Context: an optimization exercise on an open-source flow, tuned for small area. The choices shown serve that exercise and are no tape-out recipe.
In this exercise RTL edits were held to simulation tests only and were not proved equivalent to the original.
Some runs may be left out. An edit can pass the tests and still lose a function that they never use.
Power is estimated from default activity; no workload was simulated.

==> design.v <==
module quarterwave_table #(
    parameter QLUT_DEPTH = 8,
    parameter DATA_WIDTH = 16
)(
    input  wire        [QLUT_DEPTH-3:0] address,  
    output reg signed [DATA_WIDTH-1:0] value     
);
    always @* begin
         case(address)
            6'd0: value = 16'h192;
            6'd1: value = 16'h4B6;
            6'd2: value = 16'h7D9;
            6'd3: value = 16'hAFB;
            6'd4: value = 16'hE1B;
            6'd5: value = 16'h1139;
            6'd6: value = 16'h1455;
            6'd7: value = 16'h176D;
            6'd8: value = 16'h1A82;
            6'd9: value = 16'h1D93;
            6'd10: value = 16'h209F;
            6'd11: value = 16'h23A6;
            6'd12: value = 16'h26A7;
            6'd13: value = 16'h29A3;
            6'd14: value = 16'h2C98;
            6'd15: value = 16'h2F86;
            6'd16: value = 16'h326D;
            6'd17: value = 16'h354D;
            6'd18: value = 16'h3824;
            6'd19: value = 16'h3AF2;
            6'd20: value = 16'h3DB7;
            6'd21: value = 16'h4073;
            6'd22: value = 16'h4325;
            6'd23: value = 16'h45CC;
            6'd24: value = 16'h4869;
            6'd25: value = 16'h4AFA;
            6'd26: value = 16'h4D80;
            6'd27: value = 16'h4FFA;
            6'd28: value = 16'h5268;
            6'd29: value = 16'h54C9;
            6'd30: value = 16'h571D;
            6'd31: value = 16'h5963;
            6'd32: value = 16'h5B9C;
            6'd33: value = 16'h5DC6;
            6'd34: value = 16'h5FE2;
            6'd35: value = 16'h61F0;
            6'd36: value = 16'h63EE;
            6'd37: value = 16'h65DD;
            6'd38: value = 16'h67BC;
            6'd39: value = 16'h698B;
            6'd40: value = 16'h6B4A;
            6'd41: value = 16'h6CF8;
            6'd42: value = 16'h6E95;
            6'd43: value = 16'h7022;
            6'd44: value = 16'h719D;
            6'd45: value = 16'h7306;
            6'd46: value = 16'h745E;
            6'd47: value = 16'h75A4;
            6'd48: value = 16'h76D8;
            6'd49: value = 16'h77F9;
            6'd50: value = 16'h7908;
            6'd51: value = 16'h7A04;
            6'd52: value = 16'h7AEE;
            6'd53: value = 16'h7BC4;
            6'd54: value = 16'h7C88;
            6'd55: value = 16'h7D38;
            6'd56: value = 16'h7DD5;
            6'd57: value = 16'h7E5E;
            6'd58: value = 16'h7ED4;
            6'd59: value = 16'h7F37;
            6'd60: value = 16'h7F86;
            6'd61: value = 16'h7FC1;
            6'd62: value = 16'h7FE8;
            6'd63: value = 16'h7FFC;
            default: value = 16'd0;
        endcase
    end
endmodule
module quarterwave_generator #(
    parameter DATA_WIDTH  = 16,
              QLUT_DEPTH  = 8,
              PHASE_WIDTH = 32
) (
    input  wire                            clk,
    input  wire                            arst,
    input  wire                            sample_clk_ce,
    input  wire        [PHASE_WIDTH-1:0]   phase_increment,
    output reg  signed [DATA_WIDTH -1:0]   sinewave,
    output reg  signed [DATA_WIDTH -1:0]   cosinewave
);
  reg         [           1:0] sine_negate;
  reg         [QLUT_DEPTH-3:0] sine_index;
  wire signed [DATA_WIDTH-1:0] sine_table_value;
  reg         [           1:0] cosine_negate;
  reg         [QLUT_DEPTH-3:0] cosine_index;
  wire signed [DATA_WIDTH-1:0] cosine_table_value;
  reg         [PHASE_WIDTH-1:0] phase_accumulator;
  quarterwave_table #( .QLUT_DEPTH(QLUT_DEPTH), .DATA_WIDTH(DATA_WIDTH) ) sinewave_inst (
      .address(sine_index),
      .value(sine_table_value)
  );
  quarterwave_table #( .QLUT_DEPTH(QLUT_DEPTH), .DATA_WIDTH(DATA_WIDTH) ) cosinewave_inst (
      .address(cosine_index),
      .value(cosine_table_value)
  );
  always @(posedge clk or negedge arst) begin
    if      (arst == 1'b0)          phase_accumulator <= '0;
    else if (sample_clk_ce == 1'b1) phase_accumulator <= PHASE_WIDTH'(phase_accumulator + phase_increment);
  end
  always @(posedge clk or negedge arst) begin
    if (arst == 1'b0) begin
      sine_negate        <= 2'b00;
      sine_index         <= '0;
      sinewave           <= '0;
      cosine_negate      <= 2'b00;
      cosine_index       <= '0;
      cosinewave         <= '0;
    end else if (sample_clk_ce == 1'b1) begin
      sine_negate[0]     <= phase_accumulator[PHASE_WIDTH-1];
      cosine_negate [0]  <= phase_accumulator[PHASE_WIDTH-1] ^ phase_accumulator[PHASE_WIDTH-2];
      if (phase_accumulator[(PHASE_WIDTH-2)]) begin
         sine_index      <= ~phase_accumulator[PHASE_WIDTH-3:(PHASE_WIDTH-QLUT_DEPTH)];
         cosine_index    <=  phase_accumulator[PHASE_WIDTH-3:(PHASE_WIDTH-QLUT_DEPTH)];
      end else begin
         sine_index      <=  phase_accumulator[PHASE_WIDTH-3:(PHASE_WIDTH-QLUT_DEPTH)];
         cosine_index    <= ~phase_accumulator[PHASE_WIDTH-3:(PHASE_WIDTH-QLUT_DEPTH)];
      end
      sine_negate  [1]   <= sine_negate  [0];
      cosine_negate[1]   <= cosine_negate[0];
      sinewave           <= sine_negate  [1] ? -sine_table_value   : sine_table_value;
      cosinewave         <= cosine_negate[1] ? -cosine_table_value : cosine_table_value;
    end
  end
endmodule
module halfBandFirst (
    input wire clk,
    input wire clk_enable,
    input wire reset,
    input wire signed [15:0] filter_in,
    output signed [20:0] filter_out,
    output ce_out
);
   reg signed [21:0] coeffs [0:32];  
	initial begin
		 coeffs[0]  = 22'b0000000000000000010110;  
		 coeffs[1]  = 22'b1111111111111111011010;  
		 coeffs[2]  = 22'b0000000000000001000101;  
		 coeffs[3]  = 22'b1111111111111110001101;  
		 coeffs[4]  = 22'b0000000000000010110111;  
		 coeffs[5]  = 22'b1111111111111011101010;  
		 coeffs[6]  = 22'b0000000000000110011000;  
		 coeffs[7]  = 22'b1111111111110110111011;  
		 coeffs[8]  = 22'b0000000000001100101000;  
		 coeffs[9]  = 22'b1111111111101110110100;  
		 coeffs[10] = 22'b0000000000010110111110;  
		 coeffs[11] = 22'b1111111111100001110010;  
		 coeffs[12] = 22'b0000000000100111001011;  
		 coeffs[13] = 22'b1111111111001101111000;  
		 coeffs[14] = 22'b0000000000111111011010;  
		 coeffs[15] = 22'b1111111110110000100111;  
		 coeffs[16] = 22'b0000000001100010100000;  
		 coeffs[17] = 22'b1111111110000110110010;  
		 coeffs[18] = 22'b0000000010010100001001;  
		 coeffs[19] = 22'b1111111101001100000011;  
		 coeffs[20] = 22'b0000000011011001100101;  
		 coeffs[21] = 22'b1111111011111001110111;  
		 coeffs[22] = 22'b0000000100111011001101;  
		 coeffs[23] = 22'b1111111010000101000011;  
		 coeffs[24] = 22'b0000000111001000100011;  
		 coeffs[25] = 22'b1111110111010111001001;  
		 coeffs[26] = 22'b0000001010100011101110;  
		 coeffs[27] = 22'b1111110010111001001111;  
		 coeffs[28] = 22'b0000010000101011110000;  
		 coeffs[29] = 22'b1111101001110101111001;  
		 coeffs[30] = 22'b0000011111110010001000;  
		 coeffs[31] = 22'b1111001010001010100111;  
		 coeffs[32] = 22'b0010100010110011111000;  
	end
    reg signed [15:0] delay_pipeline [0:65];  
    wire signed [16:0] tapsum [0:32];
    wire signed [15:0] add_signext;  
    wire signed [15:0] add_signext_1;  
    wire signed [15:0] add_signext_2;  
    wire signed [15:0] add_signext_3;  
    wire signed [15:0] add_signext_4;  
    wire signed [15:0] add_signext_5;  
    wire signed [15:0] add_signext_6;  
    wire signed [15:0] add_signext_7;  
    wire signed [15:0] add_signext_8;  
    wire signed [15:0] add_signext_9;  
    wire signed [15:0] add_signext_10;  
    wire signed [15:0] add_signext_11;  
    wire signed [15:0] add_signext_12;  
    wire signed [15:0] add_signext_13;  
    wire signed [15:0] add_signext_14;  
    wire signed [15:0] add_signext_15;  
    wire signed [15:0] add_signext_16;  
    wire signed [15:0] add_signext_17;  
    wire signed [15:0] add_signext_18;  
    wire signed [15:0] add_signext_19;  
    wire signed [15:0] add_signext_20;  
    wire signed [15:0] add_signext_21;  
    wire signed [15:0] add_signext_22;  
    wire signed [15:0] add_signext_23;  
    wire signed [15:0] add_signext_24;  
    wire signed [15:0] add_signext_25;  
    wire signed [15:0] add_signext_26;  
    wire signed [15:0] add_signext_27;  
    wire signed [15:0] add_signext_28;  
    wire signed [15:0] add_signext_29;  
    wire signed [15:0] add_signext_30;  
    wire signed [15:0] add_signext_31;  
    wire signed [15:0] add_signext_32;  
    wire signed [15:0] add_signext_33;  
    wire signed [15:0] add_signext_34;  
    wire signed [15:0] add_signext_35;  
    wire signed [15:0] add_signext_36;  
    wire signed [15:0] add_signext_37;  
    wire signed [15:0] add_signext_38;  
    wire signed [15:0] add_signext_39;  
    wire signed [15:0] add_signext_40;  
    wire signed [15:0] add_signext_41;  
    wire signed [15:0] add_signext_42;  
    wire signed [15:0] add_signext_43;  
    wire signed [15:0] add_signext_44;  
    wire signed [15:0] add_signext_45;  
    wire signed [15:0] add_signext_46;  
    wire signed [15:0] add_signext_47;  
    wire signed [15:0] add_signext_48;  
    wire signed [15:0] add_signext_49;  
    wire signed [15:0] add_signext_50;  
    wire signed [15:0] add_signext_51;  
    wire signed [15:0] add_signext_52;  
    wire signed [15:0] add_signext_53;  
    wire signed [15:0] add_signext_54;  
    wire signed [15:0] add_signext_55;  
    wire signed [15:0] add_signext_56;  
    wire signed [15:0] add_signext_57;  
    wire signed [15:0] add_signext_58;  
    wire signed [15:0] add_signext_59;  
    wire signed [15:0] add_signext_60;  
    wire signed [15:0] add_signext_61;  
    wire signed [15:0] add_signext_62;  
    wire signed [15:0] add_signext_63;  
    wire signed [15:0] add_signext_64;  
    wire signed [15:0] add_signext_65;  
    reg  [1:0] cur_count;  
    wire phase_1;  
    always @ (posedge clk or posedge reset)
    begin: ce_output
      if (reset == 1'b1) begin
        cur_count <= 2'b00;
      end
      else begin
        if (clk_enable == 1'b1) begin
          if (cur_count >= 2'b01) begin
            cur_count <= 2'b00;
          end
          else begin
            cur_count <= cur_count + 2'b01;
          end
        end
	  end
    end  
    assign  phase_1 = (cur_count == 2'b01 && clk_enable == 1'b1) ? 1'b1 : 1'b0;
    always @(posedge clk or posedge reset) begin
        if (reset) begin
            delay_pipeline[0] <= 0;
            delay_pipeline[1] <= 0;
            delay_pipeline[2] <= 0;
            delay_pipeline[3] <= 0;
            delay_pipeline[4] <= 0;
            delay_pipeline[5] <= 0;
            delay_pipeline[6] <= 0;
            delay_pipeline[7] <= 0;
            delay_pipeline[8] <= 0;
            delay_pipeline[9] <= 0;
            delay_pipeline[10] <= 0;
            delay_pipeline[11] <= 0;
            delay_pipeline[12] <= 0;
            delay_pipeline[13] <= 0;
            delay_pipeline[14] <= 0;
            delay_pipeline[15] <= 0;
            delay_pipeline[16] <= 0;
            delay_pipeline[17] <= 0;
            delay_pipeline[18] <= 0;
            delay_pipeline[19] <= 0;
            delay_pipeline[20] <= 0;
            delay_pipeline[21] <= 0;
            delay_pipeline[22] <= 0;
            delay_pipeline[23] <= 0;
            delay_pipeline[24] <= 0;
            delay_pipeline[25] <= 0;
            delay_pipeline[26] <= 0;
            delay_pipeline[27] <= 0;
            delay_pipeline[28] <= 0;
            delay_pipeline[29] <= 0;
            delay_pipeline[30] <= 0;
            delay_pipeline[31] <= 0;
            delay_pipeline[32] <= 0;
            delay_pipeline[33] <= 0;
            delay_pipeline[34] <= 0;
            delay_pipeline[35] <= 0;
            delay_pipeline[36] <= 0;
            delay_pipeline[37] <= 0;
            delay_pipeline[38] <= 0;
            delay_pipeline[39] <= 0;
            delay_pipeline[40] <= 0;
            delay_pipeline[41] <= 0;
            delay_pipeline[42] <= 0;
            delay_pipeline[43] <= 0;
            delay_pipeline[44] <= 0;
            delay_pipeline[45] <= 0;
            delay_pipeline[46] <= 0;
            delay_pipeline[47] <= 0;
            delay_pipeline[48] <= 0;
            delay_pipeline[49] <= 0;
            delay_pipeline[50] <= 0;
            delay_pipeline[51] <= 0;
            delay_pipeline[52] <= 0;
            delay_pipeline[53] <= 0;
            delay_pipeline[54] <= 0;
            delay_pipeline[55] <= 0;
            delay_pipeline[56] <= 0;
            delay_pipeline[57] <= 0;
            delay_pipeline[58] <= 0;
            delay_pipeline[59] <= 0;
            delay_pipeline[60] <= 0;
            delay_pipeline[61] <= 0;
            delay_pipeline[62] <= 0;
            delay_pipeline[63] <= 0;
            delay_pipeline[64] <= 0;
            delay_pipeline[65] <= 0;
        end else if (phase_1 == 1'b1) begin
            delay_pipeline[0] <= filter_in;
            delay_pipeline[1] <= delay_pipeline[0];
            delay_pipeline[2] <= delay_pipeline[1];
            delay_pipeline[3] <= delay_pipeline[2];
            delay_pipeline[4] <= delay_pipeline[3];
            delay_pipeline[5] <= delay_pipeline[4];
            delay_pipeline[6] <= delay_pipeline[5];
            delay_pipeline[7] <= delay_pipeline[6];
            delay_pipeline[8] <= delay_pipeline[7];
            delay_pipeline[9] <= delay_pipeline[8];
            delay_pipeline[10] <= delay_pipeline[9];
            delay_pipeline[11] <= delay_pipeline[10];
            delay_pipeline[12] <= delay_pipeline[11];
            delay_pipeline[13] <= delay_pipeline[12];
            delay_pipeline[14] <= delay_pipeline[13];
            delay_pipeline[15] <= delay_pipeline[14];
            delay_pipeline[16] <= delay_pipeline[15];
            delay_pipeline[17] <= delay_pipeline[16];
            delay_pipeline[18] <= delay_pipeline[17];
            delay_pipeline[19] <= delay_pipeline[18];
            delay_pipeline[20] <= delay_pipeline[19];
            delay_pipeline[21] <= delay_pipeline[20];
            delay_pipeline[22] <= delay_pipeline[21];
            delay_pipeline[23] <= delay_pipeline[22];
            delay_pipeline[24] <= delay_pipeline[23];
            delay_pipeline[25] <= delay_pipeline[24];
            delay_pipeline[26] <= delay_pipeline[25];
            delay_pipeline[27] <= delay_pipeline[26];
            delay_pipeline[28] <= delay_pipeline[27];
            delay_pipeline[29] <= delay_pipeline[28];
            delay_pipeline[30] <= delay_pipeline[29];
            delay_pipeline[31] <= delay_pipeline[30];
            delay_pipeline[32] <= delay_pipeline[31];
            delay_pipeline[33] <= delay_pipeline[32];
            delay_pipeline[34] <= delay_pipeline[33];
            delay_pipeline[35] <= delay_pipeline[34];
            delay_pipeline[36] <= delay_pipeline[35];
            delay_pipeline[37] <= delay_pipeline[36];
            delay_pipeline[38] <= delay_pipeline[37];
            delay_pipeline[39] <= delay_pipeline[38];
            delay_pipeline[40] <= delay_pipeline[39];
            delay_pipeline[41] <= delay_pipeline[40];
            delay_pipeline[42] <= delay_pipeline[41];
            delay_pipeline[43] <= delay_pipeline[42];
            delay_pipeline[44] <= delay_pipeline[43];
            delay_pipeline[45] <= delay_pipeline[44];
            delay_pipeline[46] <= delay_pipeline[45];
            delay_pipeline[47] <= delay_pipeline[46];
            delay_pipeline[48] <= delay_pipeline[47];
            delay_pipeline[49] <= delay_pipeline[48];
            delay_pipeline[50] <= delay_pipeline[49];
            delay_pipeline[51] <= delay_pipeline[50];
            delay_pipeline[52] <= delay_pipeline[51];
            delay_pipeline[53] <= delay_pipeline[52];
            delay_pipeline[54] <= delay_pipeline[53];
            delay_pipeline[55] <= delay_pipeline[54];
            delay_pipeline[56] <= delay_pipeline[55];
            delay_pipeline[57] <= delay_pipeline[56];
            delay_pipeline[58] <= delay_pipeline[57];
            delay_pipeline[59] <= delay_pipeline[58];
            delay_pipeline[60] <= delay_pipeline[59];
            delay_pipeline[61] <= delay_pipeline[60];
            delay_pipeline[62] <= delay_pipeline[61];
            delay_pipeline[63] <= delay_pipeline[62];
            delay_pipeline[64] <= delay_pipeline[63];
            delay_pipeline[65] <= delay_pipeline[64];
        end
    end
    assign add_signext = delay_pipeline[0];
    assign add_signext_1 = delay_pipeline[65];
    assign tapsum[0] = add_signext + add_signext_1;
    assign add_signext_2 = delay_pipeline[1];
    assign add_signext_3 = delay_pipeline[64];
    assign tapsum[1] = add_signext_2 + add_signext_3;
    assign add_signext_4 = delay_pipeline[2];
    assign add_signext_5 = delay_pipeline[63];
    assign tapsum[2] = add_signext_4 + add_signext_5;
    assign add_signext_6 = delay_pipeline[3];
    assign add_signext_7 = delay_pipeline[62];
    assign tapsum[3] = add_signext_6 + add_signext_7;
    assign add_signext_8 = delay_pipeline[4];
    assign add_signext_9 = delay_pipeline[61];
    assign tapsum[4] = add_signext_8 + add_signext_9;
    assign add_signext_10 = delay_pipeline[5];
    assign add_signext_11 = delay_pipeline[60];
    assign tapsum[5] = add_signext_10 + add_signext_11;
    assign add_signext_12 = delay_pipeline[6];
    assign add_signext_13 = delay_pipeline[59];
    assign tapsum[6] = add_signext_12 + add_signext_13;
    assign add_signext_14 = delay_pipeline[7];
    assign add_signext_15 = delay_pipeline[58];
    assign tapsum[7] = add_signext_14 + add_signext_15;
    assign add_signext_16 = delay_pipeline[8];
    assign add_signext_17 = delay_pipeline[57];
    assign tapsum[8] = add_signext_16 + add_signext_17;
    assign add_signext_18 = delay_pipeline[9];
    assign add_signext_19 = delay_pipeline[56];
    assign tapsum[9] = add_signext_18 + add_signext_19;
    assign add_signext_20 = delay_pipeline[10];
    assign add_signext_21 = delay_pipeline[55];
    assign tapsum[10] = add_signext_20 + add_signext_21;
    assign add_signext_22 = delay_pipeline[11];
    assign add_signext_23 = delay_pipeline[54];
    assign tapsum[11] = add_signext_22 + add_signext_23;
    assign add_signext_24 = delay_pipeline[12];
    assign add_signext_25 = delay_pipeline[53];
    assign tapsum[12] = add_signext_24 + add_signext_25;
    assign add_signext_26 = delay_pipeline[13];
    assign add_signext_27 = delay_pipeline[52];
    assign tapsum[13] = add_signext_26 + add_signext_27;
    assign add_signext_28 = delay_pipeline[14];
    assign add_signext_29 = delay_pipeline[51];
    assign tapsum[14] = add_signext_28 + add_signext_29;
    assign add_signext_30 = delay_pipeline[15];
    assign add_signext_31 = delay_pipeline[50];
    assign tapsum[15] = add_signext_30 + add_signext_31;
    assign add_signext_32 = delay_pipeline[16];
    assign add_signext_33 = delay_pipeline[49];
    assign tapsum[16] = add_signext_32 + add_signext_33;
    assign add_signext_34 = delay_pipeline[17];
    assign add_signext_35 = delay_pipeline[48];
    assign tapsum[17] = add_signext_34 + add_signext_35;
    assign add_signext_36 = delay_pipeline[18];
    assign add_signext_37 = delay_pipeline[47];
    assign tapsum[18] = add_signext_36 + add_signext_37;
    assign add_signext_38 = delay_pipeline[19];
    assign add_signext_39 = delay_pipeline[46];
    assign tapsum[19] = add_signext_38 + add_signext_39;
    assign add_signext_40 = delay_pipeline[20];
    assign add_signext_41 = delay_pipeline[45];
    assign tapsum[20] = add_signext_40 + add_signext_41;
    assign add_signext_42 = delay_pipeline[21];
    assign add_signext_43 = delay_pipeline[44];
    assign tapsum[21] = add_signext_42 + add_signext_43;
    assign add_signext_44 = delay_pipeline[22];
    assign add_signext_45 = delay_pipeline[43];
    assign tapsum[22] = add_signext_44 + add_signext_45;
    assign add_signext_46 = delay_pipeline[23];
    assign add_signext_47 = delay_pipeline[42];
    assign tapsum[23] = add_signext_46 + add_signext_47;
    assign add_signext_48 = delay_pipeline[24];
    assign add_signext_49 = delay_pipeline[41];
    assign tapsum[24] = add_signext_48 + add_signext_49;
    assign add_signext_50 = delay_pipeline[25];
    assign add_signext_51 = delay_pipeline[40];
    assign tapsum[25] = add_signext_50 + add_signext_51;
    assign add_signext_52 = delay_pipeline[26];
    assign add_signext_53 = delay_pipeline[39];
    assign tapsum[26] = add_signext_52 + add_signext_53;
    assign add_signext_54 = delay_pipeline[27];
    assign add_signext_55 = delay_pipeline[38];
    assign tapsum[27] = add_signext_54 + add_signext_55;
    assign add_signext_56 = delay_pipeline[28];
    assign add_signext_57 = delay_pipeline[37];
    assign tapsum[28] = add_signext_56 + add_signext_57;
    assign add_signext_58 = delay_pipeline[29];
    assign add_signext_59 = delay_pipeline[36];
    assign tapsum[29] = add_signext_58 + add_signext_59;
    assign add_signext_60 = delay_pipeline[30];
    assign add_signext_61 = delay_pipeline[35];
    assign tapsum[30] = add_signext_60 + add_signext_61;
    assign add_signext_62 = delay_pipeline[31];
    assign add_signext_63 = delay_pipeline[34];
    assign tapsum[31] = add_signext_62 + add_signext_63;
    assign add_signext_64 = delay_pipeline[32];
    assign add_signext_65 = delay_pipeline[33];
    assign tapsum[32] = add_signext_64 + add_signext_65;
	 localparam[1:0] INIT          = 2'd0,
					     MAC           = 2'd1,
					     OUTPUT_PHASE  = 2'd2;
	 reg[1:0] state_reg, state_nxt;
    reg signed [38:0] product_nxt;
	 reg signed [44:0] product_cast_nxt;
    reg signed [44:0] acc_reg , acc_nxt;
    reg  [6:0] counter_reg, counter_nxt;
    reg signed [20:0] output_typeconvert_reg, output_typeconvert_nxt;
	 always @(posedge clk or posedge reset) begin
			 if(reset) begin
				  state_reg <= INIT;
				  acc_reg <= 0;
				  counter_reg <= 0;
				  output_typeconvert_reg <= 0;
			 end
			 else begin
				  state_reg <= state_nxt;
				  acc_reg <= acc_nxt;
				  counter_reg <= counter_nxt;
				  output_typeconvert_reg <= output_typeconvert_nxt;
			 end
		end
		always @(*) begin
			 state_nxt = state_reg;
			 acc_nxt = acc_reg;
			 product_nxt = 0;
			 product_cast_nxt = 0;
			 counter_nxt = counter_reg;   
			 output_typeconvert_nxt = output_typeconvert_reg;
			 case(state_reg)
				  INIT: begin
						acc_nxt = 0;
						state_nxt = MAC;
						counter_nxt = 7'b0000_001;   
				  end
				  MAC: begin
						counter_nxt = counter_reg + 7'b0000_001;
						if (counter_reg == 7'd33) begin
							 state_nxt = OUTPUT_PHASE;
						end
						product_nxt = coeffs[counter_reg - 1] * tapsum[counter_reg - 1];
						product_cast_nxt = $signed({{6{product_nxt[38]}}, product_nxt});
						acc_nxt = acc_reg + product_cast_nxt;
				  end
				  OUTPUT_PHASE: begin
						if (counter_reg == 7'd127) begin
							 counter_nxt = 7'd0;
							 state_nxt = INIT;
							 output_typeconvert_nxt = $signed({{5{delay_pipeline[32][15]}}, delay_pipeline[32]});
						end
						else if (counter_reg > 7'd63) begin
							 output_typeconvert_nxt = (acc_reg[40:0] + {acc_reg[20], {19{~acc_reg[20]}}}) >>> 20;
							 counter_nxt = counter_reg + 7'b0000_001;
						end
						else begin
							 counter_nxt = counter_reg + 7'b0000_001;
						end
				  end
				  default: state_nxt = INIT;
			 endcase
		end
    assign filter_out = output_typeconvert_reg;
    assign ce_out = phase_1;
endmodule
module halfBandSecond (
    input wire clk,
    input wire clk_enable,
    input wire reset,
    input wire signed [20:0] filter_in,
    output signed [19:0] filter_out,
    output ce_out
);
	reg signed [19:0] coeffs [0:5];  
	initial begin
		 coeffs[0]  = 20'b11111111111101001001;  
		 coeffs[1]  = 20'b00000000010100101001;  
		 coeffs[2]  = 20'b11111110101100101010;  
		 coeffs[3]  = 20'b00000011111010011110;  
		 coeffs[4]  = 20'b11110101100000001111;  
		 coeffs[5]  = 20'b00100111100110110101;  
	end
    reg signed  [20:0] delay_pipeline [0:11];  
    wire signed [21:0] tapsum [0:5];
    wire signed [20:0] add_signext;  
    wire signed [20:0] add_signext_1;  
    wire signed [20:0] add_signext_2;  
    wire signed [20:0] add_signext_3;  
    wire signed [20:0] add_signext_4;  
    wire signed [20:0] add_signext_5;  
    wire signed [20:0] add_signext_6;  
    wire signed [20:0] add_signext_7;  
    wire signed [20:0] add_signext_8;  
    wire signed [20:0] add_signext_9;  
    wire signed [20:0] add_signext_10;  
    wire signed [20:0] add_signext_11;  
    reg  [1:0] cur_count;  
    wire phase_1;  
    always @ (posedge clk or posedge reset)
    begin: ce_output
      if (reset == 1'b1) begin
        cur_count <= 2'b00;
      end
      else begin
        if (clk_enable == 1'b1) begin
          if (cur_count >= 2'b01) begin
            cur_count <= 2'b00;
          end
          else begin
            cur_count <= cur_count + 2'b01;
          end
        end
	  end
    end  
    assign  phase_1 = (cur_count == 2'b01 && clk_enable == 1'b1) ? 1'b1 : 1'b0;
    always @(posedge clk or posedge reset) begin
        if (reset) begin
            delay_pipeline[0] <= 0;
            delay_pipeline[1] <= 0;
            delay_pipeline[2] <= 0;
            delay_pipeline[3] <= 0;
            delay_pipeline[4] <= 0;
            delay_pipeline[5] <= 0;
            delay_pipeline[6] <= 0;
            delay_pipeline[7] <= 0;
            delay_pipeline[8] <= 0;
            delay_pipeline[9] <= 0;
            delay_pipeline[10] <= 0;
            delay_pipeline[11] <= 0;
        end else if (phase_1 == 1'b1) begin
            delay_pipeline[0] <= filter_in;
            delay_pipeline[1] <= delay_pipeline[0];
            delay_pipeline[2] <= delay_pipeline[1];
            delay_pipeline[3] <= delay_pipeline[2];
            delay_pipeline[4] <= delay_pipeline[3];
            delay_pipeline[5] <= delay_pipeline[4];
            delay_pipeline[6] <= delay_pipeline[5];
            delay_pipeline[7] <= delay_pipeline[6];
            delay_pipeline[8] <= delay_pipeline[7];
            delay_pipeline[9] <= delay_pipeline[8];
            delay_pipeline[10] <= delay_pipeline[9];
            delay_pipeline[11] <= delay_pipeline[10];
        end
    end
    assign add_signext = delay_pipeline[0];
    assign add_signext_1 = delay_pipeline[11];
    assign tapsum[0] = add_signext + add_signext_1;
    assign add_signext_2 = delay_pipeline[1];
    assign add_signext_3 = delay_pipeline[10];
    assign tapsum[1] = add_signext_2 + add_signext_3;
    assign add_signext_4 = delay_pipeline[2];
    assign add_signext_5 = delay_pipeline[9];
    assign tapsum[2] = add_signext_4 + add_signext_5;
    assign add_signext_6 = delay_pipeline[3];
    assign add_signext_7 = delay_pipeline[8];
    assign tapsum[3] = add_signext_6 + add_signext_7;
    assign add_signext_8 = delay_pipeline[4];
    assign add_signext_9 = delay_pipeline[7];
    assign tapsum[4] = add_signext_8 + add_signext_9;
    assign add_signext_10 = delay_pipeline[5];
    assign add_signext_11 = delay_pipeline[6];
    assign tapsum[5] = add_signext_10 + add_signext_11;
	 localparam [1:0] INIT          = 2'd0,
					      MAC           = 2'd1,
					      OUTPUT_PHASE  = 2'd2;
	 reg[1:0] state_reg, state_nxt;
    reg signed [41:0] product_nxt ;
	 reg signed [44:0] product_cast_nxt;
    reg signed [44:0] acc_reg , acc_nxt;          
    reg  [5:0] counter_reg, counter_nxt;
    reg signed [19:0] output_typeconvert_reg, output_typeconvert_nxt;
	 always @(posedge clk or posedge reset) begin
			 if(reset) begin
				  state_reg <= INIT;
				  acc_reg <= 0;
				  counter_reg <= 0;
				  output_typeconvert_reg <= 0;
			 end
			 else begin
				  state_reg <= state_nxt;
				  acc_reg <= acc_nxt;
				  counter_reg <= counter_nxt;
				  output_typeconvert_reg <= output_typeconvert_nxt;
			 end
		end
		always @(*) begin
			 state_nxt = state_reg;
			 acc_nxt = acc_reg;
			 product_nxt = 0;
			 product_cast_nxt = 0;
			 counter_nxt = counter_reg;   
			 output_typeconvert_nxt = output_typeconvert_reg;
			 case(state_reg)
				  INIT: begin
						acc_nxt = 0;
						state_nxt = MAC;
						counter_nxt = 6'b000_001;   
				  end
				  MAC: begin
						counter_nxt = counter_reg + 6'b000_001;
						if (counter_reg == 6'd6) begin
							 state_nxt = OUTPUT_PHASE;
						end
						product_nxt = coeffs[counter_reg - 1] * tapsum[counter_reg - 1];
						product_cast_nxt = $signed({{3{product_nxt[41]}}, product_nxt});
						acc_nxt = acc_reg + product_cast_nxt;
				  end
				  OUTPUT_PHASE: begin
						if (counter_reg == 6'd63) begin
							 counter_nxt = 6'd0;
							 state_nxt = INIT;
							 output_typeconvert_nxt = delay_pipeline[5];
						end
						else if (counter_reg > 6'd31) begin
							 output_typeconvert_nxt = (acc_reg[37:0] + {acc_reg[18], {17{~acc_reg[18]}}}) >>> 18;
							 counter_nxt = counter_reg + 6'b000_001;
						end
						else begin
							 counter_nxt = counter_reg + 6'b000_001;
						end
				  end
				  default: state_nxt = INIT;
			 endcase
		end
    assign filter_out = output_typeconvert_reg;
    assign ce_out = phase_1;
endmodule
module inverseSinc (
    input wire clk,
    input wire clk_enable,
    input wire reset,
    input wire signed [19:0] filter_in,
    output signed [17:0] filter_out,
    output ce_out
);
	reg signed [15:0] coeffs [0:5];  
	initial begin
		 coeffs[0]  = 16'b0000000100011001;  
		 coeffs[1]  = 16'b1111100000000111;  
		 coeffs[2]  = 16'b0010001001000000;  
		 coeffs[3]  = 16'b0111000011011011;  
		 coeffs[4]  = 16'b1111000111101101;  
		 coeffs[5]  = 16'b0000000111011001;  
	end
    reg signed [19:0] delay_pipeline [0:5];  
    reg  [1:0] cur_count;  
    wire phase_1;  
    always @ (posedge clk or posedge reset)
    begin: ce_output
      if (reset == 1'b1) begin
        cur_count <= 2'b00;
      end
      else begin
        if (clk_enable == 1'b1) begin
          if (cur_count >= 2'b01) begin
            cur_count <= 2'b00;
          end
          else begin
            cur_count <= cur_count + 2'b01;
          end
        end
	  end
    end  
    assign  phase_1 = (cur_count == 2'b01 && clk_enable == 1'b1) ? 1'b1 : 1'b0;
    always @( posedge clk or posedge reset)
    begin: Delay_Pipeline_process
      if (reset == 1'b1) begin
        delay_pipeline[0] <= 0;
        delay_pipeline[1] <= 0;
        delay_pipeline[2] <= 0;
        delay_pipeline[3] <= 0;
        delay_pipeline[4] <= 0;
        delay_pipeline[5] <= 0;
      end
      else begin
        if (phase_1 == 1'b1) begin
          delay_pipeline[0] <= filter_in;
          delay_pipeline[1] <= delay_pipeline[0];
          delay_pipeline[2] <= delay_pipeline[1];
          delay_pipeline[3] <= delay_pipeline[2];
          delay_pipeline[4] <= delay_pipeline[3];
          delay_pipeline[5] <= delay_pipeline[4];
        end
      end
    end  
	 localparam [1:0] INIT          = 2'd0,
					      MAC   = 2'd1,
					      OUTPUT_PHASE  = 2'd2;
    reg[1:0] state_reg, state_nxt;
    reg signed [35:0] product_nxt ;
	 reg signed [38:0] product_cast_nxt;
    reg signed [38:0] acc_reg1 , acc_nxt1, acc_reg2 , acc_nxt2;
    reg  [5:0] counter_reg, counter_nxt;
    reg signed [19:0] output_typeconvert_reg, output_typeconvert_nxt;
	 always @(posedge clk or posedge reset) begin
			 if(reset) begin
				  state_reg <= INIT;
				  acc_reg1 <= 0;
				  acc_reg2 <= 0;
				  counter_reg <= 0;
				  output_typeconvert_reg <= 0;
   		 end
			 else begin
				  state_reg <= state_nxt;
				  acc_reg1 <= acc_nxt1;
				  acc_reg2 <= acc_nxt2;
				  counter_reg <= counter_nxt;
				  output_typeconvert_reg <= output_typeconvert_nxt;
			 end
		end
		always @(*) begin
			 state_nxt = state_reg;
			 acc_nxt1 = acc_reg1;
			 product_nxt = 0;
			 product_cast_nxt = 0;
			 acc_nxt2 = acc_reg2;
			 counter_nxt = counter_reg;   
			 output_typeconvert_nxt = output_typeconvert_reg;
			 case(state_reg)
				  INIT: begin
						acc_nxt1 = 39'd0;
						acc_nxt2 = 39'd0;
						state_nxt = MAC;
						counter_nxt = 6'b000_001;
				  end
				  MAC: begin
						counter_nxt = counter_reg + 6'b000_001;
						if (counter_reg > 0 && counter_reg < 6'd7) begin
							 product_nxt = coeffs[counter_reg - 1] * delay_pipeline[counter_reg - 1];
							 product_cast_nxt = $signed({{3{product_nxt[35]}}, product_nxt});
							 acc_nxt1 = acc_reg1 + product_cast_nxt;
						end
						else if (counter_reg == 6'd16) begin
							 output_typeconvert_nxt = (acc_reg1[32:0] + {acc_reg1[15], {14{~acc_reg1[15]}}}) >>> 15;
						end
						else if (counter_reg > 6'd16 && counter_reg < 6'd23) begin
							 product_nxt = coeffs[22 - counter_reg] * delay_pipeline[counter_reg - 17];
							 product_cast_nxt = $signed({{3{product_nxt[35]}}, product_nxt});
							 acc_nxt2 = acc_reg2 + product_cast_nxt;
						end
						else if (counter_reg > 6'd23) begin
							 state_nxt = OUTPUT_PHASE;
						end
				  end
				  OUTPUT_PHASE: begin
						if (counter_reg == 6'd31) begin
							 state_nxt = INIT;
							 output_typeconvert_nxt = (acc_reg2[32:0] + {acc_reg2[15], {14{~acc_reg2[15]}}}) >>> 15;
						end
						else begin
							 counter_nxt = counter_reg + 6'b000_001;
						end
				  end
				  default: state_nxt = INIT;
			 endcase
		end
		assign filter_out = output_typeconvert_reg;
		assign ce_out = phase_1;
endmodule
`timescale 1 ns / 1 ns
module cic1
               (
                clk,
                clk_enable,
                reset,
                filter_in,
                filter_out,
                ce_out
                );
  input   clk; 
  input   clk_enable; 
  input   reset; 
  input   signed [17:0] filter_in;  
  output  signed [18:0] filter_out;  
  output  ce_out; 
  parameter signed [17:0] zeroconst = 18'b000000000000000000;  
  reg  [1:0] cur_count;  
  wire phase_0;  
  reg  signed [17:0] input_register;  
  wire signed [17:0] section_in1;  
  wire signed [17:0] section_cast1;  
  reg  signed [17:0] diff1;  
  wire signed [17:0] section_out1;  
  wire signed [17:0] sub_cast;  
  wire signed [17:0] sub_cast_1;  
  wire signed [18:0] sub_temp;  
  reg  signed [17:0] cic_pipeline1;  
  wire signed [17:0] section_in2;  
  reg  signed [17:0] diff2;  
  wire signed [17:0] section_out2;  
  wire signed [17:0] sub_cast_2;  
  wire signed [17:0] sub_cast_3;  
  wire signed [18:0] sub_temp_1;  
  reg  signed [17:0] cic_pipeline2;  
  wire signed [17:0] section_in3;  
  reg  signed [17:0] diff3;  
  wire signed [17:0] section_out3;  
  wire signed [17:0] sub_cast_4;  
  wire signed [17:0] sub_cast_5;  
  wire signed [18:0] sub_temp_2;  
  reg  signed [17:0] cic_pipeline3;  
  wire signed [17:0] upsampling;  
  wire signed [17:0] section_in4;  
  wire signed [17:0] sum1;  
  reg  signed [17:0] section_out4;  
  wire signed [17:0] add_cast;  
  wire signed [17:0] add_cast_1;  
  wire signed [18:0] add_temp;  
  wire signed [17:0] section_in5;  
  wire signed [17:0] sum2;  
  reg  signed [17:0] section_out5;  
  wire signed [17:0] add_cast_2;  
  wire signed [17:0] add_cast_3;  
  wire signed [18:0] add_temp_1;  
  wire signed [17:0] section_in6;  
  wire signed [17:0] sum3;  
  reg  signed [17:0] section_out6;  
  wire signed [17:0] add_cast_4;  
  wire signed [17:0] add_cast_5;  
  wire signed [18:0] add_temp_2;  
  wire signed [18:0] output_typeconvert;  
  reg  signed [18:0] output_register;  
  always @ (posedge clk or posedge reset)
    begin: ce_output
      if (reset == 1'b1) begin
        cur_count <= 2'b00;
      end
      else begin
        if (clk_enable == 1'b1) begin
          if (cur_count >= 2'b01) begin
            cur_count <= 2'b00;
          end
          else begin
            cur_count <= cur_count + 2'b01;
          end
        end
      end
    end  
  assign  phase_0 = (cur_count == 2'b01 && clk_enable == 1'b1) ? 1'b1 : 1'b0;
  always @ (posedge clk or posedge reset)
    begin: input_reg_process
      if (reset == 1'b1) begin
        input_register <= 0;
      end
      else begin
        if (phase_0 == 1'b1) begin
          input_register <= filter_in;
        end
      end
    end  
  assign section_in1 = input_register;
  assign section_cast1 = $signed({{1{section_in1[17]}}, section_in1[17:1]});
  assign sub_cast = section_cast1;
  assign sub_cast_1 = diff1;
  assign sub_temp = sub_cast - sub_cast_1;
  assign section_out1 = sub_temp[17:0];
  always @ (posedge clk or posedge reset)
    begin: comb_delay_section1
      if (reset == 1'b1) begin
        diff1 <= 0;
      end
      else begin
        if (phase_0 == 1'b1) begin
          diff1 <= section_cast1;
        end
      end
    end  
  always @ (posedge clk or posedge reset)
    begin: cic_pipeline_process_section1
      if (reset == 1'b1) begin
        cic_pipeline1 <= 0;
      end
      else begin
        if (phase_0 == 1'b1) begin
          cic_pipeline1 <= section_out1;
        end
      end
    end  
  assign section_in2 = cic_pipeline1;
  assign sub_cast_2 = section_in2;
  assign sub_cast_3 = diff2;
  assign sub_temp_1 = sub_cast_2 - sub_cast_3;
  assign section_out2 = sub_temp_1[17:0];
  always @ (posedge clk or posedge reset)
    begin: comb_delay_section2
      if (reset == 1'b1) begin
        diff2 <= 0;
      end
      else begin
        if (phase_0 == 1'b1) begin
          diff2 <= section_in2;
        end
      end
    end  
  always @ (posedge clk or posedge reset)
    begin: cic_pipeline_process_section2
      if (reset == 1'b1) begin
        cic_pipeline2 <= 0;
      end
      else begin
        if (phase_0 == 1'b1) begin
          cic_pipeline2 <= section_out2;
        end
      end
    end  
  assign section_in3 = cic_pipeline2;
  assign sub_cast_4 = section_in3;
  assign sub_cast_5 = diff3;
  assign sub_temp_2 = sub_cast_4 - sub_cast_5;
  assign section_out3 = sub_temp_2[17:0];
  always @ (posedge clk or posedge reset)
    begin: comb_delay_section3
      if (reset == 1'b1) begin
        diff3 <= 0;
      end
      else begin
        if (phase_0 == 1'b1) begin
          diff3 <= section_in3;
        end
      end
    end  
  always @ (posedge clk or posedge reset)
    begin: cic_pipeline_process_section3
      if (reset == 1'b1) begin
        cic_pipeline3 <= 0;
      end
      else begin
        if (phase_0 == 1'b1) begin
          cic_pipeline3 <= section_out3;
        end
      end
    end  
  assign upsampling = (phase_0 == 1'b1) ? cic_pipeline3 :
                zeroconst;
  assign section_in4 = upsampling;
  assign add_cast = section_in4;
  assign add_cast_1 = section_out4;
  assign add_temp = add_cast + add_cast_1;
  assign sum1 = add_temp[17:0];
  always @ (posedge clk or posedge reset)
    begin: integrator_delay_section4
      if (reset == 1'b1) begin
        section_out4 <= 0;
      end
      else begin
        if (clk_enable == 1'b1) begin
          section_out4 <= sum1;
        end
      end
    end  
  assign section_in5 = section_out4;
  assign add_cast_2 = section_in5;
  assign add_cast_3 = section_out5;
  assign add_temp_1 = add_cast_2 + add_cast_3;
  assign sum2 = add_temp_1[17:0];
  always @ (posedge clk or posedge reset)
    begin: integrator_delay_section5
      if (reset == 1'b1) begin
        section_out5 <= 0;
      end
      else begin
        if (clk_enable == 1'b1) begin
          section_out5 <= sum2;
        end
      end
    end  
  assign section_in6 = section_out5;
  assign add_cast_4 = section_in6;
  assign add_cast_5 = section_out6;
  assign add_temp_2 = add_cast_4 + add_cast_5;
  assign sum3 = add_temp_2[17:0];
  always @ (posedge clk or posedge reset)
    begin: integrator_delay_section6
      if (reset == 1'b1) begin
        section_out6 <= 0;
      end
      else begin
        if (clk_enable == 1'b1) begin
          section_out6 <= sum3;
        end
      end
    end  
  assign output_typeconvert = $signed({section_out6[16:0], 2'b00});
  always @ (posedge clk or posedge reset)
    begin: output_reg_process
      if (reset == 1'b1) begin
        output_register <= 0;
      end
      else begin
        if (clk_enable == 1'b1) begin
          output_register <= output_typeconvert;
        end
      end
    end  
  assign ce_out = phase_0;
  assign filter_out = output_register;
endmodule   
`timescale 1 ns / 1 ns
module cic2
               (
                clk,
                clk_enable,
                reset,
                filter_in,
                filter_out,
                ce_out
                );
  input   clk; 
  input   clk_enable; 
  input   reset; 
  input   signed [18:0] filter_in;  
  output  signed [17:0] filter_out;  
  output  ce_out; 
  parameter signed [17:0] zeroconst = 18'b000000000000000000;  
  reg  [1:0] cur_count;  
  wire phase_0;  
  reg  signed [18:0] input_register;  
  wire signed [18:0] section_in1;  
  wire signed [17:0] section_cast1;  
  reg  signed [17:0] diff1;  
  wire signed [17:0] section_out1;  
  wire signed [17:0] sub_cast;  
  wire signed [17:0] sub_cast_1;  
  wire signed [18:0] sub_temp;  
  reg  signed [17:0] cic_pipeline1;  
  wire signed [17:0] section_in2;  
  reg  signed [17:0] diff2;  
  wire signed [17:0] section_out2;  
  wire signed [17:0] sub_cast_2;  
  wire signed [17:0] sub_cast_3;  
  wire signed [18:0] sub_temp_1;  
  reg  signed [17:0] cic_pipeline2;  
  wire signed [17:0] upsampling;  
  wire signed [17:0] section_in3;  
  wire signed [17:0] sum1;  
  reg  signed [17:0] section_out3;  
  wire signed [17:0] add_cast;  
  wire signed [17:0] add_cast_1;  
  wire signed [18:0] add_temp;  
  wire signed [17:0] section_in4;  
  wire signed [17:0] sum2;  
  reg  signed [17:0] section_out4;  
  wire signed [17:0] add_cast_2;  
  wire signed [17:0] add_cast_3;  
  wire signed [18:0] add_temp_1;  
  wire signed [17:0] output_typeconvert;  
  reg  signed [17:0] output_register;  
  always @ (posedge clk or posedge reset)
    begin: ce_output
      if (reset == 1'b1) begin
        cur_count <= 2'b00;
      end
      else begin
        if (clk_enable == 1'b1) begin
          if (cur_count >= 2'b01) begin
            cur_count <= 2'b00;
          end
          else begin
            cur_count <= cur_count + 2'b01;
          end
        end
      end
    end  
  assign  phase_0 = (cur_count == 2'b01 && clk_enable == 1'b1) ? 1'b1 : 1'b0;
  always @ (posedge clk or posedge reset)
    begin: input_reg_process
      if (reset == 1'b1) begin
        input_register <= 0;
      end
      else begin
        if (phase_0 == 1'b1) begin
          input_register <= filter_in;
        end
      end
    end  
  assign section_in1 = input_register;
  assign section_cast1 = $signed({{1{section_in1[18]}}, section_in1[18:2]});
  assign sub_cast = section_cast1;
  assign sub_cast_1 = diff1;
  assign sub_temp = sub_cast - sub_cast_1;
  assign section_out1 = sub_temp[17:0];
  always @ (posedge clk or posedge reset)
    begin: comb_delay_section1
      if (reset == 1'b1) begin
        diff1 <= 0;
      end
      else begin
        if (phase_0 == 1'b1) begin
          diff1 <= section_cast1;
        end
      end
    end  
  always @ (posedge clk or posedge reset)
    begin: cic_pipeline_process_section1
      if (reset == 1'b1) begin
        cic_pipeline1 <= 0;
      end
      else begin
        if (phase_0 == 1'b1) begin
          cic_pipeline1 <= section_out1;
        end
      end
    end  
  assign section_in2 = cic_pipeline1;
  assign sub_cast_2 = section_in2;
  assign sub_cast_3 = diff2;
  assign sub_temp_1 = sub_cast_2 - sub_cast_3;
  assign section_out2 = sub_temp_1[17:0];
  always @ (posedge clk or posedge reset)
    begin: comb_delay_section2
      if (reset == 1'b1) begin
        diff2 <= 0;
      end
      else begin
        if (phase_0 == 1'b1) begin
          diff2 <= section_in2;
        end
      end
    end  
  always @ (posedge clk or posedge reset)
    begin: cic_pipeline_process_section2
      if (reset == 1'b1) begin
        cic_pipeline2 <= 0;
      end
      else begin
        if (phase_0 == 1'b1) begin
          cic_pipeline2 <= section_out2;
        end
      end
    end  
  assign upsampling = (phase_0 == 1'b1) ? cic_pipeline2 :
                zeroconst;
  assign section_in3 = upsampling;
  assign add_cast = section_in3;
  assign add_cast_1 = section_out3;
  assign add_temp = add_cast + add_cast_1;
  assign sum1 = add_temp[17:0];
  always @ (posedge clk or posedge reset)
    begin: integrator_delay_section3
      if (reset == 1'b1) begin
        section_out3 <= 0;
      end
      else begin
        if (clk_enable == 1'b1) begin
          section_out3 <= sum1;
        end
      end
    end  
  assign section_in4 = section_out3;
  assign add_cast_2 = section_in4;
  assign add_cast_3 = section_out4;
  assign add_temp_1 = add_cast_2 + add_cast_3;
  assign sum2 = add_temp_1[17:0];
  always @ (posedge clk or posedge reset)
    begin: integrator_delay_section4
      if (reset == 1'b1) begin
        section_out4 <= 0;
      end
      else begin
        if (clk_enable == 1'b1) begin
          section_out4 <= sum2;
        end
      end
    end  
  assign output_typeconvert = $signed({section_out4[16:0], 1'b0});
  always @ (posedge clk or posedge reset)
    begin: output_reg_process
      if (reset == 1'b1) begin
        output_register <= 0;
      end
      else begin
        if (clk_enable == 1'b1) begin
          output_register <= output_typeconvert;
        end
      end
    end  
  assign ce_out = phase_0;
  assign filter_out = output_register;
endmodule   
`timescale 1 ns / 1 ns
module cic3
               (
                clk,
                clk_enable,
                reset,
                filter_in,
                filter_out,
                ce_out
                );
  input   clk; 
  input   clk_enable; 
  input   reset; 
  input   signed [17:0] filter_in;  
  output  signed [16:0] filter_out;  
  output  ce_out; 
  parameter signed [17:0] zeroconst = 18'b000000000000000000;  
  reg  [1:0] cur_count;  
  wire phase_0;  
  reg  signed [17:0] input_register;  
  wire signed [17:0] section_in1;  
  wire signed [17:0] section_cast1;  
  reg  signed [17:0] diff1;  
  wire signed [17:0] section_out1;  
  wire signed [17:0] sub_cast;  
  wire signed [17:0] sub_cast_1;  
  wire signed [18:0] sub_temp;  
  reg  signed [17:0] cic_pipeline1;  
  wire signed [17:0] upsampling;  
  wire signed [17:0] section_in2;  
  wire signed [17:0] sum1;  
  reg  signed [17:0] section_out2;  
  wire signed [17:0] add_cast;  
  wire signed [17:0] add_cast_1;  
  wire signed [18:0] add_temp;  
  wire signed [16:0] output_typeconvert;  
  reg  signed [16:0] output_register;  
  always @ (posedge clk or posedge reset)
    begin: ce_output
      if (reset == 1'b1) begin
        cur_count <= 2'b00;
      end
      else begin
        if (clk_enable == 1'b1) begin
          if (cur_count >= 2'b01) begin
            cur_count <= 2'b00;
          end
          else begin
            cur_count <= cur_count + 2'b01;
          end
        end
      end
    end  
  assign  phase_0 = (cur_count == 2'b01 && clk_enable == 1'b1) ? 1'b1 : 1'b0;
  always @ (posedge clk or posedge reset)
    begin: input_reg_process
      if (reset == 1'b1) begin
        input_register <= 0;
      end
      else begin
        if (phase_0 == 1'b1) begin
          input_register <= filter_in;
        end
      end
    end  
  assign section_in1 = input_register;
  assign section_cast1 = $signed({{1{section_in1[17]}}, section_in1[17:1]});
  assign sub_cast = section_cast1;
  assign sub_cast_1 = diff1;
  assign sub_temp = sub_cast - sub_cast_1;
  assign section_out1 = sub_temp[17:0];
  always @ (posedge clk or posedge reset)
    begin: comb_delay_section1
      if (reset == 1'b1) begin
        diff1 <= 0;
      end
      else begin
        if (phase_0 == 1'b1) begin
          diff1 <= section_cast1;
        end
      end
    end  
  always @ (posedge clk or posedge reset)
    begin: cic_pipeline_process_section1
      if (reset == 1'b1) begin
        cic_pipeline1 <= 0;
      end
      else begin
        if (phase_0 == 1'b1) begin
          cic_pipeline1 <= section_out1;
        end
      end
    end  
  assign upsampling = (phase_0 == 1'b1) ? cic_pipeline1 :
                zeroconst;
  assign section_in2 = upsampling;
  assign add_cast = section_in2;
  assign add_cast_1 = section_out2;
  assign add_temp = add_cast + add_cast_1;
  assign sum1 = add_temp[17:0];
  always @ (posedge clk or posedge reset)
    begin: integrator_delay_section2
      if (reset == 1'b1) begin
        section_out2 <= 0;
      end
      else begin
        if (clk_enable == 1'b1) begin
          section_out2 <= sum1;
        end
      end
    end  
  assign output_typeconvert = section_out2[16:0];
  always @ (posedge clk or posedge reset)
    begin: output_reg_process
      if (reset == 1'b1) begin
        output_register <= 0;
      end
      else begin
        if (clk_enable == 1'b1) begin
          output_register <= output_typeconvert;
        end
      end
    end  
  assign ce_out = phase_0;
  assign filter_out = output_register;
endmodule   
`timescale 1 ns / 1 ns
module cic4
               (
                clk,
                clk_enable,
                reset,
                filter_in,
                filter_out,
                ce_out
                );
  input   clk; 
  input   clk_enable; 
  input   reset; 
  input   signed [16:0] filter_in;  
  output  signed [15:0] filter_out;  
  output  ce_out; 
  parameter signed [17:0] zeroconst = 18'b000000000000000000;  
  reg  [1:0] cur_count;  
  wire phase_0;  
  reg  signed [16:0] input_register;  
  wire signed [16:0] section_in1;  
  wire signed [17:0] section_cast1;  
  reg  signed [17:0] diff1;  
  wire signed [17:0] section_out1;  
  wire signed [17:0] sub_cast;  
  wire signed [17:0] sub_cast_1;  
  wire signed [18:0] sub_temp;  
  reg  signed [17:0] cic_pipeline1;  
  wire signed [17:0] upsampling;  
  wire signed [17:0] section_in2;  
  wire signed [17:0] sum1;  
  reg  signed [17:0] section_out2;  
  wire signed [17:0] add_cast;  
  wire signed [17:0] add_cast_1;  
  wire signed [18:0] add_temp;  
  wire signed [15:0] output_typeconvert;  
  reg  signed [15:0] output_register;  
  always @ (posedge clk or posedge reset)
    begin: ce_output
      if (reset == 1'b1) begin
        cur_count <= 2'b00;
      end
      else begin
        if (clk_enable == 1'b1) begin
          if (cur_count >= 2'b01) begin
            cur_count <= 2'b00;
          end
          else begin
            cur_count <= cur_count + 2'b01;
          end
        end
      end
    end  
  assign  phase_0 = (cur_count == 2'b01 && clk_enable == 1'b1) ? 1'b1 : 1'b0;
  always @ (posedge clk or posedge reset)
    begin: input_reg_process
      if (reset == 1'b1) begin
        input_register <= 0;
      end
      else begin
        if (phase_0 == 1'b1) begin
          input_register <= filter_in;
        end
      end
    end  
  assign section_in1 = input_register;
  assign section_cast1 = $signed({{1{section_in1[16]}}, section_in1});
  assign sub_cast = section_cast1;
  assign sub_cast_1 = diff1;
  assign sub_temp = sub_cast - sub_cast_1;
  assign section_out1 = sub_temp[17:0];
  always @ (posedge clk or posedge reset)
    begin: comb_delay_section1
      if (reset == 1'b1) begin
        diff1 <= 0;
      end
      else begin
        if (phase_0 == 1'b1) begin
          diff1 <= section_cast1;
        end
      end
    end  
  always @ (posedge clk or posedge reset)
    begin: cic_pipeline_process_section1
      if (reset == 1'b1) begin
        cic_pipeline1 <= 0;
      end
      else begin
        if (phase_0 == 1'b1) begin
          cic_pipeline1 <= section_out1;
        end
      end
    end  
  assign upsampling = (phase_0 == 1'b1) ? cic_pipeline1 :
                zeroconst;
  assign section_in2 = upsampling;
  assign add_cast = section_in2;
  assign add_cast_1 = section_out2;
  assign add_temp = add_cast + add_cast_1;
  assign sum1 = add_temp[17:0];
  always @ (posedge clk or posedge reset)
    begin: integrator_delay_section2
      if (reset == 1'b1) begin
        section_out2 <= 0;
      end
      else begin
        if (clk_enable == 1'b1) begin
          section_out2 <= sum1;
        end
      end
    end  
  assign output_typeconvert = section_out2[15:0];
  always @ (posedge clk or posedge reset)
    begin: output_reg_process
      if (reset == 1'b1) begin
        output_register <= 0;
      end
      else begin
        if (clk_enable == 1'b1) begin
          output_register <= output_typeconvert;
        end
      end
    end  
  assign ce_out = phase_0;
  assign filter_out = output_register;
endmodule   
module interpolatingFilter (
    input         clk,
    input         clk_enable,
    input         reset,
    input  signed [15:0] input_data,
    output signed [15:0] output_data,
    output        ce_out
);
    wire signed [15:0] filter_in_stage1;
    wire signed [20:0] filter_out_stage1;
    wire ce_out_stage1, clk_enable_stage1;
    wire signed [20:0] filter_in_stage2;
    wire signed [19:0] filter_out_stage2;
    wire ce_out_stage2, clk_enable_stage2;
    wire signed [19:0] filter_in_stage3;
    wire signed [17:0] filter_out_stage3;
    wire ce_out_stage3, clk_enable_stage3;
    wire signed [17:0] filter_in_stage4;
    wire signed [18:0] filter_out_stage4;
    wire ce_out_stage4, clk_enable_stage4;
    wire signed [18:0] filter_in_stage5;
    wire signed [17:0] filter_out_stage5;
    wire ce_out_stage5, clk_enable_stage5;
    wire signed [17:0] filter_in_stage6;
    wire signed [16:0] filter_out_stage6;
    wire ce_out_stage6, clk_enable_stage6;
    wire signed [16:0] filter_in_stage7;
    wire signed [15:0] filter_out_stage7;
    wire ce_out_stage7, clk_enable_stage7;
    halfBandFirst stage1 (
        .clk(clk),
        .clk_enable(clk_enable_stage1),
        .reset(reset),
        .filter_in(filter_in_stage1),
        .filter_out(filter_out_stage1),
        .ce_out(ce_out_stage1)
    );
    halfBandSecond stage2 (
        .clk(clk),
        .clk_enable(clk_enable_stage2),
        .reset(reset),
        .filter_in(filter_in_stage2),
        .filter_out(filter_out_stage2),
        .ce_out(ce_out_stage2)
    );
    inverseSinc stage3 (
        .clk(clk),
        .clk_enable(clk_enable_stage3),
        .reset(reset),
        .filter_in(filter_in_stage3),
        .filter_out(filter_out_stage3),
        .ce_out(ce_out_stage3)
    );
    cic1 stage4 (
        .clk(clk),
        .clk_enable(clk_enable_stage4),
        .reset(reset),
        .filter_in(filter_in_stage4),
        .filter_out(filter_out_stage4),
        .ce_out(ce_out_stage4)
    );
    cic2 stage5 (
        .clk(clk),
        .clk_enable(clk_enable_stage5),
        .reset(reset),
        .filter_in(filter_in_stage5),
        .filter_out(filter_out_stage5),
        .ce_out(ce_out_stage5)
    );
    cic3 stage6 (
        .clk(clk),
        .clk_enable(clk_enable_stage6),
        .reset(reset),
        .filter_in(filter_in_stage6),
        .filter_out(filter_out_stage6),
        .ce_out(ce_out_stage6)
    );
    cic4 stage7 (
        .clk(clk),
        .clk_enable(clk_enable_stage7),
        .reset(reset),
        .filter_in(filter_in_stage7),
        .filter_out(filter_out_stage7),
        .ce_out(ce_out_stage7)
    );
    assign filter_in_stage1 = input_data;
    assign filter_in_stage2 = filter_out_stage1;
    assign filter_in_stage3 = filter_out_stage2;
    assign filter_in_stage4 = filter_out_stage3;
    assign filter_in_stage5 = filter_out_stage4;
    assign filter_in_stage6 = filter_out_stage5;
    assign filter_in_stage7 = filter_out_stage6;
    assign output_data = filter_out_stage7;
    assign clk_enable_stage7 = clk_enable;
    assign clk_enable_stage6 = ce_out_stage7;
    assign clk_enable_stage5 = ce_out_stage6;
    assign clk_enable_stage4 = ce_out_stage5;
    assign clk_enable_stage3 = ce_out_stage4;
    assign clk_enable_stage2 = ce_out_stage3;
    assign clk_enable_stage1 = ce_out_stage2;
    assign ce_out = ce_out_stage1;
endmodule
module sigma_delta_modulator (
    input wire clk,               
    input wire rst_n,             
    input wire signed [15:0] in,  
    output reg out                
);
    wire [20:0] sd_in;
    reg signed [20:0] s1, w1, y1;
    reg signed [20:0] r, s, v, w, y;
    localparam FULLSC = 19'd49152;  
    assign sd_in = {{5{in[15]}}, in};
    always @* begin
        r = sd_in - y1;
        s = r + s1;
        v = s - y1;
        w = v + w1;
        y = (w[20] == 1'b0) ? FULLSC : - FULLSC;
    end
    always @(posedge clk or negedge rst_n) begin
        if (rst_n == 1'b0) begin
            s1 <= 0;
            w1 <= 0;
            y1  <= 0;
            out <= 0;
        end else begin
            s1 <= s;
            w1 <= w;
            y1 <= y;
            out <= ~w[20];  
        end
    end
endmodule
module sd_dac_top(
    input clk,                        
    input rst_n,                      
    input tone_en,                    
    input [31:0] phase_increment,     
    input signed [15:0] sample_in,    
    output sample_strobe,             
    output output_pdm_p,
    output output_pdm_n
);
    wire ce_out;
    wire clk_enable = 1'b1;
    localparam PHASE_WIDTH=32;
  wire signed [15:0]               lo_cosinewave;
  wire signed [15:0]               lo_sinewave, lo_sinewave_int;
  wire signed [15:0]               filter_in;
    wire nco_ce;
    quarterwave_generator #(
      .DATA_WIDTH (16),
      .QLUT_DEPTH (8),
      .PHASE_WIDTH(PHASE_WIDTH)
  ) nco_inst (
      .clk            (clk),
      .arst           (rst_n),
      .sample_clk_ce  (nco_ce),
      .phase_increment(phase_increment),
      .sinewave         (lo_sinewave),
      .cosinewave     (lo_cosinewave)
  );
    assign filter_in = tone_en ? lo_sinewave : sample_in;
    interpolatingFilter u_interpolatingFilter (
        .clk(clk),           
        .clk_enable(clk_enable),
        .reset(!rst_n),
        .input_data(filter_in),
        .output_data(lo_sinewave_int),
        .ce_out(ce_out)
    );
     sigma_delta_modulator u_sigma_delta_modulator(
        .clk(clk),
        .rst_n(rst_n),
        .in(lo_sinewave_int),
        .out(output_pdm_p)
    );
	reg [6:0] counter44;
    reg clk44;
    always @(posedge clk or negedge rst_n) begin
        if (!rst_n) begin
            counter44 <= 7'd0;
            clk44 <= 1'b0;
        end else begin
            if (counter44 == 7'd63) begin
                counter44 <= 7'd0;
                clk44 <= ~clk44;
            end else begin
                counter44 <= counter44 + 7'd1;
            end
        end
    end
    assign nco_ce = (counter44 == 7'd63) && !clk44;
    assign output_pdm_n = ~ output_pdm_p;
    assign sample_strobe = ce_out;
endmodule
==> run.sh <==
#!/bin/bash
# synth_recipe.tcl (not shown) runs the flow's synth.tcl, then flattens the netlist and writes it again
# the make line also repeats each setting of config.mk as NAME=value (left out here)
make -C /OpenROAD-flow-scripts/flow DESIGN_CONFIG=/design/flow/config.mk WORK_HOME=/design/flow/orfs CLKGATE_MAP_FILE= SYNTH_SCRIPT=/design/flow/synth_recipe.tcl finish
==> config.mk <==
export PLATFORM = sky130hd
export DESIGN_NAME = sd_dac_top
export DESIGN_NICKNAME = sd_dac_top
export VERILOG_FILES = /design/flow/design.v
export SDC_FILE = /design/flow/constraint.sdc
export NUM_CORES = 8
export LEC_CHECK = 0
export CAP_MARGIN = 30
export CORE_MARGIN = 2
export CORE_UTILIZATION = 40
export SLEW_MARGIN = 30
==> constraint.sdc <==
create_clock -name core_clock -period 15.0 [get_ports {clk}]
set_input_delay 3.0000 -clock core_clock [delete_from_list [all_inputs] [get_ports {clk}]]
set_output_delay 3.0000 -clock core_clock [all_outputs]
set_load 0.01 [all_outputs]
==> flow_summary.ini, run 1 <==
[status]
status = timing/DRC/antenna clean

[global_routing]
grt_max_degree = 204
grtUsageTotal_pct = 27.09
grt_pass1_wl_um = 974100
antenna_found_initial = 38
grt_pass1_vias = 149800

[synth]
synthesis.nets = 24450
yosys-top-cells-area = dfrtp_1 30%, fa_1 16%, ha_1 10%, nand2_1 10%, inv_1 5.0%
synth_top_cell_by_area = dfrtp_1
yosys_warnings = 14
synth-main-ff-cell = dfrtp_1
synthTopCellsByCount = 5124 x nand2_1, 2529 x inv_1, 2239 x dfrtp_1, 1560 x ha_1, 1540 x fa_1
syn_area_per_cell_um2 = 8.829
ys_seq_area_share_pct = 29.80
synth-seq-cells = 2239

[clock_network]
post_cts_resized = 0
cts_buffers = 280
clkSlewWorstSetupHoldPaths_ns = 0.06
cts_tree = done
htree_levels = 5
postCtsSetupRepairBufs = 0
insertion_delay_ns = 0.98
hold_buffers = 0

[drt]
routed_wl_um = 646000
dr.pass1.iters = 8
drc = 0
wire_per_inst_um = 23.45
drtAntennaViolNets = 0
vias = 150600
drt-vias-per-instance = 5.465

[critical_path]
crit_type = flip-flop to flip-flop
cp_num_buf_inv = 8
crit_top_cell = fa_1
cp.required_ns = 15.86
crit_path_end_kind = flip-flop
path_delay_family = compound AO/OA/AOI/OAI gates
cp_slowest_cell = a2111oi_1
startpoint_type = flip-flop

[worst_hold_path]
hp-class = flip-flop to flip-flop

[pwr]
clock_power_share_pct = 50.4
irDropWorstVdd_mv = 0.2693
finalPower_mw = 14.34
leakagePower_nw = 105.7
swShare_pct = 24.71
power.share.combinational_pct = 7.1

[final_layout]
postLayoutCoreUtil_pct = 44.08
area_delta_synth_final_pct = 9.633
final_common_cell = nand2_1
nets = 24280
final_cell_mix = 5115 x nand2_1, 2529 x inv_1, 2237 x dfrtp_1
finalNonFillerCells = 27550
largest_reg_flops = 1056
top_register = u_interpolatingFilter.stage1.delay_pipeline
fin_area_um2 = 206100

[placement]
port_buffers = 53
dp_hpwl_um = 503000
dpl_worst_slack_ns = 2.019
placed_area_um2 = 196300
dp.cells = 27040

[timing]
finalSetupViolations = 0
hold_ws_ns = 0.3798
post-route-period-util_pct = 88.73
setup_tns_ns = 0
slew_viol_final = 0
fin_worst_skew_ns = 0.04687
grt_setup_unrepaired = no
slew_headroom_pct = 13.14
post-route-min-period_ns = 13.31

[floorplan]
row_count = 251
core_um2 = 467600

[job]
max_cap_viol_count = 0
==> run 1: metal layers <==
metal / vias to the layer above / global-route usage [%] / wire (um) / share of wire (%)
met5: - / 0 / 155 / 0.024
met4: 22 / 10.50 / 29440 / 4.6
met3: 1070 / 3.927 / 43430 / 6.7
met2: 4836 / 42.00 / 284400 / 44
met1: 75200 / 38.26 / 288600 / 45
li1: 69450 / - / - / -
==> run 1: cells by family (layout without fill, tap and decap cells) <==
logic type,after synthesis,in the layout,share of synthesized area [%]
and+or+nand+nor,7719,7719,17.60
muxes,541,541,3.192
buffers and inverters,3341,3386,6.691
DFF,2239,2239,29.80
AOI/OAI and AO/OA,3488,3488,11.89
xor gates and xnor gates,866,866,4.046
other,1,14,0.001995
adders and majority gates,3100,3100,26.78
==> run 1: cell type report <==
type	instances	area (um^2)
fillers	45720	261500
multi-input cells	15720	120000
flip-flops and latches	2239	56030
inverters	2536	9527
clock buffers	387	8005
well taps	6198	7755
repair buffers	353	3141
clock inverters	110	1658
diodes	13	32.53
==> run 1: power groups by stage <==
stage / combinational (mW) / clock (mW) / sequential [mW]
after global routing: 1.15 / 7.62 / 6.10
after detailed placement: 1.02 / 0 / 6.21
after CTS: 1.03 / 7.39 / 6.10
after global placement: 0.995 / 0 / 6.21
after floorplan: 0.696 / 0 / 6.21
final: 1.01 / 7.23 / 6.10
==> run 1: path summary, 6_finish.rpt <==
check                                                                        start                                                     endpoint  slack, ns  depth (start not counted)
setup / recovery           u_interpolatingFilter.stage1.counter_reg[1]$_DFFE_PN0P_         u_interpolatingFilter.stage1.acc_reg[39]$_DFFE_PN0P_       1.69                         42
hold / removal              u_interpolatingFilter.stage7.section_out2[9]$_DFF_PN0_    u_interpolatingFilter.stage7.output_register[9]$_DFF_PN0_       0.38                          0
setup reg to reg           u_interpolatingFilter.stage1.counter_reg[1]$_DFFE_PN0P_         u_interpolatingFilter.stage1.acc_reg[39]$_DFFE_PN0P_       1.69                         42
hold reg to reg             u_interpolatingFilter.stage7.section_out2[9]$_DFF_PN0_    u_interpolatingFilter.stage7.output_register[9]$_DFF_PN0_       0.38                          0
max in group asynchronous                                                    rst_n                           nco_inst.sine_index[5]$_DFFE_PN0P_       9.82                          5
min in group asynchronous                                                    rst_n  u_interpolatingFilter.stage5.input_register[15]$_DFFE_PN0P_       2.01                          1
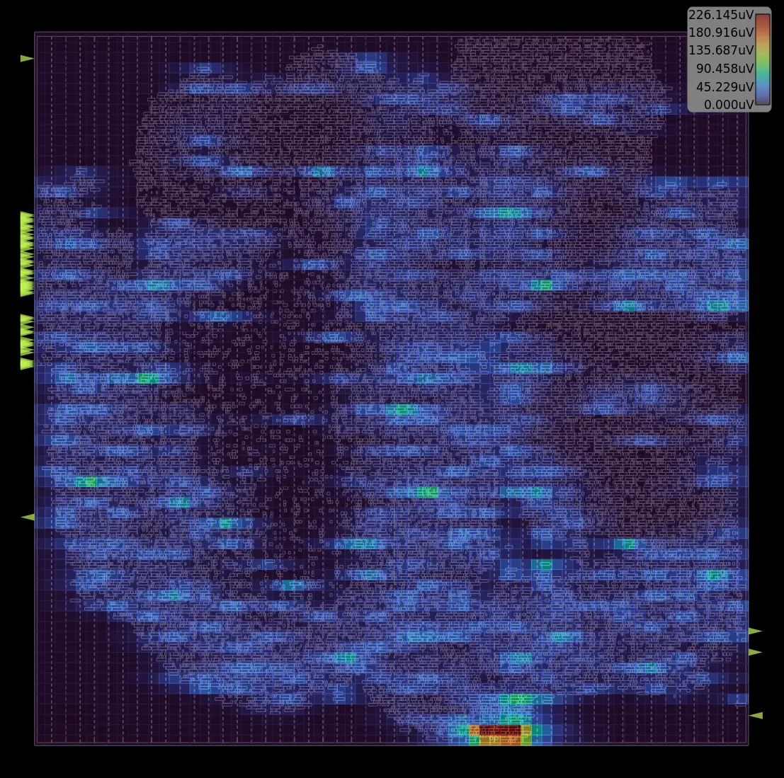
Run 1: IR drop over the die
pwr dens: 69.58 nW/um^2
Net Switching: 3.544 mW
Internal: 10.80 mW

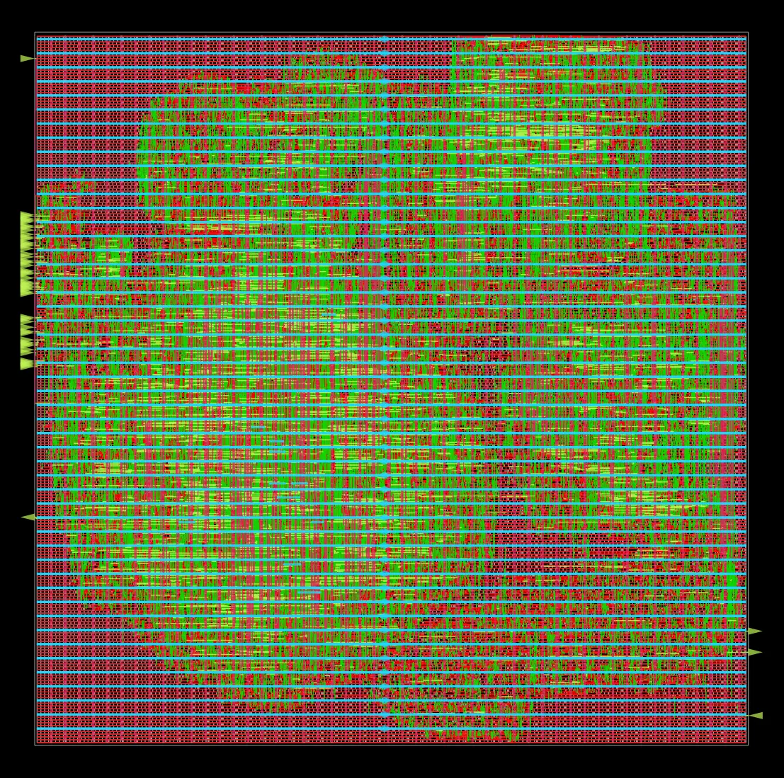
Run 1: finished layout with every layer on
Chip Width: 689.6 um
Die ar.: 475500 um^2
DIE HEIGHT: 689.6 um
I/O pins: 54

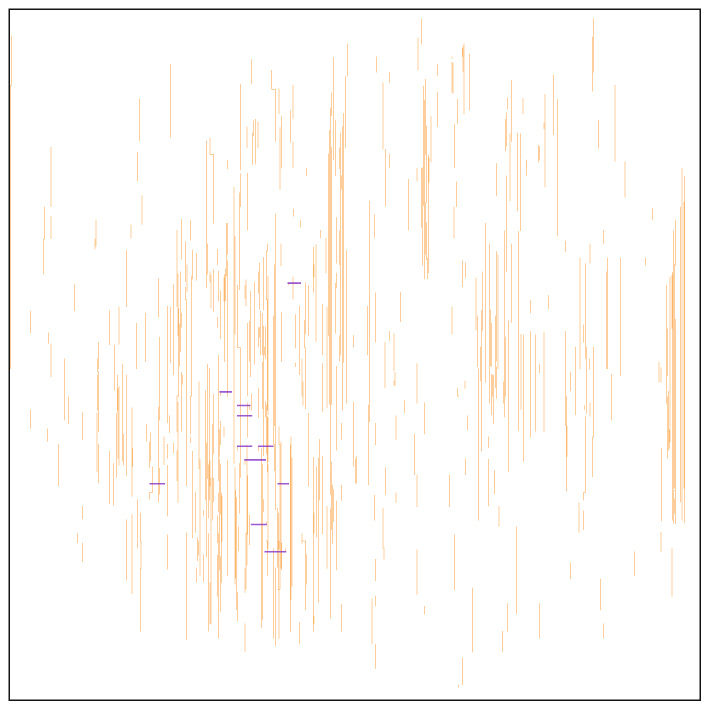
Run 1: wiring by layer
(1 px per um) Only two layers are drawn.
| layer | color | wire length |
|---|---|---|
| M5 | purple | 156 um |
| M4 | orange | 29.4 mm |

--- run 2 (changed files replaced; the others as in run 1) ---
==> design.v <==
module quarterwave_table #(
    parameter QLUT_DEPTH = 8,
    parameter DATA_WIDTH = 16
)(
    input  wire        [QLUT_DEPTH-3:0] address,  
    output reg signed [DATA_WIDTH-1:0] value     
);
    always @* begin
         case(address)
            6'd0: value = 16'h192;
            6'd1: value = 16'h4B6;
            6'd2: value = 16'h7D9;
            6'd3: value = 16'hAFB;
            6'd4: value = 16'hE1B;
            6'd5: value = 16'h1139;
            6'd6: value = 16'h1455;
            6'd7: value = 16'h176D;
            6'd8: value = 16'h1A82;
            6'd9: value = 16'h1D93;
            6'd10: value = 16'h209F;
            6'd11: value = 16'h23A6;
            6'd12: value = 16'h26A7;
            6'd13: value = 16'h29A3;
            6'd14: value = 16'h2C98;
            6'd15: value = 16'h2F86;
            6'd16: value = 16'h326D;
            6'd17: value = 16'h354D;
            6'd18: value = 16'h3824;
            6'd19: value = 16'h3AF2;
            6'd20: value = 16'h3DB7;
            6'd21: value = 16'h4073;
            6'd22: value = 16'h4325;
            6'd23: value = 16'h45CC;
            6'd24: value = 16'h4869;
            6'd25: value = 16'h4AFA;
            6'd26: value = 16'h4D80;
            6'd27: value = 16'h4FFA;
            6'd28: value = 16'h5268;
            6'd29: value = 16'h54C9;
            6'd30: value = 16'h571D;
            6'd31: value = 16'h5963;
            6'd32: value = 16'h5B9C;
            6'd33: value = 16'h5DC6;
            6'd34: value = 16'h5FE2;
            6'd35: value = 16'h61F0;
            6'd36: value = 16'h63EE;
            6'd37: value = 16'h65DD;
            6'd38: value = 16'h67BC;
            6'd39: value = 16'h698B;
            6'd40: value = 16'h6B4A;
            6'd41: value = 16'h6CF8;
            6'd42: value = 16'h6E95;
            6'd43: value = 16'h7022;
            6'd44: value = 16'h719D;
            6'd45: value = 16'h7306;
            6'd46: value = 16'h745E;
            6'd47: value = 16'h75A4;
            6'd48: value = 16'h76D8;
            6'd49: value = 16'h77F9;
            6'd50: value = 16'h7908;
            6'd51: value = 16'h7A04;
            6'd52: value = 16'h7AEE;
            6'd53: value = 16'h7BC4;
            6'd54: value = 16'h7C88;
            6'd55: value = 16'h7D38;
            6'd56: value = 16'h7DD5;
            6'd57: value = 16'h7E5E;
            6'd58: value = 16'h7ED4;
            6'd59: value = 16'h7F37;
            6'd60: value = 16'h7F86;
            6'd61: value = 16'h7FC1;
            6'd62: value = 16'h7FE8;
            6'd63: value = 16'h7FFC;
            default: value = 16'd0;
        endcase
    end
endmodule
module quarterwave_generator (
    input  wire        clk,
    input  wire        arst,
    input  wire        ce,
    input  wire [31:0] phase_increment,
    output wire [15:0] sinewave
);
  reg [31:0] phase_accumulator;
  reg [5:0]  sine_index;
  reg [1:0]  sine_negate;
  reg [5:0]  out_index;
  reg        out_negate;
  always @(posedge clk or negedge arst) begin
    if (!arst) begin
      phase_accumulator <= 32'd0;
      sine_index        <= 6'd0;
      sine_negate       <= 2'b00;
    end else if (ce) begin
      phase_accumulator <= phase_accumulator + phase_increment;
      sine_negate[0]    <= phase_accumulator[31];
      sine_negate[1]    <= sine_negate[0];
      sine_index        <= phase_accumulator[30] ? ~phase_accumulator[29:24] : phase_accumulator[29:24];
    end
  end
  always @(posedge clk) begin
    if (ce) begin
      out_index  <= sine_index;
      out_negate <= sine_negate[1];
    end
  end
  wire [15:0] table_value;
  quarterwave_table sine_table (.address(out_index), .value(table_value));
  assign sinewave = out_negate ? -table_value : table_value;
endmodule
module sigma_delta_modulator (
    input  wire        clk,
    input  wire        rst_n,
    input  wire [15:0] in,
    output wire        out
);
    reg [20:0] s1, w1;
    reg        fb_valid, fb_neg;
    wire [20:0] sd_in = {{5{in[15]}}, in};
    wire [20:0] y1 = fb_valid ? (fb_neg ? 21'h1F4000 : 21'h00C000) : 21'd0;
    wire [20:0] s = sd_in - y1 + s1;
    wire [20:0] w = s - y1 + w1;
    always @(posedge clk or negedge rst_n) begin
        if (!rst_n) begin
            s1 <= 21'd0; w1 <= 21'd0; fb_valid <= 1'b0; fb_neg <= 1'b0;
        end else begin
            s1 <= s; w1 <= w; fb_valid <= 1'b1; fb_neg <= w[20];
        end
    end
    assign out = fb_valid & ~fb_neg;
endmodule
module sd_dac_top(
    input clk, input rst_n, input tone_en, input [31:0] phase_increment,
    input signed [15:0] sample_in, output sample_strobe, output output_pdm_p, output output_pdm_n);
    reg [6:0] N;
    reg clr;    
    always @(posedge clk or negedge rst_n) begin
        if (!rst_n) begin N <= 7'd0; clr <= 1'b1; end
        else begin N <= N + 7'd1; if (N == 7'd127) clr <= 1'b0; end
    end
    assign sample_strobe = (N == 7'd127);
    wire [15:0] sine;
    quarterwave_generator nco (.clk(clk), .arst(rst_n), .ce(N == 7'd63), .phase_increment(phase_increment), .sinewave(sine));
    wire [15:0] xin = tone_en ? sine : sample_in;
    wire isH, isS, first, mf, mt, m2s;
    wire [20:0] coef;
    wire [7:0] xs;
    wire [1:0] ms;
    wire [127:0] onehot = 128'd1 << N;
    assign isH = |(onehot & 128'hab22844ecd6a1feccf6a00cd6d605feb);
    assign isS = |(onehot & 128'h54dd7bb13295e0133095ff32929ba010);
    assign first = |(onehot & 128'h00402020008020000080202000802001);
    assign mf = |(onehot & 128'h00001ba00000000000001f2000000000);
    assign mt = |(onehot & 128'h14084001009400100000800200020000);
    assign m2s = |(onehot & 128'h00d500102200e0031014201010918010);
    assign coef[0] = |(onehot & 128'h29028046c8081f0c400a000928404be0);
    assign coef[1] = |(onehot & 128'h0b028406cd20190ccd6800080460062a);
    assign coef[2] = |(onehot & 128'h8b0017c6c928100404000729040059c0);
    assign coef[3] = |(onehot & 128'h23000e6c046206e88e2a190169600383);
    assign coef[4] = |(onehot & 128'h820002aa852214e00b6a154c04201608);
    assign coef[5] = |(onehot & 128'h9ef9ff3bf8f6f4a7f5dbfbfe8399be5a);
    assign coef[6] = |(onehot & 128'h018064ae148a7eab8c22d447a0714cfa);
    assign coef[7] = |(onehot & 128'h9ab05cc0aca642c98ff84cede0f81383);
    assign coef[8] = |(onehot & 128'hb65b21593474af6a3bfba2122be9b330);
    assign coef[9] = |(onehot & 128'h8d4ba0ff1c50b122f821b4570321b9d2);
    assign coef[10] = |(onehot & 128'h331019c66426168488ba0e2168a80bc3);
    assign coef[11] = |(onehot & 128'hd17c2d677607b49e9cbf9ac752eb979b);
    assign coef[12] = |(onehot & 128'h907ab16b3404b722d0bb92a262899f5b);
    assign coef[13] = |(onehot & 128'hbd598fff6c169aa4f5f93f106a88bf6b);
    assign coef[14] = |(onehot & 128'hc00683e846010334c16c17017002178b);
    assign coef[15] = |(onehot & 128'h88020dea4c001d24856a1e004000172b);
    assign coef[16] = |(onehot & 128'h81824bce44805b2581684f44e010172b);
    assign coef[17] = |(onehot & 128'h9192694e74867fa781faca02a099173a);
    assign coef[18] = |(onehot & 128'hd9966b4e7e857f3781fecb02b09b173a);
    assign coef[19] = |(onehot & 128'h99926bce7c867fa781facf02a099173a);
    assign coef[20] = |(onehot & 128'h99924b4e6c845f2581fa4b00a098172a);
    assign xs[0] = |(onehot & 128'h00000800000000800000008428000000);
    assign xs[1] = |(onehot & 128'h20000640040210084000100001400080);
    assign xs[2] = |(onehot & 128'h00202088090000000901040040000421);
    assign xs[3] = |(onehot & 128'h01000020002001200400410000001800);
    assign xs[4] = |(onehot & 128'h000080020000064420c2080100000200);
    assign xs[5] = |(onehot & 128'h40021000004000008208020004004102);
    assign xs[6] = |(onehot & 128'h82000000000100000000000000082000);
    assign xs[7] = |(onehot & 128'h08000104d00808000020006882200048);
    assign ms[0] = |(onehot & 128'h14084aa10080000000000a2000020000);
    assign ms[1] = |(onehot & 128'h00001100001400100000950200000000);
    reg [67*16-1:0] r1;
    always @(posedge clk) r1 <= {r1[66*16-1:0], (N == 7'd127) ? xin : (clr ? 16'd0 : r1[67*16-1:66*16])};
    wire [20:0] rnd;
    reg [7*21-1:0] rm;
    always @(posedge clk) rm <= {rm[6*21-1:0], clr ? 21'd0 : (N == 7'd127) ? rnd : rm[7*21-1:6*21]};
    reg [3*20-1:0] rm2;
    always @(posedge clk) rm2 <= {rm2[2*20-1:0], clr ? 20'd0 : (N == 7'd44 || N == 7'd108) ? rnd[19:0] : rm2[3*20-1:2*20]};
    wire [15:0] xr = ({16{xs[0]}} & r1[7*16 +: 16]) | ({16{xs[1]}} & r1[11*16 +: 16]) | ({16{xs[2]}} & r1[15*16 +: 16]) | ({16{xs[3]}} & r1[19*16 +: 16]) | ({16{xs[4]}} & r1[28*16 +: 16]) | ({16{xs[5]}} & r1[32*16 +: 16]) | ({16{xs[6]}} & r1[53*16 +: 16]) | ({16{xs[7]}} & r1[65*16 +: 16]);
    wire [20:0] mr = ({21{ms[0]}} & rm[4*21 +: 21]) | ({21{ms[1]}} & rm[6*21 +: 21]);
    wire [19:0] m2r = rm2[0*20 +: 20];
    wire [21:0] opx = {{6{xr[15]}}, xr};
    wire [21:0] opy = mf ? {mr[20], mr} : mt ? {{2{mr[19]}}, mr[19:0]} : m2s ? {{2{m2r[19]}}, m2r} : 22'd0;
    wire [21:0] dat = opx + opy;
    reg [40:0] accH, accS;
    wire [40:0] acc_in = first ? 41'd0 : isH ? accH : accS;
    wire [21:0] cb = {coef[20], coef};   
    reg [40:0] pp [0:10];
    reg [40:0] negs, K;
    reg [23:0] m, q;
    reg one, two, neg;
    integer i;
    always @* begin
        negs = 0; K = 0;
        for (i = 0; i < 11; i = i + 1) begin
            neg = cb[2*i+1];
            if (i == 0) begin
                one = cb[0];
                two = cb[1] & ~cb[0];
            end else begin
                one = cb[2*i] ^ cb[2*i-1];
                two = (cb[2*i+1] & ~cb[2*i] & ~cb[2*i-1]) | (~cb[2*i+1] & cb[2*i] & cb[2*i-1]);
            end
            m = one ? {{2{dat[21]}}, dat} : two ? {dat[21], dat, 1'b0} : 24'd0;
            q = m ^ {24{neg}};
            q[23] = ~q[23];
            pp[i] = {17'd0, q} << (2*i);
            negs[2*i] = neg;
            K = K + (41'd1 << (23+2*i));
        end
    end
    wire [40:0] sum = acc_in + pp[0] + pp[1] + pp[2] + pp[3] + pp[4] + pp[5] + pp[6] + pp[7] + pp[8] + pp[9] + pp[10] + negs - K;
    always @(posedge clk) begin
        if (isH) accH <= sum;
        if (isS) accS <= sum;
    end
    wire [40:0] rsum = sum + {21'd0, sum[20], {19{~sum[20]}}};
    assign rnd = rsum[40:20];
    reg [15:0] v0, v1, v2;
    always @(posedge clk or negedge rst_n) begin
        if (!rst_n) begin v0 <= 0; v1 <= 0; v2 <= 0; end
        else if (N[3:0] == 4'd4) begin v0 <= clr ? 16'd0 : rnd[16:1]; v1 <= v0; v2 <= v1; end
    end
    wire [3:0] b = N[3:0] - 4'd5;
    reg [15:0] cic;
    always @* begin
        case (b[3:2])
            2'd0: cic = v0 + 6*v1 + v2;
            2'd1: cic = 2*v0 + 6*v1;
            2'd2: cic = 4*v0 + 4*v1;
            default: cic = 6*v0 + 2*v1;
        endcase
    end
    sigma_delta_modulator sdm (.clk(clk), .rst_n(rst_n), .in(cic), .out(output_pdm_p));
    assign output_pdm_n = ~output_pdm_p;
endmodule
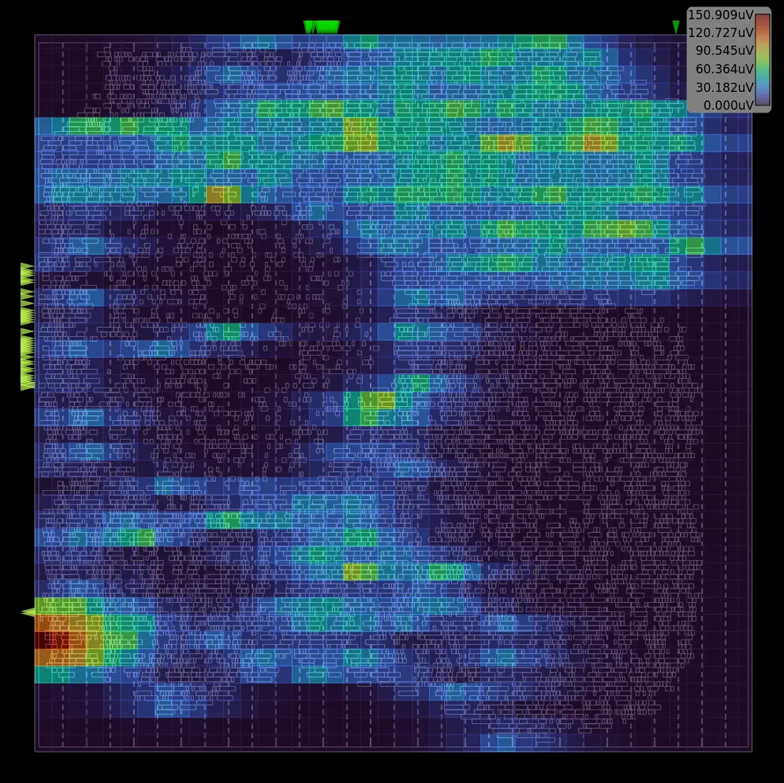
Run 2: IR drop over the die
Net Switching: 2.034 mW
pwr dens: 112.6 nW/um^2
Internal: 6.736 mW
power consumption: 8.770 mW

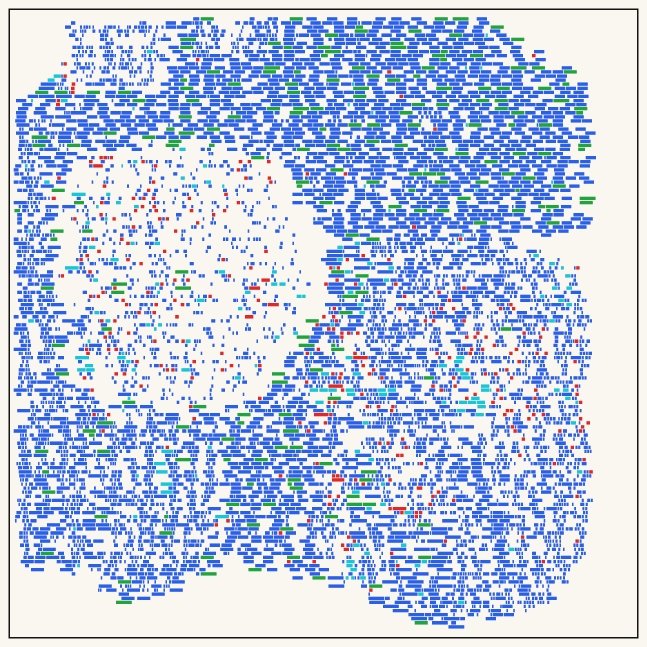
Run 2: sizing map
(1.5 px per um)
| size | color | cells | share | most used |
|---|---|---|---|---|
| x2 | cyan | 176 | 2.5% | mux2_2 |
| x1 and smaller | blue | 6372 | 90% | dfxtp_1 |
| x6 and larger | green | 211 | 3.0% | clkbuf_16 |
| x3 and x4 | red | 294 | 4.2% | buf_4 |

==> flow_summary.ini, run 2 <==
[status]
status = timing/DRC/antenna clean

[pwr]
p_comb_uw = 800
irDropWorstVdd_mv = 0.4052
power.share.combinational_pct = 9.1
swShare_pct = 23.19
p_seq_mw = 4.13

[timing]
post-route-period-util_pct = 96.07
setup_tns_ns = 0
slew_viol_final = 0
slew_headroom_pct = 29.16
finalSetupViolations = 0
grt_setup_unrepaired = no

[critical_path]
path_delay_family = adder cells
r2r_slack_ns = 0.59
cp-endpoint = rm2[19]$_SDFF_PP0_
ff2ff_path_depth = 44
path_depth = 44
reg2reg_to = rm2[19]$_SDFF_PP0_

[floorplan]
io_pins = 54
chipWidth_um = 418.0

[clock_network]
post_cts_resized = 0
insertion_delay_ns = 0.79
cts_tree = done
hold_buffers = 0
clkSlewWorstSetupHoldPaths_ns = 0.06

[final_layout]
fillCellCount = 15810
finalNonFillerCells = 9274
seq_area_um2 = 32060
multi_input_area_um2 = 33130
final_cell_mix = 1294 x dfxtp_1, 533 x inv_1, 512 x o21ai_0
area_delta_synth_final_pct = 13.56
largest_reg_flops = 1072
top_register = r1

[synth]
synthesis.nets = 7563
synth_top_cell_by_area = dfxtp_1
yosys-top-cells-area = dfxtp_1 38%, fa_1 7.7%, ha_1 6.2%, dfrtp_1 5.0%, edfxtp_1 3.9%
synth-main-ff-cell = dfxtp_1
ys_seq_area_share_pct = 46.75
synthTopCellsByCount = 1294 x dfxtp_1, 533 x inv_1, 512 x o21ai_0, 458 x a21oi_1, 447 x nand2_1

[drt]
drtAntennaViolNets = 0
dr.pass1.iters = 8
routed_wl_um = 232800
drt-vias-per-instance = 5.803
wire_per_inst_um = 25.10
drc = 0
vias = 53820

[global_routing]
grt_pass1_vias = 51940

[worst_hold_path]
hp-class = flip-flop to flip-flop

[placement]
dp.cells = 9001

[job]
max_cap_viol_count = 0
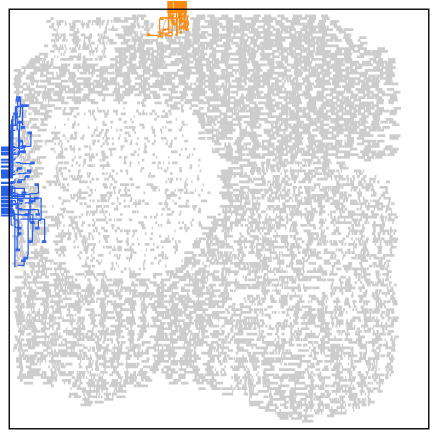
Run 2: nets reached from selected ports
(1 px per um)
| port | color | direction | edge | end cells | wire |
|---|---|---|---|---|---|
| sample_in | orange | input | north | 16 | 410 um |
| phase_increment | blue | input | west | 33 | 1300 um |

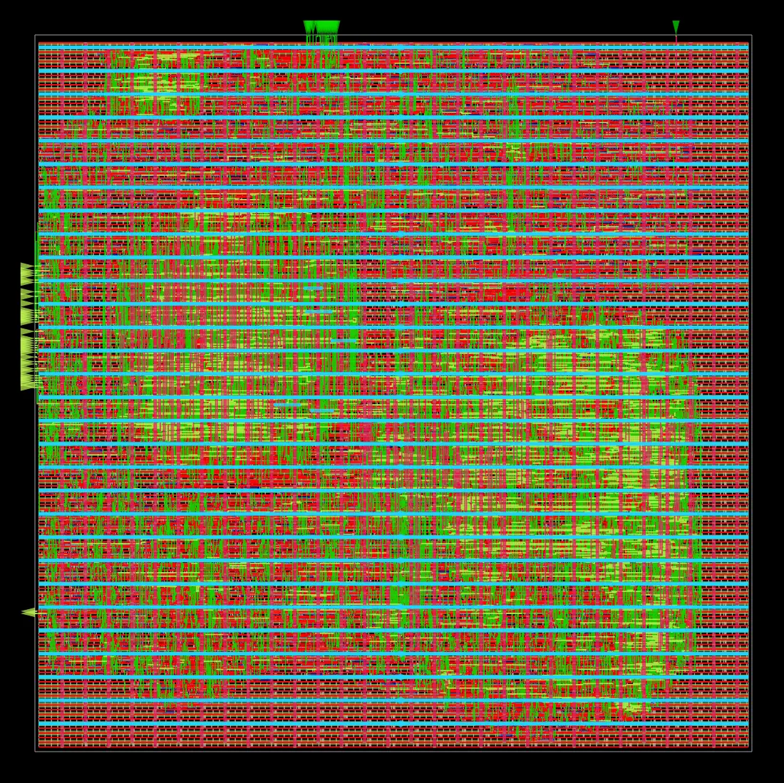
Run 2: finished layout with every layer on
DIE HEIGHT: 418.0 um
Row Count: 151
fin area: 77870 um^2

==> run 2: cell count changes in the layout (fill, tap and decap cells not counted), sizes merged, moves of 186 or more <==
cell | previous run | this run
inv | 2541 | 547
dfxtp | 0 | 1294
xor2 | 320 | 107
ha | 1560 | 341
nor2 | 898 | 354
nand2 | 5125 | 450
mux2 | 448 | 23
xnor2 | 545 | 179
clkbuf | 387 | 201
a21oi | 765 | 459
dfrtp | 2239 | 138
fa | 1540 | 263
o21ai | 1009 | 525
==> run 2: stage by stage <==
step | utilization [%] | area [um^2] | hold WS [ns] | power (mW)
after floorplan | - | 68570 | 0.3096 | 4.852
after global placement | 42.73 | 72580 | 0.3096 | 4.991
after detailed placement | 42.77 | 72640 | 0.3121 | 5.019
after CTS | 45.83 | 77840 | 0.2865 | 8.870
after global routing | 45.84 | 77860 | 0.2970 | 9.130
final | 45.84 | 77870 | 0.2941 | 8.770
==> run 2: layout make-up <==
class	count	share of cell area, %
inverter	542	2.613
multi-input combinational	4392	42.55
clock inverter	69	1.375
sequential	1522	41.17
tap	2218	3.564
clock buffer	201	5.312
timing repair buffer	327	3.406
antenna	3	0.009641
==> run 2: how the worst min path moves through the flow <==
stage                startpoint                to  slack (ns)  cells after the start
2_1_floorplan   r1[984]$_DFF_P_  r1[1000]$_DFF_P_        0.31                      0
3_3_place_gp    r1[908]$_DFF_P_   r1[924]$_DFF_P_        0.31                      0
3_5_place_dp   r1[1035]$_DFF_P_  r1[1051]$_DFF_P_        0.31                      0
4_1_cts         r1[549]$_DFF_P_   r1[565]$_DFF_P_        0.29                      0
5_1_grt         r1[497]$_DFF_P_   r1[513]$_DFF_P_        0.30                      0
6_report        r1[497]$_DFF_P_   r1[513]$_DFF_P_        0.29                      0
==> run 2: metal layers <==
metal / vias to the layer above / GRT usage (%) / wire length, um
li1: 24410 / - / -
met1: 26140 / 36.44 / 101000
met2: 2648 / 38.82 / 98620
met3: 606 / 6.043 / 21000
met4: 10 / 12.22 / 12100
met5: - / 0 / 61
==> run 2: logic make-up after synthesis <==
| group | Yosys count | synth area share (%) |
|---|---|---|
| other | 1 | 0.005469 |
| AOI/OAI and AO/OA | 1974 | 18.55 |
| muxes | 77 | 1.257 |
| DFF | 1522 | 46.75 |
| buffers and inverters | 994 | 5.609 |
| adders and majority gates | 617 | 14.09 |
| and+or+nand+nor | 1435 | 10.02 |
| xor gates and xnor gates | 288 | 3.719 |
--- run 3 (changed files replaced; the others as in run 2) ---
==> design.v <==
module quarterwave_table #(
    parameter QLUT_DEPTH = 8,
    parameter DATA_WIDTH = 16
)(
    input  wire        [QLUT_DEPTH-3:0] address,  
    output reg signed [DATA_WIDTH-1:0] value     
);
    always @* begin
         case(address)
            6'd0: value = 16'h192;
            6'd1: value = 16'h4B6;
            6'd2: value = 16'h7D9;
            6'd3: value = 16'hAFB;
            6'd4: value = 16'hE1B;
            6'd5: value = 16'h1139;
            6'd6: value = 16'h1455;
            6'd7: value = 16'h176D;
            6'd8: value = 16'h1A82;
            6'd9: value = 16'h1D93;
            6'd10: value = 16'h209F;
            6'd11: value = 16'h23A6;
            6'd12: value = 16'h26A7;
            6'd13: value = 16'h29A3;
            6'd14: value = 16'h2C98;
            6'd15: value = 16'h2F86;
            6'd16: value = 16'h326D;
            6'd17: value = 16'h354D;
            6'd18: value = 16'h3824;
            6'd19: value = 16'h3AF2;
            6'd20: value = 16'h3DB7;
            6'd21: value = 16'h4073;
            6'd22: value = 16'h4325;
            6'd23: value = 16'h45CC;
            6'd24: value = 16'h4869;
            6'd25: value = 16'h4AFA;
            6'd26: value = 16'h4D80;
            6'd27: value = 16'h4FFA;
            6'd28: value = 16'h5268;
            6'd29: value = 16'h54C9;
            6'd30: value = 16'h571D;
            6'd31: value = 16'h5963;
            6'd32: value = 16'h5B9C;
            6'd33: value = 16'h5DC6;
            6'd34: value = 16'h5FE2;
            6'd35: value = 16'h61F0;
            6'd36: value = 16'h63EE;
            6'd37: value = 16'h65DD;
            6'd38: value = 16'h67BC;
            6'd39: value = 16'h698B;
            6'd40: value = 16'h6B4A;
            6'd41: value = 16'h6CF8;
            6'd42: value = 16'h6E95;
            6'd43: value = 16'h7022;
            6'd44: value = 16'h719D;
            6'd45: value = 16'h7306;
            6'd46: value = 16'h745E;
            6'd47: value = 16'h75A4;
            6'd48: value = 16'h76D8;
            6'd49: value = 16'h77F9;
            6'd50: value = 16'h7908;
            6'd51: value = 16'h7A04;
            6'd52: value = 16'h7AEE;
            6'd53: value = 16'h7BC4;
            6'd54: value = 16'h7C88;
            6'd55: value = 16'h7D38;
            6'd56: value = 16'h7DD5;
            6'd57: value = 16'h7E5E;
            6'd58: value = 16'h7ED4;
            6'd59: value = 16'h7F37;
            6'd60: value = 16'h7F86;
            6'd61: value = 16'h7FC1;
            6'd62: value = 16'h7FE8;
            6'd63: value = 16'h7FFC;
            default: value = 16'd0;
        endcase
    end
endmodule
module quarterwave_generator (
    input  wire        clk,
    input  wire        arst,
    input  wire        ce,
    input  wire [31:0] phase_increment,
    output wire [15:0] sinewave
);
  reg [31:0] phase_accumulator;
  reg [5:0]  sine_index;
  reg [1:0]  sine_negate;
  reg [5:0]  out_index;
  reg        out_negate;
  wire [15:0] sum_lo, sum_hi0, sum_hi1;
  wire        c16, c_unused0, c_unused1;
  rca #(16) add_lo  (.a(phase_accumulator[15:0]),  .b(phase_increment[15:0]),  .ci(1'b0), .s(sum_lo),  .co(c16));
  rca #(16) add_hi0 (.a(phase_accumulator[31:16]), .b(phase_increment[31:16]), .ci(1'b0), .s(sum_hi0), .co(c_unused0));
  rca #(16) add_hi1 (.a(phase_accumulator[31:16]), .b(phase_increment[31:16]), .ci(1'b1), .s(sum_hi1), .co(c_unused1));
  wire [31:0] next_phase = {c16 ? sum_hi1 : sum_hi0, sum_lo};
  always @(posedge clk or negedge arst) begin
    if (!arst) begin
      phase_accumulator <= 32'd0;
      sine_index        <= 6'd0;
      sine_negate       <= 2'b00;
    end else if (ce) begin
      phase_accumulator <= next_phase;
      sine_negate[0]    <= phase_accumulator[31];
      sine_negate[1]    <= sine_negate[0];
      sine_index        <= phase_accumulator[29:24] ^ {6{phase_accumulator[30]}};
    end
  end
  always @(posedge clk) begin
    if (ce) begin
      out_index  <= sine_index;
      out_negate <= sine_negate[1];
    end
  end
  wire [15:0] table_value;
  quarterwave_table sine_table (.address(out_index), .value(table_value));
  wire [15:0] neg_value;
  wire        c_unused2;
  rca #(16) negate (.a(table_value ^ {16{out_negate}}), .b(16'd0), .ci(out_negate), .s(neg_value), .co(c_unused2));
  assign sinewave = neg_value;
endmodule
module rca #(parameter W = 16) (
    input  wire [W-1:0] a,
    input  wire [W-1:0] b,
    input  wire         ci,
    output wire [W-1:0] s,
    output wire         co
);
    wire [W:0] c;
    assign c[0] = ci;
    genvar i;
    generate
        for (i = 0; i < W; i = i + 1) begin : bit_
            assign s[i]   = a[i] ^ b[i] ^ c[i];
            assign c[i+1] = (a[i] & b[i]) | (c[i] & (a[i] ^ b[i]));
        end
    endgenerate
    assign co = c[W];
endmodule
module csa3 #(parameter W = 16) (
    input  wire [W-1:0] a,
    input  wire [W-1:0] b,
    input  wire [W-1:0] c,
    input  wire         ci,
    output wire [W-1:0] s
);
    wire [W-1:0] ps = a ^ b ^ c;
    wire [W-1:0] pc = (a & b) | (c & (a ^ b));
    wire co;
    rca #(W) add (.a(ps), .b({pc[W-2:0], 1'b0}), .ci(ci), .s(s), .co(co));
endmodule
module sigma_delta_modulator (
    input  wire        clk,
    input  wire        rst_n,
    input  wire [15:0] in,
    output wire        out
);
    reg [20:0] s1, w1;
    reg        fb_valid, fb_neg;
    wire [20:0] sd_in = {{5{in[15]}}, in};
    wire [20:0] my1  = fb_valid ? (fb_neg ? 21'h00C000 : 21'h1F4000) : 21'd0;
    wire [20:0] my2  = fb_valid ? (fb_neg ? 21'h018000 : 21'h1E8000) : 21'd0;
    wire [20:0] s, w, t;
    csa3 #(21) add_s (.a(s1), .b(sd_in), .c(my1), .ci(1'b0), .s(s));
    wire [20:0] ps1 = w1 ^ s1 ^ sd_in;
    wire [20:0] pc1 = (w1 & s1) | (sd_in & (w1 ^ s1));
    csa3 #(21) add_w (.a(ps1), .b({pc1[19:0], 1'b0}), .c(my2), .ci(1'b0), .s(w));
    always @(posedge clk or negedge rst_n) begin
        if (!rst_n) begin
            s1 <= 21'd0; w1 <= 21'd0; fb_valid <= 1'b0; fb_neg <= 1'b0;
        end else begin
            s1 <= s; w1 <= w; fb_valid <= 1'b1; fb_neg <= w[20];
        end
    end
    assign out = fb_valid & ~fb_neg;
endmodule
module sched_rom (
    input  wire [6:0]  N,
    output wire [7:0]  xs,      
    output wire        x8,      
    output wire [1:0]  ms,      
    output wire        mf,      
    output wire        mt,      
    output wire        m2s,     
    output wire        isH,     
    output wire        isS,     
    output wire        first,   
    output wire [18:0] coef     
);
    wire [127:0] onehot = 128'd1 << N;
    assign xs[0] = |(onehot & 128'h20020410c00001000200008308000000);
    assign xs[1] = |(onehot & 128'h0c180104000000000020002000000400);
    assign xs[2] = |(onehot & 128'h00000040208880610008080880000012);
    assign xs[3] = |(onehot & 128'h00008200006010880004000040000000);
    assign xs[4] = |(onehot & 128'h00000088000000000081060010000080);
    assign xs[5] = |(onehot & 128'h00c00020000002004500010000000000);
    assign xs[6] = |(onehot & 128'h10004000000004000040001000008000);
    assign xs[7] = |(onehot & 128'h80200000100040123002000005d22b68);
    assign x8 = |(onehot & 128'h00000002080000000000000000000000);
    assign ms[0] = |(onehot & 128'h42050540000000008000050000000000);
    assign ms[1] = |(onehot & 128'h000002a100102800000080b800081000);
    assign mf = |(onehot & 128'h000007e000000000000005b800000000);
    assign mt = |(onehot & 128'h42050001001028008000800000081000);
    assign m2s = |(onehot & 128'h01003800070700040810700420254005);
    assign isH = |(onehot & 128'h78f48035f1d12ff6e7541403aba14ff5);
    assign isS = |(onehot & 128'h870b7fca0e2ed00918abeb7c505eb00a);
    assign first = |(onehot & 128'h01001040002010000020201000101001);
    assign coef[0] = |(onehot & 128'hee2fdcfe5abf7c0efdffcd3450ded3fa);
    assign coef[1] = |(onehot & 128'h6ad983bf31c606c6f7270a4501b3c912);
    assign coef[2] = |(onehot & 128'h644815a758d53040a1f688546184ca26);
    assign coef[3] = |(onehot & 128'h96775bfd1b6b5d3a1b99cf61d97f16f9);
    assign coef[4] = |(onehot & 128'ha2d7450cb3ea46f8980d40513a5b1c5c);
    assign coef[5] = |(onehot & 128'h6cc49641a8d037b0a2849312e3a44054);
    assign coef[6] = |(onehot & 128'h07373839cdbbb2bb57cda029533f20e8);
    assign coef[7] = |(onehot & 128'h76f3151db96b140ab29990537b3f06bd);
    assign coef[8] = |(onehot & 128'h84f65e543b685d3e4c98c731f84d17dc);
    assign coef[9] = |(onehot & 128'h4910ab208591a13523142269a2212324);
    assign coef[10] = |(onehot & 128'h1074096411d12c000314056100a142f1);
    assign coef[11] = |(onehot & 128'h101c0fb38185068203361a7723a1c277);
    assign coef[12] = |(onehot & 128'h1e2d9d8a099636b412b79876603783d7);
    assign coef[13] = |(onehot & 128'h5fa9bf2b2d96beb177b7a67c61b7e297);
    assign coef[14] = |(onehot & 128'h1ea99e8e390716b412b38a3460b7c3b7);
    assign coef[15] = |(onehot & 128'h548c1a03298416b466b6822461a5c357);
    assign coef[16] = |(onehot & 128'h14a81aa6b98416b447b68a2462a5c397);
    assign coef[17] = |(onehot & 128'h04ac1ea2298416b447b68a3460a5c3d6);
    assign coef[18] = |(onehot & 128'h44ac1aa2298416b467b68a2460a5c3d6);
endmodule
module mac_unit (
    input  wire        clk,
    input  wire        isH,
    input  wire        isS,
    input  wire        first,
    input  wire [18:0] coef,
    input  wire [21:0] dat,
    output reg  [40:0] accH,
    output reg         cpH,
    output reg  [37:0] accS,
    output reg         cpS
);
    wire [40:0] acc_in = first ? 41'd0 : isH ? accH : {3'd0, accS};
    wire        cp_in  = first ? 1'b0 : isH ? cpH : cpS;
    wire [20:0] cb = {coef[18], coef, 1'b0};    
    wire [23:0] d  = {{2{dat[21]}}, dat};
    wire [9:0] neg, one, two;
    genvar i;
    generate
        for (i = 0; i < 10; i = i + 1) begin : digit
            assign neg[i] = cb[2*i+2] & ~(cb[2*i+1] & cb[2*i]);
            assign one[i] = cb[2*i+1] ^ cb[2*i];
            assign two[i] = (cb[2*i+2] & ~cb[2*i+1] & ~cb[2*i]) | (~cb[2*i+2] & cb[2*i+1] & cb[2*i]);
        end
    endgenerate
    wire pp0_0 = (((one[0] & d[0]) | (two[0] & 1'b0)) ^ neg[0]);
    wire pp0_1 = (((one[0] & d[1]) | (two[0] & d[0])) ^ neg[0]);
    wire pp0_2 = (((one[0] & d[2]) | (two[0] & d[1])) ^ neg[0]);
    wire pp0_3 = (((one[0] & d[3]) | (two[0] & d[2])) ^ neg[0]);
    wire pp0_4 = (((one[0] & d[4]) | (two[0] & d[3])) ^ neg[0]);
    wire pp0_5 = (((one[0] & d[5]) | (two[0] & d[4])) ^ neg[0]);
    wire pp0_6 = (((one[0] & d[6]) | (two[0] & d[5])) ^ neg[0]);
    wire pp0_7 = (((one[0] & d[7]) | (two[0] & d[6])) ^ neg[0]);
    wire pp0_8 = (((one[0] & d[8]) | (two[0] & d[7])) ^ neg[0]);
    wire pp0_9 = (((one[0] & d[9]) | (two[0] & d[8])) ^ neg[0]);
    wire pp0_10 = (((one[0] & d[10]) | (two[0] & d[9])) ^ neg[0]);
    wire pp0_11 = (((one[0] & d[11]) | (two[0] & d[10])) ^ neg[0]);
    wire pp0_12 = (((one[0] & d[12]) | (two[0] & d[11])) ^ neg[0]);
    wire pp0_13 = (((one[0] & d[13]) | (two[0] & d[12])) ^ neg[0]);
    wire pp0_14 = (((one[0] & d[14]) | (two[0] & d[13])) ^ neg[0]);
    wire pp0_15 = (((one[0] & d[15]) | (two[0] & d[14])) ^ neg[0]);
    wire pp0_16 = (((one[0] & d[16]) | (two[0] & d[15])) ^ neg[0]);
    wire pp0_17 = (((one[0] & d[17]) | (two[0] & d[16])) ^ neg[0]);
    wire pp0_18 = (((one[0] & d[18]) | (two[0] & d[17])) ^ neg[0]);
    wire pp0_19 = (((one[0] & d[19]) | (two[0] & d[18])) ^ neg[0]);
    wire pp0_20 = (((one[0] & d[20]) | (two[0] & d[19])) ^ neg[0]);
    wire pp0_21 = (((one[0] & d[21]) | (two[0] & d[20])) ^ neg[0]);
    wire pp0_22 = (((one[0] & d[22]) | (two[0] & d[21])) ^ neg[0]);
    wire pp0_23 = ~(((one[0] & d[23]) | (two[0] & d[22])) ^ neg[0]);
    wire pp1_0 = (((one[1] & d[0]) | (two[1] & 1'b0)) ^ neg[1]);
    wire pp1_1 = (((one[1] & d[1]) | (two[1] & d[0])) ^ neg[1]);
    wire pp1_2 = (((one[1] & d[2]) | (two[1] & d[1])) ^ neg[1]);
    wire pp1_3 = (((one[1] & d[3]) | (two[1] & d[2])) ^ neg[1]);
    wire pp1_4 = (((one[1] & d[4]) | (two[1] & d[3])) ^ neg[1]);
    wire pp1_5 = (((one[1] & d[5]) | (two[1] & d[4])) ^ neg[1]);
    wire pp1_6 = (((one[1] & d[6]) | (two[1] & d[5])) ^ neg[1]);
    wire pp1_7 = (((one[1] & d[7]) | (two[1] & d[6])) ^ neg[1]);
    wire pp1_8 = (((one[1] & d[8]) | (two[1] & d[7])) ^ neg[1]);
    wire pp1_9 = (((one[1] & d[9]) | (two[1] & d[8])) ^ neg[1]);
    wire pp1_10 = (((one[1] & d[10]) | (two[1] & d[9])) ^ neg[1]);
    wire pp1_11 = (((one[1] & d[11]) | (two[1] & d[10])) ^ neg[1]);
    wire pp1_12 = (((one[1] & d[12]) | (two[1] & d[11])) ^ neg[1]);
    wire pp1_13 = (((one[1] & d[13]) | (two[1] & d[12])) ^ neg[1]);
    wire pp1_14 = (((one[1] & d[14]) | (two[1] & d[13])) ^ neg[1]);
    wire pp1_15 = (((one[1] & d[15]) | (two[1] & d[14])) ^ neg[1]);
    wire pp1_16 = (((one[1] & d[16]) | (two[1] & d[15])) ^ neg[1]);
    wire pp1_17 = (((one[1] & d[17]) | (two[1] & d[16])) ^ neg[1]);
    wire pp1_18 = (((one[1] & d[18]) | (two[1] & d[17])) ^ neg[1]);
    wire pp1_19 = (((one[1] & d[19]) | (two[1] & d[18])) ^ neg[1]);
    wire pp1_20 = (((one[1] & d[20]) | (two[1] & d[19])) ^ neg[1]);
    wire pp1_21 = (((one[1] & d[21]) | (two[1] & d[20])) ^ neg[1]);
    wire pp1_22 = (((one[1] & d[22]) | (two[1] & d[21])) ^ neg[1]);
    wire pp1_23 = ~(((one[1] & d[23]) | (two[1] & d[22])) ^ neg[1]);
    wire pp2_0 = (((one[2] & d[0]) | (two[2] & 1'b0)) ^ neg[2]);
    wire pp2_1 = (((one[2] & d[1]) | (two[2] & d[0])) ^ neg[2]);
    wire pp2_2 = (((one[2] & d[2]) | (two[2] & d[1])) ^ neg[2]);
    wire pp2_3 = (((one[2] & d[3]) | (two[2] & d[2])) ^ neg[2]);
    wire pp2_4 = (((one[2] & d[4]) | (two[2] & d[3])) ^ neg[2]);
    wire pp2_5 = (((one[2] & d[5]) | (two[2] & d[4])) ^ neg[2]);
    wire pp2_6 = (((one[2] & d[6]) | (two[2] & d[5])) ^ neg[2]);
    wire pp2_7 = (((one[2] & d[7]) | (two[2] & d[6])) ^ neg[2]);
    wire pp2_8 = (((one[2] & d[8]) | (two[2] & d[7])) ^ neg[2]);
    wire pp2_9 = (((one[2] & d[9]) | (two[2] & d[8])) ^ neg[2]);
    wire pp2_10 = (((one[2] & d[10]) | (two[2] & d[9])) ^ neg[2]);
    wire pp2_11 = (((one[2] & d[11]) | (two[2] & d[10])) ^ neg[2]);
    wire pp2_12 = (((one[2] & d[12]) | (two[2] & d[11])) ^ neg[2]);
    wire pp2_13 = (((one[2] & d[13]) | (two[2] & d[12])) ^ neg[2]);
    wire pp2_14 = (((one[2] & d[14]) | (two[2] & d[13])) ^ neg[2]);
    wire pp2_15 = (((one[2] & d[15]) | (two[2] & d[14])) ^ neg[2]);
    wire pp2_16 = (((one[2] & d[16]) | (two[2] & d[15])) ^ neg[2]);
    wire pp2_17 = (((one[2] & d[17]) | (two[2] & d[16])) ^ neg[2]);
    wire pp2_18 = (((one[2] & d[18]) | (two[2] & d[17])) ^ neg[2]);
    wire pp2_19 = (((one[2] & d[19]) | (two[2] & d[18])) ^ neg[2]);
    wire pp2_20 = (((one[2] & d[20]) | (two[2] & d[19])) ^ neg[2]);
    wire pp2_21 = (((one[2] & d[21]) | (two[2] & d[20])) ^ neg[2]);
    wire pp2_22 = (((one[2] & d[22]) | (two[2] & d[21])) ^ neg[2]);
    wire pp2_23 = ~(((one[2] & d[23]) | (two[2] & d[22])) ^ neg[2]);
    wire pp3_0 = (((one[3] & d[0]) | (two[3] & 1'b0)) ^ neg[3]);
    wire pp3_1 = (((one[3] & d[1]) | (two[3] & d[0])) ^ neg[3]);
    wire pp3_2 = (((one[3] & d[2]) | (two[3] & d[1])) ^ neg[3]);
    wire pp3_3 = (((one[3] & d[3]) | (two[3] & d[2])) ^ neg[3]);
    wire pp3_4 = (((one[3] & d[4]) | (two[3] & d[3])) ^ neg[3]);
    wire pp3_5 = (((one[3] & d[5]) | (two[3] & d[4])) ^ neg[3]);
    wire pp3_6 = (((one[3] & d[6]) | (two[3] & d[5])) ^ neg[3]);
    wire pp3_7 = (((one[3] & d[7]) | (two[3] & d[6])) ^ neg[3]);
    wire pp3_8 = (((one[3] & d[8]) | (two[3] & d[7])) ^ neg[3]);
    wire pp3_9 = (((one[3] & d[9]) | (two[3] & d[8])) ^ neg[3]);
    wire pp3_10 = (((one[3] & d[10]) | (two[3] & d[9])) ^ neg[3]);
    wire pp3_11 = (((one[3] & d[11]) | (two[3] & d[10])) ^ neg[3]);
    wire pp3_12 = (((one[3] & d[12]) | (two[3] & d[11])) ^ neg[3]);
    wire pp3_13 = (((one[3] & d[13]) | (two[3] & d[12])) ^ neg[3]);
    wire pp3_14 = (((one[3] & d[14]) | (two[3] & d[13])) ^ neg[3]);
    wire pp3_15 = (((one[3] & d[15]) | (two[3] & d[14])) ^ neg[3]);
    wire pp3_16 = (((one[3] & d[16]) | (two[3] & d[15])) ^ neg[3]);
    wire pp3_17 = (((one[3] & d[17]) | (two[3] & d[16])) ^ neg[3]);
    wire pp3_18 = (((one[3] & d[18]) | (two[3] & d[17])) ^ neg[3]);
    wire pp3_19 = (((one[3] & d[19]) | (two[3] & d[18])) ^ neg[3]);
    wire pp3_20 = (((one[3] & d[20]) | (two[3] & d[19])) ^ neg[3]);
    wire pp3_21 = (((one[3] & d[21]) | (two[3] & d[20])) ^ neg[3]);
    wire pp3_22 = (((one[3] & d[22]) | (two[3] & d[21])) ^ neg[3]);
    wire pp3_23 = ~(((one[3] & d[23]) | (two[3] & d[22])) ^ neg[3]);
    wire pp4_0 = (((one[4] & d[0]) | (two[4] & 1'b0)) ^ neg[4]);
    wire pp4_1 = (((one[4] & d[1]) | (two[4] & d[0])) ^ neg[4]);
    wire pp4_2 = (((one[4] & d[2]) | (two[4] & d[1])) ^ neg[4]);
    wire pp4_3 = (((one[4] & d[3]) | (two[4] & d[2])) ^ neg[4]);
    wire pp4_4 = (((one[4] & d[4]) | (two[4] & d[3])) ^ neg[4]);
    wire pp4_5 = (((one[4] & d[5]) | (two[4] & d[4])) ^ neg[4]);
    wire pp4_6 = (((one[4] & d[6]) | (two[4] & d[5])) ^ neg[4]);
    wire pp4_7 = (((one[4] & d[7]) | (two[4] & d[6])) ^ neg[4]);
    wire pp4_8 = (((one[4] & d[8]) | (two[4] & d[7])) ^ neg[4]);
    wire pp4_9 = (((one[4] & d[9]) | (two[4] & d[8])) ^ neg[4]);
    wire pp4_10 = (((one[4] & d[10]) | (two[4] & d[9])) ^ neg[4]);
    wire pp4_11 = (((one[4] & d[11]) | (two[4] & d[10])) ^ neg[4]);
    wire pp4_12 = (((one[4] & d[12]) | (two[4] & d[11])) ^ neg[4]);
    wire pp4_13 = (((one[4] & d[13]) | (two[4] & d[12])) ^ neg[4]);
    wire pp4_14 = (((one[4] & d[14]) | (two[4] & d[13])) ^ neg[4]);
    wire pp4_15 = (((one[4] & d[15]) | (two[4] & d[14])) ^ neg[4]);
    wire pp4_16 = (((one[4] & d[16]) | (two[4] & d[15])) ^ neg[4]);
    wire pp4_17 = (((one[4] & d[17]) | (two[4] & d[16])) ^ neg[4]);
    wire pp4_18 = (((one[4] & d[18]) | (two[4] & d[17])) ^ neg[4]);
    wire pp4_19 = (((one[4] & d[19]) | (two[4] & d[18])) ^ neg[4]);
    wire pp4_20 = (((one[4] & d[20]) | (two[4] & d[19])) ^ neg[4]);
    wire pp4_21 = (((one[4] & d[21]) | (two[4] & d[20])) ^ neg[4]);
    wire pp4_22 = (((one[4] & d[22]) | (two[4] & d[21])) ^ neg[4]);
    wire pp4_23 = ~(((one[4] & d[23]) | (two[4] & d[22])) ^ neg[4]);
    wire pp5_0 = (((one[5] & d[0]) | (two[5] & 1'b0)) ^ neg[5]);
    wire pp5_1 = (((one[5] & d[1]) | (two[5] & d[0])) ^ neg[5]);
    wire pp5_2 = (((one[5] & d[2]) | (two[5] & d[1])) ^ neg[5]);
    wire pp5_3 = (((one[5] & d[3]) | (two[5] & d[2])) ^ neg[5]);
    wire pp5_4 = (((one[5] & d[4]) | (two[5] & d[3])) ^ neg[5]);
    wire pp5_5 = (((one[5] & d[5]) | (two[5] & d[4])) ^ neg[5]);
    wire pp5_6 = (((one[5] & d[6]) | (two[5] & d[5])) ^ neg[5]);
    wire pp5_7 = (((one[5] & d[7]) | (two[5] & d[6])) ^ neg[5]);
    wire pp5_8 = (((one[5] & d[8]) | (two[5] & d[7])) ^ neg[5]);
    wire pp5_9 = (((one[5] & d[9]) | (two[5] & d[8])) ^ neg[5]);
    wire pp5_10 = (((one[5] & d[10]) | (two[5] & d[9])) ^ neg[5]);
    wire pp5_11 = (((one[5] & d[11]) | (two[5] & d[10])) ^ neg[5]);
    wire pp5_12 = (((one[5] & d[12]) | (two[5] & d[11])) ^ neg[5]);
    wire pp5_13 = (((one[5] & d[13]) | (two[5] & d[12])) ^ neg[5]);
    wire pp5_14 = (((one[5] & d[14]) | (two[5] & d[13])) ^ neg[5]);
    wire pp5_15 = (((one[5] & d[15]) | (two[5] & d[14])) ^ neg[5]);
    wire pp5_16 = (((one[5] & d[16]) | (two[5] & d[15])) ^ neg[5]);
    wire pp5_17 = (((one[5] & d[17]) | (two[5] & d[16])) ^ neg[5]);
    wire pp5_18 = (((one[5] & d[18]) | (two[5] & d[17])) ^ neg[5]);
    wire pp5_19 = (((one[5] & d[19]) | (two[5] & d[18])) ^ neg[5]);
    wire pp5_20 = (((one[5] & d[20]) | (two[5] & d[19])) ^ neg[5]);
    wire pp5_21 = (((one[5] & d[21]) | (two[5] & d[20])) ^ neg[5]);
    wire pp5_22 = (((one[5] & d[22]) | (two[5] & d[21])) ^ neg[5]);
    wire pp5_23 = ~(((one[5] & d[23]) | (two[5] & d[22])) ^ neg[5]);
    wire pp6_0 = (((one[6] & d[0]) | (two[6] & 1'b0)) ^ neg[6]);
    wire pp6_1 = (((one[6] & d[1]) | (two[6] & d[0])) ^ neg[6]);
    wire pp6_2 = (((one[6] & d[2]) | (two[6] & d[1])) ^ neg[6]);
    wire pp6_3 = (((one[6] & d[3]) | (two[6] & d[2])) ^ neg[6]);
    wire pp6_4 = (((one[6] & d[4]) | (two[6] & d[3])) ^ neg[6]);
    wire pp6_5 = (((one[6] & d[5]) | (two[6] & d[4])) ^ neg[6]);
    wire pp6_6 = (((one[6] & d[6]) | (two[6] & d[5])) ^ neg[6]);
    wire pp6_7 = (((one[6] & d[7]) | (two[6] & d[6])) ^ neg[6]);
    wire pp6_8 = (((one[6] & d[8]) | (two[6] & d[7])) ^ neg[6]);
    wire pp6_9 = (((one[6] & d[9]) | (two[6] & d[8])) ^ neg[6]);
    wire pp6_10 = (((one[6] & d[10]) | (two[6] & d[9])) ^ neg[6]);
    wire pp6_11 = (((one[6] & d[11]) | (two[6] & d[10])) ^ neg[6]);
    wire pp6_12 = (((one[6] & d[12]) | (two[6] & d[11])) ^ neg[6]);
    wire pp6_13 = (((one[6] & d[13]) | (two[6] & d[12])) ^ neg[6]);
    wire pp6_14 = (((one[6] & d[14]) | (two[6] & d[13])) ^ neg[6]);
    wire pp6_15 = (((one[6] & d[15]) | (two[6] & d[14])) ^ neg[6]);
    wire pp6_16 = (((one[6] & d[16]) | (two[6] & d[15])) ^ neg[6]);
    wire pp6_17 = (((one[6] & d[17]) | (two[6] & d[16])) ^ neg[6]);
    wire pp6_18 = (((one[6] & d[18]) | (two[6] & d[17])) ^ neg[6]);
    wire pp6_19 = (((one[6] & d[19]) | (two[6] & d[18])) ^ neg[6]);
    wire pp6_20 = (((one[6] & d[20]) | (two[6] & d[19])) ^ neg[6]);
    wire pp6_21 = (((one[6] & d[21]) | (two[6] & d[20])) ^ neg[6]);
    wire pp6_22 = (((one[6] & d[22]) | (two[6] & d[21])) ^ neg[6]);
    wire pp6_23 = ~(((one[6] & d[23]) | (two[6] & d[22])) ^ neg[6]);
    wire pp7_0 = (((one[7] & d[0]) | (two[7] & 1'b0)) ^ neg[7]);
    wire pp7_1 = (((one[7] & d[1]) | (two[7] & d[0])) ^ neg[7]);
    wire pp7_2 = (((one[7] & d[2]) | (two[7] & d[1])) ^ neg[7]);
    wire pp7_3 = (((one[7] & d[3]) | (two[7] & d[2])) ^ neg[7]);
    wire pp7_4 = (((one[7] & d[4]) | (two[7] & d[3])) ^ neg[7]);
    wire pp7_5 = (((one[7] & d[5]) | (two[7] & d[4])) ^ neg[7]);
    wire pp7_6 = (((one[7] & d[6]) | (two[7] & d[5])) ^ neg[7]);
    wire pp7_7 = (((one[7] & d[7]) | (two[7] & d[6])) ^ neg[7]);
    wire pp7_8 = (((one[7] & d[8]) | (two[7] & d[7])) ^ neg[7]);
    wire pp7_9 = (((one[7] & d[9]) | (two[7] & d[8])) ^ neg[7]);
    wire pp7_10 = (((one[7] & d[10]) | (two[7] & d[9])) ^ neg[7]);
    wire pp7_11 = (((one[7] & d[11]) | (two[7] & d[10])) ^ neg[7]);
    wire pp7_12 = (((one[7] & d[12]) | (two[7] & d[11])) ^ neg[7]);
    wire pp7_13 = (((one[7] & d[13]) | (two[7] & d[12])) ^ neg[7]);
    wire pp7_14 = (((one[7] & d[14]) | (two[7] & d[13])) ^ neg[7]);
    wire pp7_15 = (((one[7] & d[15]) | (two[7] & d[14])) ^ neg[7]);
    wire pp7_16 = (((one[7] & d[16]) | (two[7] & d[15])) ^ neg[7]);
    wire pp7_17 = (((one[7] & d[17]) | (two[7] & d[16])) ^ neg[7]);
    wire pp7_18 = (((one[7] & d[18]) | (two[7] & d[17])) ^ neg[7]);
    wire pp7_19 = (((one[7] & d[19]) | (two[7] & d[18])) ^ neg[7]);
    wire pp7_20 = (((one[7] & d[20]) | (two[7] & d[19])) ^ neg[7]);
    wire pp7_21 = (((one[7] & d[21]) | (two[7] & d[20])) ^ neg[7]);
    wire pp7_22 = (((one[7] & d[22]) | (two[7] & d[21])) ^ neg[7]);
    wire pp7_23 = ~(((one[7] & d[23]) | (two[7] & d[22])) ^ neg[7]);
    wire pp8_0 = (((one[8] & d[0]) | (two[8] & 1'b0)) ^ neg[8]);
    wire pp8_1 = (((one[8] & d[1]) | (two[8] & d[0])) ^ neg[8]);
    wire pp8_2 = (((one[8] & d[2]) | (two[8] & d[1])) ^ neg[8]);
    wire pp8_3 = (((one[8] & d[3]) | (two[8] & d[2])) ^ neg[8]);
    wire pp8_4 = (((one[8] & d[4]) | (two[8] & d[3])) ^ neg[8]);
    wire pp8_5 = (((one[8] & d[5]) | (two[8] & d[4])) ^ neg[8]);
    wire pp8_6 = (((one[8] & d[6]) | (two[8] & d[5])) ^ neg[8]);
    wire pp8_7 = (((one[8] & d[7]) | (two[8] & d[6])) ^ neg[8]);
    wire pp8_8 = (((one[8] & d[8]) | (two[8] & d[7])) ^ neg[8]);
    wire pp8_9 = (((one[8] & d[9]) | (two[8] & d[8])) ^ neg[8]);
    wire pp8_10 = (((one[8] & d[10]) | (two[8] & d[9])) ^ neg[8]);
    wire pp8_11 = (((one[8] & d[11]) | (two[8] & d[10])) ^ neg[8]);
    wire pp8_12 = (((one[8] & d[12]) | (two[8] & d[11])) ^ neg[8]);
    wire pp8_13 = (((one[8] & d[13]) | (two[8] & d[12])) ^ neg[8]);
    wire pp8_14 = (((one[8] & d[14]) | (two[8] & d[13])) ^ neg[8]);
    wire pp8_15 = (((one[8] & d[15]) | (two[8] & d[14])) ^ neg[8]);
    wire pp8_16 = (((one[8] & d[16]) | (two[8] & d[15])) ^ neg[8]);
    wire pp8_17 = (((one[8] & d[17]) | (two[8] & d[16])) ^ neg[8]);
    wire pp8_18 = (((one[8] & d[18]) | (two[8] & d[17])) ^ neg[8]);
    wire pp8_19 = (((one[8] & d[19]) | (two[8] & d[18])) ^ neg[8]);
    wire pp8_20 = (((one[8] & d[20]) | (two[8] & d[19])) ^ neg[8]);
    wire pp8_21 = (((one[8] & d[21]) | (two[8] & d[20])) ^ neg[8]);
    wire pp8_22 = (((one[8] & d[22]) | (two[8] & d[21])) ^ neg[8]);
    wire pp8_23 = ~(((one[8] & d[23]) | (two[8] & d[22])) ^ neg[8]);
    wire pp9_0 = (((one[9] & d[0]) | (two[9] & 1'b0)) ^ neg[9]);
    wire pp9_1 = (((one[9] & d[1]) | (two[9] & d[0])) ^ neg[9]);
    wire pp9_2 = (((one[9] & d[2]) | (two[9] & d[1])) ^ neg[9]);
    wire pp9_3 = (((one[9] & d[3]) | (two[9] & d[2])) ^ neg[9]);
    wire pp9_4 = (((one[9] & d[4]) | (two[9] & d[3])) ^ neg[9]);
    wire pp9_5 = (((one[9] & d[5]) | (two[9] & d[4])) ^ neg[9]);
    wire pp9_6 = (((one[9] & d[6]) | (two[9] & d[5])) ^ neg[9]);
    wire pp9_7 = (((one[9] & d[7]) | (two[9] & d[6])) ^ neg[9]);
    wire pp9_8 = (((one[9] & d[8]) | (two[9] & d[7])) ^ neg[9]);
    wire pp9_9 = (((one[9] & d[9]) | (two[9] & d[8])) ^ neg[9]);
    wire pp9_10 = (((one[9] & d[10]) | (two[9] & d[9])) ^ neg[9]);
    wire pp9_11 = (((one[9] & d[11]) | (two[9] & d[10])) ^ neg[9]);
    wire pp9_12 = (((one[9] & d[12]) | (two[9] & d[11])) ^ neg[9]);
    wire pp9_13 = (((one[9] & d[13]) | (two[9] & d[12])) ^ neg[9]);
    wire pp9_14 = (((one[9] & d[14]) | (two[9] & d[13])) ^ neg[9]);
    wire pp9_15 = (((one[9] & d[15]) | (two[9] & d[14])) ^ neg[9]);
    wire pp9_16 = (((one[9] & d[16]) | (two[9] & d[15])) ^ neg[9]);
    wire pp9_17 = (((one[9] & d[17]) | (two[9] & d[16])) ^ neg[9]);
    wire pp9_18 = (((one[9] & d[18]) | (two[9] & d[17])) ^ neg[9]);
    wire pp9_19 = (((one[9] & d[19]) | (two[9] & d[18])) ^ neg[9]);
    wire pp9_20 = (((one[9] & d[20]) | (two[9] & d[19])) ^ neg[9]);
    wire pp9_21 = (((one[9] & d[21]) | (two[9] & d[20])) ^ neg[9]);
    wire pp9_22 = (((one[9] & d[22]) | (two[9] & d[21])) ^ neg[9]);
    wire t1, t2, t3, t4, t5, t6, t7, t8, t9, t10, t11, t12, t13, t14, t15, t16, t17, t18, t19, t20, t21, t22, t23, t24, t25, t26, t27, t28, t29, t30, t31, t32, t33, t34, t35, t36, t37, t38, t39, t40, t41, t42, t43, t44, t45, t46, t47, t48, t49, t50, t51, t52, t53, t54, t55, t56, t57, t58, t59, t60, t61, t62, t63, t64, t65, t66, t67, t68, t69, t70, t71, t72, t73, t74, t75, t76, t77, t78, t79, t80, t81, t82, t83, t84, t85, t86, t87, t88, t89, t90, t91, t92, t93, t94, t95, t96, t97, t98, t99, t100, t101, t102, t103, t104, t105, t106, t107, t108, t109, t110, t111, t112, t113, t114, t115, t116, t117, t118, t119, t120, t121, t122, t123, t124, t125, t126, t127, t128, t129, t130, t131, t132, t133, t134, t135, t136, t137, t138, t139, t140, t141, t142, t143, t144, t145, t146, t147, t148, t149, t150, t151, t152, t153, t154, t155, t156, t157, t158, t159, t160, t161, t162, t163, t164, t165, t166, t167, t168, t169, t170, t171, t172, t173, t174, t175, t176, t177, t178, t179, t180, t181, t182, t183, t184, t185, t186, t187, t188, t189, t190, t191, t192, t193, t194, t195, t196, t197, t198, t199, t200, t201, t202, t203, t204, t205, t206, t207, t208, t209, t210, t211, t212, t213, t214, t215, t216, t217, t218, t219, t220, t221, t222, t223, t224, t225, t226, t227, t228, t229, t230, t231, t232, t233, t234, t235, t236, t237, t238, t239, t240, t241, t242, t243, t244, t245, t246, t247, t248, t249, t250, t251, t252, t253, t254, t255, t256, t257, t258, t259, t260, t261, t262, t263, t264, t265, t266, t267, t268, t269, t270, t271, t272, t273, t274, t275, t276, t277, t278, t279, t280, t281, t282, t283, t284, t285, t286, t287, t288, t289, t290, t291, t292, t293, t294, t295, t296, t297, t298, t299, t300, t301, t302, t303, t304, t305, t306, t307, t308, t309, t310, t311, t312, t313, t314, t315, t316, t317, t318, t319, t320, t321, t322, t323, t324, t325, t326, t327, t328, t329, t330, t331, t332, t333, t334, t335, t336, t337, t338, t339, t340, t341, t342, t343, t344, t345, t346, t347, t348, t349, t350, t351, t352, t353, t354, t355, t356, t357, t358, t359, t360, t361, t362, t363, t364, t365, t366, t367, t368, t369, t370, t371, t372, t373, t374, t375, t376, t377, t378, t379, t380, t381, t382, t383, t384, t385, t386, t387, t388, t389, t390, t391, t392, t393, t394, t395, t396, t397, t398, t399, t400, t401, t402, t403, t404, t405, t406, t407, t408, t409, t410, t411, t412, t413, t414, t415, t416, t417, t418, t419, t420, t421, t422, t423, t424, t425, t426, t427, t428, t429, t430, t431, t432, t433, t434, t435, t436, t437, t438, t439, t440, t441, t442, t443, t444, t445, t446, t447, t448, t449, t450, t451, t452, t453, t454, t455, t456, t457, t458, t459, t460, t461, t462, t463, t464, t465, t466, t467, t468, t469, t470, t471, t472, t473, t474, t475, t476, t477, t478, t479, t480, t481, t482, t483, t484, t485, t486, t487, t488, t489, t490, t491, t492, t493, t494, t495, t496;
    assign t1 = acc_in[14] ^ pp0_14;
    assign t2 = acc_in[14] & pp0_14;
    assign t3 = acc_in[15] ^ pp0_15;
    assign t4 = acc_in[15] & pp0_15;
    assign t5 = acc_in[16] ^ pp0_16 ^ pp1_14;
    assign t6 = (acc_in[16] & pp0_16) | (pp1_14 & (acc_in[16] ^ pp0_16));
    assign t7 = pp2_12 ^ pp3_10;
    assign t8 = pp2_12 & pp3_10;
    assign t9 = acc_in[17] ^ pp0_17 ^ pp1_15;
    assign t10 = (acc_in[17] & pp0_17) | (pp1_15 & (acc_in[17] ^ pp0_17));
    assign t11 = pp2_13 ^ pp3_11;
    assign t12 = pp2_13 & pp3_11;
    assign t13 = acc_in[18] ^ pp0_18 ^ pp1_16;
    assign t14 = (acc_in[18] & pp0_18) | (pp1_16 & (acc_in[18] ^ pp0_18));
    assign t15 = pp2_14 ^ pp3_12 ^ pp4_10;
    assign t16 = (pp2_14 & pp3_12) | (pp4_10 & (pp2_14 ^ pp3_12));
    assign t17 = pp5_8 ^ pp6_6;
    assign t18 = pp5_8 & pp6_6;
    assign t19 = acc_in[19] ^ pp0_19 ^ pp1_17;
    assign t20 = (acc_in[19] & pp0_19) | (pp1_17 & (acc_in[19] ^ pp0_19));
    assign t21 = pp2_15 ^ pp3_13 ^ pp4_11;
    assign t22 = (pp2_15 & pp3_13) | (pp4_11 & (pp2_15 ^ pp3_13));
    assign t23 = pp5_9 ^ pp6_7;
    assign t24 = pp5_9 & pp6_7;
    assign t25 = acc_in[20] ^ pp0_20 ^ pp1_18;
    assign t26 = (acc_in[20] & pp0_20) | (pp1_18 & (acc_in[20] ^ pp0_20));
    assign t27 = pp2_16 ^ pp3_14 ^ pp4_12;
    assign t28 = (pp2_16 & pp3_14) | (pp4_12 & (pp2_16 ^ pp3_14));
    assign t29 = pp5_10 ^ pp6_8;
    assign t30 = pp5_10 & pp6_8;
    assign t31 = acc_in[21] ^ pp0_21 ^ pp1_19;
    assign t32 = (acc_in[21] & pp0_21) | (pp1_19 & (acc_in[21] ^ pp0_21));
    assign t33 = pp2_17 ^ pp3_15 ^ pp4_13;
    assign t34 = (pp2_17 & pp3_15) | (pp4_13 & (pp2_17 ^ pp3_15));
    assign t35 = pp5_11 ^ pp6_9;
    assign t36 = pp5_11 & pp6_9;
    assign t37 = acc_in[22] ^ pp0_22 ^ pp1_20;
    assign t38 = (acc_in[22] & pp0_22) | (pp1_20 & (acc_in[22] ^ pp0_22));
    assign t39 = pp2_18 ^ pp3_16 ^ pp4_14;
    assign t40 = (pp2_18 & pp3_16) | (pp4_14 & (pp2_18 ^ pp3_16));
    assign t41 = pp5_12 ^ pp6_10;
    assign t42 = pp5_12 & pp6_10;
    assign t43 = acc_in[23] ^ pp0_23 ^ pp1_21;
    assign t44 = (acc_in[23] & pp0_23) | (pp1_21 & (acc_in[23] ^ pp0_23));
    assign t45 = pp2_19 ^ pp3_17 ^ pp4_15;
    assign t46 = (pp2_19 & pp3_17) | (pp4_15 & (pp2_19 ^ pp3_17));
    assign t47 = pp5_13 ^ pp6_11 ^ pp7_9;
    assign t48 = (pp5_13 & pp6_11) | (pp7_9 & (pp5_13 ^ pp6_11));
    assign t49 = acc_in[24] ^ pp1_22 ^ pp2_20;
    assign t50 = (acc_in[24] & pp1_22) | (pp2_20 & (acc_in[24] ^ pp1_22));
    assign t51 = pp3_18 ^ pp4_16 ^ pp5_14;
    assign t52 = (pp3_18 & pp4_16) | (pp5_14 & (pp3_18 ^ pp4_16));
    assign t53 = pp6_12 ^ pp7_10;
    assign t54 = pp6_12 & pp7_10;
    assign t55 = acc_in[25] ^ pp1_23 ^ pp2_21;
    assign t56 = (acc_in[25] & pp1_23) | (pp2_21 & (acc_in[25] ^ pp1_23));
    assign t57 = pp3_19 ^ pp4_17 ^ pp5_15;
    assign t58 = (pp3_19 & pp4_17) | (pp5_15 & (pp3_19 ^ pp4_17));
    assign t59 = acc_in[26] ^ pp2_22 ^ pp3_20;
    assign t60 = (acc_in[26] & pp2_22) | (pp3_20 & (acc_in[26] ^ pp2_22));
    assign t61 = pp4_18 ^ pp5_16;
    assign t62 = pp4_18 & pp5_16;
    assign t63 = acc_in[27] ^ pp2_23 ^ pp3_21;
    assign t64 = (acc_in[27] & pp2_23) | (pp3_21 & (acc_in[27] ^ pp2_23));
    assign t65 = acc_in[28] ^ pp3_22;
    assign t66 = acc_in[28] & pp3_22;
    assign t67 = acc_in[8] ^ pp0_8;
    assign t68 = acc_in[8] & pp0_8;
    assign t69 = acc_in[9] ^ pp0_9;
    assign t70 = acc_in[9] & pp0_9;
    assign t71 = acc_in[10] ^ pp0_10 ^ pp1_8;
    assign t72 = (acc_in[10] & pp0_10) | (pp1_8 & (acc_in[10] ^ pp0_10));
    assign t73 = pp2_6 ^ pp3_4;
    assign t74 = pp2_6 & pp3_4;
    assign t75 = acc_in[11] ^ pp0_11 ^ pp1_9;
    assign t76 = (acc_in[11] & pp0_11) | (pp1_9 & (acc_in[11] ^ pp0_11));
    assign t77 = pp2_7 ^ pp3_5;
    assign t78 = pp2_7 & pp3_5;
    assign t79 = acc_in[12] ^ pp0_12 ^ pp1_10;
    assign t80 = (acc_in[12] & pp0_12) | (pp1_10 & (acc_in[12] ^ pp0_12));
    assign t81 = pp2_8 ^ pp3_6 ^ pp4_4;
    assign t82 = (pp2_8 & pp3_6) | (pp4_4 & (pp2_8 ^ pp3_6));
    assign t83 = pp5_2 ^ pp6_0;
    assign t84 = pp5_2 & pp6_0;
    assign t85 = acc_in[13] ^ pp0_13 ^ pp1_11;
    assign t86 = (acc_in[13] & pp0_13) | (pp1_11 & (acc_in[13] ^ pp0_13));
    assign t87 = pp2_9 ^ pp3_7 ^ pp4_5;
    assign t88 = (pp2_9 & pp3_7) | (pp4_5 & (pp2_9 ^ pp3_7));
    assign t89 = pp5_3 ^ pp6_1;
    assign t90 = pp5_3 & pp6_1;
    assign t91 = t1 ^ pp1_12 ^ pp2_10;
    assign t92 = (t1 & pp1_12) | (pp2_10 & (t1 ^ pp1_12));
    assign t93 = pp3_8 ^ pp4_6 ^ pp5_4;
    assign t94 = (pp3_8 & pp4_6) | (pp5_4 & (pp3_8 ^ pp4_6));
    assign t95 = pp6_2 ^ pp7_0 ^ neg[7];
    assign t96 = (pp6_2 & pp7_0) | (neg[7] & (pp6_2 ^ pp7_0));
    assign t97 = t3 ^ pp1_13 ^ pp2_11;
    assign t98 = (t3 & pp1_13) | (pp2_11 & (t3 ^ pp1_13));
    assign t99 = pp3_9 ^ pp4_7 ^ pp5_5;
    assign t100 = (pp3_9 & pp4_7) | (pp5_5 & (pp3_9 ^ pp4_7));
    assign t101 = pp6_3 ^ pp7_1 ^ t2;
    assign t102 = (pp6_3 & pp7_1) | (t2 & (pp6_3 ^ pp7_1));
    assign t103 = t5 ^ t7 ^ pp4_8;
    assign t104 = (t5 & t7) | (pp4_8 & (t5 ^ t7));
    assign t105 = pp5_6 ^ pp6_4 ^ pp7_2;
    assign t106 = (pp5_6 & pp6_4) | (pp7_2 & (pp5_6 ^ pp6_4));
    assign t107 = pp8_0 ^ neg[8] ^ t4;
    assign t108 = (pp8_0 & neg[8]) | (t4 & (pp8_0 ^ neg[8]));
    assign t109 = t9 ^ t11 ^ pp4_9;
    assign t110 = (t9 & t11) | (pp4_9 & (t9 ^ t11));
    assign t111 = pp5_7 ^ pp6_5 ^ pp7_3;
    assign t112 = (pp5_7 & pp6_5) | (pp7_3 & (pp5_7 ^ pp6_5));
    assign t113 = pp8_1 ^ t6 ^ t8;
    assign t114 = (pp8_1 & t6) | (t8 & (pp8_1 ^ t6));
    assign t115 = t13 ^ t15 ^ t17;
    assign t116 = (t13 & t15) | (t17 & (t13 ^ t15));
    assign t117 = pp7_4 ^ pp8_2 ^ pp9_0;
    assign t118 = (pp7_4 & pp8_2) | (pp9_0 & (pp7_4 ^ pp8_2));
    assign t119 = neg[9] ^ t10 ^ t12;
    assign t120 = (neg[9] & t10) | (t12 & (neg[9] ^ t10));
    assign t121 = t19 ^ t21 ^ t23;
    assign t122 = (t19 & t21) | (t23 & (t19 ^ t21));
    assign t123 = pp7_5 ^ pp8_3 ^ pp9_1;
    assign t124 = (pp7_5 & pp8_3) | (pp9_1 & (pp7_5 ^ pp8_3));
    assign t125 = t14 ^ t16 ^ t18;
    assign t126 = (t14 & t16) | (t18 & (t14 ^ t16));
    assign t127 = t25 ^ t27 ^ t29;
    assign t128 = (t25 & t27) | (t29 & (t25 ^ t27));
    assign t129 = pp7_6 ^ pp8_4 ^ pp9_2;
    assign t130 = (pp7_6 & pp8_4) | (pp9_2 & (pp7_6 ^ pp8_4));
    assign t131 = t20 ^ t22 ^ t24;
    assign t132 = (t20 & t22) | (t24 & (t20 ^ t22));
    assign t133 = t31 ^ t33 ^ t35;
    assign t134 = (t31 & t33) | (t35 & (t31 ^ t33));
    assign t135 = pp7_7 ^ pp8_5 ^ pp9_3;
    assign t136 = (pp7_7 & pp8_5) | (pp9_3 & (pp7_7 ^ pp8_5));
    assign t137 = t26 ^ t28 ^ t30;
    assign t138 = (t26 & t28) | (t30 & (t26 ^ t28));
    assign t139 = t37 ^ t39 ^ t41;
    assign t140 = (t37 & t39) | (t41 & (t37 ^ t39));
    assign t141 = pp7_8 ^ pp8_6 ^ pp9_4;
    assign t142 = (pp7_8 & pp8_6) | (pp9_4 & (pp7_8 ^ pp8_6));
    assign t143 = t32 ^ t34 ^ t36;
    assign t144 = (t32 & t34) | (t36 & (t32 ^ t34));
    assign t145 = t43 ^ t45 ^ t47;
    assign t146 = (t43 & t45) | (t47 & (t43 ^ t45));
    assign t147 = pp8_7 ^ pp9_5 ^ 1'b1;
    assign t148 = (pp8_7 & pp9_5) | (1'b1 & (pp8_7 ^ pp9_5));
    assign t149 = t38 ^ t40 ^ t42;
    assign t150 = (t38 & t40) | (t42 & (t38 ^ t40));
    assign t151 = t49 ^ t51 ^ t53;
    assign t152 = (t49 & t51) | (t53 & (t49 ^ t51));
    assign t153 = pp8_8 ^ pp9_6 ^ 1'b1;
    assign t154 = (pp8_8 & pp9_6) | (1'b1 & (pp8_8 ^ pp9_6));
    assign t155 = t44 ^ t46 ^ t48;
    assign t156 = (t44 & t46) | (t48 & (t44 ^ t46));
    assign t157 = t55 ^ t57 ^ pp6_13;
    assign t158 = (t55 & t57) | (pp6_13 & (t55 ^ t57));
    assign t159 = pp7_11 ^ pp8_9 ^ pp9_7;
    assign t160 = (pp7_11 & pp8_9) | (pp9_7 & (pp7_11 ^ pp8_9));
    assign t161 = t50 ^ t52 ^ t54;
    assign t162 = (t50 & t52) | (t54 & (t50 ^ t52));
    assign t163 = t59 ^ t61 ^ pp6_14;
    assign t164 = (t59 & t61) | (pp6_14 & (t59 ^ t61));
    assign t165 = pp7_12 ^ pp8_10 ^ pp9_8;
    assign t166 = (pp7_12 & pp8_10) | (pp9_8 & (pp7_12 ^ pp8_10));
    assign t167 = 1'b1 ^ t56 ^ t58;
    assign t168 = (1'b1 & t56) | (t58 & (1'b1 ^ t56));
    assign t169 = t63 ^ pp4_19 ^ pp5_17;
    assign t170 = (t63 & pp4_19) | (pp5_17 & (t63 ^ pp4_19));
    assign t171 = pp6_15 ^ pp7_13 ^ pp8_11;
    assign t172 = (pp6_15 & pp7_13) | (pp8_11 & (pp6_15 ^ pp7_13));
    assign t173 = pp9_9 ^ t60 ^ t62;
    assign t174 = (pp9_9 & t60) | (t62 & (pp9_9 ^ t60));
    assign t175 = t65 ^ pp4_20 ^ pp5_18;
    assign t176 = (t65 & pp4_20) | (pp5_18 & (t65 ^ pp4_20));
    assign t177 = pp6_16 ^ pp7_14 ^ pp8_12;
    assign t178 = (pp6_16 & pp7_14) | (pp8_12 & (pp6_16 ^ pp7_14));
    assign t179 = pp9_10 ^ 1'b1 ^ t64;
    assign t180 = (pp9_10 & 1'b1) | (t64 & (pp9_10 ^ 1'b1));
    assign t181 = acc_in[29] ^ pp3_23 ^ pp4_21;
    assign t182 = (acc_in[29] & pp3_23) | (pp4_21 & (acc_in[29] ^ pp3_23));
    assign t183 = pp5_19 ^ pp6_17 ^ pp7_15;
    assign t184 = (pp5_19 & pp6_17) | (pp7_15 & (pp5_19 ^ pp6_17));
    assign t185 = pp8_13 ^ pp9_11 ^ t66;
    assign t186 = (pp8_13 & pp9_11) | (t66 & (pp8_13 ^ pp9_11));
    assign t187 = acc_in[30] ^ pp4_22 ^ pp5_20;
    assign t188 = (acc_in[30] & pp4_22) | (pp5_20 & (acc_in[30] ^ pp4_22));
    assign t189 = pp6_18 ^ pp7_16 ^ pp8_14;
    assign t190 = (pp6_18 & pp7_16) | (pp8_14 & (pp6_18 ^ pp7_16));
    assign t191 = pp9_12 ^ 1'b1;
    assign t192 = pp9_12 & 1'b1;
    assign t193 = acc_in[31] ^ pp4_23 ^ pp5_21;
    assign t194 = (acc_in[31] & pp4_23) | (pp5_21 & (acc_in[31] ^ pp4_23));
    assign t195 = pp6_19 ^ pp7_17 ^ pp8_15;
    assign t196 = (pp6_19 & pp7_17) | (pp8_15 & (pp6_19 ^ pp7_17));
    assign t197 = acc_in[32] ^ pp5_22 ^ pp6_20;
    assign t198 = (acc_in[32] & pp5_22) | (pp6_20 & (acc_in[32] ^ pp5_22));
    assign t199 = pp7_18 ^ pp8_16;
    assign t200 = pp7_18 & pp8_16;
    assign t201 = acc_in[33] ^ pp5_23 ^ pp6_21;
    assign t202 = (acc_in[33] & pp5_23) | (pp6_21 & (acc_in[33] ^ pp5_23));
    assign t203 = acc_in[34] ^ pp6_22;
    assign t204 = acc_in[34] & pp6_22;
    assign t205 = acc_in[4] ^ pp0_4;
    assign t206 = acc_in[4] & pp0_4;
    assign t207 = acc_in[5] ^ pp0_5;
    assign t208 = acc_in[5] & pp0_5;
    assign t209 = acc_in[6] ^ pp0_6 ^ pp1_4;
    assign t210 = (acc_in[6] & pp0_6) | (pp1_4 & (acc_in[6] ^ pp0_6));
    assign t211 = pp2_2 ^ pp3_0;
    assign t212 = pp2_2 & pp3_0;
    assign t213 = acc_in[7] ^ pp0_7 ^ pp1_5;
    assign t214 = (acc_in[7] & pp0_7) | (pp1_5 & (acc_in[7] ^ pp0_7));
    assign t215 = pp2_3 ^ pp3_1;
    assign t216 = pp2_3 & pp3_1;
    assign t217 = t67 ^ pp1_6 ^ pp2_4;
    assign t218 = (t67 & pp1_6) | (pp2_4 & (t67 ^ pp1_6));
    assign t219 = pp3_2 ^ pp4_0 ^ neg[4];
    assign t220 = (pp3_2 & pp4_0) | (neg[4] & (pp3_2 ^ pp4_0));
    assign t221 = t69 ^ pp1_7 ^ pp2_5;
    assign t222 = (t69 & pp1_7) | (pp2_5 & (t69 ^ pp1_7));
    assign t223 = pp3_3 ^ pp4_1 ^ t68;
    assign t224 = (pp3_3 & pp4_1) | (t68 & (pp3_3 ^ pp4_1));
    assign t225 = t71 ^ t73 ^ pp4_2;
    assign t226 = (t71 & t73) | (pp4_2 & (t71 ^ t73));
    assign t227 = pp5_0 ^ neg[5] ^ t70;
    assign t228 = (pp5_0 & neg[5]) | (t70 & (pp5_0 ^ neg[5]));
    assign t229 = t75 ^ t77 ^ pp4_3;
    assign t230 = (t75 & t77) | (pp4_3 & (t75 ^ t77));
    assign t231 = pp5_1 ^ t72 ^ t74;
    assign t232 = (pp5_1 & t72) | (t74 & (pp5_1 ^ t72));
    assign t233 = t79 ^ t81 ^ t83;
    assign t234 = (t79 & t81) | (t83 & (t79 ^ t81));
    assign t235 = neg[6] ^ t76 ^ t78;
    assign t236 = (neg[6] & t76) | (t78 & (neg[6] ^ t76));
    assign t237 = t85 ^ t87 ^ t89;
    assign t238 = (t85 & t87) | (t89 & (t85 ^ t87));
    assign t239 = t80 ^ t82 ^ t84;
    assign t240 = (t80 & t82) | (t84 & (t80 ^ t82));
    assign t241 = t91 ^ t93 ^ t95;
    assign t242 = (t91 & t93) | (t95 & (t91 ^ t93));
    assign t243 = t86 ^ t88 ^ t90;
    assign t244 = (t86 & t88) | (t90 & (t86 ^ t88));
    assign t245 = t97 ^ t99 ^ t101;
    assign t246 = (t97 & t99) | (t101 & (t97 ^ t99));
    assign t247 = t92 ^ t94 ^ t96;
    assign t248 = (t92 & t94) | (t96 & (t92 ^ t94));
    assign t249 = t103 ^ t105 ^ t107;
    assign t250 = (t103 & t105) | (t107 & (t103 ^ t105));
    assign t251 = t98 ^ t100 ^ t102;
    assign t252 = (t98 & t100) | (t102 & (t98 ^ t100));
    assign t253 = t109 ^ t111 ^ t113;
    assign t254 = (t109 & t111) | (t113 & (t109 ^ t111));
    assign t255 = t104 ^ t106 ^ t108;
    assign t256 = (t104 & t106) | (t108 & (t104 ^ t106));
    assign t257 = t115 ^ t117 ^ t119;
    assign t258 = (t115 & t117) | (t119 & (t115 ^ t117));
    assign t259 = t110 ^ t112 ^ t114;
    assign t260 = (t110 & t112) | (t114 & (t110 ^ t112));
    assign t261 = t121 ^ t123 ^ t125;
    assign t262 = (t121 & t123) | (t125 & (t121 ^ t123));
    assign t263 = t116 ^ t118 ^ t120;
    assign t264 = (t116 & t118) | (t120 & (t116 ^ t118));
    assign t265 = t127 ^ t129 ^ t131;
    assign t266 = (t127 & t129) | (t131 & (t127 ^ t129));
    assign t267 = t122 ^ t124 ^ t126;
    assign t268 = (t122 & t124) | (t126 & (t122 ^ t124));
    assign t269 = t133 ^ t135 ^ t137;
    assign t270 = (t133 & t135) | (t137 & (t133 ^ t135));
    assign t271 = t128 ^ t130 ^ t132;
    assign t272 = (t128 & t130) | (t132 & (t128 ^ t130));
    assign t273 = t139 ^ t141 ^ t143;
    assign t274 = (t139 & t141) | (t143 & (t139 ^ t141));
    assign t275 = t134 ^ t136 ^ t138;
    assign t276 = (t134 & t136) | (t138 & (t134 ^ t136));
    assign t277 = t145 ^ t147 ^ t149;
    assign t278 = (t145 & t147) | (t149 & (t145 ^ t147));
    assign t279 = t140 ^ t142 ^ t144;
    assign t280 = (t140 & t142) | (t144 & (t140 ^ t142));
    assign t281 = t151 ^ t153 ^ t155;
    assign t282 = (t151 & t153) | (t155 & (t151 ^ t153));
    assign t283 = t146 ^ t148 ^ t150;
    assign t284 = (t146 & t148) | (t150 & (t146 ^ t148));
    assign t285 = t157 ^ t159 ^ t161;
    assign t286 = (t157 & t159) | (t161 & (t157 ^ t159));
    assign t287 = t152 ^ t154 ^ t156;
    assign t288 = (t152 & t154) | (t156 & (t152 ^ t154));
    assign t289 = t163 ^ t165 ^ t167;
    assign t290 = (t163 & t165) | (t167 & (t163 ^ t165));
    assign t291 = t158 ^ t160 ^ t162;
    assign t292 = (t158 & t160) | (t162 & (t158 ^ t160));
    assign t293 = t169 ^ t171 ^ t173;
    assign t294 = (t169 & t171) | (t173 & (t169 ^ t171));
    assign t295 = t164 ^ t166 ^ t168;
    assign t296 = (t164 & t166) | (t168 & (t164 ^ t166));
    assign t297 = t175 ^ t177 ^ t179;
    assign t298 = (t175 & t177) | (t179 & (t175 ^ t177));
    assign t299 = t170 ^ t172 ^ t174;
    assign t300 = (t170 & t172) | (t174 & (t170 ^ t172));
    assign t301 = t181 ^ t183 ^ t185;
    assign t302 = (t181 & t183) | (t185 & (t181 ^ t183));
    assign t303 = t176 ^ t178 ^ t180;
    assign t304 = (t176 & t178) | (t180 & (t176 ^ t178));
    assign t305 = t187 ^ t189 ^ t191;
    assign t306 = (t187 & t189) | (t191 & (t187 ^ t189));
    assign t307 = t182 ^ t184 ^ t186;
    assign t308 = (t182 & t184) | (t186 & (t182 ^ t184));
    assign t309 = t193 ^ t195 ^ pp9_13;
    assign t310 = (t193 & t195) | (pp9_13 & (t193 ^ t195));
    assign t311 = t188 ^ t190 ^ t192;
    assign t312 = (t188 & t190) | (t192 & (t188 ^ t190));
    assign t313 = t197 ^ t199 ^ pp9_14;
    assign t314 = (t197 & t199) | (pp9_14 & (t197 ^ t199));
    assign t315 = 1'b1 ^ t194 ^ t196;
    assign t316 = (1'b1 & t194) | (t196 & (1'b1 ^ t194));
    assign t317 = t201 ^ pp7_19 ^ pp8_17;
    assign t318 = (t201 & pp7_19) | (pp8_17 & (t201 ^ pp7_19));
    assign t319 = pp9_15 ^ t198 ^ t200;
    assign t320 = (pp9_15 & t198) | (t200 & (pp9_15 ^ t198));
    assign t321 = t203 ^ pp7_20 ^ pp8_18;
    assign t322 = (t203 & pp7_20) | (pp8_18 & (t203 ^ pp7_20));
    assign t323 = pp9_16 ^ 1'b1 ^ t202;
    assign t324 = (pp9_16 & 1'b1) | (t202 & (pp9_16 ^ 1'b1));
    assign t325 = acc_in[35] ^ pp6_23 ^ pp7_21;
    assign t326 = (acc_in[35] & pp6_23) | (pp7_21 & (acc_in[35] ^ pp6_23));
    assign t327 = pp8_19 ^ pp9_17 ^ t204;
    assign t328 = (pp8_19 & pp9_17) | (t204 & (pp8_19 ^ pp9_17));
    assign t329 = acc_in[36] ^ pp7_22 ^ pp8_20;
    assign t330 = (acc_in[36] & pp7_22) | (pp8_20 & (acc_in[36] ^ pp7_22));
    assign t331 = pp9_18 ^ 1'b1;
    assign t332 = pp9_18 & 1'b1;
    assign t333 = acc_in[37] ^ pp7_23 ^ pp8_21;
    assign t334 = (acc_in[37] & pp7_23) | (pp8_21 & (acc_in[37] ^ pp7_23));
    assign t335 = acc_in[38] ^ pp8_22;
    assign t336 = acc_in[38] & pp8_22;
    assign t337 = acc_in[2] ^ pp0_2;
    assign t338 = acc_in[2] & pp0_2;
    assign t339 = acc_in[3] ^ pp0_3;
    assign t340 = acc_in[3] & pp0_3;
    assign t341 = t205 ^ pp1_2 ^ pp2_0;
    assign t342 = (t205 & pp1_2) | (pp2_0 & (t205 ^ pp1_2));
    assign t343 = t207 ^ pp1_3 ^ pp2_1;
    assign t344 = (t207 & pp1_3) | (pp2_1 & (t207 ^ pp1_3));
    assign t345 = t209 ^ t211 ^ neg[3];
    assign t346 = (t209 & t211) | (neg[3] & (t209 ^ t211));
    assign t347 = t213 ^ t215 ^ t210;
    assign t348 = (t213 & t215) | (t210 & (t213 ^ t215));
    assign t349 = t217 ^ t219 ^ t214;
    assign t350 = (t217 & t219) | (t214 & (t217 ^ t219));
    assign t351 = t221 ^ t223 ^ t218;
    assign t352 = (t221 & t223) | (t218 & (t221 ^ t223));
    assign t353 = t225 ^ t227 ^ t222;
    assign t354 = (t225 & t227) | (t222 & (t225 ^ t227));
    assign t355 = t229 ^ t231 ^ t226;
    assign t356 = (t229 & t231) | (t226 & (t229 ^ t231));
    assign t357 = t233 ^ t235 ^ t230;
    assign t358 = (t233 & t235) | (t230 & (t233 ^ t235));
    assign t359 = t237 ^ t239 ^ t234;
    assign t360 = (t237 & t239) | (t234 & (t237 ^ t239));
    assign t361 = t241 ^ t243 ^ t238;
    assign t362 = (t241 & t243) | (t238 & (t241 ^ t243));
    assign t363 = t245 ^ t247 ^ t242;
    assign t364 = (t245 & t247) | (t242 & (t245 ^ t247));
    assign t365 = t249 ^ t251 ^ t246;
    assign t366 = (t249 & t251) | (t246 & (t249 ^ t251));
    assign t367 = t253 ^ t255 ^ t250;
    assign t368 = (t253 & t255) | (t250 & (t253 ^ t255));
    assign t369 = t257 ^ t259 ^ t254;
    assign t370 = (t257 & t259) | (t254 & (t257 ^ t259));
    assign t371 = t261 ^ t263 ^ t258;
    assign t372 = (t261 & t263) | (t258 & (t261 ^ t263));
    assign t373 = t265 ^ t267 ^ t262;
    assign t374 = (t265 & t267) | (t262 & (t265 ^ t267));
    assign t375 = t269 ^ t271 ^ t266;
    assign t376 = (t269 & t271) | (t266 & (t269 ^ t271));
    assign t377 = t273 ^ t275 ^ t270;
    assign t378 = (t273 & t275) | (t270 & (t273 ^ t275));
    assign t379 = t277 ^ t279 ^ t274;
    assign t380 = (t277 & t279) | (t274 & (t277 ^ t279));
    assign t381 = t281 ^ t283 ^ t278;
    assign t382 = (t281 & t283) | (t278 & (t281 ^ t283));
    assign t383 = t285 ^ t287 ^ t282;
    assign t384 = (t285 & t287) | (t282 & (t285 ^ t287));
    assign t385 = t289 ^ t291 ^ t286;
    assign t386 = (t289 & t291) | (t286 & (t289 ^ t291));
    assign t387 = t293 ^ t295 ^ t290;
    assign t388 = (t293 & t295) | (t290 & (t293 ^ t295));
    assign t389 = t297 ^ t299 ^ t294;
    assign t390 = (t297 & t299) | (t294 & (t297 ^ t299));
    assign t391 = t301 ^ t303 ^ t298;
    assign t392 = (t301 & t303) | (t298 & (t301 ^ t303));
    assign t393 = t305 ^ t307 ^ t302;
    assign t394 = (t305 & t307) | (t302 & (t305 ^ t307));
    assign t395 = t309 ^ t311 ^ t306;
    assign t396 = (t309 & t311) | (t306 & (t309 ^ t311));
    assign t397 = t313 ^ t315 ^ t310;
    assign t398 = (t313 & t315) | (t310 & (t313 ^ t315));
    assign t399 = t317 ^ t319 ^ t314;
    assign t400 = (t317 & t319) | (t314 & (t317 ^ t319));
    assign t401 = t321 ^ t323 ^ t318;
    assign t402 = (t321 & t323) | (t318 & (t321 ^ t323));
    assign t403 = t325 ^ t327 ^ t322;
    assign t404 = (t325 & t327) | (t322 & (t325 ^ t327));
    assign t405 = t329 ^ t331 ^ t326;
    assign t406 = (t329 & t331) | (t326 & (t329 ^ t331));
    assign t407 = t333 ^ pp9_19 ^ t330;
    assign t408 = (t333 & pp9_19) | (t330 & (t333 ^ pp9_19));
    assign t409 = t335 ^ pp9_20 ^ 1'b1;
    assign t410 = (t335 & pp9_20) | (1'b1 & (t335 ^ pp9_20));
    assign t411 = acc_in[39] ^ pp8_23 ^ pp9_21;
    assign t412 = (acc_in[39] & pp8_23) | (pp9_21 & (acc_in[39] ^ pp8_23));
    assign t413 = acc_in[40] ^ pp9_22;
    assign t414 = acc_in[40] & pp9_22;
    assign t415 = acc_in[0] ^ pp0_0;
    assign t416 = acc_in[0] & pp0_0;
    assign t417 = acc_in[1] ^ pp0_1;
    assign t418 = acc_in[1] & pp0_1;
    assign t419 = t337 ^ pp1_0 ^ neg[1];
    assign t420 = (t337 & pp1_0) | (neg[1] & (t337 ^ pp1_0));
    assign t421 = t339 ^ pp1_1 ^ t338;
    assign t422 = (t339 & pp1_1) | (t338 & (t339 ^ pp1_1));
    assign t423 = t341 ^ neg[2] ^ t340;
    assign t424 = (t341 & neg[2]) | (t340 & (t341 ^ neg[2]));
    assign t425 = t343 ^ t206 ^ t342;
    assign t426 = (t343 & t206) | (t342 & (t343 ^ t206));
    assign t427 = t345 ^ t208 ^ t344;
    assign t428 = (t345 & t208) | (t344 & (t345 ^ t208));
    assign t429 = t347 ^ t212 ^ t346;
    assign t430 = (t347 & t212) | (t346 & (t347 ^ t212));
    assign t431 = t349 ^ t216 ^ t348;
    assign t432 = (t349 & t216) | (t348 & (t349 ^ t216));
    assign t433 = t351 ^ t220 ^ t350;
    assign t434 = (t351 & t220) | (t350 & (t351 ^ t220));
    assign t435 = t353 ^ t224 ^ t352;
    assign t436 = (t353 & t224) | (t352 & (t353 ^ t224));
    assign t437 = t355 ^ t228 ^ t354;
    assign t438 = (t355 & t228) | (t354 & (t355 ^ t228));
    assign t439 = t357 ^ t232 ^ t356;
    assign t440 = (t357 & t232) | (t356 & (t357 ^ t232));
    assign t441 = t359 ^ t236 ^ t358;
    assign t442 = (t359 & t236) | (t358 & (t359 ^ t236));
    assign t443 = t361 ^ t240 ^ t360;
    assign t444 = (t361 & t240) | (t360 & (t361 ^ t240));
    assign t445 = t363 ^ t244 ^ t362;
    assign t446 = (t363 & t244) | (t362 & (t363 ^ t244));
    assign t447 = t365 ^ t248 ^ t364;
    assign t448 = (t365 & t248) | (t364 & (t365 ^ t248));
    assign t449 = t367 ^ t252 ^ t366;
    assign t450 = (t367 & t252) | (t366 & (t367 ^ t252));
    assign t451 = t369 ^ t256 ^ t368;
    assign t452 = (t369 & t256) | (t368 & (t369 ^ t256));
    assign t453 = t371 ^ t260 ^ t370;
    assign t454 = (t371 & t260) | (t370 & (t371 ^ t260));
    assign t455 = t373 ^ t264 ^ t372;
    assign t456 = (t373 & t264) | (t372 & (t373 ^ t264));
    assign t457 = t375 ^ t268 ^ t374;
    assign t458 = (t375 & t268) | (t374 & (t375 ^ t268));
    assign t459 = t377 ^ t272 ^ t376;
    assign t460 = (t377 & t272) | (t376 & (t377 ^ t272));
    assign t461 = t379 ^ t276 ^ t378;
    assign t462 = (t379 & t276) | (t378 & (t379 ^ t276));
    assign t463 = t381 ^ t280 ^ t380;
    assign t464 = (t381 & t280) | (t380 & (t381 ^ t280));
    assign t465 = t383 ^ t284 ^ t382;
    assign t466 = (t383 & t284) | (t382 & (t383 ^ t284));
    assign t467 = t385 ^ t288 ^ t384;
    assign t468 = (t385 & t288) | (t384 & (t385 ^ t288));
    assign t469 = t387 ^ t292 ^ t386;
    assign t470 = (t387 & t292) | (t386 & (t387 ^ t292));
    assign t471 = t389 ^ t296 ^ t388;
    assign t472 = (t389 & t296) | (t388 & (t389 ^ t296));
    assign t473 = t391 ^ t300 ^ t390;
    assign t474 = (t391 & t300) | (t390 & (t391 ^ t300));
    assign t475 = t393 ^ t304 ^ t392;
    assign t476 = (t393 & t304) | (t392 & (t393 ^ t304));
    assign t477 = t395 ^ t308 ^ t394;
    assign t478 = (t395 & t308) | (t394 & (t395 ^ t308));
    assign t479 = t397 ^ t312 ^ t396;
    assign t480 = (t397 & t312) | (t396 & (t397 ^ t312));
    assign t481 = t399 ^ t316 ^ t398;
    assign t482 = (t399 & t316) | (t398 & (t399 ^ t316));
    assign t483 = t401 ^ t320 ^ t400;
    assign t484 = (t401 & t320) | (t400 & (t401 ^ t320));
    assign t485 = t403 ^ t324 ^ t402;
    assign t486 = (t403 & t324) | (t402 & (t403 ^ t324));
    assign t487 = t405 ^ t328 ^ t404;
    assign t488 = (t405 & t328) | (t404 & (t405 ^ t328));
    assign t489 = t407 ^ t332 ^ t406;
    assign t490 = (t407 & t332) | (t406 & (t407 ^ t332));
    assign t491 = t409 ^ t334 ^ t408;
    assign t492 = (t409 & t334) | (t408 & (t409 ^ t334));
    assign t493 = t411 ^ t336 ^ t410;
    assign t494 = (t411 & t336) | (t410 & (t411 ^ t336));
    assign t495 = t413 ^ 1'b1 ^ t412;
    assign t496 = (t413 & 1'b1) | (t412 & (t413 ^ 1'b1));
    wire [40:0] ra = {t495, t493, t491, t489, t487, t485, t483, t481, t479, t477, t475, t473, t471, t469, t467, t465, t463, t461, t459, t457, t455, t453, t451, t449, t447, t445, t443, t441, t439, t437, t435, t433, t431, t429, t427, t425, t423, t421, t419, t417, t415};
    wire [40:0] rb = {t494, t492, t490, t488, t486, t484, t482, t480, t478, t476, t474, t472, t470, t468, t466, t464, t462, t460, t458, t456, t454, t452, t450, t448, t446, t444, t442, t440, t438, t436, t434, t432, t430, t428, t426, t424, t422, t420, t418, t416, neg[0]};
    wire [19:0] lo;
    wire [20:0] hi;
    wire        c20, c_unused;
    rca #(20) add_lo (.a(ra[19:0]),  .b(rb[19:0]),  .ci(1'b0),  .s(lo), .co(c20));
    rca #(21) add_hi (.a(ra[40:20]), .b(rb[40:20]), .ci(cp_in), .s(hi), .co(c_unused));
    always @(posedge clk) begin
        if (isH) begin accH <= {hi, lo}; cpH <= c20; end
        if (isS) begin accS <= {hi[17:0], lo}; cpS <= c20; end
    end
endmodule
module sd_dac_top (
    input               clk,
    input               rst_n,
    input               tone_en,
    input        [31:0] phase_increment,
    input signed [15:0] sample_in,
    output              sample_strobe,
    output              output_pdm_p,
    output              output_pdm_n
);
    reg [6:0] N;
    reg clr;    
    wire [6:0] N_next;
    wire c_unused0;
    rca #(7) count (.a(N), .b(7'd0), .ci(1'b1), .s(N_next), .co(c_unused0));
    always @(posedge clk or negedge rst_n) begin
        if (!rst_n) begin N <= 7'd0; clr <= 1'b1; end
        else begin N <= N_next; if (N == 7'd127) clr <= 1'b0; end
    end
    assign sample_strobe = (N == 7'd127);
    wire [15:0] sine;
    quarterwave_generator nco (.clk(clk), .arst(rst_n), .ce(N == 7'd63), .phase_increment(phase_increment), .sinewave(sine));
    wire [15:0] xin = tone_en ? sine : sample_in;
    wire [7:0] xs;
    wire [1:0] ms;
    wire x8, mf, mt, m2s, isH, isS, first;
    wire [18:0] coef;
    sched_rom ctl (.N(N), .xs(xs), .x8(x8), .ms(ms), .mf(mf), .mt(mt), .m2s(m2s),
                   .isH(isH), .isS(isS), .first(first), .coef(coef));
    wire [20:0] rndH;     
    wire [19:0] rndM2;    
    wire [15:0] rndV;     
    reg [67*16-1:0] r1;
    always @(posedge clk) r1 <= {r1[66*16-1:0], (N == 7'd127) ? xin : (clr ? 16'd0 : r1[67*16-1:66*16])};
    reg [7*21-1:0] rm;
    always @(posedge clk) rm <= {rm[6*21-1:0], clr ? 21'd0 : (N == 7'd127) ? rndH : rm[7*21-1:6*21]};
    reg [3*20-1:0] rm2;
    always @(posedge clk) rm2 <= {rm2[2*20-1:0], clr ? 20'd0 : (N == 7'd44 || N == 7'd108) ? rndM2 : rm2[3*20-1:2*20]};
    wire [15:0] xr = ({16{xs[0]}} & r1[0*16 +: 16]) | ({16{xs[1]}} & r1[4*16 +: 16]) | ({16{xs[2]}} & r1[8*16 +: 16]) | ({16{xs[3]}} & r1[17*16 +: 16]) | ({16{xs[4]}} & r1[21*16 +: 16]) | ({16{xs[5]}} & r1[25*16 +: 16]) | ({16{xs[6]}} & r1[27*16 +: 16]) | ({16{xs[7]}} & r1[51*16 +: 16]);
    wire [15:0] xr8 = {16{x8}} & r1[27*16 +: 16];
    wire [20:0] mr = ({21{ms[0]}} & rm[1*21 +: 21]) | ({21{ms[1]}} & rm[6*21 +: 21]);
    wire [19:0] m2r = rm2[0*20 +: 20];
    wire [21:0] opx = {{6{xr[15]}}, xr} | {{3{xr8[15]}}, xr8, 3'b000};
    wire [21:0] opy = ({22{mf}} & {mr[20], mr}) | ({22{mt}} & {{2{mr[19]}}, mr[19:0]}) | ({22{m2s}} & {{2{m2r[19]}}, m2r});
    wire [21:0] dsum;
    wire c_unused1;
    rca #(22) preadd (.a(opx), .b(opy), .ci(1'b0), .s(dsum), .co(c_unused1));
    reg [21:0] dat;
    always @(posedge clk) dat <= dsum;
    wire [40:0] accH;
    wire [37:0] accS;
    wire cpH, cpS;
    mac_unit mac (.clk(clk), .isH(isH), .isS(isS), .first(first), .coef(coef), .dat(dat),
                  .accH(accH), .cpH(cpH), .accS(accS), .cpS(cpS));
    wire rcH = accH[19] & ((accH[20] ^ cpH) | (|accH[18:0]));
    wire c_unused2, c_unused3, c_unused4;
    rca #(21) roundH (.a(accH[40:20]), .b({20'd0, cpH}), .ci(rcH), .s(rndH), .co(c_unused2));
    wire rcS2 = accS[17] & (accS[18] | (|accS[16:0]));
    rca #(20) roundM2 (.a(accS[37:18]), .b({17'd0, cpS, 2'b00}), .ci(rcS2), .s(rndM2), .co(c_unused3));
    wire rcS1 = accS[14] & (accS[15] | (|accS[13:0]));
    wire [16:0] rv;
    rca #(17) roundV (.a(accS[31:15]), .b({11'd0, cpS, 5'd0}), .ci(rcS1), .s(rv), .co(c_unused4));
    assign rndV = rv[16:1];
    reg [15:0] v0, v1, v2;
    always @(posedge clk or negedge rst_n) begin
        if (!rst_n) begin v0 <= 16'd0; v1 <= 16'd0; v2 <= 16'd0; end
        else if (N[3:0] == 4'd4) begin v0 <= clr ? 16'd0 : rndV; v1 <= v0; v2 <= v1; end
    end
    reg [15:0] cic;
    wire g_new = (N[3:0] == 4'd4);
    wire g_01  = (N[3:0] == 4'd8);
    wire g_dbl = (N[1:0] == 2'd0) & ~g_new & ~g_01;
    wire [15:0] dp = g_new ? (clr ? 16'd0 : rndV) : g_dbl ? {v0[14:0], 1'b0} : v0;
    wire [15:0] dq = g_new ? v1 : g_dbl ? {v1[14:0], 1'b0} : v2;
    wire [15:0] cic_next;
    csa3 #(16) cic_add (.a(cic), .b(dp), .c(~dq), .ci(1'b1), .s(cic_next));
    always @(posedge clk or negedge rst_n) begin
        if (!rst_n) cic <= 16'd0;
        else if (N[1:0] == 2'd0) cic <= cic_next;
    end
    sigma_delta_modulator sdm (.clk(clk), .rst_n(rst_n), .in(cic), .out(output_pdm_p));
    assign output_pdm_n = ~output_pdm_p;
endmodule
==> config.mk <==
export PLATFORM = sky130hd
export DESIGN_NAME = sd_dac_top
export DESIGN_NICKNAME = sd_dac_top
export VERILOG_FILES = /design/flow/design.v
export SDC_FILE = /design/flow/constraint.sdc
export NUM_CORES = 8
export LEC_CHECK = 0
export CAP_MARGIN = 30
export CORE_MARGIN = 2
export CORE_UTILIZATION = 40
export CTS_BUF_LIST = sky130_fd_sc_hd__clkbuf_16
export CTS_CLUSTER_SIZE = 20
export SLEW_MARGIN = 30
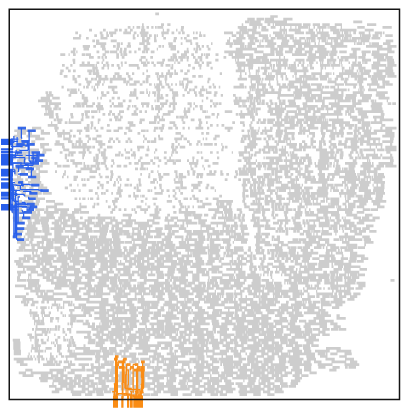
Run 3: nets reached from selected ports
(1 px per um)
Port Buffer Count: 53

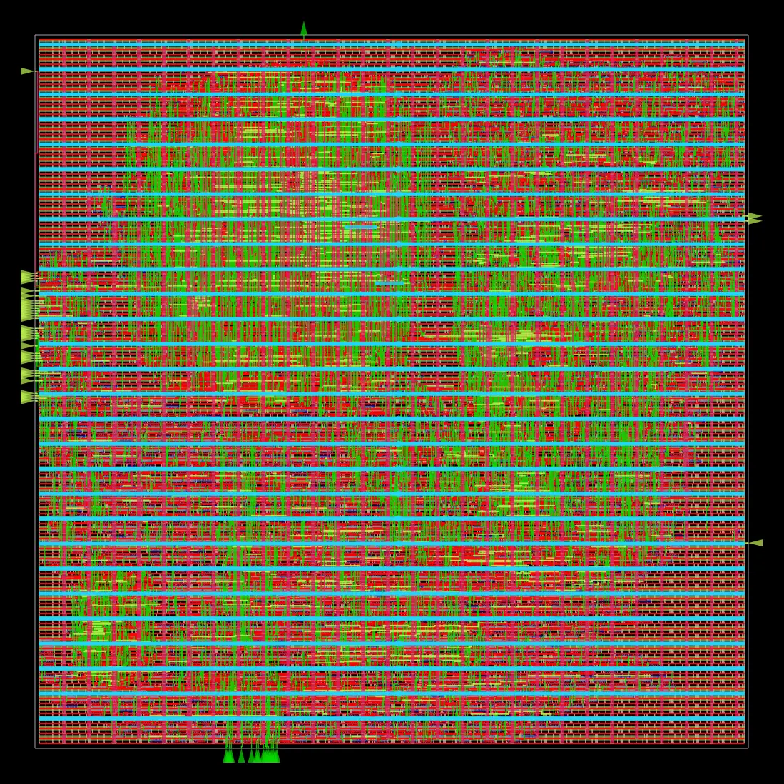
Run 3: finished layout with every layer on
Chip Width: 388.7 um
Die ar.: 151100 um^2
DIE HEIGHT: 388.7 um
fin area: 71330 um^2

==> flow_summary.ini, run 3 <==
[status]
status = timing/DRC/antenna clean

[drt]
dr.pass1.iters = 8
top_layer = met5
drtAntennaViolNets = 0
drt-vias-per-instance = 5.176
wl_met2_um = 78870
routed_wl_um = 176300
met3_length_um = 10070
wire_per_inst_um = 23.84
vias = 38290
met1Wirelength_um = 79420
drc = 0
drt-initial-drc-count = 3376

[synth]
synthArstFlopShare_pct = 9.942
yosys-top-cells-area = dfxtp_1 45%, fa_1 13%, dfrtp_1 6.5%, edfxtp_1 4.5%, ha_1 3.6%
synth_top_area_share_pct = 44.51
synth_top_family_by_area = adder cells
synth_top_cell_by_area = dfxtp_1
yosys_warnings = 5
syn_inst = 4791
synthMuxAreaShare_pct = 2.735
synthXorXnorAreaFrac_pct = 3.788
synthAdderAreaFrac_pct = 16.77
synth-main-ff-cell = dfxtp_1
synthTopCellsByCount = 1316 x dfxtp_1, 389 x fa_1, 343 x nand2_1, 312 x inv_1, 184 x a22oi_1
ys_seq_area_share_pct = 55.53
yosys.area_share.simple_pct = 7.283
synth_compound_area_share_pct = 9.555
synthesis.nets = 5402

[final_layout]
largest_reg_flops = 1072
final_cell_mix = 1316 x dfxtp_1, 615 x buf_4, 351 x fa_1
nets = 5947
drive_gt1_share_pct = 19.97
top_register = r1

[timing]
slew_headroom_pct = 38.23
setup_tns_ns = 0
finalSetupViolations = 0
post-route-period-util_pct = 97.03
grt_setup_unrepaired = no
slew_viol_final = 0
hold_ws_ns = 0.2981

[global_routing]
grt_util_met3_pct = 3.445
grt_pass1_wl_um = 262700
grt.met1_usage_pct = 32.69
grtUsageTotal_pct = 23.48
met2_usage_pct = 36.49
grt_pass1_vias = 39560
busiest_layer = met2

[worst_hold_path]
hp-class = flip-flop to flip-flop

[clock_network]
clkSlewWorstSetupHoldPaths_ns = 0.08
hold_buffers = 0
insertion_delay_ns = 0.80
htree_levels = 4
cts_tree = done

[floorplan]
io_pins = 54
row_count = 141

[critical_path]
cp.arrival_ns = 15.12
cp.required_ns = 15.56
slowest_delay_ns = 0.56
startpoint_type = flip-flop
crit_path_max_fanout = 5

[pwr]
powerClk_mw = 3.72
swShare_pct = 21.82
p_seq_mw = 4.22
p_int_mw = 6.405
power.share.combinational_pct = 3.1
p_sw_mw = 1.787
p_comb_uw = 254
irDropWorstVdd_mv = 0.08762

[placement]
gp_congestion = 1.018
dp_hpwl_um = 132700

[job]
max_cap_viol_count = 0
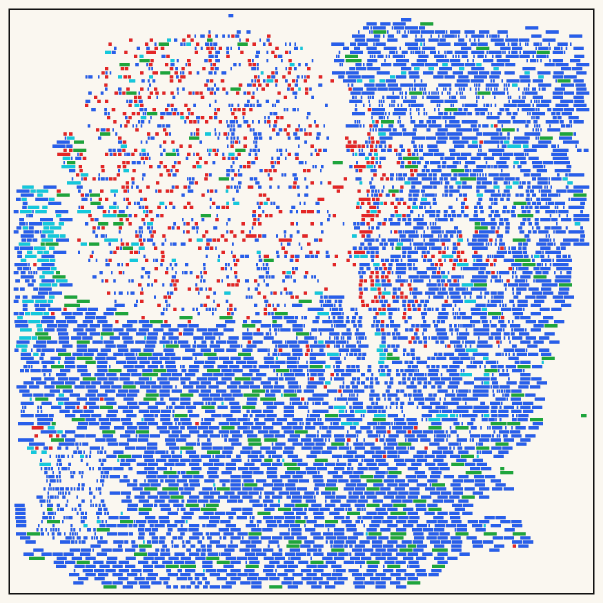
Run 3: sizing map
(1.5 px per um)
Signal buffers: 695
area grow syn2layout: 20.52%
final setup margin: 0.4455 ns

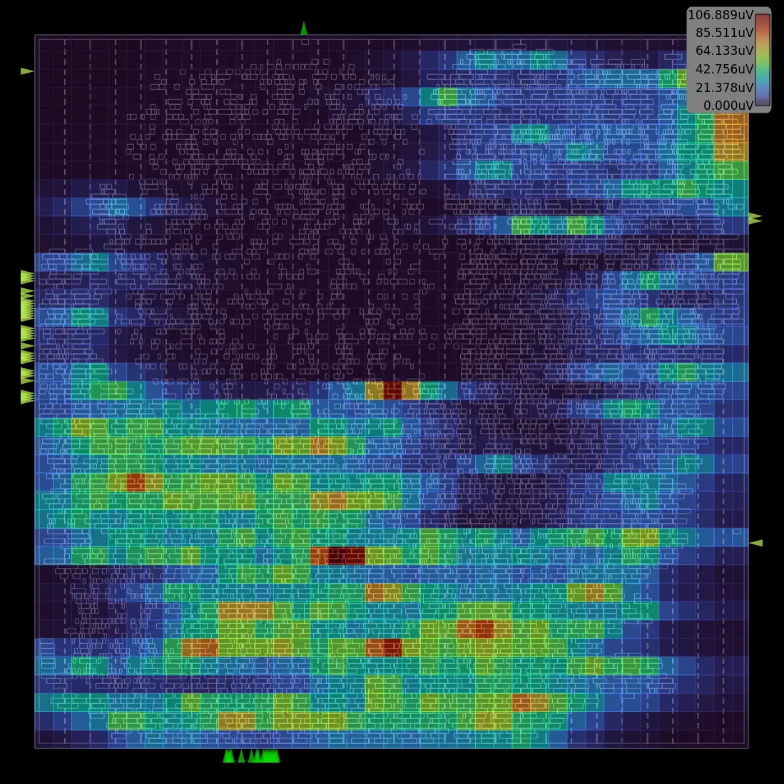
Run 3: IR drop over the die
pwr dens: 114.8 nW/um^2
power consumption: 8.192 mW

## run 3: cell count changes after synthesis, moves of 122 or more
cell and delta:
a21oi_1 -307, clkbuf_1 -187, nor2_1 -222, fa_1 +126
o22ai_1 -122, inv_1 -221, o21ai_0 -405, ha_1 -170
## run 3: kinds of logic after synthesis
logic type / after synthesis
AO/OA/AOI/OAI: 796
XOR/XNOR: 256
adder cells (fa/ha/maj): 560
buffers and inverters: 617
flip-flops: 1559
multiplexers: 149
other: 1
AND/OR/NAND/NOR: 853
## run 3: cell type report
type                            instances  area (um^2)
Multi-Input combinational cell       2615        24160
Clock inverter                        128         1244
Clock buffer                          151         3779
Sequential cell                      1559        32870
Inverter                              315         1182
Tap cell                             1930         2415
Antenna cell                            4        10.01
Timing Repair Buffer                  695         5672
Fill cell                           13130        75980
## run 3: critical path, delay by kind of cell, from the launching register on
family | cells | cell delay [ns]
adder cells (fa/ha/maj) | 30 | 10.63
AND/OR/NAND/NOR | 5 | 1.78
XOR/XNOR | 5 | 0.75
buffers and inverters | 6 | 0.48
flip-flops | 1 | 0.39
AO/OA/AOI/OAI | 2 | 0.16
multiplexers | 1 | 0.12
## run 3: final timing paths
path	start	to	slack, ns	depth (start not counted)
min in group asynchronous	rst_n	sdm.w1[20]$_DFF_PN0_	2.20	1
hold reg to reg	r1[605]$_DFF_P_	r1[621]$_DFF_P_	0.30	0
hold / removal	r1[605]$_DFF_P_	r1[621]$_DFF_P_	0.30	0
setup reg to reg	N[0]$_DFF_PN0_	mac.accH[40]$_DFFE_PN_	0.45	49
setup / recovery	N[0]$_DFF_PN0_	mac.accH[40]$_DFFE_PN_	0.45	49
max in group asynchronous	rst_n	N[6]$_DFF_PN0_	10.82	3
## run 3: per-stage QoR
| step | instance area (um^2) | cells | power, mW | utilization [%] |
|---|---|---|---|---|
| after floorplan | 59230 | 4791 | 4.494 | - |
| after CTS | 71210 | 7392 | 8.302 | 48.34 |
| after global placement | 65990 | 7107 | 4.559 | 44.79 |
| after detailed placement | 66000 | 7107 | 4.573 | 44.81 |
| after global routing | 71320 | 7393 | 8.522 | 48.42 |
| final | 71330 | 7397 | 8.192 | 48.42 |
## run 3: timing repair
item                                    in CTS  in global routing
pin swaps                                   13                 17
endpoints found under the setup margin       3                  3
hold endpoints to repair                     0                  0
gates resized for setup                     32                 29
setup buffers                                6                  1
==> run 4, diff against run 3 <==
--- a/config.mk
+++ b/config.mk
@@ -9,5 +9,4 @@
 export CORE_MARGIN = 2
 export CORE_UTILIZATION = 40
-export CTS_BUF_LIST = sky130_fd_sc_hd__clkbuf_16
-export CTS_CLUSTER_SIZE = 20
+export GPL_TIMING_DRIVEN = 0
 export SLEW_MARGIN = 30
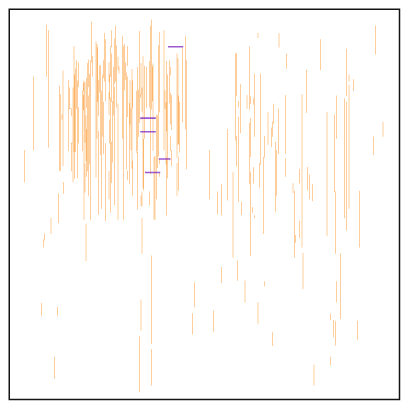
Run 4: wiring by layer
(1 px per um) Only two layers are drawn.
| layer | color | wire length |
|---|---|---|
| M5 | purple | 65.3 um |
| M4 | orange | 11300 um |

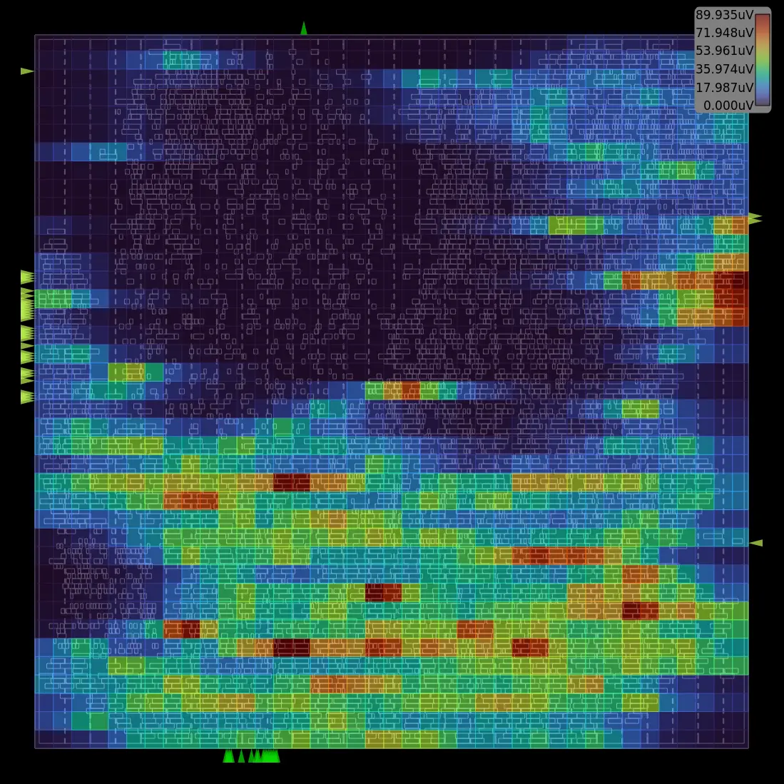
Run 4: IR drop over the die
pwr dens: 118.2 nW/um^2
Internal: 6.529 mW
power consumption: 8.258 mW
Net Switching: 1.730 mW

==> flow_summary.ini, run 4 <==
[timing]
post-route-period-util_pct = 98.08
post-route-min-period_ns = 14.71
fin_worst_skew_ns = 0.06111
max_freq_mhz = 67.97
finalSetupViolations = 0
slew_viol_final = 0
slew_headroom_pct = 23.23
hold_ws_ns = 0.2891
finalHoldViolations = 0
grt_setup_unrepaired = yes
setup_tns_ns = 0
worst_slack_ns = 0.2876
worstMarginPinSlew_ns = 1.152

[clock_network]
cts.path.max_buffers = 3
insertion_delay_ns = 0.78
cts_sinks = 1559
cts_tree = done
clock-root-buffer = clkbuf_16
htree_levels = 4
cts_buffers = 148
clkSlewWorstSetupHoldPaths_ns = 0.06

[global_routing]
grt_pass1_vias = 39530
antenna_found_initial = 10
grt_pass1_wl_um = 281900
overflow = 0
grtUsageTotal_pct = 25.90
grt_max_degree = 57

[floorplan]
row_count = 141
fp.dieArea_um2 = 151100
io_pins = 54
core_um2 = 147300
initial_utilization_pct = 40.18
fp.dieH_um = 388.7
chipWidth_um = 388.7

[job]
max_cap_viol_count = 0

[critical_path]
slowest_delay_ns = 0.65
startpoint_type = flip-flop
crit_path_end_kind = flip-flop
crit_type = flip-flop to flip-flop
cp_slowest_cell = or4_1
crit_path_max_fanout = 10
crit_top_cell = fa_2
cp.arrival_ns = 15.24
cp.required_ns = 15.52

[drt]
drc = 0
dr.pass1.iters = 8
routed_wl_um = 195700
vias = 38720
drtAntennaViolNets = 0
drt-initial-drc-count = 3705
wire_per_inst_um = 27.45
drt-vias-per-instance = 5.430

[final_layout]
nets = 5689
largestRegisters = r1 x1072, rm x147, rm2 x60
seq_area_um2 = 32870
top_register = r1
final_common_cell = dfxtp_1
drive_gt1_share_pct = 16.37
largest_reg_flops = 1072
area_delta_synth_final_pct = 18.08
final_cell_mix = 1316 x dfxtp_1, 351 x fa_1, 338 x nand2_1
fillCellCount = 13230
multi_input_area_um2 = 25140

[placement]
dpl_worst_slack_ns = -3.086
port_buffers = 52
gp_congestion = 1.038
placed_area_um2 = 62580
dp.cells = 6788
dp_hpwl_um = 144700

[synth]
synth-main-ff-cell = dfxtp_1
synth_cell_type_count = 101
syn_inst = 4791
ys_seq_area_share_pct = 55.53
synth_top_cell_by_area = dfxtp_1
syn_area_per_cell_um2 = 12.35
synthesis.nets = 5402
synthArstFlopShare_pct = 9.942
synth_edf_count = 88
syn-cell-area_um2 = 59190
synthTopCellsByCount = 1316 x dfxtp_1, 389 x fa_1, 343 x nand2_1, 312 x inv_1, 184 x a22oi_1
yosysMostFrequentCell = dfxtp_1
synth_top_area_share_pct = 44.51
synth-seq-cells = 1559
yosys_warnings = 5
yosys-top-cells-area = dfxtp_1 45%, fa_1 13%, dfrtp_1 6.5%, edfxtp_1 4.5%, ha_1 3.6%

[worst_hold_path]
hp-class = flip-flop to flip-flop

[pwr]
irDropWorstVdd_mv = 0.1013
leakagePower_nw = 28.25

[status]
status = timing/DRC/antenna clean
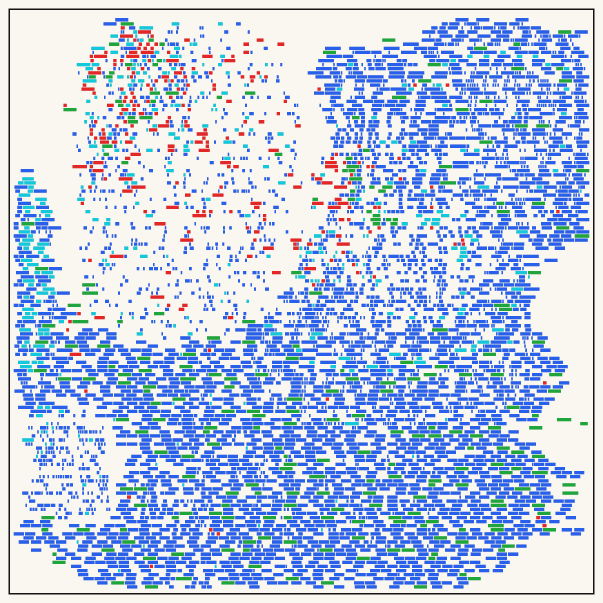
Run 4: sizing map
(1.5 px per um)
| size | color | cells | share | most used |
|---|---|---|---|---|
| x3 and x4 | red | 237 | 4.6% | buf_4 |
| x1 and smaller | blue | 4347 | 84% | dfxtp_1 |
| x2 | cyan | 362 | 7.0% | mux2_2 |
| x6 and larger | green | 252 | 4.8% | clkbuf_16 |

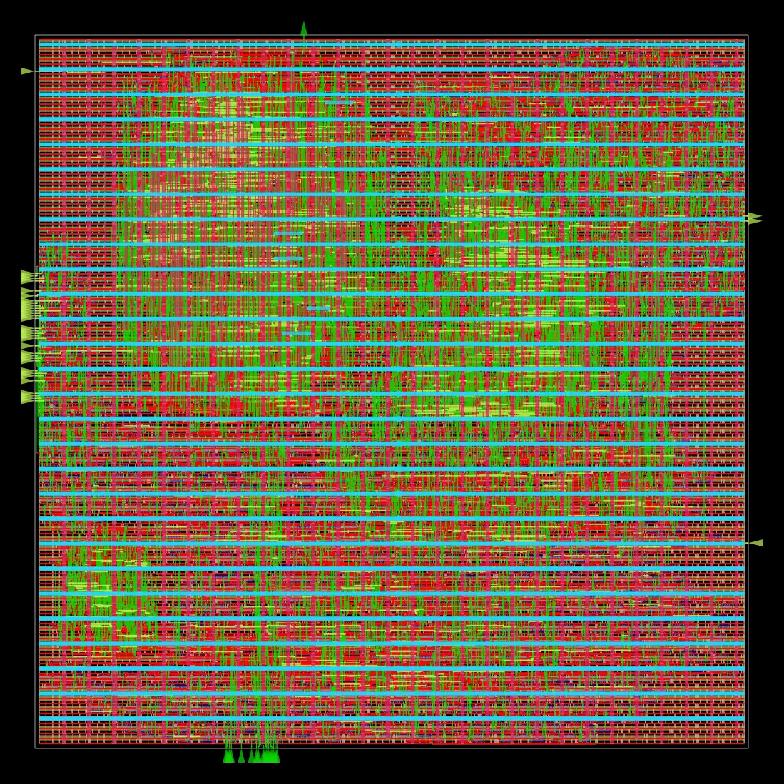
Run 4: finished layout with every layer on
final cell count without fillers: 7130
Core Util, Final: 47.44%
fin area: 69890 um^2

## run 4: changes by cell type in the layout (fill, tap and decap cells not counted), sizes merged, moves of 2 or more
cell	previous run	this run
clkinv	81	37
clkinvlp	5	13
inv	346	316
buf	643	223
clkbuf	151	374
diode	4	2
## run 4: cells by family after synthesis
group | synth area share, %
xor gates and xnor gates | 3.788
buffers and inverters | 4.327
adders and majority gates | 16.77
other | 0.006336
and+or+nand+nor | 7.283
DFF | 55.53
AOI/OAI and AO/OA | 9.555
muxes | 2.735
## run 4: final cells by class
type                       instances  area share (%)
antenna                            2        0.007161
buffer                           290           2.551
clock buffer                     209           6.123
clock inverter                    61           1.174
inverter                         315           1.715
multi-input combinational       2615           35.98
sequential                      1559           47.04
tap                             1930           3.455
timing repair buffer             149           1.959
## run 4: path summary, 6_finish.rpt
path                            cells past startpoint  slack, ns                endpoint             start
worst max-delay path                               42       0.29  mac.accH[40]$_DFFE_PN_    N[3]$_DFF_PN0_
worst min-delay path                                0       0.29          rm[25]$_DFF_P_  rm[4]$_SDFF_PP0_
worst max register to register                     42       0.29  mac.accH[40]$_DFFE_PN_    N[3]$_DFF_PN0_
worst min register to register                      0       0.29          rm[25]$_DFF_P_  rm[4]$_SDFF_PP0_
max in group asynchronous                           2      12.06          N[6]$_DFF_PN0_             rst_n
min in group asynchronous                           1       2.16    sdm.s1[19]$_DFF_PN0_             rst_n
## run 4: power by group
| part | total, mW | switching [mW] | internal (mW) |
|---|---|---|---|
| logic | 0.256 | 0.129 | 0.127 |
| clock network | 3.78 | 1.59 | 2.19 |
| registers | 4.22 | 0.0146 | 4.21 |
## run 4: timing repair
item	4_1_cts	5_1_grt
buffers inserted	65	15
resized for setup	309	93
cloned	1	0
hold buffers	0	0
setup endpoints to repair	14	4
pin swaps	42	36
## run 4: routing by layer
layer  up-vias  GRT usage [%]  routed length (um)  part of all wire [%]
li1      16880              -                   -                     -
met5         -              0                  65                 0.033
met2      1684          40.08               87330                    45
met4        10          13.37               11300                   5.8
met3       513          4.652               13090                   6.7
met1     19630          34.76               83910                    43
## run 4: critical path: cells and delay by family (launching register included)
| family | cells | cell delay (ns) |
|---|---|---|
| fa+ha+maj | 26 | 9.94 |
| flops | 1 | 0.40 |
| compound gates | 3 | 0.87 |
| simple gates | 3 | 1.69 |
| buf+inv | 5 | 0.72 |
| xor+xnor | 5 | 0.82 |
==> run 5, diff against run 4 <==
--- a/config.mk
+++ b/config.mk
@@ -9,4 +9,3 @@
 export CORE_MARGIN = 2
 export CORE_UTILIZATION = 40
-export GPL_TIMING_DRIVEN = 0
 export SLEW_MARGIN = 30
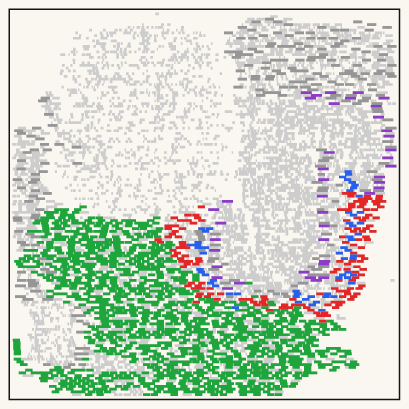
Run 5: where the registers sit
(1 px per um) Other sequential cells in the stronger gray, the rest of the logic in the fainter gray.
| name in the netlist | color | placed flops |
|---|---|---|
| rm | red | 147 |
| rm2 | blue | 60 |
| mac.accH | purple | 41 |
| r1 | green | 1072 |
not colored: 239

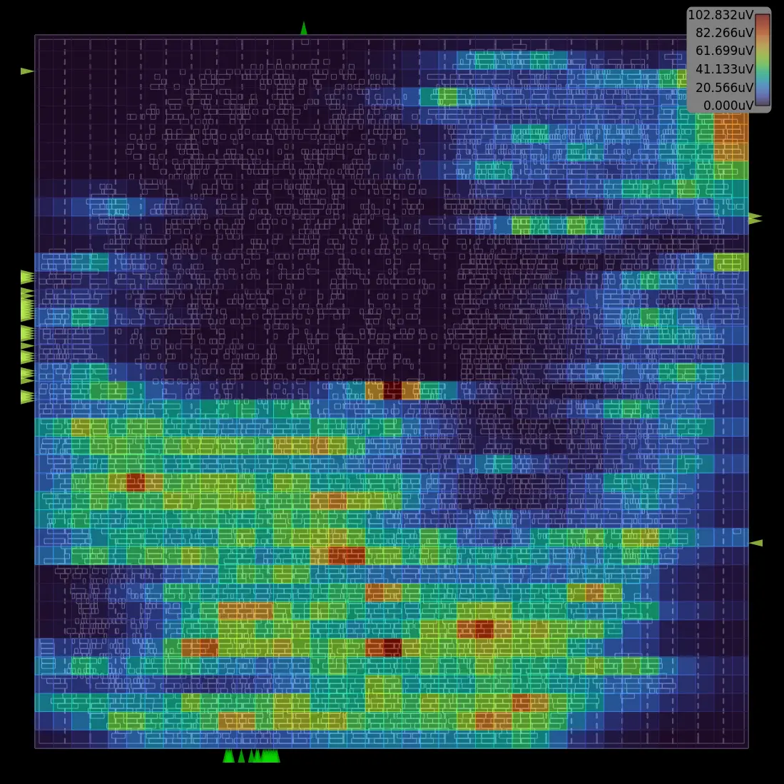
Run 5: IR drop over the die
power consumption: 8.392 mW
Internal: 6.594 mW

==> flow_summary.ini, run 5 <==
[floorplan]
fp.dieH_um = 388.7
initial_utilization_pct = 40.18
chipWidth_um = 388.7
fp.dieArea_um2 = 151100
core_um2 = 147300

[final_layout]
top_register = r1
largest_reg_flops = 1072
final_common_cell = dfxtp_1
largestRegisters = r1 x1072, rm x147, rm2 x60
area_delta_synth_final_pct = 21.10
nets = 5947
drive_gt1_share_pct = 20.59

[timing]
finalHoldViolations = 0
slew_headroom_pct = 40.41
worst_slack_ns = 0.4459
fin_worst_skew_ns = 0.07369
worstMarginPinSlew_ns = 0.8920
post-route-min-period_ns = 14.55
setup_tns_ns = 0
max_freq_mhz = 68.71
slew_viol_final = 0
hold_ws_ns = 0.2971
post-route-period-util_pct = 97.03
grt_setup_unrepaired = no

[synth]
synth-main-ff-cell = dfxtp_1
syn_area_per_cell_um2 = 12.35
synth_top_area_share_pct = 44.51
syn-cell-area_um2 = 59190
yosys-top-cells-area = dfxtp_1 45%, fa_1 13%, dfrtp_1 6.5%, edfxtp_1 4.5%, ha_1 3.6%
synth_edf_count = 88
yosysMostFrequentCell = dfxtp_1
yosys_warnings = 5
ys_seq_area_share_pct = 55.53
synthesis.nets = 5402
synth_top_cell_by_area = dfxtp_1
synthTopCellsByCount = 1316 x dfxtp_1, 389 x fa_1, 343 x nand2_1, 312 x inv_1, 184 x a22oi_1
syn_inst = 4791
synthArstFlopShare_pct = 9.942

[drt]
dr.pass1.iters = 9
drt-initial-drc-count = 3391
drt-vias-per-instance = 5.157
drc = 0

[pwr]
irDropWorstVdd_mv = 0.08779
p_seq_share_pct = 50.3
leakagePower_nw = 29.89
swShare_pct = 21.42
powerDensity_nw_per_um2 = 117.1
clock_power_share_pct = 46.7
p_sw_mw = 1.798
power.share.combinational_pct = 3.0

[status]
status = timing/DRC/antenna clean

[critical_path]
startpoint_type = flip-flop
cp.required_ns = 15.56
crit_path_end_kind = flip-flop
rr_startpoint = N[0]$_DFF_PN0_
crit_top_cell = fa_2
r2r_slack_ns = 0.45
crit_type = flip-flop to flip-flop
reg2reg_to = mac.accH[40]$_DFFE_PN_
cp.arrival_ns = 15.12
crit_path_max_fanout = 5
ff2ff_path_depth = 49
slowest_delay_ns = 0.56

[clock_network]
cts.path.max_buffers = 3
cts_tree = done
insertion_delay_ns = 0.80
hold_buffers = 0
htree_levels = 4
clock-root-buffer = clkbuf_16

[global_routing]
grt_max_degree = 60
grt_pass1_wl_um = 263000
antenna_found_initial = 13
grt_pass1_vias = 39520
overflow = 0

[worst_hold_path]
worst_hold_path.endpoint = r1[621]$_DFF_P_
hold_depth = 0
hp-class = flip-flop to flip-flop
hold_start = r1[605]$_DFF_P_

[placement]
port_buffers = 53
gp_congestion = 1.018
dpl_worst_slack_ns = -0.8194

[job]
max_cap_viol_count = 0
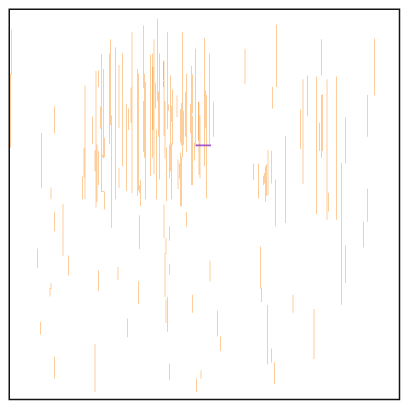
Run 5: wiring by layer
(1 px per um) Only two layers are drawn.
Avg WL per Cell: 23.86 um
GRT Total Usage: 23.51%
vias post-DR: 38140
WL final: 176500 um

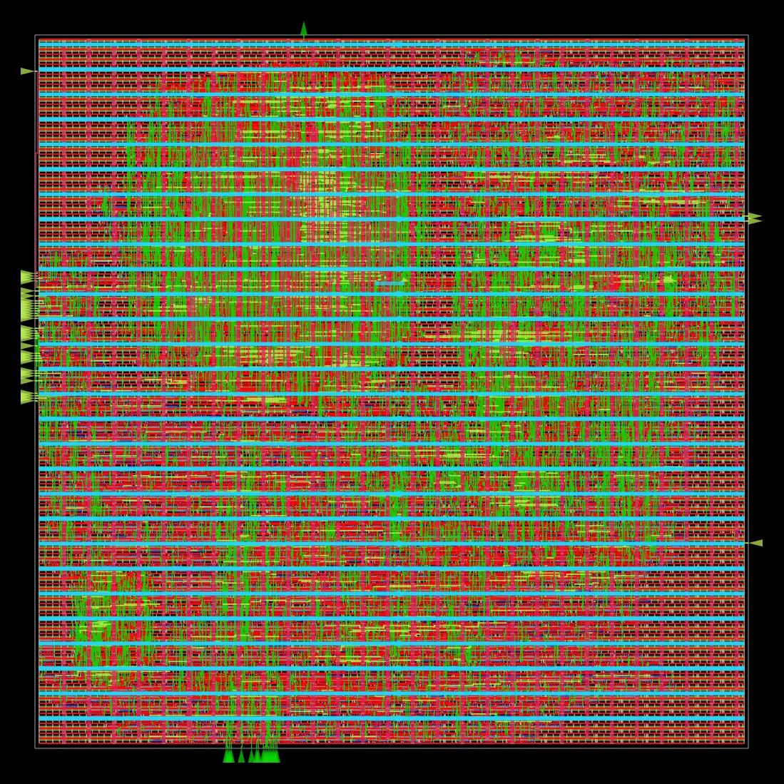
Run 5: finished layout with every layer on
Core Util, Final: 48.65%
fin area: 71670 um^2
final cell count without fillers: 7396
Row Count: 141

[run 5: cell counts after synthesis]
No cell type changed its count.
[run 5: cells by family after synthesis]
| family | count (synthesis) | share of synthesized area [%] |
|---|---|---|
| adder cells (fa/ha/maj) | 560 | 16.77 |
| multiplexers | 149 | 2.735 |
| buffers and inverters | 617 | 4.327 |
| flip-flops | 1559 | 55.53 |
| AND/OR/NAND/NOR | 853 | 7.283 |
| other | 1 | 0.006336 |
| AO/OA/AOI/OAI | 796 | 9.555 |
| XOR/XNOR | 256 | 3.788 |
[run 5: cell type report]
cell class | instances | area, um^2
fill | 13070 | 75640
sequential | 1559 | 32870
multi-input combinational | 2615 | 24160
timing repair buffer | 695 | 5672
clock buffer | 206 | 4325
tap | 1930 | 2415
inverter | 315 | 1182
clock inverter | 73 | 1037
antenna | 3 | 7.507
[run 5: routing by layer]
layer / track usage, % / up-vias / share of wire (%)
met5: 0 / - / 0.0074
met4: 9.940 / 2 / 4.4
met3: 3.402 / 330 / 5.7
met2: 36.55 / 1264 / 45
met1: 32.80 / 19150 / 45
li1: - / 17400 / -
[run 5: worst max-delay path: cells and delay by family, from the launching register on]
family	cells	cell delay, ns
mux	1	0.12
xor+xnor	5	0.75
buf+inv	6	0.48
simple gates	5	1.78
flops	1	0.39
compound gates	2	0.16
fa+ha+maj	30	10.63
[run 5: how the worst max path moves through the flow]
stage	startpoint	end	depth (start not counted)
floorplan	phase_increment[0]	nco.phase_accumulator[31]$_DFFE_PN0P_	37
global placement	phase_increment[0]	nco.phase_accumulator[31]$_DFFE_PN0P_	38
detailed placement	phase_increment[0]	nco.phase_accumulator[31]$_DFFE_PN0P_	38
CTS	phase_increment[0]	nco.phase_accumulator[31]$_DFFE_PN0P_	38
global route	phase_increment[0]	nco.phase_accumulator[31]$_DFFE_PN0P_	38
finish	N[0]$_DFF_PN0_	mac.accH[40]$_DFFE_PN_	49
[run 5: timing repair]
action | CTS | global route
endpoints found under the setup margin | 3 | 3
buffers inserted | 6 | 1
gates resized for setup | 32 | 29
pin swaps | 13 | 17
[run 5: power groups by stage]
stage	logic, mW	clock network [mW]	registers (mW)
final	0.254	3.92	4.22
after floorplan	0.184	0	4.31
after detailed placement	0.260	0	4.31
after global placement	0.247	0	4.31
after global routing	0.309	4.19	4.22
after CTS	0.265	4.01	4.22
==> run 6, diff against run 5 <==
--- a/config.mk
+++ b/config.mk
@@ -9,3 +9,6 @@
 export CORE_MARGIN = 2
 export CORE_UTILIZATION = 40
+export CTS_BUF_LIST = sky130_fd_sc_hd__clkbuf_16
+export CTS_CLUSTER_DIAMETER = 100
+export CTS_CLUSTER_SIZE = 30
 export SLEW_MARGIN = 30
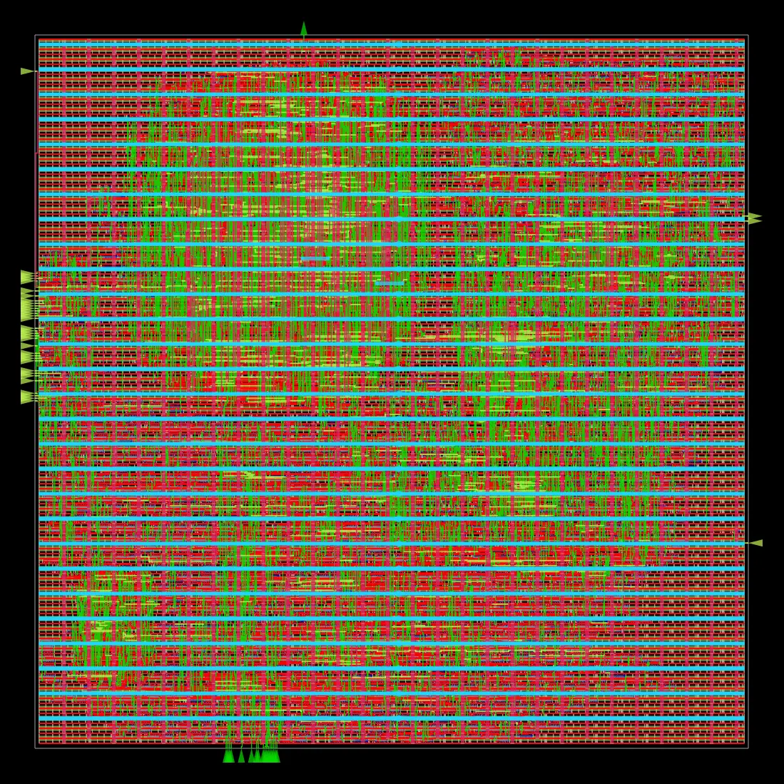
Run 6: finished layout with every layer on
final cell count without fillers: 7211
Core Util, Final: 46.38%

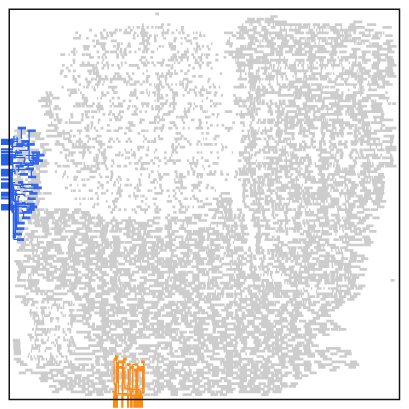
Run 6: nets reached from selected ports
(1 px per um)

==> flow_summary.ini, run 6 <==
[critical_path]
cp.required_ns = 15.41
path_delay_family = adder cells
crit_top_cell = fa_2
crit_path_end_kind = flip-flop
crit_path_max_fanout = 5
startpoint_type = flip-flop
rr_startpoint = N[0]$_DFF_PN0_
cp_slowest_cell = fa_1
cp_num_buf_inv = 6
cp.arrival_ns = 14.99
critPathLaunch = N[0]$_DFF_PN0_
slowest_delay_ns = 0.57
crit_type = flip-flop to flip-flop

[drt]
drtAntennaViolNets = 0
dr.pass1.iters = 10
vias = 37560
wire_per_inst_um = 24.02
routed_wl_um = 173200
drc = 0
drt-initial-drc-count = 3517
drt-vias-per-instance = 5.209

[final_layout]
final_common_cell = dfxtp_1
top_register = r1
drive_gt1_share_pct = 18.10
largestRegisters = r1 x1072, rm x147, rm2 x60
largest_reg_flops = 1072
fin_area_um2 = 68320
nets = 5863
area_delta_synth_final_pct = 15.44
final_cell_mix = 1316 x dfxtp_1, 615 x buf_4, 349 x fa_1

[floorplan]
fp.dieH_um = 388.7
core_um2 = 147300
row_count = 141
io_pins = 54
chipWidth_um = 388.7
initial_utilization_pct = 40.18
fp.dieArea_um2 = 151100

[placement]
port_buffers = 53
gp_congestion = 1.018
dpl_worst_slack_ns = -0.8194
dp.cells = 7107
placed_area_um2 = 66000
dp_hpwl_um = 132700

[synth]
synth_edf_count = 88
synthMuxAreaShare_pct = 2.735
syn-cell-area_um2 = 59190
synth_compound_area_share_pct = 9.555
synthAdderAreaFrac_pct = 16.77
synth_top_cell_by_area = dfxtp_1
syn_inst = 4791
synth_cell_type_count = 101
synthXorXnorAreaFrac_pct = 3.788
synth_top_area_share_pct = 44.51
yosysMostFrequentCell = dfxtp_1
synthArstFlopShare_pct = 9.942
synthesis.nets = 5402
synth-seq-cells = 1559
ys_seq_area_share_pct = 55.53
syn_area_per_cell_um2 = 12.35
synth-main-ff-cell = dfxtp_1
yosys-top-cells-area = dfxtp_1 45%, fa_1 13%, dfrtp_1 6.5%, edfxtp_1 4.5%, ha_1 3.6%
synthTopCellsByCount = 1316 x dfxtp_1, 389 x fa_1, 343 x nand2_1, 312 x inv_1, 184 x a22oi_1
yosys_warnings = 5
synth_top_family_by_area = adder cells
yosys.area_share.simple_pct = 7.283

[timing]
worstMarginPinSlew_ns = 0.8724
post-route-min-period_ns = 14.58
fin_worst_skew_ns = 0.05255
slew_viol_final = 0
finalSetupViolations = 0
post-route-period-util_pct = 97.21
worst_slack_ns = 0.4184
max_freq_mhz = 68.58
grt_setup_unrepaired = no
finalHoldViolations = 0
slew_headroom_pct = 41.48

[global_routing]
grtUsageTotal_pct = 23.01
grt_pass1_vias = 38390
overflow = 0
antenna_found_initial = 11
grt_pass1_wl_um = 257800
grt_max_degree = 60

[clock_network]
cts_tree = done
clock-root-buffer = clkbuf_16
cts_buffers = 66
clkSlewWorstSetupHoldPaths_ns = 0.11
cts.path.max_buffers = 3
htree_levels = 3
insertion_delay_ns = 0.70
cts_sinks = 1559

[pwr]
finalPower_mw = 6.600
irDropWorstVdd_mv = 0.09759
leakagePower_nw = 28.27
powerDensity_nw_per_um2 = 96.59

[status]
status = timing/DRC/antenna clean

[job]
max_cap_viol_count = 0

[worst_hold_path]
hold_start = rm[83]$_DFF_P_
hp-class = flip-flop to flip-flop
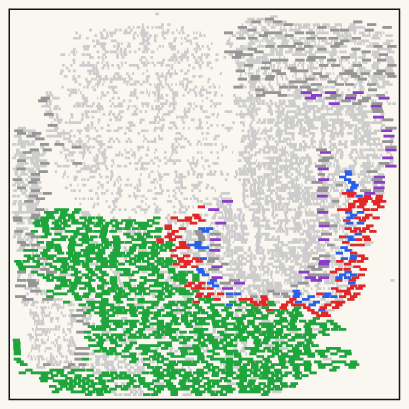
Run 6: where the registers sit
(1 px per um) Other sequential cells in the stronger gray, the rest of the logic in the fainter gray.
| name in the netlist | color | placed flops |
|---|---|---|
| rm | red | 147 |
| r1 | green | 1072 |
| mac.accH | purple | 41 |
| rm2 | blue | 60 |
not colored: 239

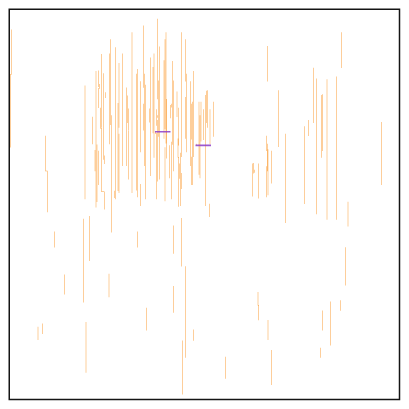
Run 6: wiring by layer
(1 px per um) Only two layers are drawn.
| layer | color | wire length |
|---|---|---|
| M5 | purple | 27.6 um |
| M4 | orange | 7330 um |

## run 6: cell counts after synthesis
Identical to the previous run, type by type.
## run 6: stage by stage
step / hold WS (ns) / setup TNS (ns)
floorplan: 0.3096 / 0
global placement: 0.3095 / -2.353
detailed placement: 0.3121 / -2.651
CTS: 0.3260 / 0
global route: 0.3271 / 0
finish: 0.3195 / 0
## run 6: final cells by class
| class | instances | area [um^2] |
|---|---|---|
| Antenna cell | 4 | 10.01 |
| Clock buffer | 69 | 1727 |
| Clock inverter | 24 | 279.0 |
| Fill cell | 13430 | 78990 |
| Inverter | 315 | 1182 |
| Multi-Input combinational cell | 2615 | 24160 |
| Sequential cell | 1559 | 32870 |
| Tap cell | 1930 | 2415 |
| Timing Repair Buffer | 695 | 5672 |
## run 6: worst paths after layout
check	depth (start not counted)	slack, ns	end
max	49	0.42	mac.accH[40]$_DFFE_PN_
min	0	0.32	rm[104]$_DFF_P_
max reg2reg	49	0.42	mac.accH[40]$_DFFE_PN_
min reg2reg	0	0.32	rm[104]$_DFF_P_
max in group asynchronous	3	10.71	N[5]$_DFF_PN0_
min in group asynchronous	1	2.24	sdm.s1[20]$_DFF_PN0_
## run 6: routing by layer
layer	vias up	track usage, %	share of wire, %
met1	18870	32.65	46
met2	1257	35.82	45
met5	-	0	0.016
met4	4	9.034	4.2
li1	17130	-	-
met3	297	2.878	5.5
## run 6: worst register-to-register path, delay by kind of cell (launching register included)
family                     cells  cell delay (ns)
adders and majority gates     30            10.59
and+or+nand+nor                5             1.78
xor gates and xnor gates       5             0.75
buffers and inverters          6             0.48
DFF                            1             0.40
AOI/OAI and AO/OA              2             0.17
muxes                          1             0.12
## run 6: cell families (layout without fill, tap and decap cells)
family          count (synthesis)  count (layout)
simple gates                  853             853
compound gates                796             796
mux                           149             149
buf+inv                       617            1103
other cells                     1               5
xor+xnor                      256             256
fa+ha+maj                     560             560
flops                        1559            1559
## run 6: timing repair
action                                  in CTS  in global routing
pin swaps                                   14                 17
buffers inserted                             6                  1
resized for setup                           34                 29
endpoints found under the setup margin       4                  3
hold buffers                                 0                  0
## run 6: power breakdown
part	switching, mW	leakage (nW)	internal (mW)
clock network	1.26	1.01	0.871
registers	0.0139	13.5	4.20
logic	0.127	13.7	0.126
==> run 7, diff against run 6 <==
--- a/design.v
+++ b/design.v
@@ -202,26 +202,26 @@
     assign mt = |(onehot & 128'h42050001001028008000800000081000);
     assign m2s = |(onehot & 128'h01003800070700040810700420254005);
-    assign isH = |(onehot & 128'h78f48035f1d12ff6e7541403aba14ff5);
-    assign isS = |(onehot & 128'h870b7fca0e2ed00918abeb7c505eb00a);
-    assign first = |(onehot & 128'h01001040002010000020201000101001);
-    assign coef[0] = |(onehot & 128'hee2fdcfe5abf7c0efdffcd3450ded3fa);
-    assign coef[1] = |(onehot & 128'h6ad983bf31c606c6f7270a4501b3c912);
-    assign coef[2] = |(onehot & 128'h644815a758d53040a1f688546184ca26);
-    assign coef[3] = |(onehot & 128'h96775bfd1b6b5d3a1b99cf61d97f16f9);
-    assign coef[4] = |(onehot & 128'ha2d7450cb3ea46f8980d40513a5b1c5c);
-    assign coef[5] = |(onehot & 128'h6cc49641a8d037b0a2849312e3a44054);
-    assign coef[6] = |(onehot & 128'h07373839cdbbb2bb57cda029533f20e8);
-    assign coef[7] = |(onehot & 128'h76f3151db96b140ab29990537b3f06bd);
-    assign coef[8] = |(onehot & 128'h84f65e543b685d3e4c98c731f84d17dc);
-    assign coef[9] = |(onehot & 128'h4910ab208591a13523142269a2212324);
-    assign coef[10] = |(onehot & 128'h1074096411d12c000314056100a142f1);
-    assign coef[11] = |(onehot & 128'h101c0fb38185068203361a7723a1c277);
-    assign coef[12] = |(onehot & 128'h1e2d9d8a099636b412b79876603783d7);
-    assign coef[13] = |(onehot & 128'h5fa9bf2b2d96beb177b7a67c61b7e297);
-    assign coef[14] = |(onehot & 128'h1ea99e8e390716b412b38a3460b7c3b7);
-    assign coef[15] = |(onehot & 128'h548c1a03298416b466b6822461a5c357);
-    assign coef[16] = |(onehot & 128'h14a81aa6b98416b447b68a2462a5c397);
-    assign coef[17] = |(onehot & 128'h04ac1ea2298416b447b68a3460a5c3d6);
-    assign coef[18] = |(onehot & 128'h44ac1aa2298416b467b68a2460a5c3d6);
+    assign isH = |(onehot & 128'hbc7a401af8e897fb73aa0a01d5d0a7fa);
+    assign isS = |(onehot & 128'h4385bfe5071768048c55f5be282f5805);
+    assign first = |(onehot & 128'h80800820001008000010100800080800);
+    assign coef[0] = |(onehot & 128'h7717ee7f2d5fbe077effe69a286f69fd);
+    assign coef[1] = |(onehot & 128'h356cc1df98e303637b93852280d9e489);
+    assign coef[2] = |(onehot & 128'h32240ad3ac6a982050fb442a30c26513);
+    assign coef[3] = |(onehot & 128'hcb3badfe8db5ae9d0dcce7b0ecbf8b7c);
+    assign coef[4] = |(onehot & 128'h516ba28659f5237c4c06a0289d2d8e2e);
+    assign coef[5] = |(onehot & 128'h36624b20d4681bd85142498971d2202a);
+    assign coef[6] = |(onehot & 128'h039b9c1ce6ddd95dabe6d014a99f9074);
+    assign coef[7] = |(onehot & 128'hbb798a8edcb58a05594cc829bd9f835e);
+    assign coef[8] = |(onehot & 128'h427b2f2a1db42e9f264c6398fc268bee);
+    assign coef[9] = |(onehot & 128'h2488559042c8d09a918a1134d1109192);
+    assign coef[10] = |(onehot & 128'h883a04b208e89600018a02b08050a178);
+    assign coef[11] = |(onehot & 128'h880e07d9c0c28341019b0d3b91d0e13b);
+    assign coef[12] = |(onehot & 128'h8f16cec504cb1b5a095bcc3b301bc1eb);
+    assign coef[13] = |(onehot & 128'hafd4df9596cb5f58bbdbd33e30dbf14b);
+    assign coef[14] = |(onehot & 128'h8f54cf471c838b5a0959c51a305be1db);
+    assign coef[15] = |(onehot & 128'haa460d0194c20b5a335b411230d2e1ab);
+    assign coef[16] = |(onehot & 128'h8a540d535cc20b5a23db45123152e1cb);
+    assign coef[17] = |(onehot & 128'h02560f5114c20b5a23db451a3052e1eb);
+    assign coef[18] = |(onehot & 128'h22560d5114c20b5a33db45123052e1eb);
 endmodule
 module mac_unit (
@@ -1025,6 +1025,12 @@
     wire x8, mf, mt, m2s, isH, isS, first;
     wire [18:0] coef;
+    wire isH_a, isS_a, first_a;
+    wire [18:0] coef_a;
     sched_rom ctl (.N(N), .xs(xs), .x8(x8), .ms(ms), .mf(mf), .mt(mt), .m2s(m2s),
-                   .isH(isH), .isS(isS), .first(first), .coef(coef));
+                   .isH(isH_a), .isS(isS_a), .first(first_a), .coef(coef_a));
+    reg isH_r, isS_r, first_r;
+    reg [18:0] coef_r;
+    always @(posedge clk) begin isH_r <= isH_a; isS_r <= isS_a; first_r <= first_a; coef_r <= coef_a; end
+    assign isH = isH_r; assign isS = isS_r; assign first = first_r; assign coef = coef_r;
     wire [20:0] rndH;     
     wire [19:0] rndM2;    
@@ -1062,7 +1068,6 @@
     assign rndV = rv[16:1];
     reg [15:0] v0, v1, v2;
-    always @(posedge clk or negedge rst_n) begin
-        if (!rst_n) begin v0 <= 16'd0; v1 <= 16'd0; v2 <= 16'd0; end
-        else if (N[3:0] == 4'd4) begin v0 <= clr ? 16'd0 : rndV; v1 <= v0; v2 <= v1; end
+    always @(posedge clk) begin
+        if (N[3:0] == 4'd4) begin v0 <= clr ? 16'd0 : rndV; v1 <= v0; v2 <= v1; end
     end
     reg [15:0] cic;
@@ -1070,5 +1075,5 @@
     wire g_01  = (N[3:0] == 4'd8);
     wire g_dbl = (N[1:0] == 2'd0) & ~g_new & ~g_01;
-    wire [15:0] dp = g_new ? (clr ? 16'd0 : rndV) : g_dbl ? {v0[14:0], 1'b0} : v0;
+    wire [15:0] dp = g_new ? rndV : g_dbl ? {v0[14:0], 1'b0} : v0;
     wire [15:0] dq = g_new ? v1 : g_dbl ? {v1[14:0], 1'b0} : v2;
     wire [15:0] cic_next;
@@ -1076,5 +1081,5 @@
     always @(posedge clk or negedge rst_n) begin
         if (!rst_n) cic <= 16'd0;
-        else if (N[1:0] == 2'd0) cic <= cic_next;
+        else if (N[1:0] == 2'd0 && !clr) cic <= cic_next;
     end
     sigma_delta_modulator sdm (.clk(clk), .rst_n(rst_n), .in(cic), .out(output_pdm_p));
--- a/config.mk
+++ b/config.mk
@@ -11,4 +11,5 @@
 export CTS_BUF_LIST = sky130_fd_sc_hd__clkbuf_16
 export CTS_CLUSTER_DIAMETER = 100
-export CTS_CLUSTER_SIZE = 30
+export CTS_CLUSTER_SIZE = 35
+export GPL_TIMING_DRIVEN = 0
 export SLEW_MARGIN = 30
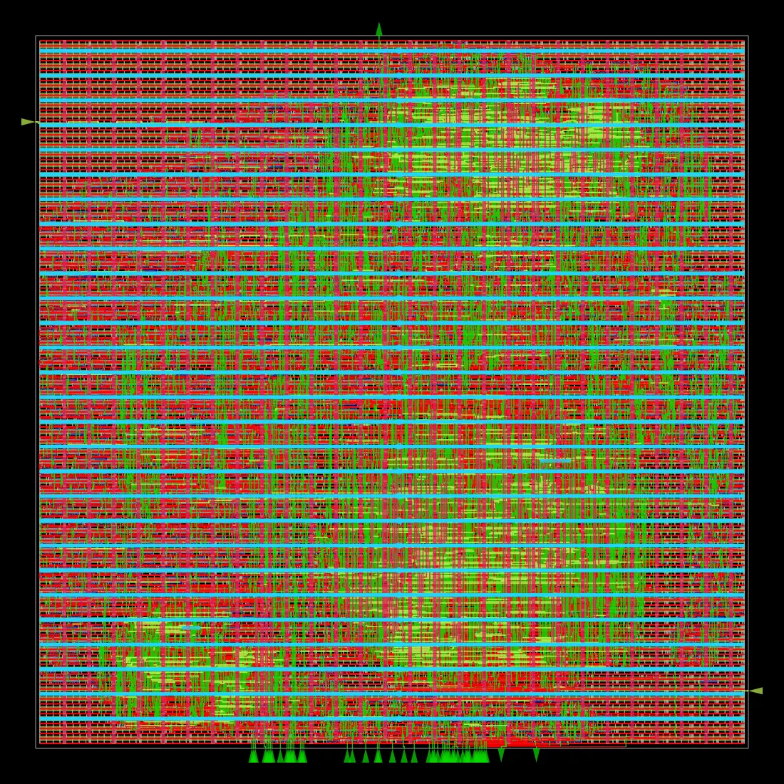
Run 7: finished layout with every layer on
Die ar.: 153500 um^2
final cell count without fillers: 7107
DIE HEIGHT: 391.8 um
Row Count: 142
WL final: 195500 um

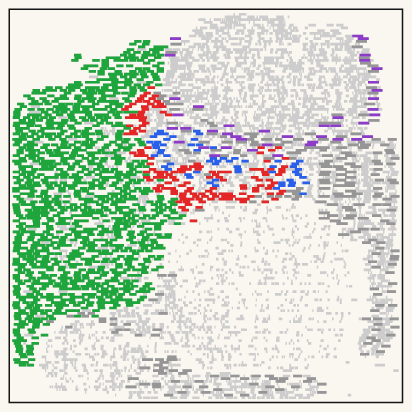
Run 7: where the registers sit
(1 px per um) Other sequential cells in the stronger gray, the rest of the logic in the fainter gray.
sequential share of cell area: 51.26%
Sequential Area: 33560 um^2
sequential power: 4.30 mW

==> flow_summary.ini, run 7 <==
[clock_network]
cts_buffers = 58
cts.path.max_buffers = 3
cts_tree = done
clock-root-buffer = clkbuf_16
cts_sinks = 1581
insertion_delay_ns = 0.73

[synth]
synth-seq-cells = 1581
synthAdderAreaFrac_pct = 16.50
synthArstFlopShare_pct = 6.768
syn_inst = 4938
synth_cell_type_count = 93
ys_seq_area_share_pct = 55.76
syn-cell-area_um2 = 60170
yosys.area_share.simple_pct = 8.004
syn_area_per_cell_um2 = 12.18
synthMuxAreaShare_pct = 1.890
yosysMostFrequentCell = dfxtp_1
synth_top_family_by_area = adder cells
synth-main-ff-cell = dfxtp_1
synth_top_area_share_pct = 44.52

[timing]
post-route-min-period_ns = 14.62
fin_worst_skew_ns = 0.04945
max_freq_mhz = 68.40
slew_headroom_pct = 23.44

[critical_path]
cp_num_buf_inv = 2
ff2ff_path_depth = 35
path_depth = 36
slowest_delay_ns = 0.45
cp.required_ns = 15.63
crit_path_max_fanout = 3

[final_layout]
largestRegisters = r1 x1072, rm x147, rm2 x60
largest_reg_flops = 1072
top_register = r1
postLayoutCoreUtil_pct = 43.76
fillCellCount = 14090
final_cell_mix = 1336 x dfxtp_1, 379 x nand2_1, 364 x fa_1
final_common_cell = dfxtp_1

[drt]
drt-initial-drc-count = 3674
wire_per_inst_um = 27.50
drtAntennaViolNets = 0
drc = 0

[global_routing]
antenna_found_initial = 6

[floorplan]
chipWidth_um = 391.8

[status]
status = timing/DRC/antenna clean

[worst_hold_path]
hp-class = flip-flop to flip-flop
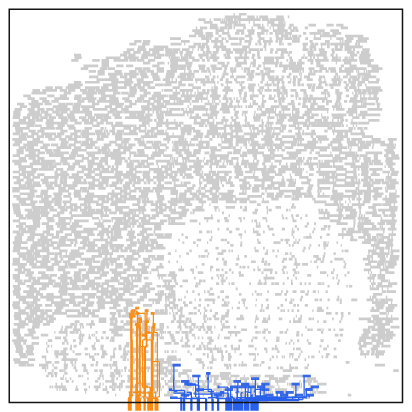
Run 7: nets reached from selected ports
(1 px per um)
| port | color | direction | edge | end cells | wire |
|---|---|---|---|---|---|
| sample_in | orange | input | south | 16 | 1420 um |
| phase_increment | blue | input | south | 33 | 1110 um |

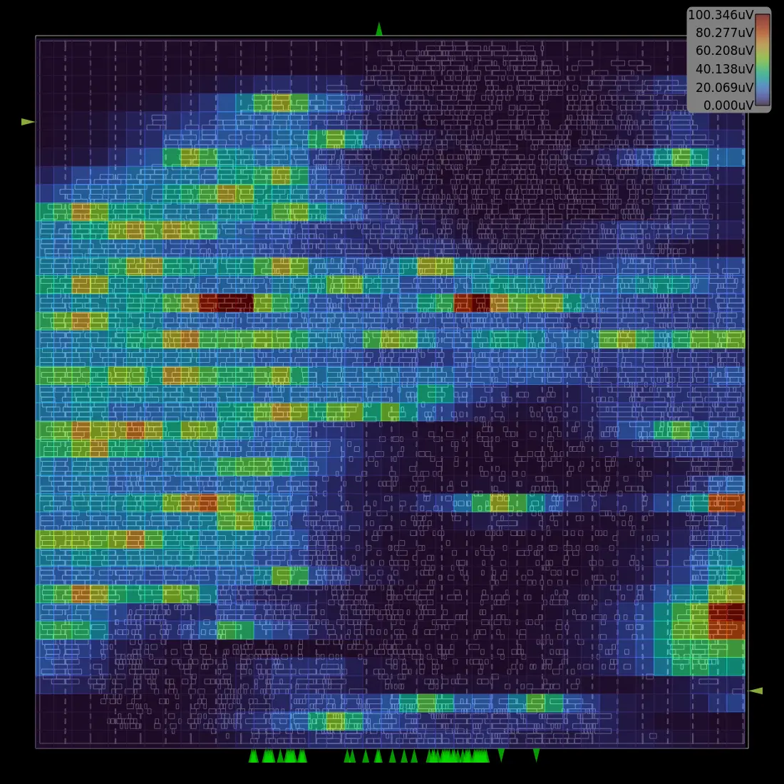
Run 7: IR drop over the die
Internal: 5.209 mW
pwr dens: 101.8 nW/um^2
Net Switching: 1.456 mW

-- run 7: cell count changes after synthesis, moves of 22 or more --
cell,before,now
nor2b_1,41,69
xor2_1,95,122
dfxtp_1,1316,1338
a22oi_1,184,208
inv_1,312,279
dfrtp_1,154,106
mux2_2,71,21
a222oi_1,58,2
o21ai_0,107,151
edfxtp_1,88,136
nand2_1,343,379
nand3_1,50,88
-- run 7: path summary, 6_finish.rpt --
path	endpoint	slack (ns)	startpoint
worst max-delay path	nco.phase_accumulator[31]$_DFFE_PN0P_	0.38	phase_increment[0]
min in group asynchronous	nco.phase_accumulator[5]$_DFFE_PN0P_	2.18	rst_n
worst min register to register	rm[90]$_DFF_P_	0.28	rm[69]$_DFF_P_
worst min-delay path	rm[90]$_DFF_P_	0.28	rm[69]$_DFF_P_
max in group asynchronous	cic[0]$_DFFE_PN0P_	12.20	rst_n
worst max register to register	mac.accH[40]$_DFFE_PP_	1.00	isH_r$_DFF_P_
-- run 7: repair_timing --
| action | 4_1_cts | 5_1_grt |
|---|---|---|
| endpoints found under the setup margin | 2 | 2 |
| gates resized for setup | 4 | 7 |
| buffers inserted | 0 | 1 |
| pin swaps | 1 | 3 |
-- run 7: cell type report --
cell class	instances	area (um^2)	share of cell area (%)
flip-flops and latches	1581	33560	51.26
multi-input cells	2764	24340	37.18
well taps	2016	2522	3.853
clock buffers	58	1451	2.217
plain buffers	309	1390	2.123
inverters	284	1066	1.628
repair buffers	65	681.9	1.042
clock inverters	27	449.2	0.6862
diodes	3	7.507	0.01147
-- run 7: layer usage --
metal  up-vias  share of wire, %  global-route usage, %
met5         -             0.012                      0
met4         4               5.1                  10.38
met3       454               7.5                  4.760
met2      1671                43                  38.97
met1     19510                44                  35.64
li1      16910                 -                      -
-- run 7: stage by stage --
stage                     cell area [um^2]  setup slack, ns   TNS, ns  hold slack, ns
after floorplan                      60210         0.004396         0          0.3096
after global placement               63250          -0.9252    -3.234          0.3095
after detailed placement             63510           -1.062    -2.502          0.3121
after CTS                            65420          0.03908         0          0.2841
after global routing                 65460         -0.02837  -0.02837          0.2808
final                                65460           0.3801         0          0.2792
-- run 7: where the power goes --
part | switching, mW | leakage, nW | internal (mW) | total [mW]
Combinational | 0.146 | 11.4 | 0.151 | 0.297
Clock | 1.30 | 0.930 | 0.776 | 2.07
Sequential | 0.0139 | 13.3 | 4.28 | 4.30
Total | 1.46 | 25.6 | 5.21 | 6.67
==> run 8, diff against run 7 <==
--- a/config.mk
+++ b/config.mk
@@ -11,5 +11,5 @@
 export CTS_BUF_LIST = sky130_fd_sc_hd__clkbuf_16
 export CTS_CLUSTER_DIAMETER = 100
-export CTS_CLUSTER_SIZE = 35
+export CTS_CLUSTER_SIZE = 25
 export GPL_TIMING_DRIVEN = 0
 export SLEW_MARGIN = 30
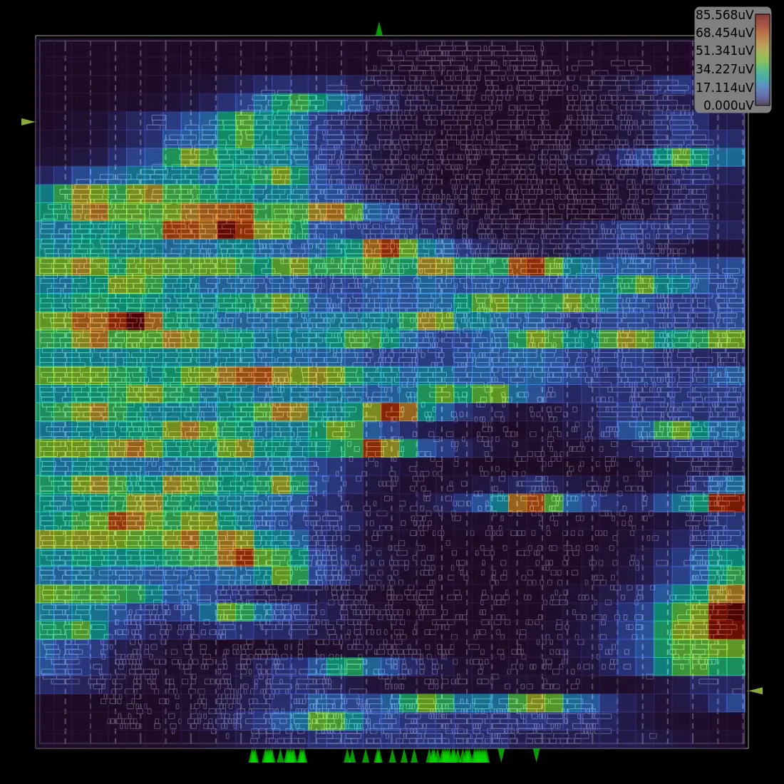
Run 8: IR drop over the die
Net Switching: 1.502 mW
power consumption: 6.955 mW
pwr dens: 105.4 nW/um^2
Internal: 5.453 mW

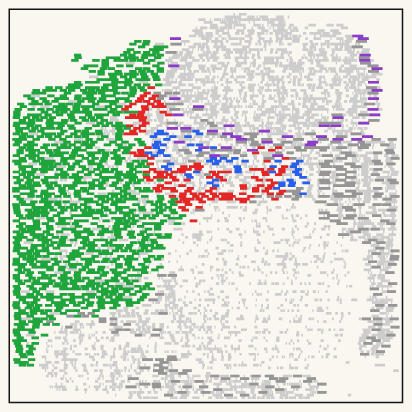
Run 8: where the registers sit
(1 px per um) Other sequential cells in the stronger gray, the rest of the logic in the fainter gray.
| name in the netlist | color | placed flops |
|---|---|---|
| mac.accH | purple | 41 |
| rm2 | blue | 60 |
| rm | red | 147 |
| r1 | green | 1072 |
not colored: 261

==> flow_summary.ini, run 8 <==
[synth]
synth_cell_type_count = 93
synth_edf_count = 136
syn_area_per_cell_um2 = 12.18
ys_seq_area_share_pct = 55.76
synth_top_cell_by_area = dfxtp_1
synth_top_area_share_pct = 44.52
syn-cell-area_um2 = 60170
synthTopCellsByCount = 1338 x dfxtp_1, 389 x fa_1, 379 x nand2_1, 279 x inv_1, 208 x a22oi_1
syn_inst = 4938
synth-seq-cells = 1581
yosysMostFrequentCell = dfxtp_1
synth-main-ff-cell = dfxtp_1
synthArstFlopShare_pct = 6.768

[clock_network]
cts_tree = done
postCtsSetupRepairBufs = 0
cts_buffers = 78
cts_sinks = 1581
clock-root-buffer = clkbuf_16
cts.path.max_buffers = 3

[worst_hold_path]
worst_hold_path.endpoint = rm[111]$_DFF_P_
hold_start = rm[90]$_DFF_P_
hp-class = flip-flop to flip-flop

[drt]
drc = 0
drt-initial-drc-count = 3720
wire_per_inst_um = 27.50
drtAntennaViolNets = 0

[timing]
hold_ws_ns = 0.3129
slew_headroom_pct = 27.09
post-route-min-period_ns = 14.63
fin_worst_skew_ns = 0.03217
setup_tns_ns = 0
max_freq_mhz = 68.37

[final_layout]
final_common_cell = dfxtp_1
largestRegisters = r1 x1072, rm x147, rm2 x60
seq_area_um2 = 33560
multi_input_area_um2 = 24340
fillCellCount = 14050
top_register = r1
final_cell_mix = 1336 x dfxtp_1, 379 x nand2_1, 364 x fa_1
largest_reg_flops = 1072

[critical_path]
cp_num_buf_inv = 2
r2r_slack_ns = 0.99
reg2reg_to = mac.accH[40]$_DFFE_PP_
rr_startpoint = isH_r$_DFF_P_
cp.required_ns = 15.61
slowest_delay_ns = 0.45
ff2ff_path_depth = 35

[floorplan]
chipWidth_um = 391.8
row_count = 142
fp.dieH_um = 391.8
fp.dieArea_um2 = 153500

[status]
status = timing/DRC/antenna clean

[placement]
placed_area_um2 = 63510

[global_routing]
antenna_found_initial = 7
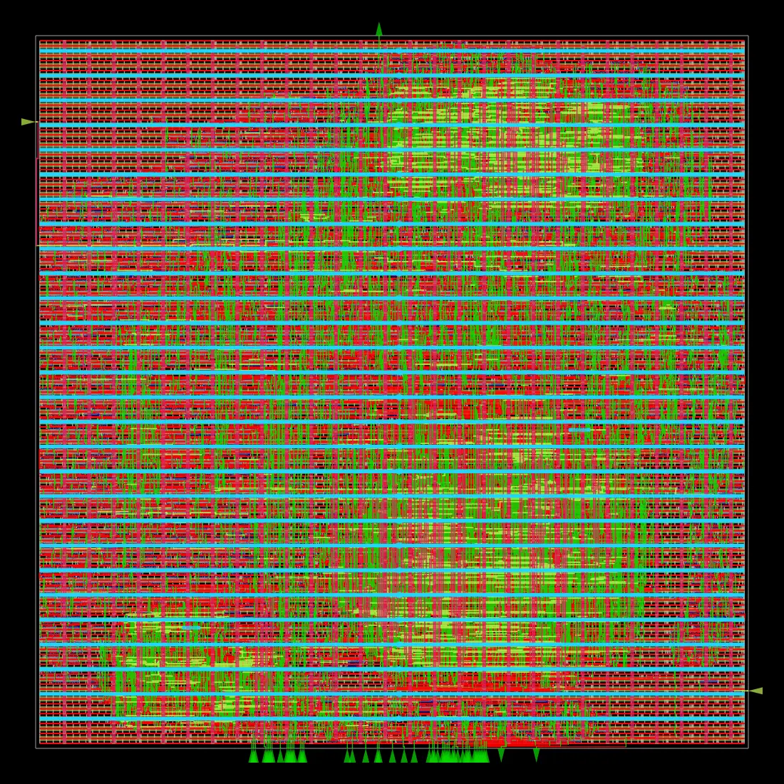
Run 8: finished layout with every layer on
Core Util, Final: 44.09%
WL final: 196000 um
fin area: 65960 um^2

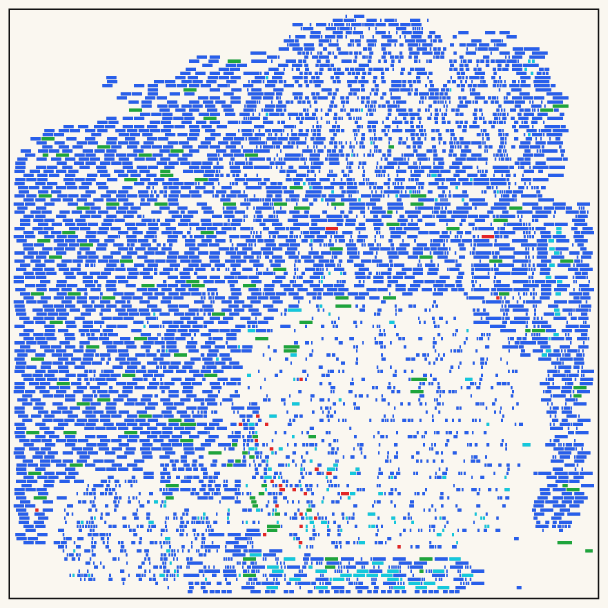
Run 8: sizing map
(1.5 px per um)
| size | color | cells | share | most used |
|---|---|---|---|---|
| x2 | cyan | 182 | 3.6% | buf_2 |
| x3 and x4 | red | 25 | 0.49% | buf_4 |
| x6 and larger | green | 116 | 2.3% | clkbuf_16 |
| x1 and smaller | blue | 4788 | 94% | dfxtp_1 |

-- run 8: cells by family (layout without fill, tap and decap cells) --
group	Yosys count	count (layout)	share of synthesized area, %
AO/OA/AOI/OAI	851	851	9.726
XOR/XNOR	278	278	4.059
buffers and inverters	593	766	4.057
flip-flops	1581	1581	55.76
multiplexers	111	111	1.890
other	1	3	0.006233
AND/OR/NAND/NOR	963	963	8.004
adder cells (fa/ha/maj)	560	560	16.50
-- run 8: layer usage --
metal / global-route usage [%] / vias up / share of wire (%)
met1: 35.69 / 19530 / 44
met4: 10.97 / 4 / 5.3
met3: 4.773 / 485 / 7.5
met5: 0 / - / 0.0092
li1: - / 16950 / -
met2: 39.20 / 1706 / 43
-- run 8: metrics by stage --
stage	instances	worst slack (ns)	utilization [%]
after floorplan	4938	0.004396	-
after global placement	7006	-0.9252	42.28
after detailed placement	7017	-1.062	42.45
after CTS	7126	0.02646	44.07
after global routing	7127	-0.02722	44.09
final	7129	0.3729	44.09
-- run 8: what timing repair did --
| item | CTS | global route |
|---|---|---|
| setup endpoints to repair | 2 | 2 |
| gates resized for setup | 4 | 7 |
| cloned | 0 | 0 |
| pin swaps | 1 | 2 |
-- run 8: how the worst max path moves through the flow --
stage                                   from                               endpoint  slack, ns  depth (start not counted)
after floorplan           phase_increment[0]  nco.phase_accumulator[31]$_DFFE_PN0P_      0.004                         35
after global placement    phase_increment[0]  nco.phase_accumulator[31]$_DFFE_PN0P_      -0.93                         36
after detailed placement  phase_increment[0]  nco.phase_accumulator[31]$_DFFE_PN0P_      -1.06                         36
after CTS                 phase_increment[0]  nco.phase_accumulator[31]$_DFFE_PN0P_       0.03                         36
after global routing      phase_increment[0]  nco.phase_accumulator[31]$_DFFE_PN0P_      -0.03                         36
final                     phase_increment[0]  nco.phase_accumulator[31]$_DFFE_PN0P_       0.37                         36
-- run 8: power breakdown --
group	switching, mW	internal [mW]
registers	0.0140	4.28
clock network	1.34	1.02
logic	0.146	0.151
-- run 8: area by class of cell --
type	count	share of cell area [%]
Antenna cell	2	0.007588
Buffer	309	2.107
Clock buffer	80	3.035
Clock inverter	29	0.6146
Inverter	284	1.616
Multi-Input combinational cell	2764	36.90
Sequential cell	1581	50.87
Tap cell	2016	3.824
Timing Repair Buffer	64	1.022
==> run 9, diff against run 8 <==
--- a/design.v
+++ b/design.v
@@ -185,5 +185,5 @@
     output wire        isS,     
     output wire        first,   
-    output wire [18:0] coef     
+    output wire [5:0]  cidx     
 );
     wire [127:0] onehot = 128'd1 << N;
@@ -205,23 +205,62 @@
     assign isS = |(onehot & 128'h4385bfe5071768048c55f5be282f5805);
     assign first = |(onehot & 128'h80800820001008000010100800080800);
-    assign coef[0] = |(onehot & 128'h7717ee7f2d5fbe077effe69a286f69fd);
-    assign coef[1] = |(onehot & 128'h356cc1df98e303637b93852280d9e489);
-    assign coef[2] = |(onehot & 128'h32240ad3ac6a982050fb442a30c26513);
-    assign coef[3] = |(onehot & 128'hcb3badfe8db5ae9d0dcce7b0ecbf8b7c);
-    assign coef[4] = |(onehot & 128'h516ba28659f5237c4c06a0289d2d8e2e);
-    assign coef[5] = |(onehot & 128'h36624b20d4681bd85142498971d2202a);
-    assign coef[6] = |(onehot & 128'h039b9c1ce6ddd95dabe6d014a99f9074);
-    assign coef[7] = |(onehot & 128'hbb798a8edcb58a05594cc829bd9f835e);
-    assign coef[8] = |(onehot & 128'h427b2f2a1db42e9f264c6398fc268bee);
-    assign coef[9] = |(onehot & 128'h2488559042c8d09a918a1134d1109192);
-    assign coef[10] = |(onehot & 128'h883a04b208e89600018a02b08050a178);
-    assign coef[11] = |(onehot & 128'h880e07d9c0c28341019b0d3b91d0e13b);
-    assign coef[12] = |(onehot & 128'h8f16cec504cb1b5a095bcc3b301bc1eb);
-    assign coef[13] = |(onehot & 128'hafd4df9596cb5f58bbdbd33e30dbf14b);
-    assign coef[14] = |(onehot & 128'h8f54cf471c838b5a0959c51a305be1db);
-    assign coef[15] = |(onehot & 128'haa460d0194c20b5a335b411230d2e1ab);
-    assign coef[16] = |(onehot & 128'h8a540d535cc20b5a23db45123152e1cb);
-    assign coef[17] = |(onehot & 128'h02560f5114c20b5a23db451a3052e1eb);
-    assign coef[18] = |(onehot & 128'h22560d5114c20b5a33db45123052e1eb);
+    assign cidx[0] = |(onehot & 128'hac6c4553386a163833b307129410460b);
+    assign cidx[1] = |(onehot & 128'h9da3d1bca2f5461dc9a693a408ddb02c);
+    assign cidx[2] = |(onehot & 128'h32380ff08468188251ca45b8f0d221c2);
+    assign cidx[3] = |(onehot & 128'he8e332a25b7c768694063aad5d241aae);
+    assign cidx[4] = |(onehot & 128'h02cc1989164a5d5b80535b27a0427081);
+    assign cidx[5] = |(onehot & 128'had12c256c80180003a80840801890070);
+endmodule
+module coef_rom (input wire [5:0] cidx, output reg [18:0] coef);
+    always @* begin
+        case (cidx)
+            6'd1: coef = 19'sd22;
+            6'd2: coef = -19'sd38;
+            6'd3: coef = 19'sd69;
+            6'd4: coef = -19'sd115;
+            6'd5: coef = -19'sd183;
+            6'd6: coef = 19'sd183;
+            6'd7: coef = -19'sd278;
+            6'd8: coef = 19'sd281;
+            6'd9: coef = 19'sd408;
+            6'd10: coef = 19'sd473;
+            6'd11: coef = -19'sd581;
+            6'd12: coef = 19'sd808;
+            6'd13: coef = -19'sd1100;
+            6'd14: coef = 19'sd1321;
+            6'd15: coef = 19'sd1470;
+            6'd16: coef = -19'sd1934;
+            6'd17: coef = -19'sd2041;
+            6'd18: coef = 19'sd2507;
+            6'd19: coef = -19'sd3208;
+            6'd20: coef = -19'sd3603;
+            6'd21: coef = 19'sd4058;
+            6'd22: coef = -19'sd5081;
+            6'd23: coef = -19'sd5334;
+            6'd24: coef = 19'sd6304;
+            6'd25: coef = -19'sd7758;
+            6'd26: coef = 19'sd8768;
+            6'd27: coef = 19'sd9481;
+            6'd28: coef = -19'sd11517;
+            6'd29: coef = 19'sd13925;
+            6'd30: coef = 19'sd16030;
+            6'd31: coef = -19'sd16777;
+            6'd32: coef = 19'sd20173;
+            6'd33: coef = -19'sd24253;
+            6'd34: coef = 19'sd28891;
+            6'd35: coef = 19'sd29219;
+            6'd36: coef = -19'sd35383;
+            6'd37: coef = -19'sd42993;
+            6'd38: coef = 19'sd43246;
+            6'd39: coef = -19'sd53681;
+            6'd40: coef = 19'sd68336;
+            6'd41: coef = 19'sd83359;
+            6'd42: coef = -19'sd90759;
+            6'd43: coef = 19'sd130184;
+            6'd44: coef = 19'sd162229;
+            6'd45: coef = -19'sd220505;
+            default: coef = 19'd0;
+        endcase
+    end
 endmodule
 module mac_unit (
@@ -233,10 +272,10 @@
     input  wire [21:0] dat,
     output reg  [40:0] accH,
-    output reg         cpH,
+    output reg  [1:0]  cpH,
     output reg  [37:0] accS,
-    output reg         cpS
+    output reg  [1:0]  cpS
 );
     wire [40:0] acc_in = first ? 41'd0 : isH ? accH : {3'd0, accS};
-    wire        cp_in  = first ? 1'b0 : isH ? cpH : cpS;
+    wire [1:0]  cp_in  = first ? 2'd0 : isH ? cpH : cpS;
     wire [20:0] cb = {coef[18], coef, 1'b0};    
     wire [23:0] d  = {{2{dat[21]}}, dat};
@@ -989,11 +1028,13 @@
     wire [40:0] rb = {t494, t492, t490, t488, t486, t484, t482, t480, t478, t476, t474, t472, t470, t468, t466, t464, t462, t460, t458, t456, t454, t452, t450, t448, t446, t444, t442, t440, t438, t436, t434, t432, t430, t428, t426, t424, t422, t420, t418, t416, neg[0]};
     wire [19:0] lo;
-    wire [20:0] hi;
-    wire        c20, c_unused;
-    rca #(20) add_lo (.a(ra[19:0]),  .b(rb[19:0]),  .ci(1'b0),  .s(lo), .co(c20));
-    rca #(21) add_hi (.a(ra[40:20]), .b(rb[40:20]), .ci(cp_in), .s(hi), .co(c_unused));
+    wire [9:0]  mid;
+    wire [10:0] hi;
+    wire        c20, c30, c_unused;
+    rca #(20) add_lo  (.a(ra[19:0]),  .b(rb[19:0]),  .ci(1'b0),     .s(lo),  .co(c20));
+    rca #(10) add_mid (.a(ra[29:20]), .b(rb[29:20]), .ci(cp_in[0]), .s(mid), .co(c30));
+    rca #(11) add_hi  (.a(ra[40:30]), .b(rb[40:30]), .ci(cp_in[1]), .s(hi),  .co(c_unused));
     always @(posedge clk) begin
-        if (isH) begin accH <= {hi, lo}; cpH <= c20; end
-        if (isS) begin accS <= {hi[17:0], lo}; cpS <= c20; end
+        if (isH) begin accH <= {hi, mid, lo}; cpH <= {c30, c20}; end
+        if (isS) begin accS <= {hi[7:0], mid, lo}; cpS <= {c30, c20}; end
     end
 endmodule
@@ -1026,11 +1067,12 @@
     wire [18:0] coef;
     wire isH_a, isS_a, first_a;
-    wire [18:0] coef_a;
+    wire [5:0] cidx_a;
     sched_rom ctl (.N(N), .xs(xs), .x8(x8), .ms(ms), .mf(mf), .mt(mt), .m2s(m2s),
-                   .isH(isH_a), .isS(isS_a), .first(first_a), .coef(coef_a));
+                   .isH(isH_a), .isS(isS_a), .first(first_a), .cidx(cidx_a));
     reg isH_r, isS_r, first_r;
-    reg [18:0] coef_r;
-    always @(posedge clk) begin isH_r <= isH_a; isS_r <= isS_a; first_r <= first_a; coef_r <= coef_a; end
-    assign isH = isH_r; assign isS = isS_r; assign first = first_r; assign coef = coef_r;
+    reg [5:0] cidx_r;
+    always @(posedge clk) begin isH_r <= isH_a; isS_r <= isS_a; first_r <= first_a; cidx_r <= cidx_a; end
+    assign isH = isH_r; assign isS = isS_r; assign first = first_r;
+    coef_rom crom (.cidx(cidx_r), .coef(coef));
     wire [20:0] rndH;     
     wire [19:0] rndM2;    
@@ -1055,28 +1097,30 @@
     wire [40:0] accH;
     wire [37:0] accS;
-    wire cpH, cpS;
+    wire [1:0] cpH, cpS;
     mac_unit mac (.clk(clk), .isH(isH), .isS(isS), .first(first), .coef(coef), .dat(dat),
                   .accH(accH), .cpH(cpH), .accS(accS), .cpS(cpS));
-    wire rcH = accH[19] & ((accH[20] ^ cpH) | (|accH[18:0]));
+    wire rcH = accH[19] & ((accH[20] ^ cpH[0]) | (|accH[18:0]));
     wire c_unused2, c_unused3, c_unused4;
-    rca #(21) roundH (.a(accH[40:20]), .b({20'd0, cpH}), .ci(rcH), .s(rndH), .co(c_unused2));
+    rca #(21) roundH (.a(accH[40:20]), .b({10'd0, cpH[1], 9'd0, cpH[0]}), .ci(rcH), .s(rndH), .co(c_unused2));
     wire rcS2 = accS[17] & (accS[18] | (|accS[16:0]));
-    rca #(20) roundM2 (.a(accS[37:18]), .b({17'd0, cpS, 2'b00}), .ci(rcS2), .s(rndM2), .co(c_unused3));
+    rca #(20) roundM2 (.a(accS[37:18]), .b({7'd0, cpS[1], 9'd0, cpS[0], 2'b00}), .ci(rcS2), .s(rndM2), .co(c_unused3));
     wire rcS1 = accS[14] & (accS[15] | (|accS[13:0]));
     wire [16:0] rv;
-    rca #(17) roundV (.a(accS[31:15]), .b({11'd0, cpS, 5'd0}), .ci(rcS1), .s(rv), .co(c_unused4));
+    rca #(17) roundV (.a(accS[31:15]), .b({1'b0, cpS[1], 9'd0, cpS[0], 5'd0}), .ci(rcS1), .s(rv), .co(c_unused4));
     assign rndV = rv[16:1];
-    reg [15:0] v0, v1, v2;
+    reg [15:0] va, vb;
     always @(posedge clk) begin
-        if (N[3:0] == 4'd4) begin v0 <= clr ? 16'd0 : rndV; v1 <= v0; v2 <= v1; end
+        if (N[3:0] == 4'd4) begin va <= clr ? 16'd0 : rndV; vb <= va; end
     end
     reg [15:0] cic;
-    wire g_new = (N[3:0] == 4'd4);
-    wire g_01  = (N[3:0] == 4'd8);
-    wire g_dbl = (N[1:0] == 2'd0) & ~g_new & ~g_01;
-    wire [15:0] dp = g_new ? rndV : g_dbl ? {v0[14:0], 1'b0} : v0;
-    wire [15:0] dq = g_new ? v1 : g_dbl ? {v1[14:0], 1'b0} : v2;
+    wire g_new = (N[3:0] == 4'd4);      
+    wire g_abs = (N[3:0] == 4'd8);      
+    wire [15:0] va2 = {va[14:0], 1'b0};
+    wire [15:0] vb2 = {vb[14:0], 1'b0};
+    wire [15:0] opa = g_abs ? va2 : cic;
+    wire [15:0] opb = g_new ? rndV : g_abs ? {vb[13:0], 2'b00} : va2;
+    wire [15:0] opc = g_new ? ~vb : g_abs ? vb2 : ~vb2;
     wire [15:0] cic_next;
-    csa3 #(16) cic_add (.a(cic), .b(dp), .c(~dq), .ci(1'b1), .s(cic_next));
+    csa3 #(16) cic_add (.a(opa), .b(opb), .c(opc), .ci(~g_abs), .s(cic_next));
     always @(posedge clk or negedge rst_n) begin
         if (!rst_n) cic <= 16'd0;
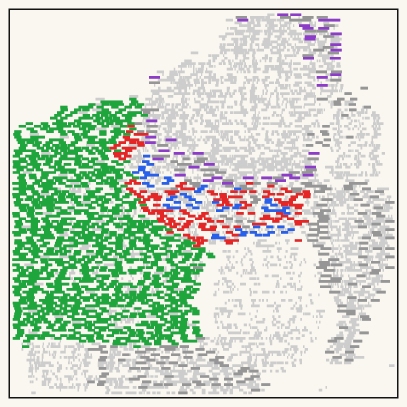
Run 9: where the registers sit
(1 px per um) Other sequential cells in the stronger gray, the rest of the logic in the fainter gray.
| name in the netlist | color | placed flops |
|---|---|---|
| r1 | green | 1072 |
| mac.accH | purple | 41 |
| rm2 | blue | 60 |
| rm | red | 147 |

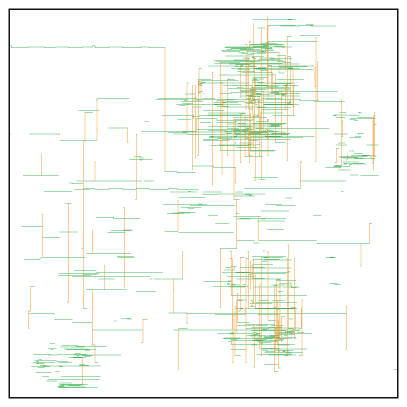
Run 9: wiring by layer
(1 px per um) Only two layers are drawn.
| layer | color | wire length |
|---|---|---|
| M4 | orange | 5810 um |
| M3 | green | 11200 um |

==> flow_summary.ini, run 9 <==
[status]
status = timing/DRC/antenna clean

[floorplan]
io_pins = 54
row_count = 140
core_um2 = 145600
chipWidth_um = 386.9

[final_layout]
largest_reg_flops = 1072
postLayoutCoreUtil_pct = 44.15
fillCellCount = 13400
final_cell_mix = 1336 x dfxtp_1, 367 x fa_1, 316 x inv_1
nets = 5438
largestRegisters = r1 x1072, rm x147, rm2 x60
area_delta_synth_final_pct = 9.592
diodes = 0
final_common_cell = dfxtp_1
top_register = r1
finalNonFillerCells = 6760
fin_area_um2 = 64270

[drt]
drtAntennaViolNets = 0
wire_per_inst_um = 23.36
dr.pass1.iters = 9
drc = 0
drt-initial-drc-count = 3274

[timing]
slew_headroom_pct = 29.02
finalSetupViolations = 0
worstMarginPinSlew_ns = 1.065
post-route-min-period_ns = 14.50
hold_ws_ns = 0.2952
post-route-period-util_pct = 96.67
slew_viol_final = 0
setup_tns_ns = 0
worst_slack_ns = 0.4990
fin_worst_skew_ns = 0.05993
max_freq_mhz = 68.96

[clock_network]
cts_sinks = 1567
cts_buffers = 79
clkSlewWorstSetupHoldPaths_ns = 0.10
htree_levels = 3
cts.path.max_buffers = 3
clock-root-buffer = clkbuf_16
cts_tree = done

[synth]
yosysMostFrequentCell = dfxtp_1
yosys-top-cells-area = dfxtp_1 46%, fa_1 13%, edfxtp_1 6.2%, dfrtp_1 4.5%, ha_1 3.9%
synth_cell_type_count = 95
ys_seq_area_share_pct = 56.49
synth-seq-cells = 1567
synthTopCellsByCount = 1338 x dfxtp_1, 392 x fa_1, 305 x inv_1, 259 x nand2_1, 200 x a22oi_1
synth_top_area_share_pct = 45.67
syn_inst = 4669
synthArstFlopShare_pct = 6.828
syn-cell-area_um2 = 58650
synth-main-ff-cell = dfxtp_1
synth_edf_count = 122
synthesis.nets = 5295
synth_top_cell_by_area = dfxtp_1
syn_area_per_cell_um2 = 12.56
yosys_warnings = 6

[global_routing]
met2_usage_pct = 32.83
grt_pass1_vias = 35580
overflow = 0
grt_util_met3_pct = 4.091
grt.met1_usage_pct = 28.98
antenna_found_initial = 2
busiest_layer = met2
grt_max_degree = 61

[placement]
port_buffers = 52
gp_congestion = 0.9611
dp_hpwl_um = 117100
dp.cells = 6646
dpl_worst_slack_ns = -0.8761
placed_area_um2 = 61800

[critical_path]
crit_path_max_fanout = 2
slowest_delay_ns = 0.43
cp.required_ns = 15.63
crit_type = primary input to flip-flop

[pwr]
powerDensity_nw_per_um2 = 107.7
finalPower_mw = 6.925
leakagePower_nw = 25.23

[worst_hold_path]
hp-class = flip-flop to flip-flop

[job]
max_cap_viol_count = 0
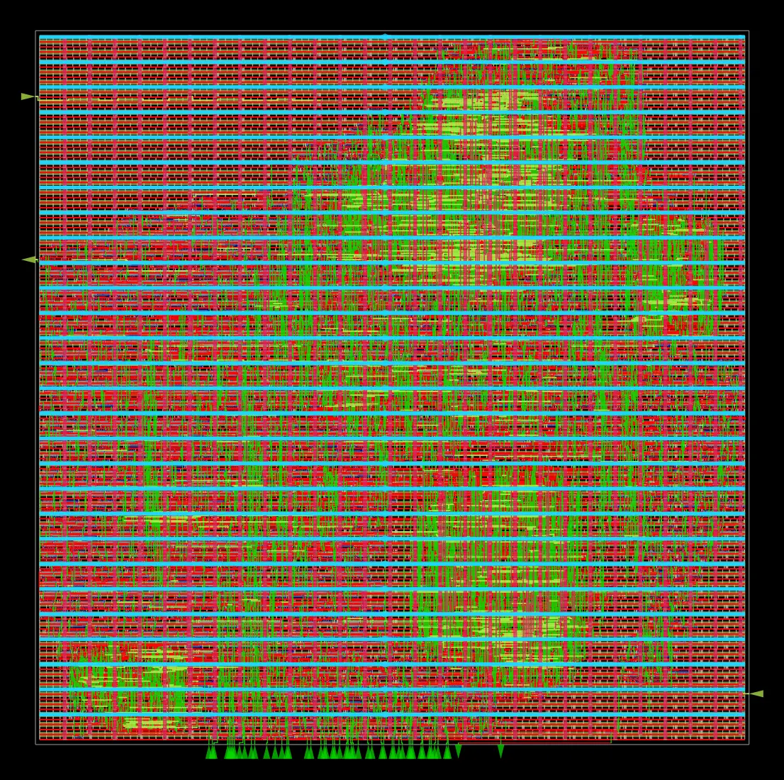
Run 9: finished layout with every layer on
Die ar.: 149700 um^2
DIE HEIGHT: 386.9 um
WL final: 157900 um

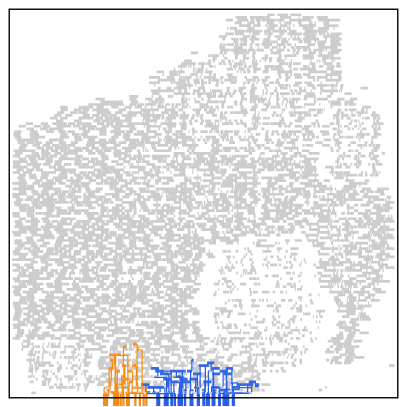
Run 9: nets reached from selected ports
(1 px per um)
| port | color | direction | edge | end cells | wire |
|---|---|---|---|---|---|
| phase_increment | blue | input | south | 33 | 823 um |
| sample_in | orange | input | south | 16 | 631 um |

run 9: worst max-delay path, delay by kind of cell:
| kind | cells | cell delay [ns] |
|---|---|---|
| buffers and inverters | 2 | 0.50 |
| adder cells (fa/ha/maj) | 30 | 11.14 |
| multiplexers | 1 | 0.11 |
| XOR/XNOR | 2 | 0.32 |
| AND/OR/NAND/NOR | 1 | 0.08 |
run 9: layer usage:
layer  up-vias  part of all wire, %
met1     17650                   44
li1      15880                    -
met2      1335                   45
met3       312                  7.1
met5         -                    0
met4         0                  3.7
run 9: timing repair:
| item | in CTS | in global routing |
|---|---|---|
| resized for setup | 2 | 7 |
| endpoints found under the setup margin | 2 | 2 |
| pin swaps | 0 | 2 |
| buffers inserted | 0 | 0 |
| hold buffers | 0 | 0 |
run 9: logic make-up (layout without fill, tap and decap cells):
family | count (synthesis) | in the layout | share of synthesized area (%)
flops | 1567 | 1567 | 56.49
compound gates | 758 | 758 | 8.856
simple gates | 717 | 717 | 6.033
buf+inv | 598 | 772 | 4.115
fa+ha+maj | 575 | 575 | 17.29
xor+xnor | 295 | 295 | 4.406
mux | 158 | 158 | 2.810
other cells | 1 | 1 | 0.006394
run 9: report_power, final:
part	switching (mW)	internal, mW	leakage, nW	total, mW
clock	1.35	1.02	1.21	2.37
combinational	0.151	0.155	10.8	0.306
sequential	0.0147	4.24	13.2	4.25
total	1.52	5.41	25.2	6.92
run 9: area by class of cell:
cell class	count	area (um^2)	share of cell area [%]
plain buffers	283	1240	1.929
clock buffers	80	2002	3.115
clock inverters	32	429.2	0.6677
inverters	315	1182	1.840
multi-input cells	2504	23220	36.14
flip-flops and latches	1567	33140	51.56
well taps	1917	2399	3.732
repair buffers	62	659.4	1.026
run 9: path summary, 6_finish.rpt:
path	start	endpoint	slack, ns	depth (start not counted)
worst min register to register	r1[855]$_DFF_P_	r1[871]$_DFF_P_	0.30	0
max in group asynchronous	rst_n	clr$_DFFE_PN1P_	12.15	2
worst max register to register	N[2]$_DFF_PN0_	dat[20]$_DFF_P_	1.77	33
worst max-delay path	phase_increment[0]	nco.phase_accumulator[31]$_DFFE_PN0P_	0.50	36
min in group asynchronous	rst_n	sdm.s1[17]$_DFF_PN0_	2.17	1
worst min-delay path	r1[855]$_DFF_P_	r1[871]$_DFF_P_	0.30	0
==> run 10, diff against run 9 <==
==> flow/run.sh (new file) <==
#!/bin/bash
# The standard layout, with one change: synthesis maps the logic with an area-oriented ABC
# script (flow/abc_area.script, selected by ABC_AREA=1 in config.mk) instead of ORFS's.
set -euo pipefail
W=$(pwd)
rm -rf "$W/scripts"
cp -r "$FLOW_HOME/scripts" "$W/scripts"
cp "$W/flow/abc_area.script" "$W/scripts/abc_area.script"
bash "$W/standard.sh" SCRIPTS_DIR="$W/scripts" finish > "$W/standard_flow.log" 2>&1
==> flow/abc_area.script (new file) <==
strash
dch -f
map -a
mfs2
strash
dch -f
map -a
topo
==> standard.sh (new file) <==
#!/bin/bash
# synth_recipe.tcl (not shown) runs the flow's synth.tcl, then flattens the netlist and writes it again
# the make line also repeats each setting of config.mk as NAME=value (left out here)
make -C /OpenROAD-flow-scripts/flow DESIGN_CONFIG=/design/flow/config.mk WORK_HOME=/design/flow/orfs CLKGATE_MAP_FILE= SYNTH_SCRIPT=/design/flow/synth_recipe.tcl "${@:-finish}"
--- a/config.mk
+++ b/config.mk
@@ -6,4 +6,5 @@
 export NUM_CORES = 8
 export LEC_CHECK = 0
+export ABC_AREA = 1
 export CAP_MARGIN = 30
 export CORE_MARGIN = 2
removed: run.sh
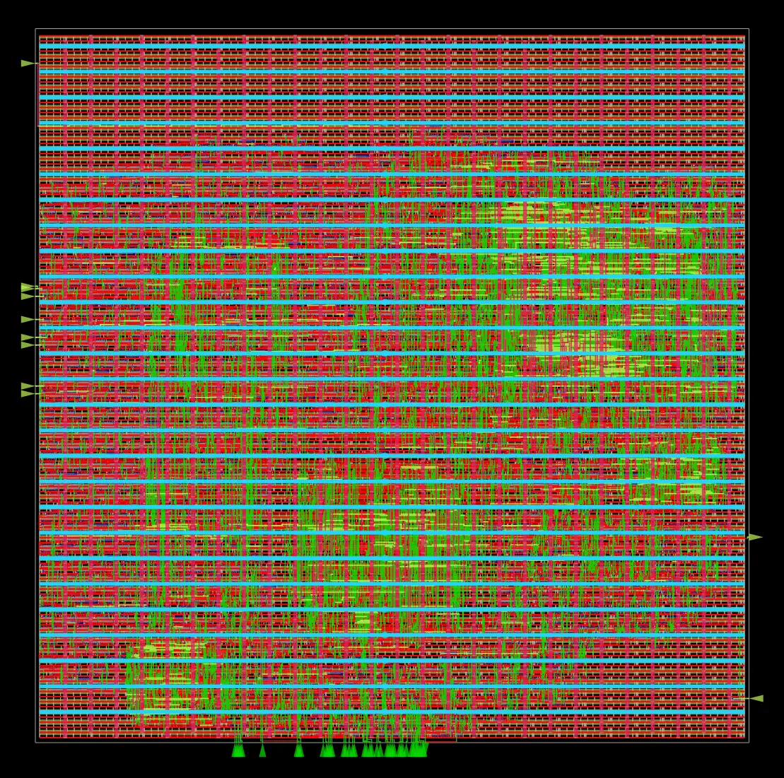
Run 10: finished layout with every layer on
fin area: 62770 um^2
Die ar.: 143800 um^2
DIE HEIGHT: 379.2 um
WL final: 137400 um

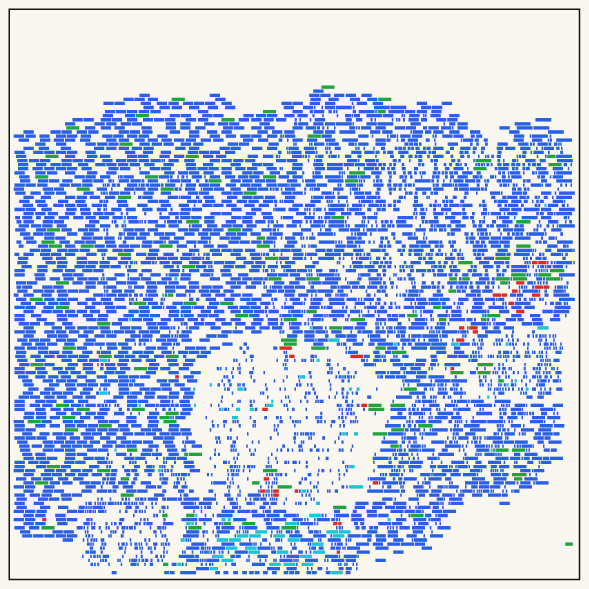
Run 10: sizing map
(1.5 px per um)
Signal buffers: 103
final setup margin: 0.3983 ns
area grow syn2layout: 11.49%

==> flow_summary.ini, run 10 <==
[status]
status = timing/DRC/antenna clean

[drt]
met1Wirelength_um = 62520
wl_met2_um = 62080
wire_per_inst_um = 20.18
dr.pass1.iters = 6
drtAntennaViolNets = 0

[clock_network]
cts_sinks = 1567
clkSlewWorstSetupHoldPaths_ns = 0.10
htree_levels = 3

[synth]
syn_area_per_cell_um2 = 11.93
synthTopCellsByCount = 1338 x dfxtp_1, 569 x clkinv_1, 410 x nand2_1, 392 x fa_1, 370 x nor2_1
synth_top_area_share_pct = 47.58
yosys_warnings = 6
ys_seq_area_share_pct = 58.84
synth-seq-cells = 1567
synth_cell_type_count = 42

[timing]
finalSetupViolations = 0
slew_headroom_pct = 34.21
post-route-period-util_pct = 97.34
hold_ws_ns = 0.3015
max_freq_mhz = 68.49

[pwr]
leakagePower_nw = 24.69

[floorplan]
chipWidth_um = 379.2
row_count = 137

[critical_path]
cp.required_ns = 15.58
path_delay_family = adder cells
ff2ff_path_depth = 36
cp_num_buf_inv = 2
r2r_slack_ns = 2.01
crit_path_max_fanout = 3

[placement]
port_buffers = 53
placed_area_um2 = 60360
dp.cells = 6698

[final_layout]
final_cell_mix = 1334 x dfxtp_1, 562 x clkinv_1, 409 x nand2_1
largestRegisters = r1 x1072, rm x147, rm2 x60
top_register = r1
nets = 5530
final_common_cell = dfxtp_1

[worst_hold_path]
hold_start = rm2[33]$_DFF_P_
worst_hold_path.endpoint = rm2[53]$_DFF_P_

[global_routing]
grt_max_degree = 78
overflow = 0
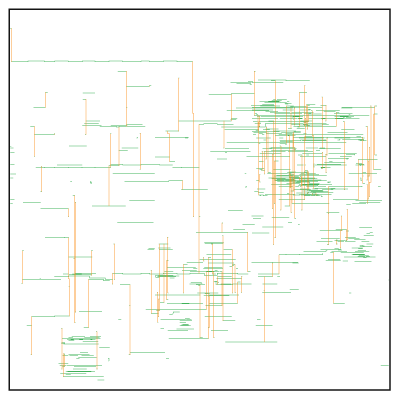
Run 10: wiring by layer
(1 px per um) Only two layers are drawn.
| layer | color | wire length |
|---|---|---|
| M3 | green | 7990 um |
| M4 | orange | 4800 um |

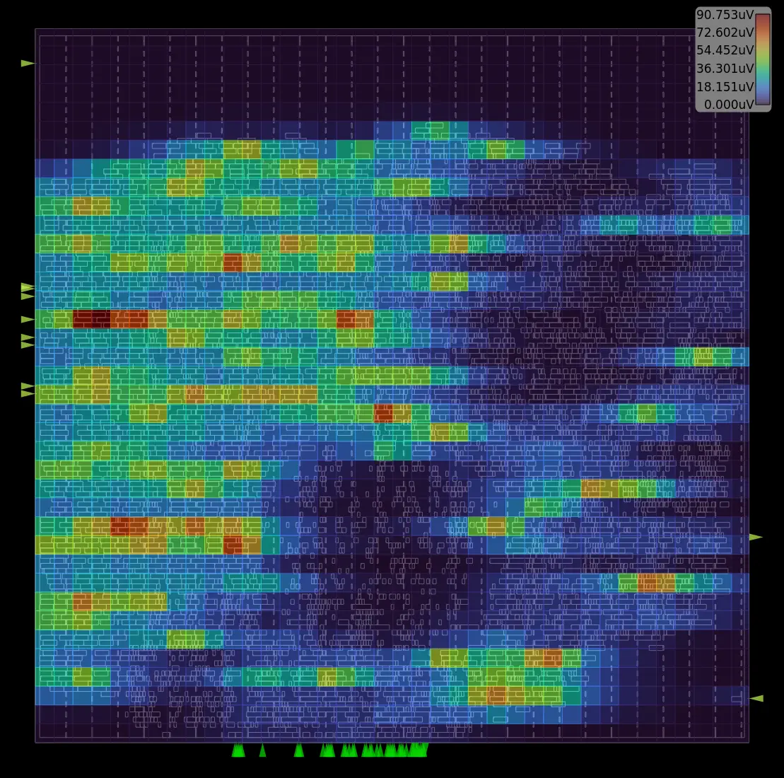
Run 10: IR drop over the die
pwr dens: 109.0 nW/um^2
power consumption: 6.843 mW
Internal: 5.371 mW

-- run 10: layout make-up --
type	instances	area, um^2
tap	1876	2347
clock inverter	27	362.8
multi-input combinational	2585	21380
antenna	2	5.005
timing repair buffer	103	1389
sequential	1567	33140
fill	12990	76760
clock buffer	80	2002
inverter	569	2145
-- run 10: cell families after synthesis --
| kind of cell | synth area share, % |
|---|---|
| AND/OR/NAND/NOR | 6.814 |
| other | 0.006661 |
| adder cells (fa/ha/maj) | 18.01 |
| multiplexers | 0.01778 |
| flip-flops | 58.84 |
| AO/OA/AOI/OAI | 8.599 |
| buffers and inverters | 3.794 |
| XOR/XNOR | 3.920 |
-- run 10: layer usage --
metal  vias up  track usage (%)
met5         -                0
li1      15880                -
met3       279            3.181
met2      1086            30.46
met4         0            6.813
met1     17060            27.25
-- run 10: timing repair --
action / 4_1_cts / 5_1_grt
buffers inserted: 0 / 2
endpoints found under the setup margin: 1 / 2
pin swaps: 1 / 1
gates resized for setup: 3 / 5
-- run 10: how the worst max path moves through the flow --
| stage | start | to | depth (start not counted) |
|---|---|---|---|
| finish | phase_increment[0] | nco.phase_accumulator[31]$_DFFE_PN0P_ | 36 |
| global route | phase_increment[0] | nco.phase_accumulator[31]$_DFFE_PN0P_ | 36 |
| CTS | phase_increment[0] | nco.phase_accumulator[31]$_DFFE_PN0P_ | 36 |
| detailed placement | phase_increment[0] | nco.phase_accumulator[31]$_DFFE_PN0P_ | 36 |
| global placement | N[0]$_DFF_PN0_ | dat[20]$_DFF_P_ | 33 |
| floorplan | phase_increment[0] | nco.phase_accumulator[31]$_DFFE_PN0P_ | 35 |
-- run 10: power by group --
group | switching, mW | internal, mW | total [mW]
Clock | 1.32 | 1.00 | 2.33
Sequential | 0.0169 | 4.24 | 4.25
Combinational | 0.134 | 0.131 | 0.265
Total | 1.47 | 5.37 | 6.84
-- run 10: through the flow --
stage	setup TNS, ns	power, mW
detailed placement	-1.546	4.631
floorplan	0	4.541
global route	-0.004457	7.132
CTS	0	6.936
finish	0	6.843
global placement	-15.43	4.601

==> notes/layouts.md <==
Pictures saved along the way, in no particular order.

Wiring by layer.
(1 px per um) Only two layers are drawn.
panel A
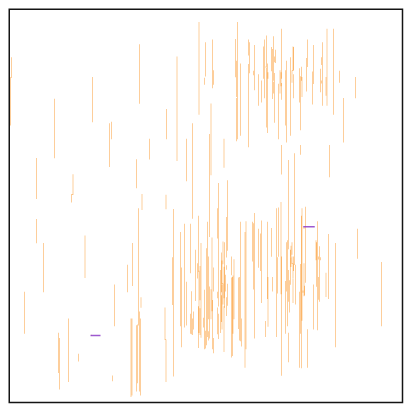
panel B
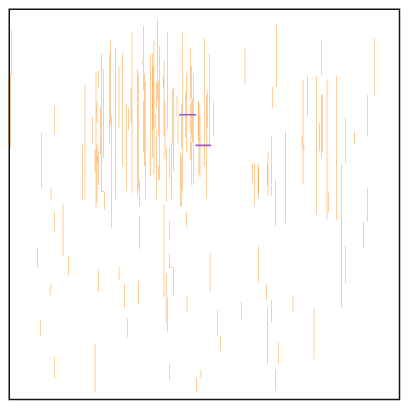
panel C
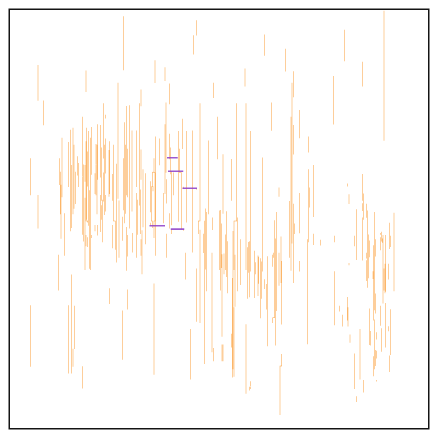
Panel B comes from run 3.
Panel A comes from run 8.
Panel C comes from run 2.
The one with the most wire is panel C.

Key to panel A:
| layer | color | wire length |
|---|---|---|
| M5 | purple | 18.4 um |
| M4 | orange | 10400 um |


==> screenshots <==
Nets reached from selected ports.
(1 px per um)
image #1
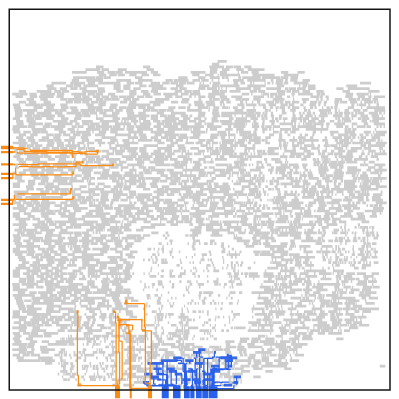
image #2
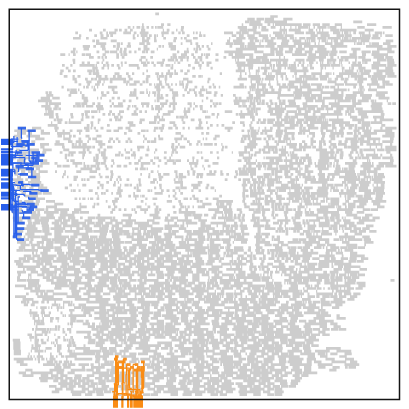
image #3
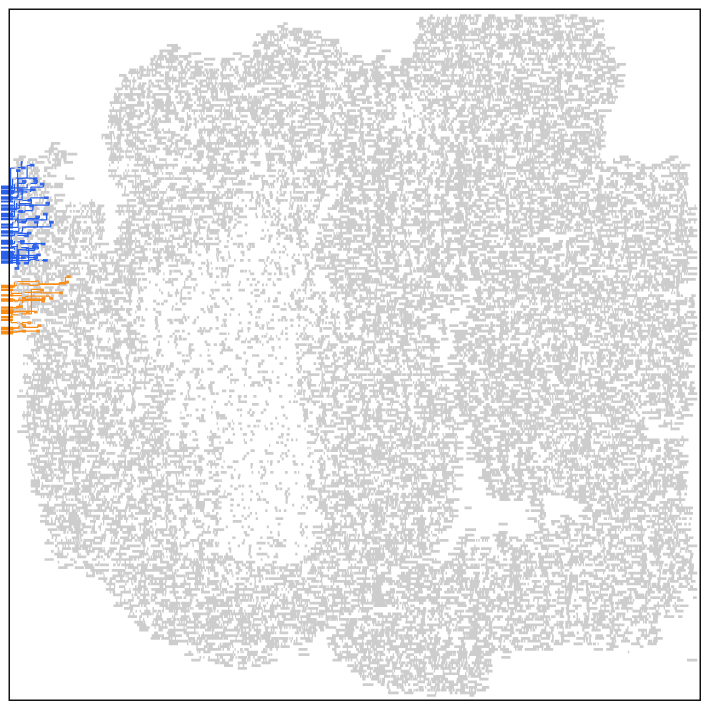
image #4
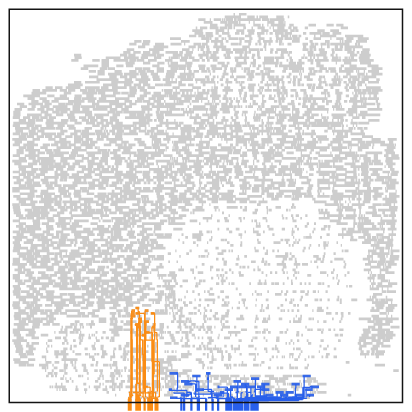
| picture | from |
|---|---|
| image #1 | run 10 |
| image #3 | run 1 |
| image #2 | run 5 |
| image #4 | run 8 |
Of these, largest die: image #3

Key to image #3:
| port | color | direction | edge | end cells | wire |
|---|---|---|---|---|---|
| phase_increment | blue | input | west | 34 | 993 um |
| sample_in | orange | input | west | 16 | 491 um |

==> separate check: timing with driven ports <==
The results above use ideal ports. As a check the final layouts listed here were re-extracted and re-timed, cells and wires unchanged.
Step 1 assumes that a clkbuf_16 drives the clock port and a buf_2 every other input.
Step 2, shift: input delay + t, output delay - t, t = (earliest + latest rising clock arrival at the registers) / 2. This alone moves slack from input paths to output paths.
Slacks: ideal ports / drivers / drivers and shift; pairs: ideal ports / drivers.
run	shift t [ns]	slack for setup (ns)	worst setup path at the end
run 1	1.082	1.690 / 1.690 / 1.690	register to register
run 2	0.845	0.589 / 0.589 / 0.589	register to register
run 3	0.843	0.445 / 0.445 / -0.301	input to register
run 4	0.837	0.288 / 0.288 / -0.279	input to register
run 5	0.844	0.446 / 0.446 / -0.302	input to register
run 6	0.757	0.418 / 0.418 / -0.228	input to register
run 7	0.786	0.380 / 0.428 / -0.357	input to register
run 8	0.787	0.373 / 0.421 / -0.366	input to register
run 9	0.772	0.499 / 0.533 / -0.239	input to register
run 10	0.762	0.398 / 0.438 / -0.324	input to register
Met with ideal ports but missed after step 2: setup timing in 8 of these runs. For run 5, which loses most, drivers alone change the setup slack by 0.000 ns; drivers and shift together by -0.748 ns.
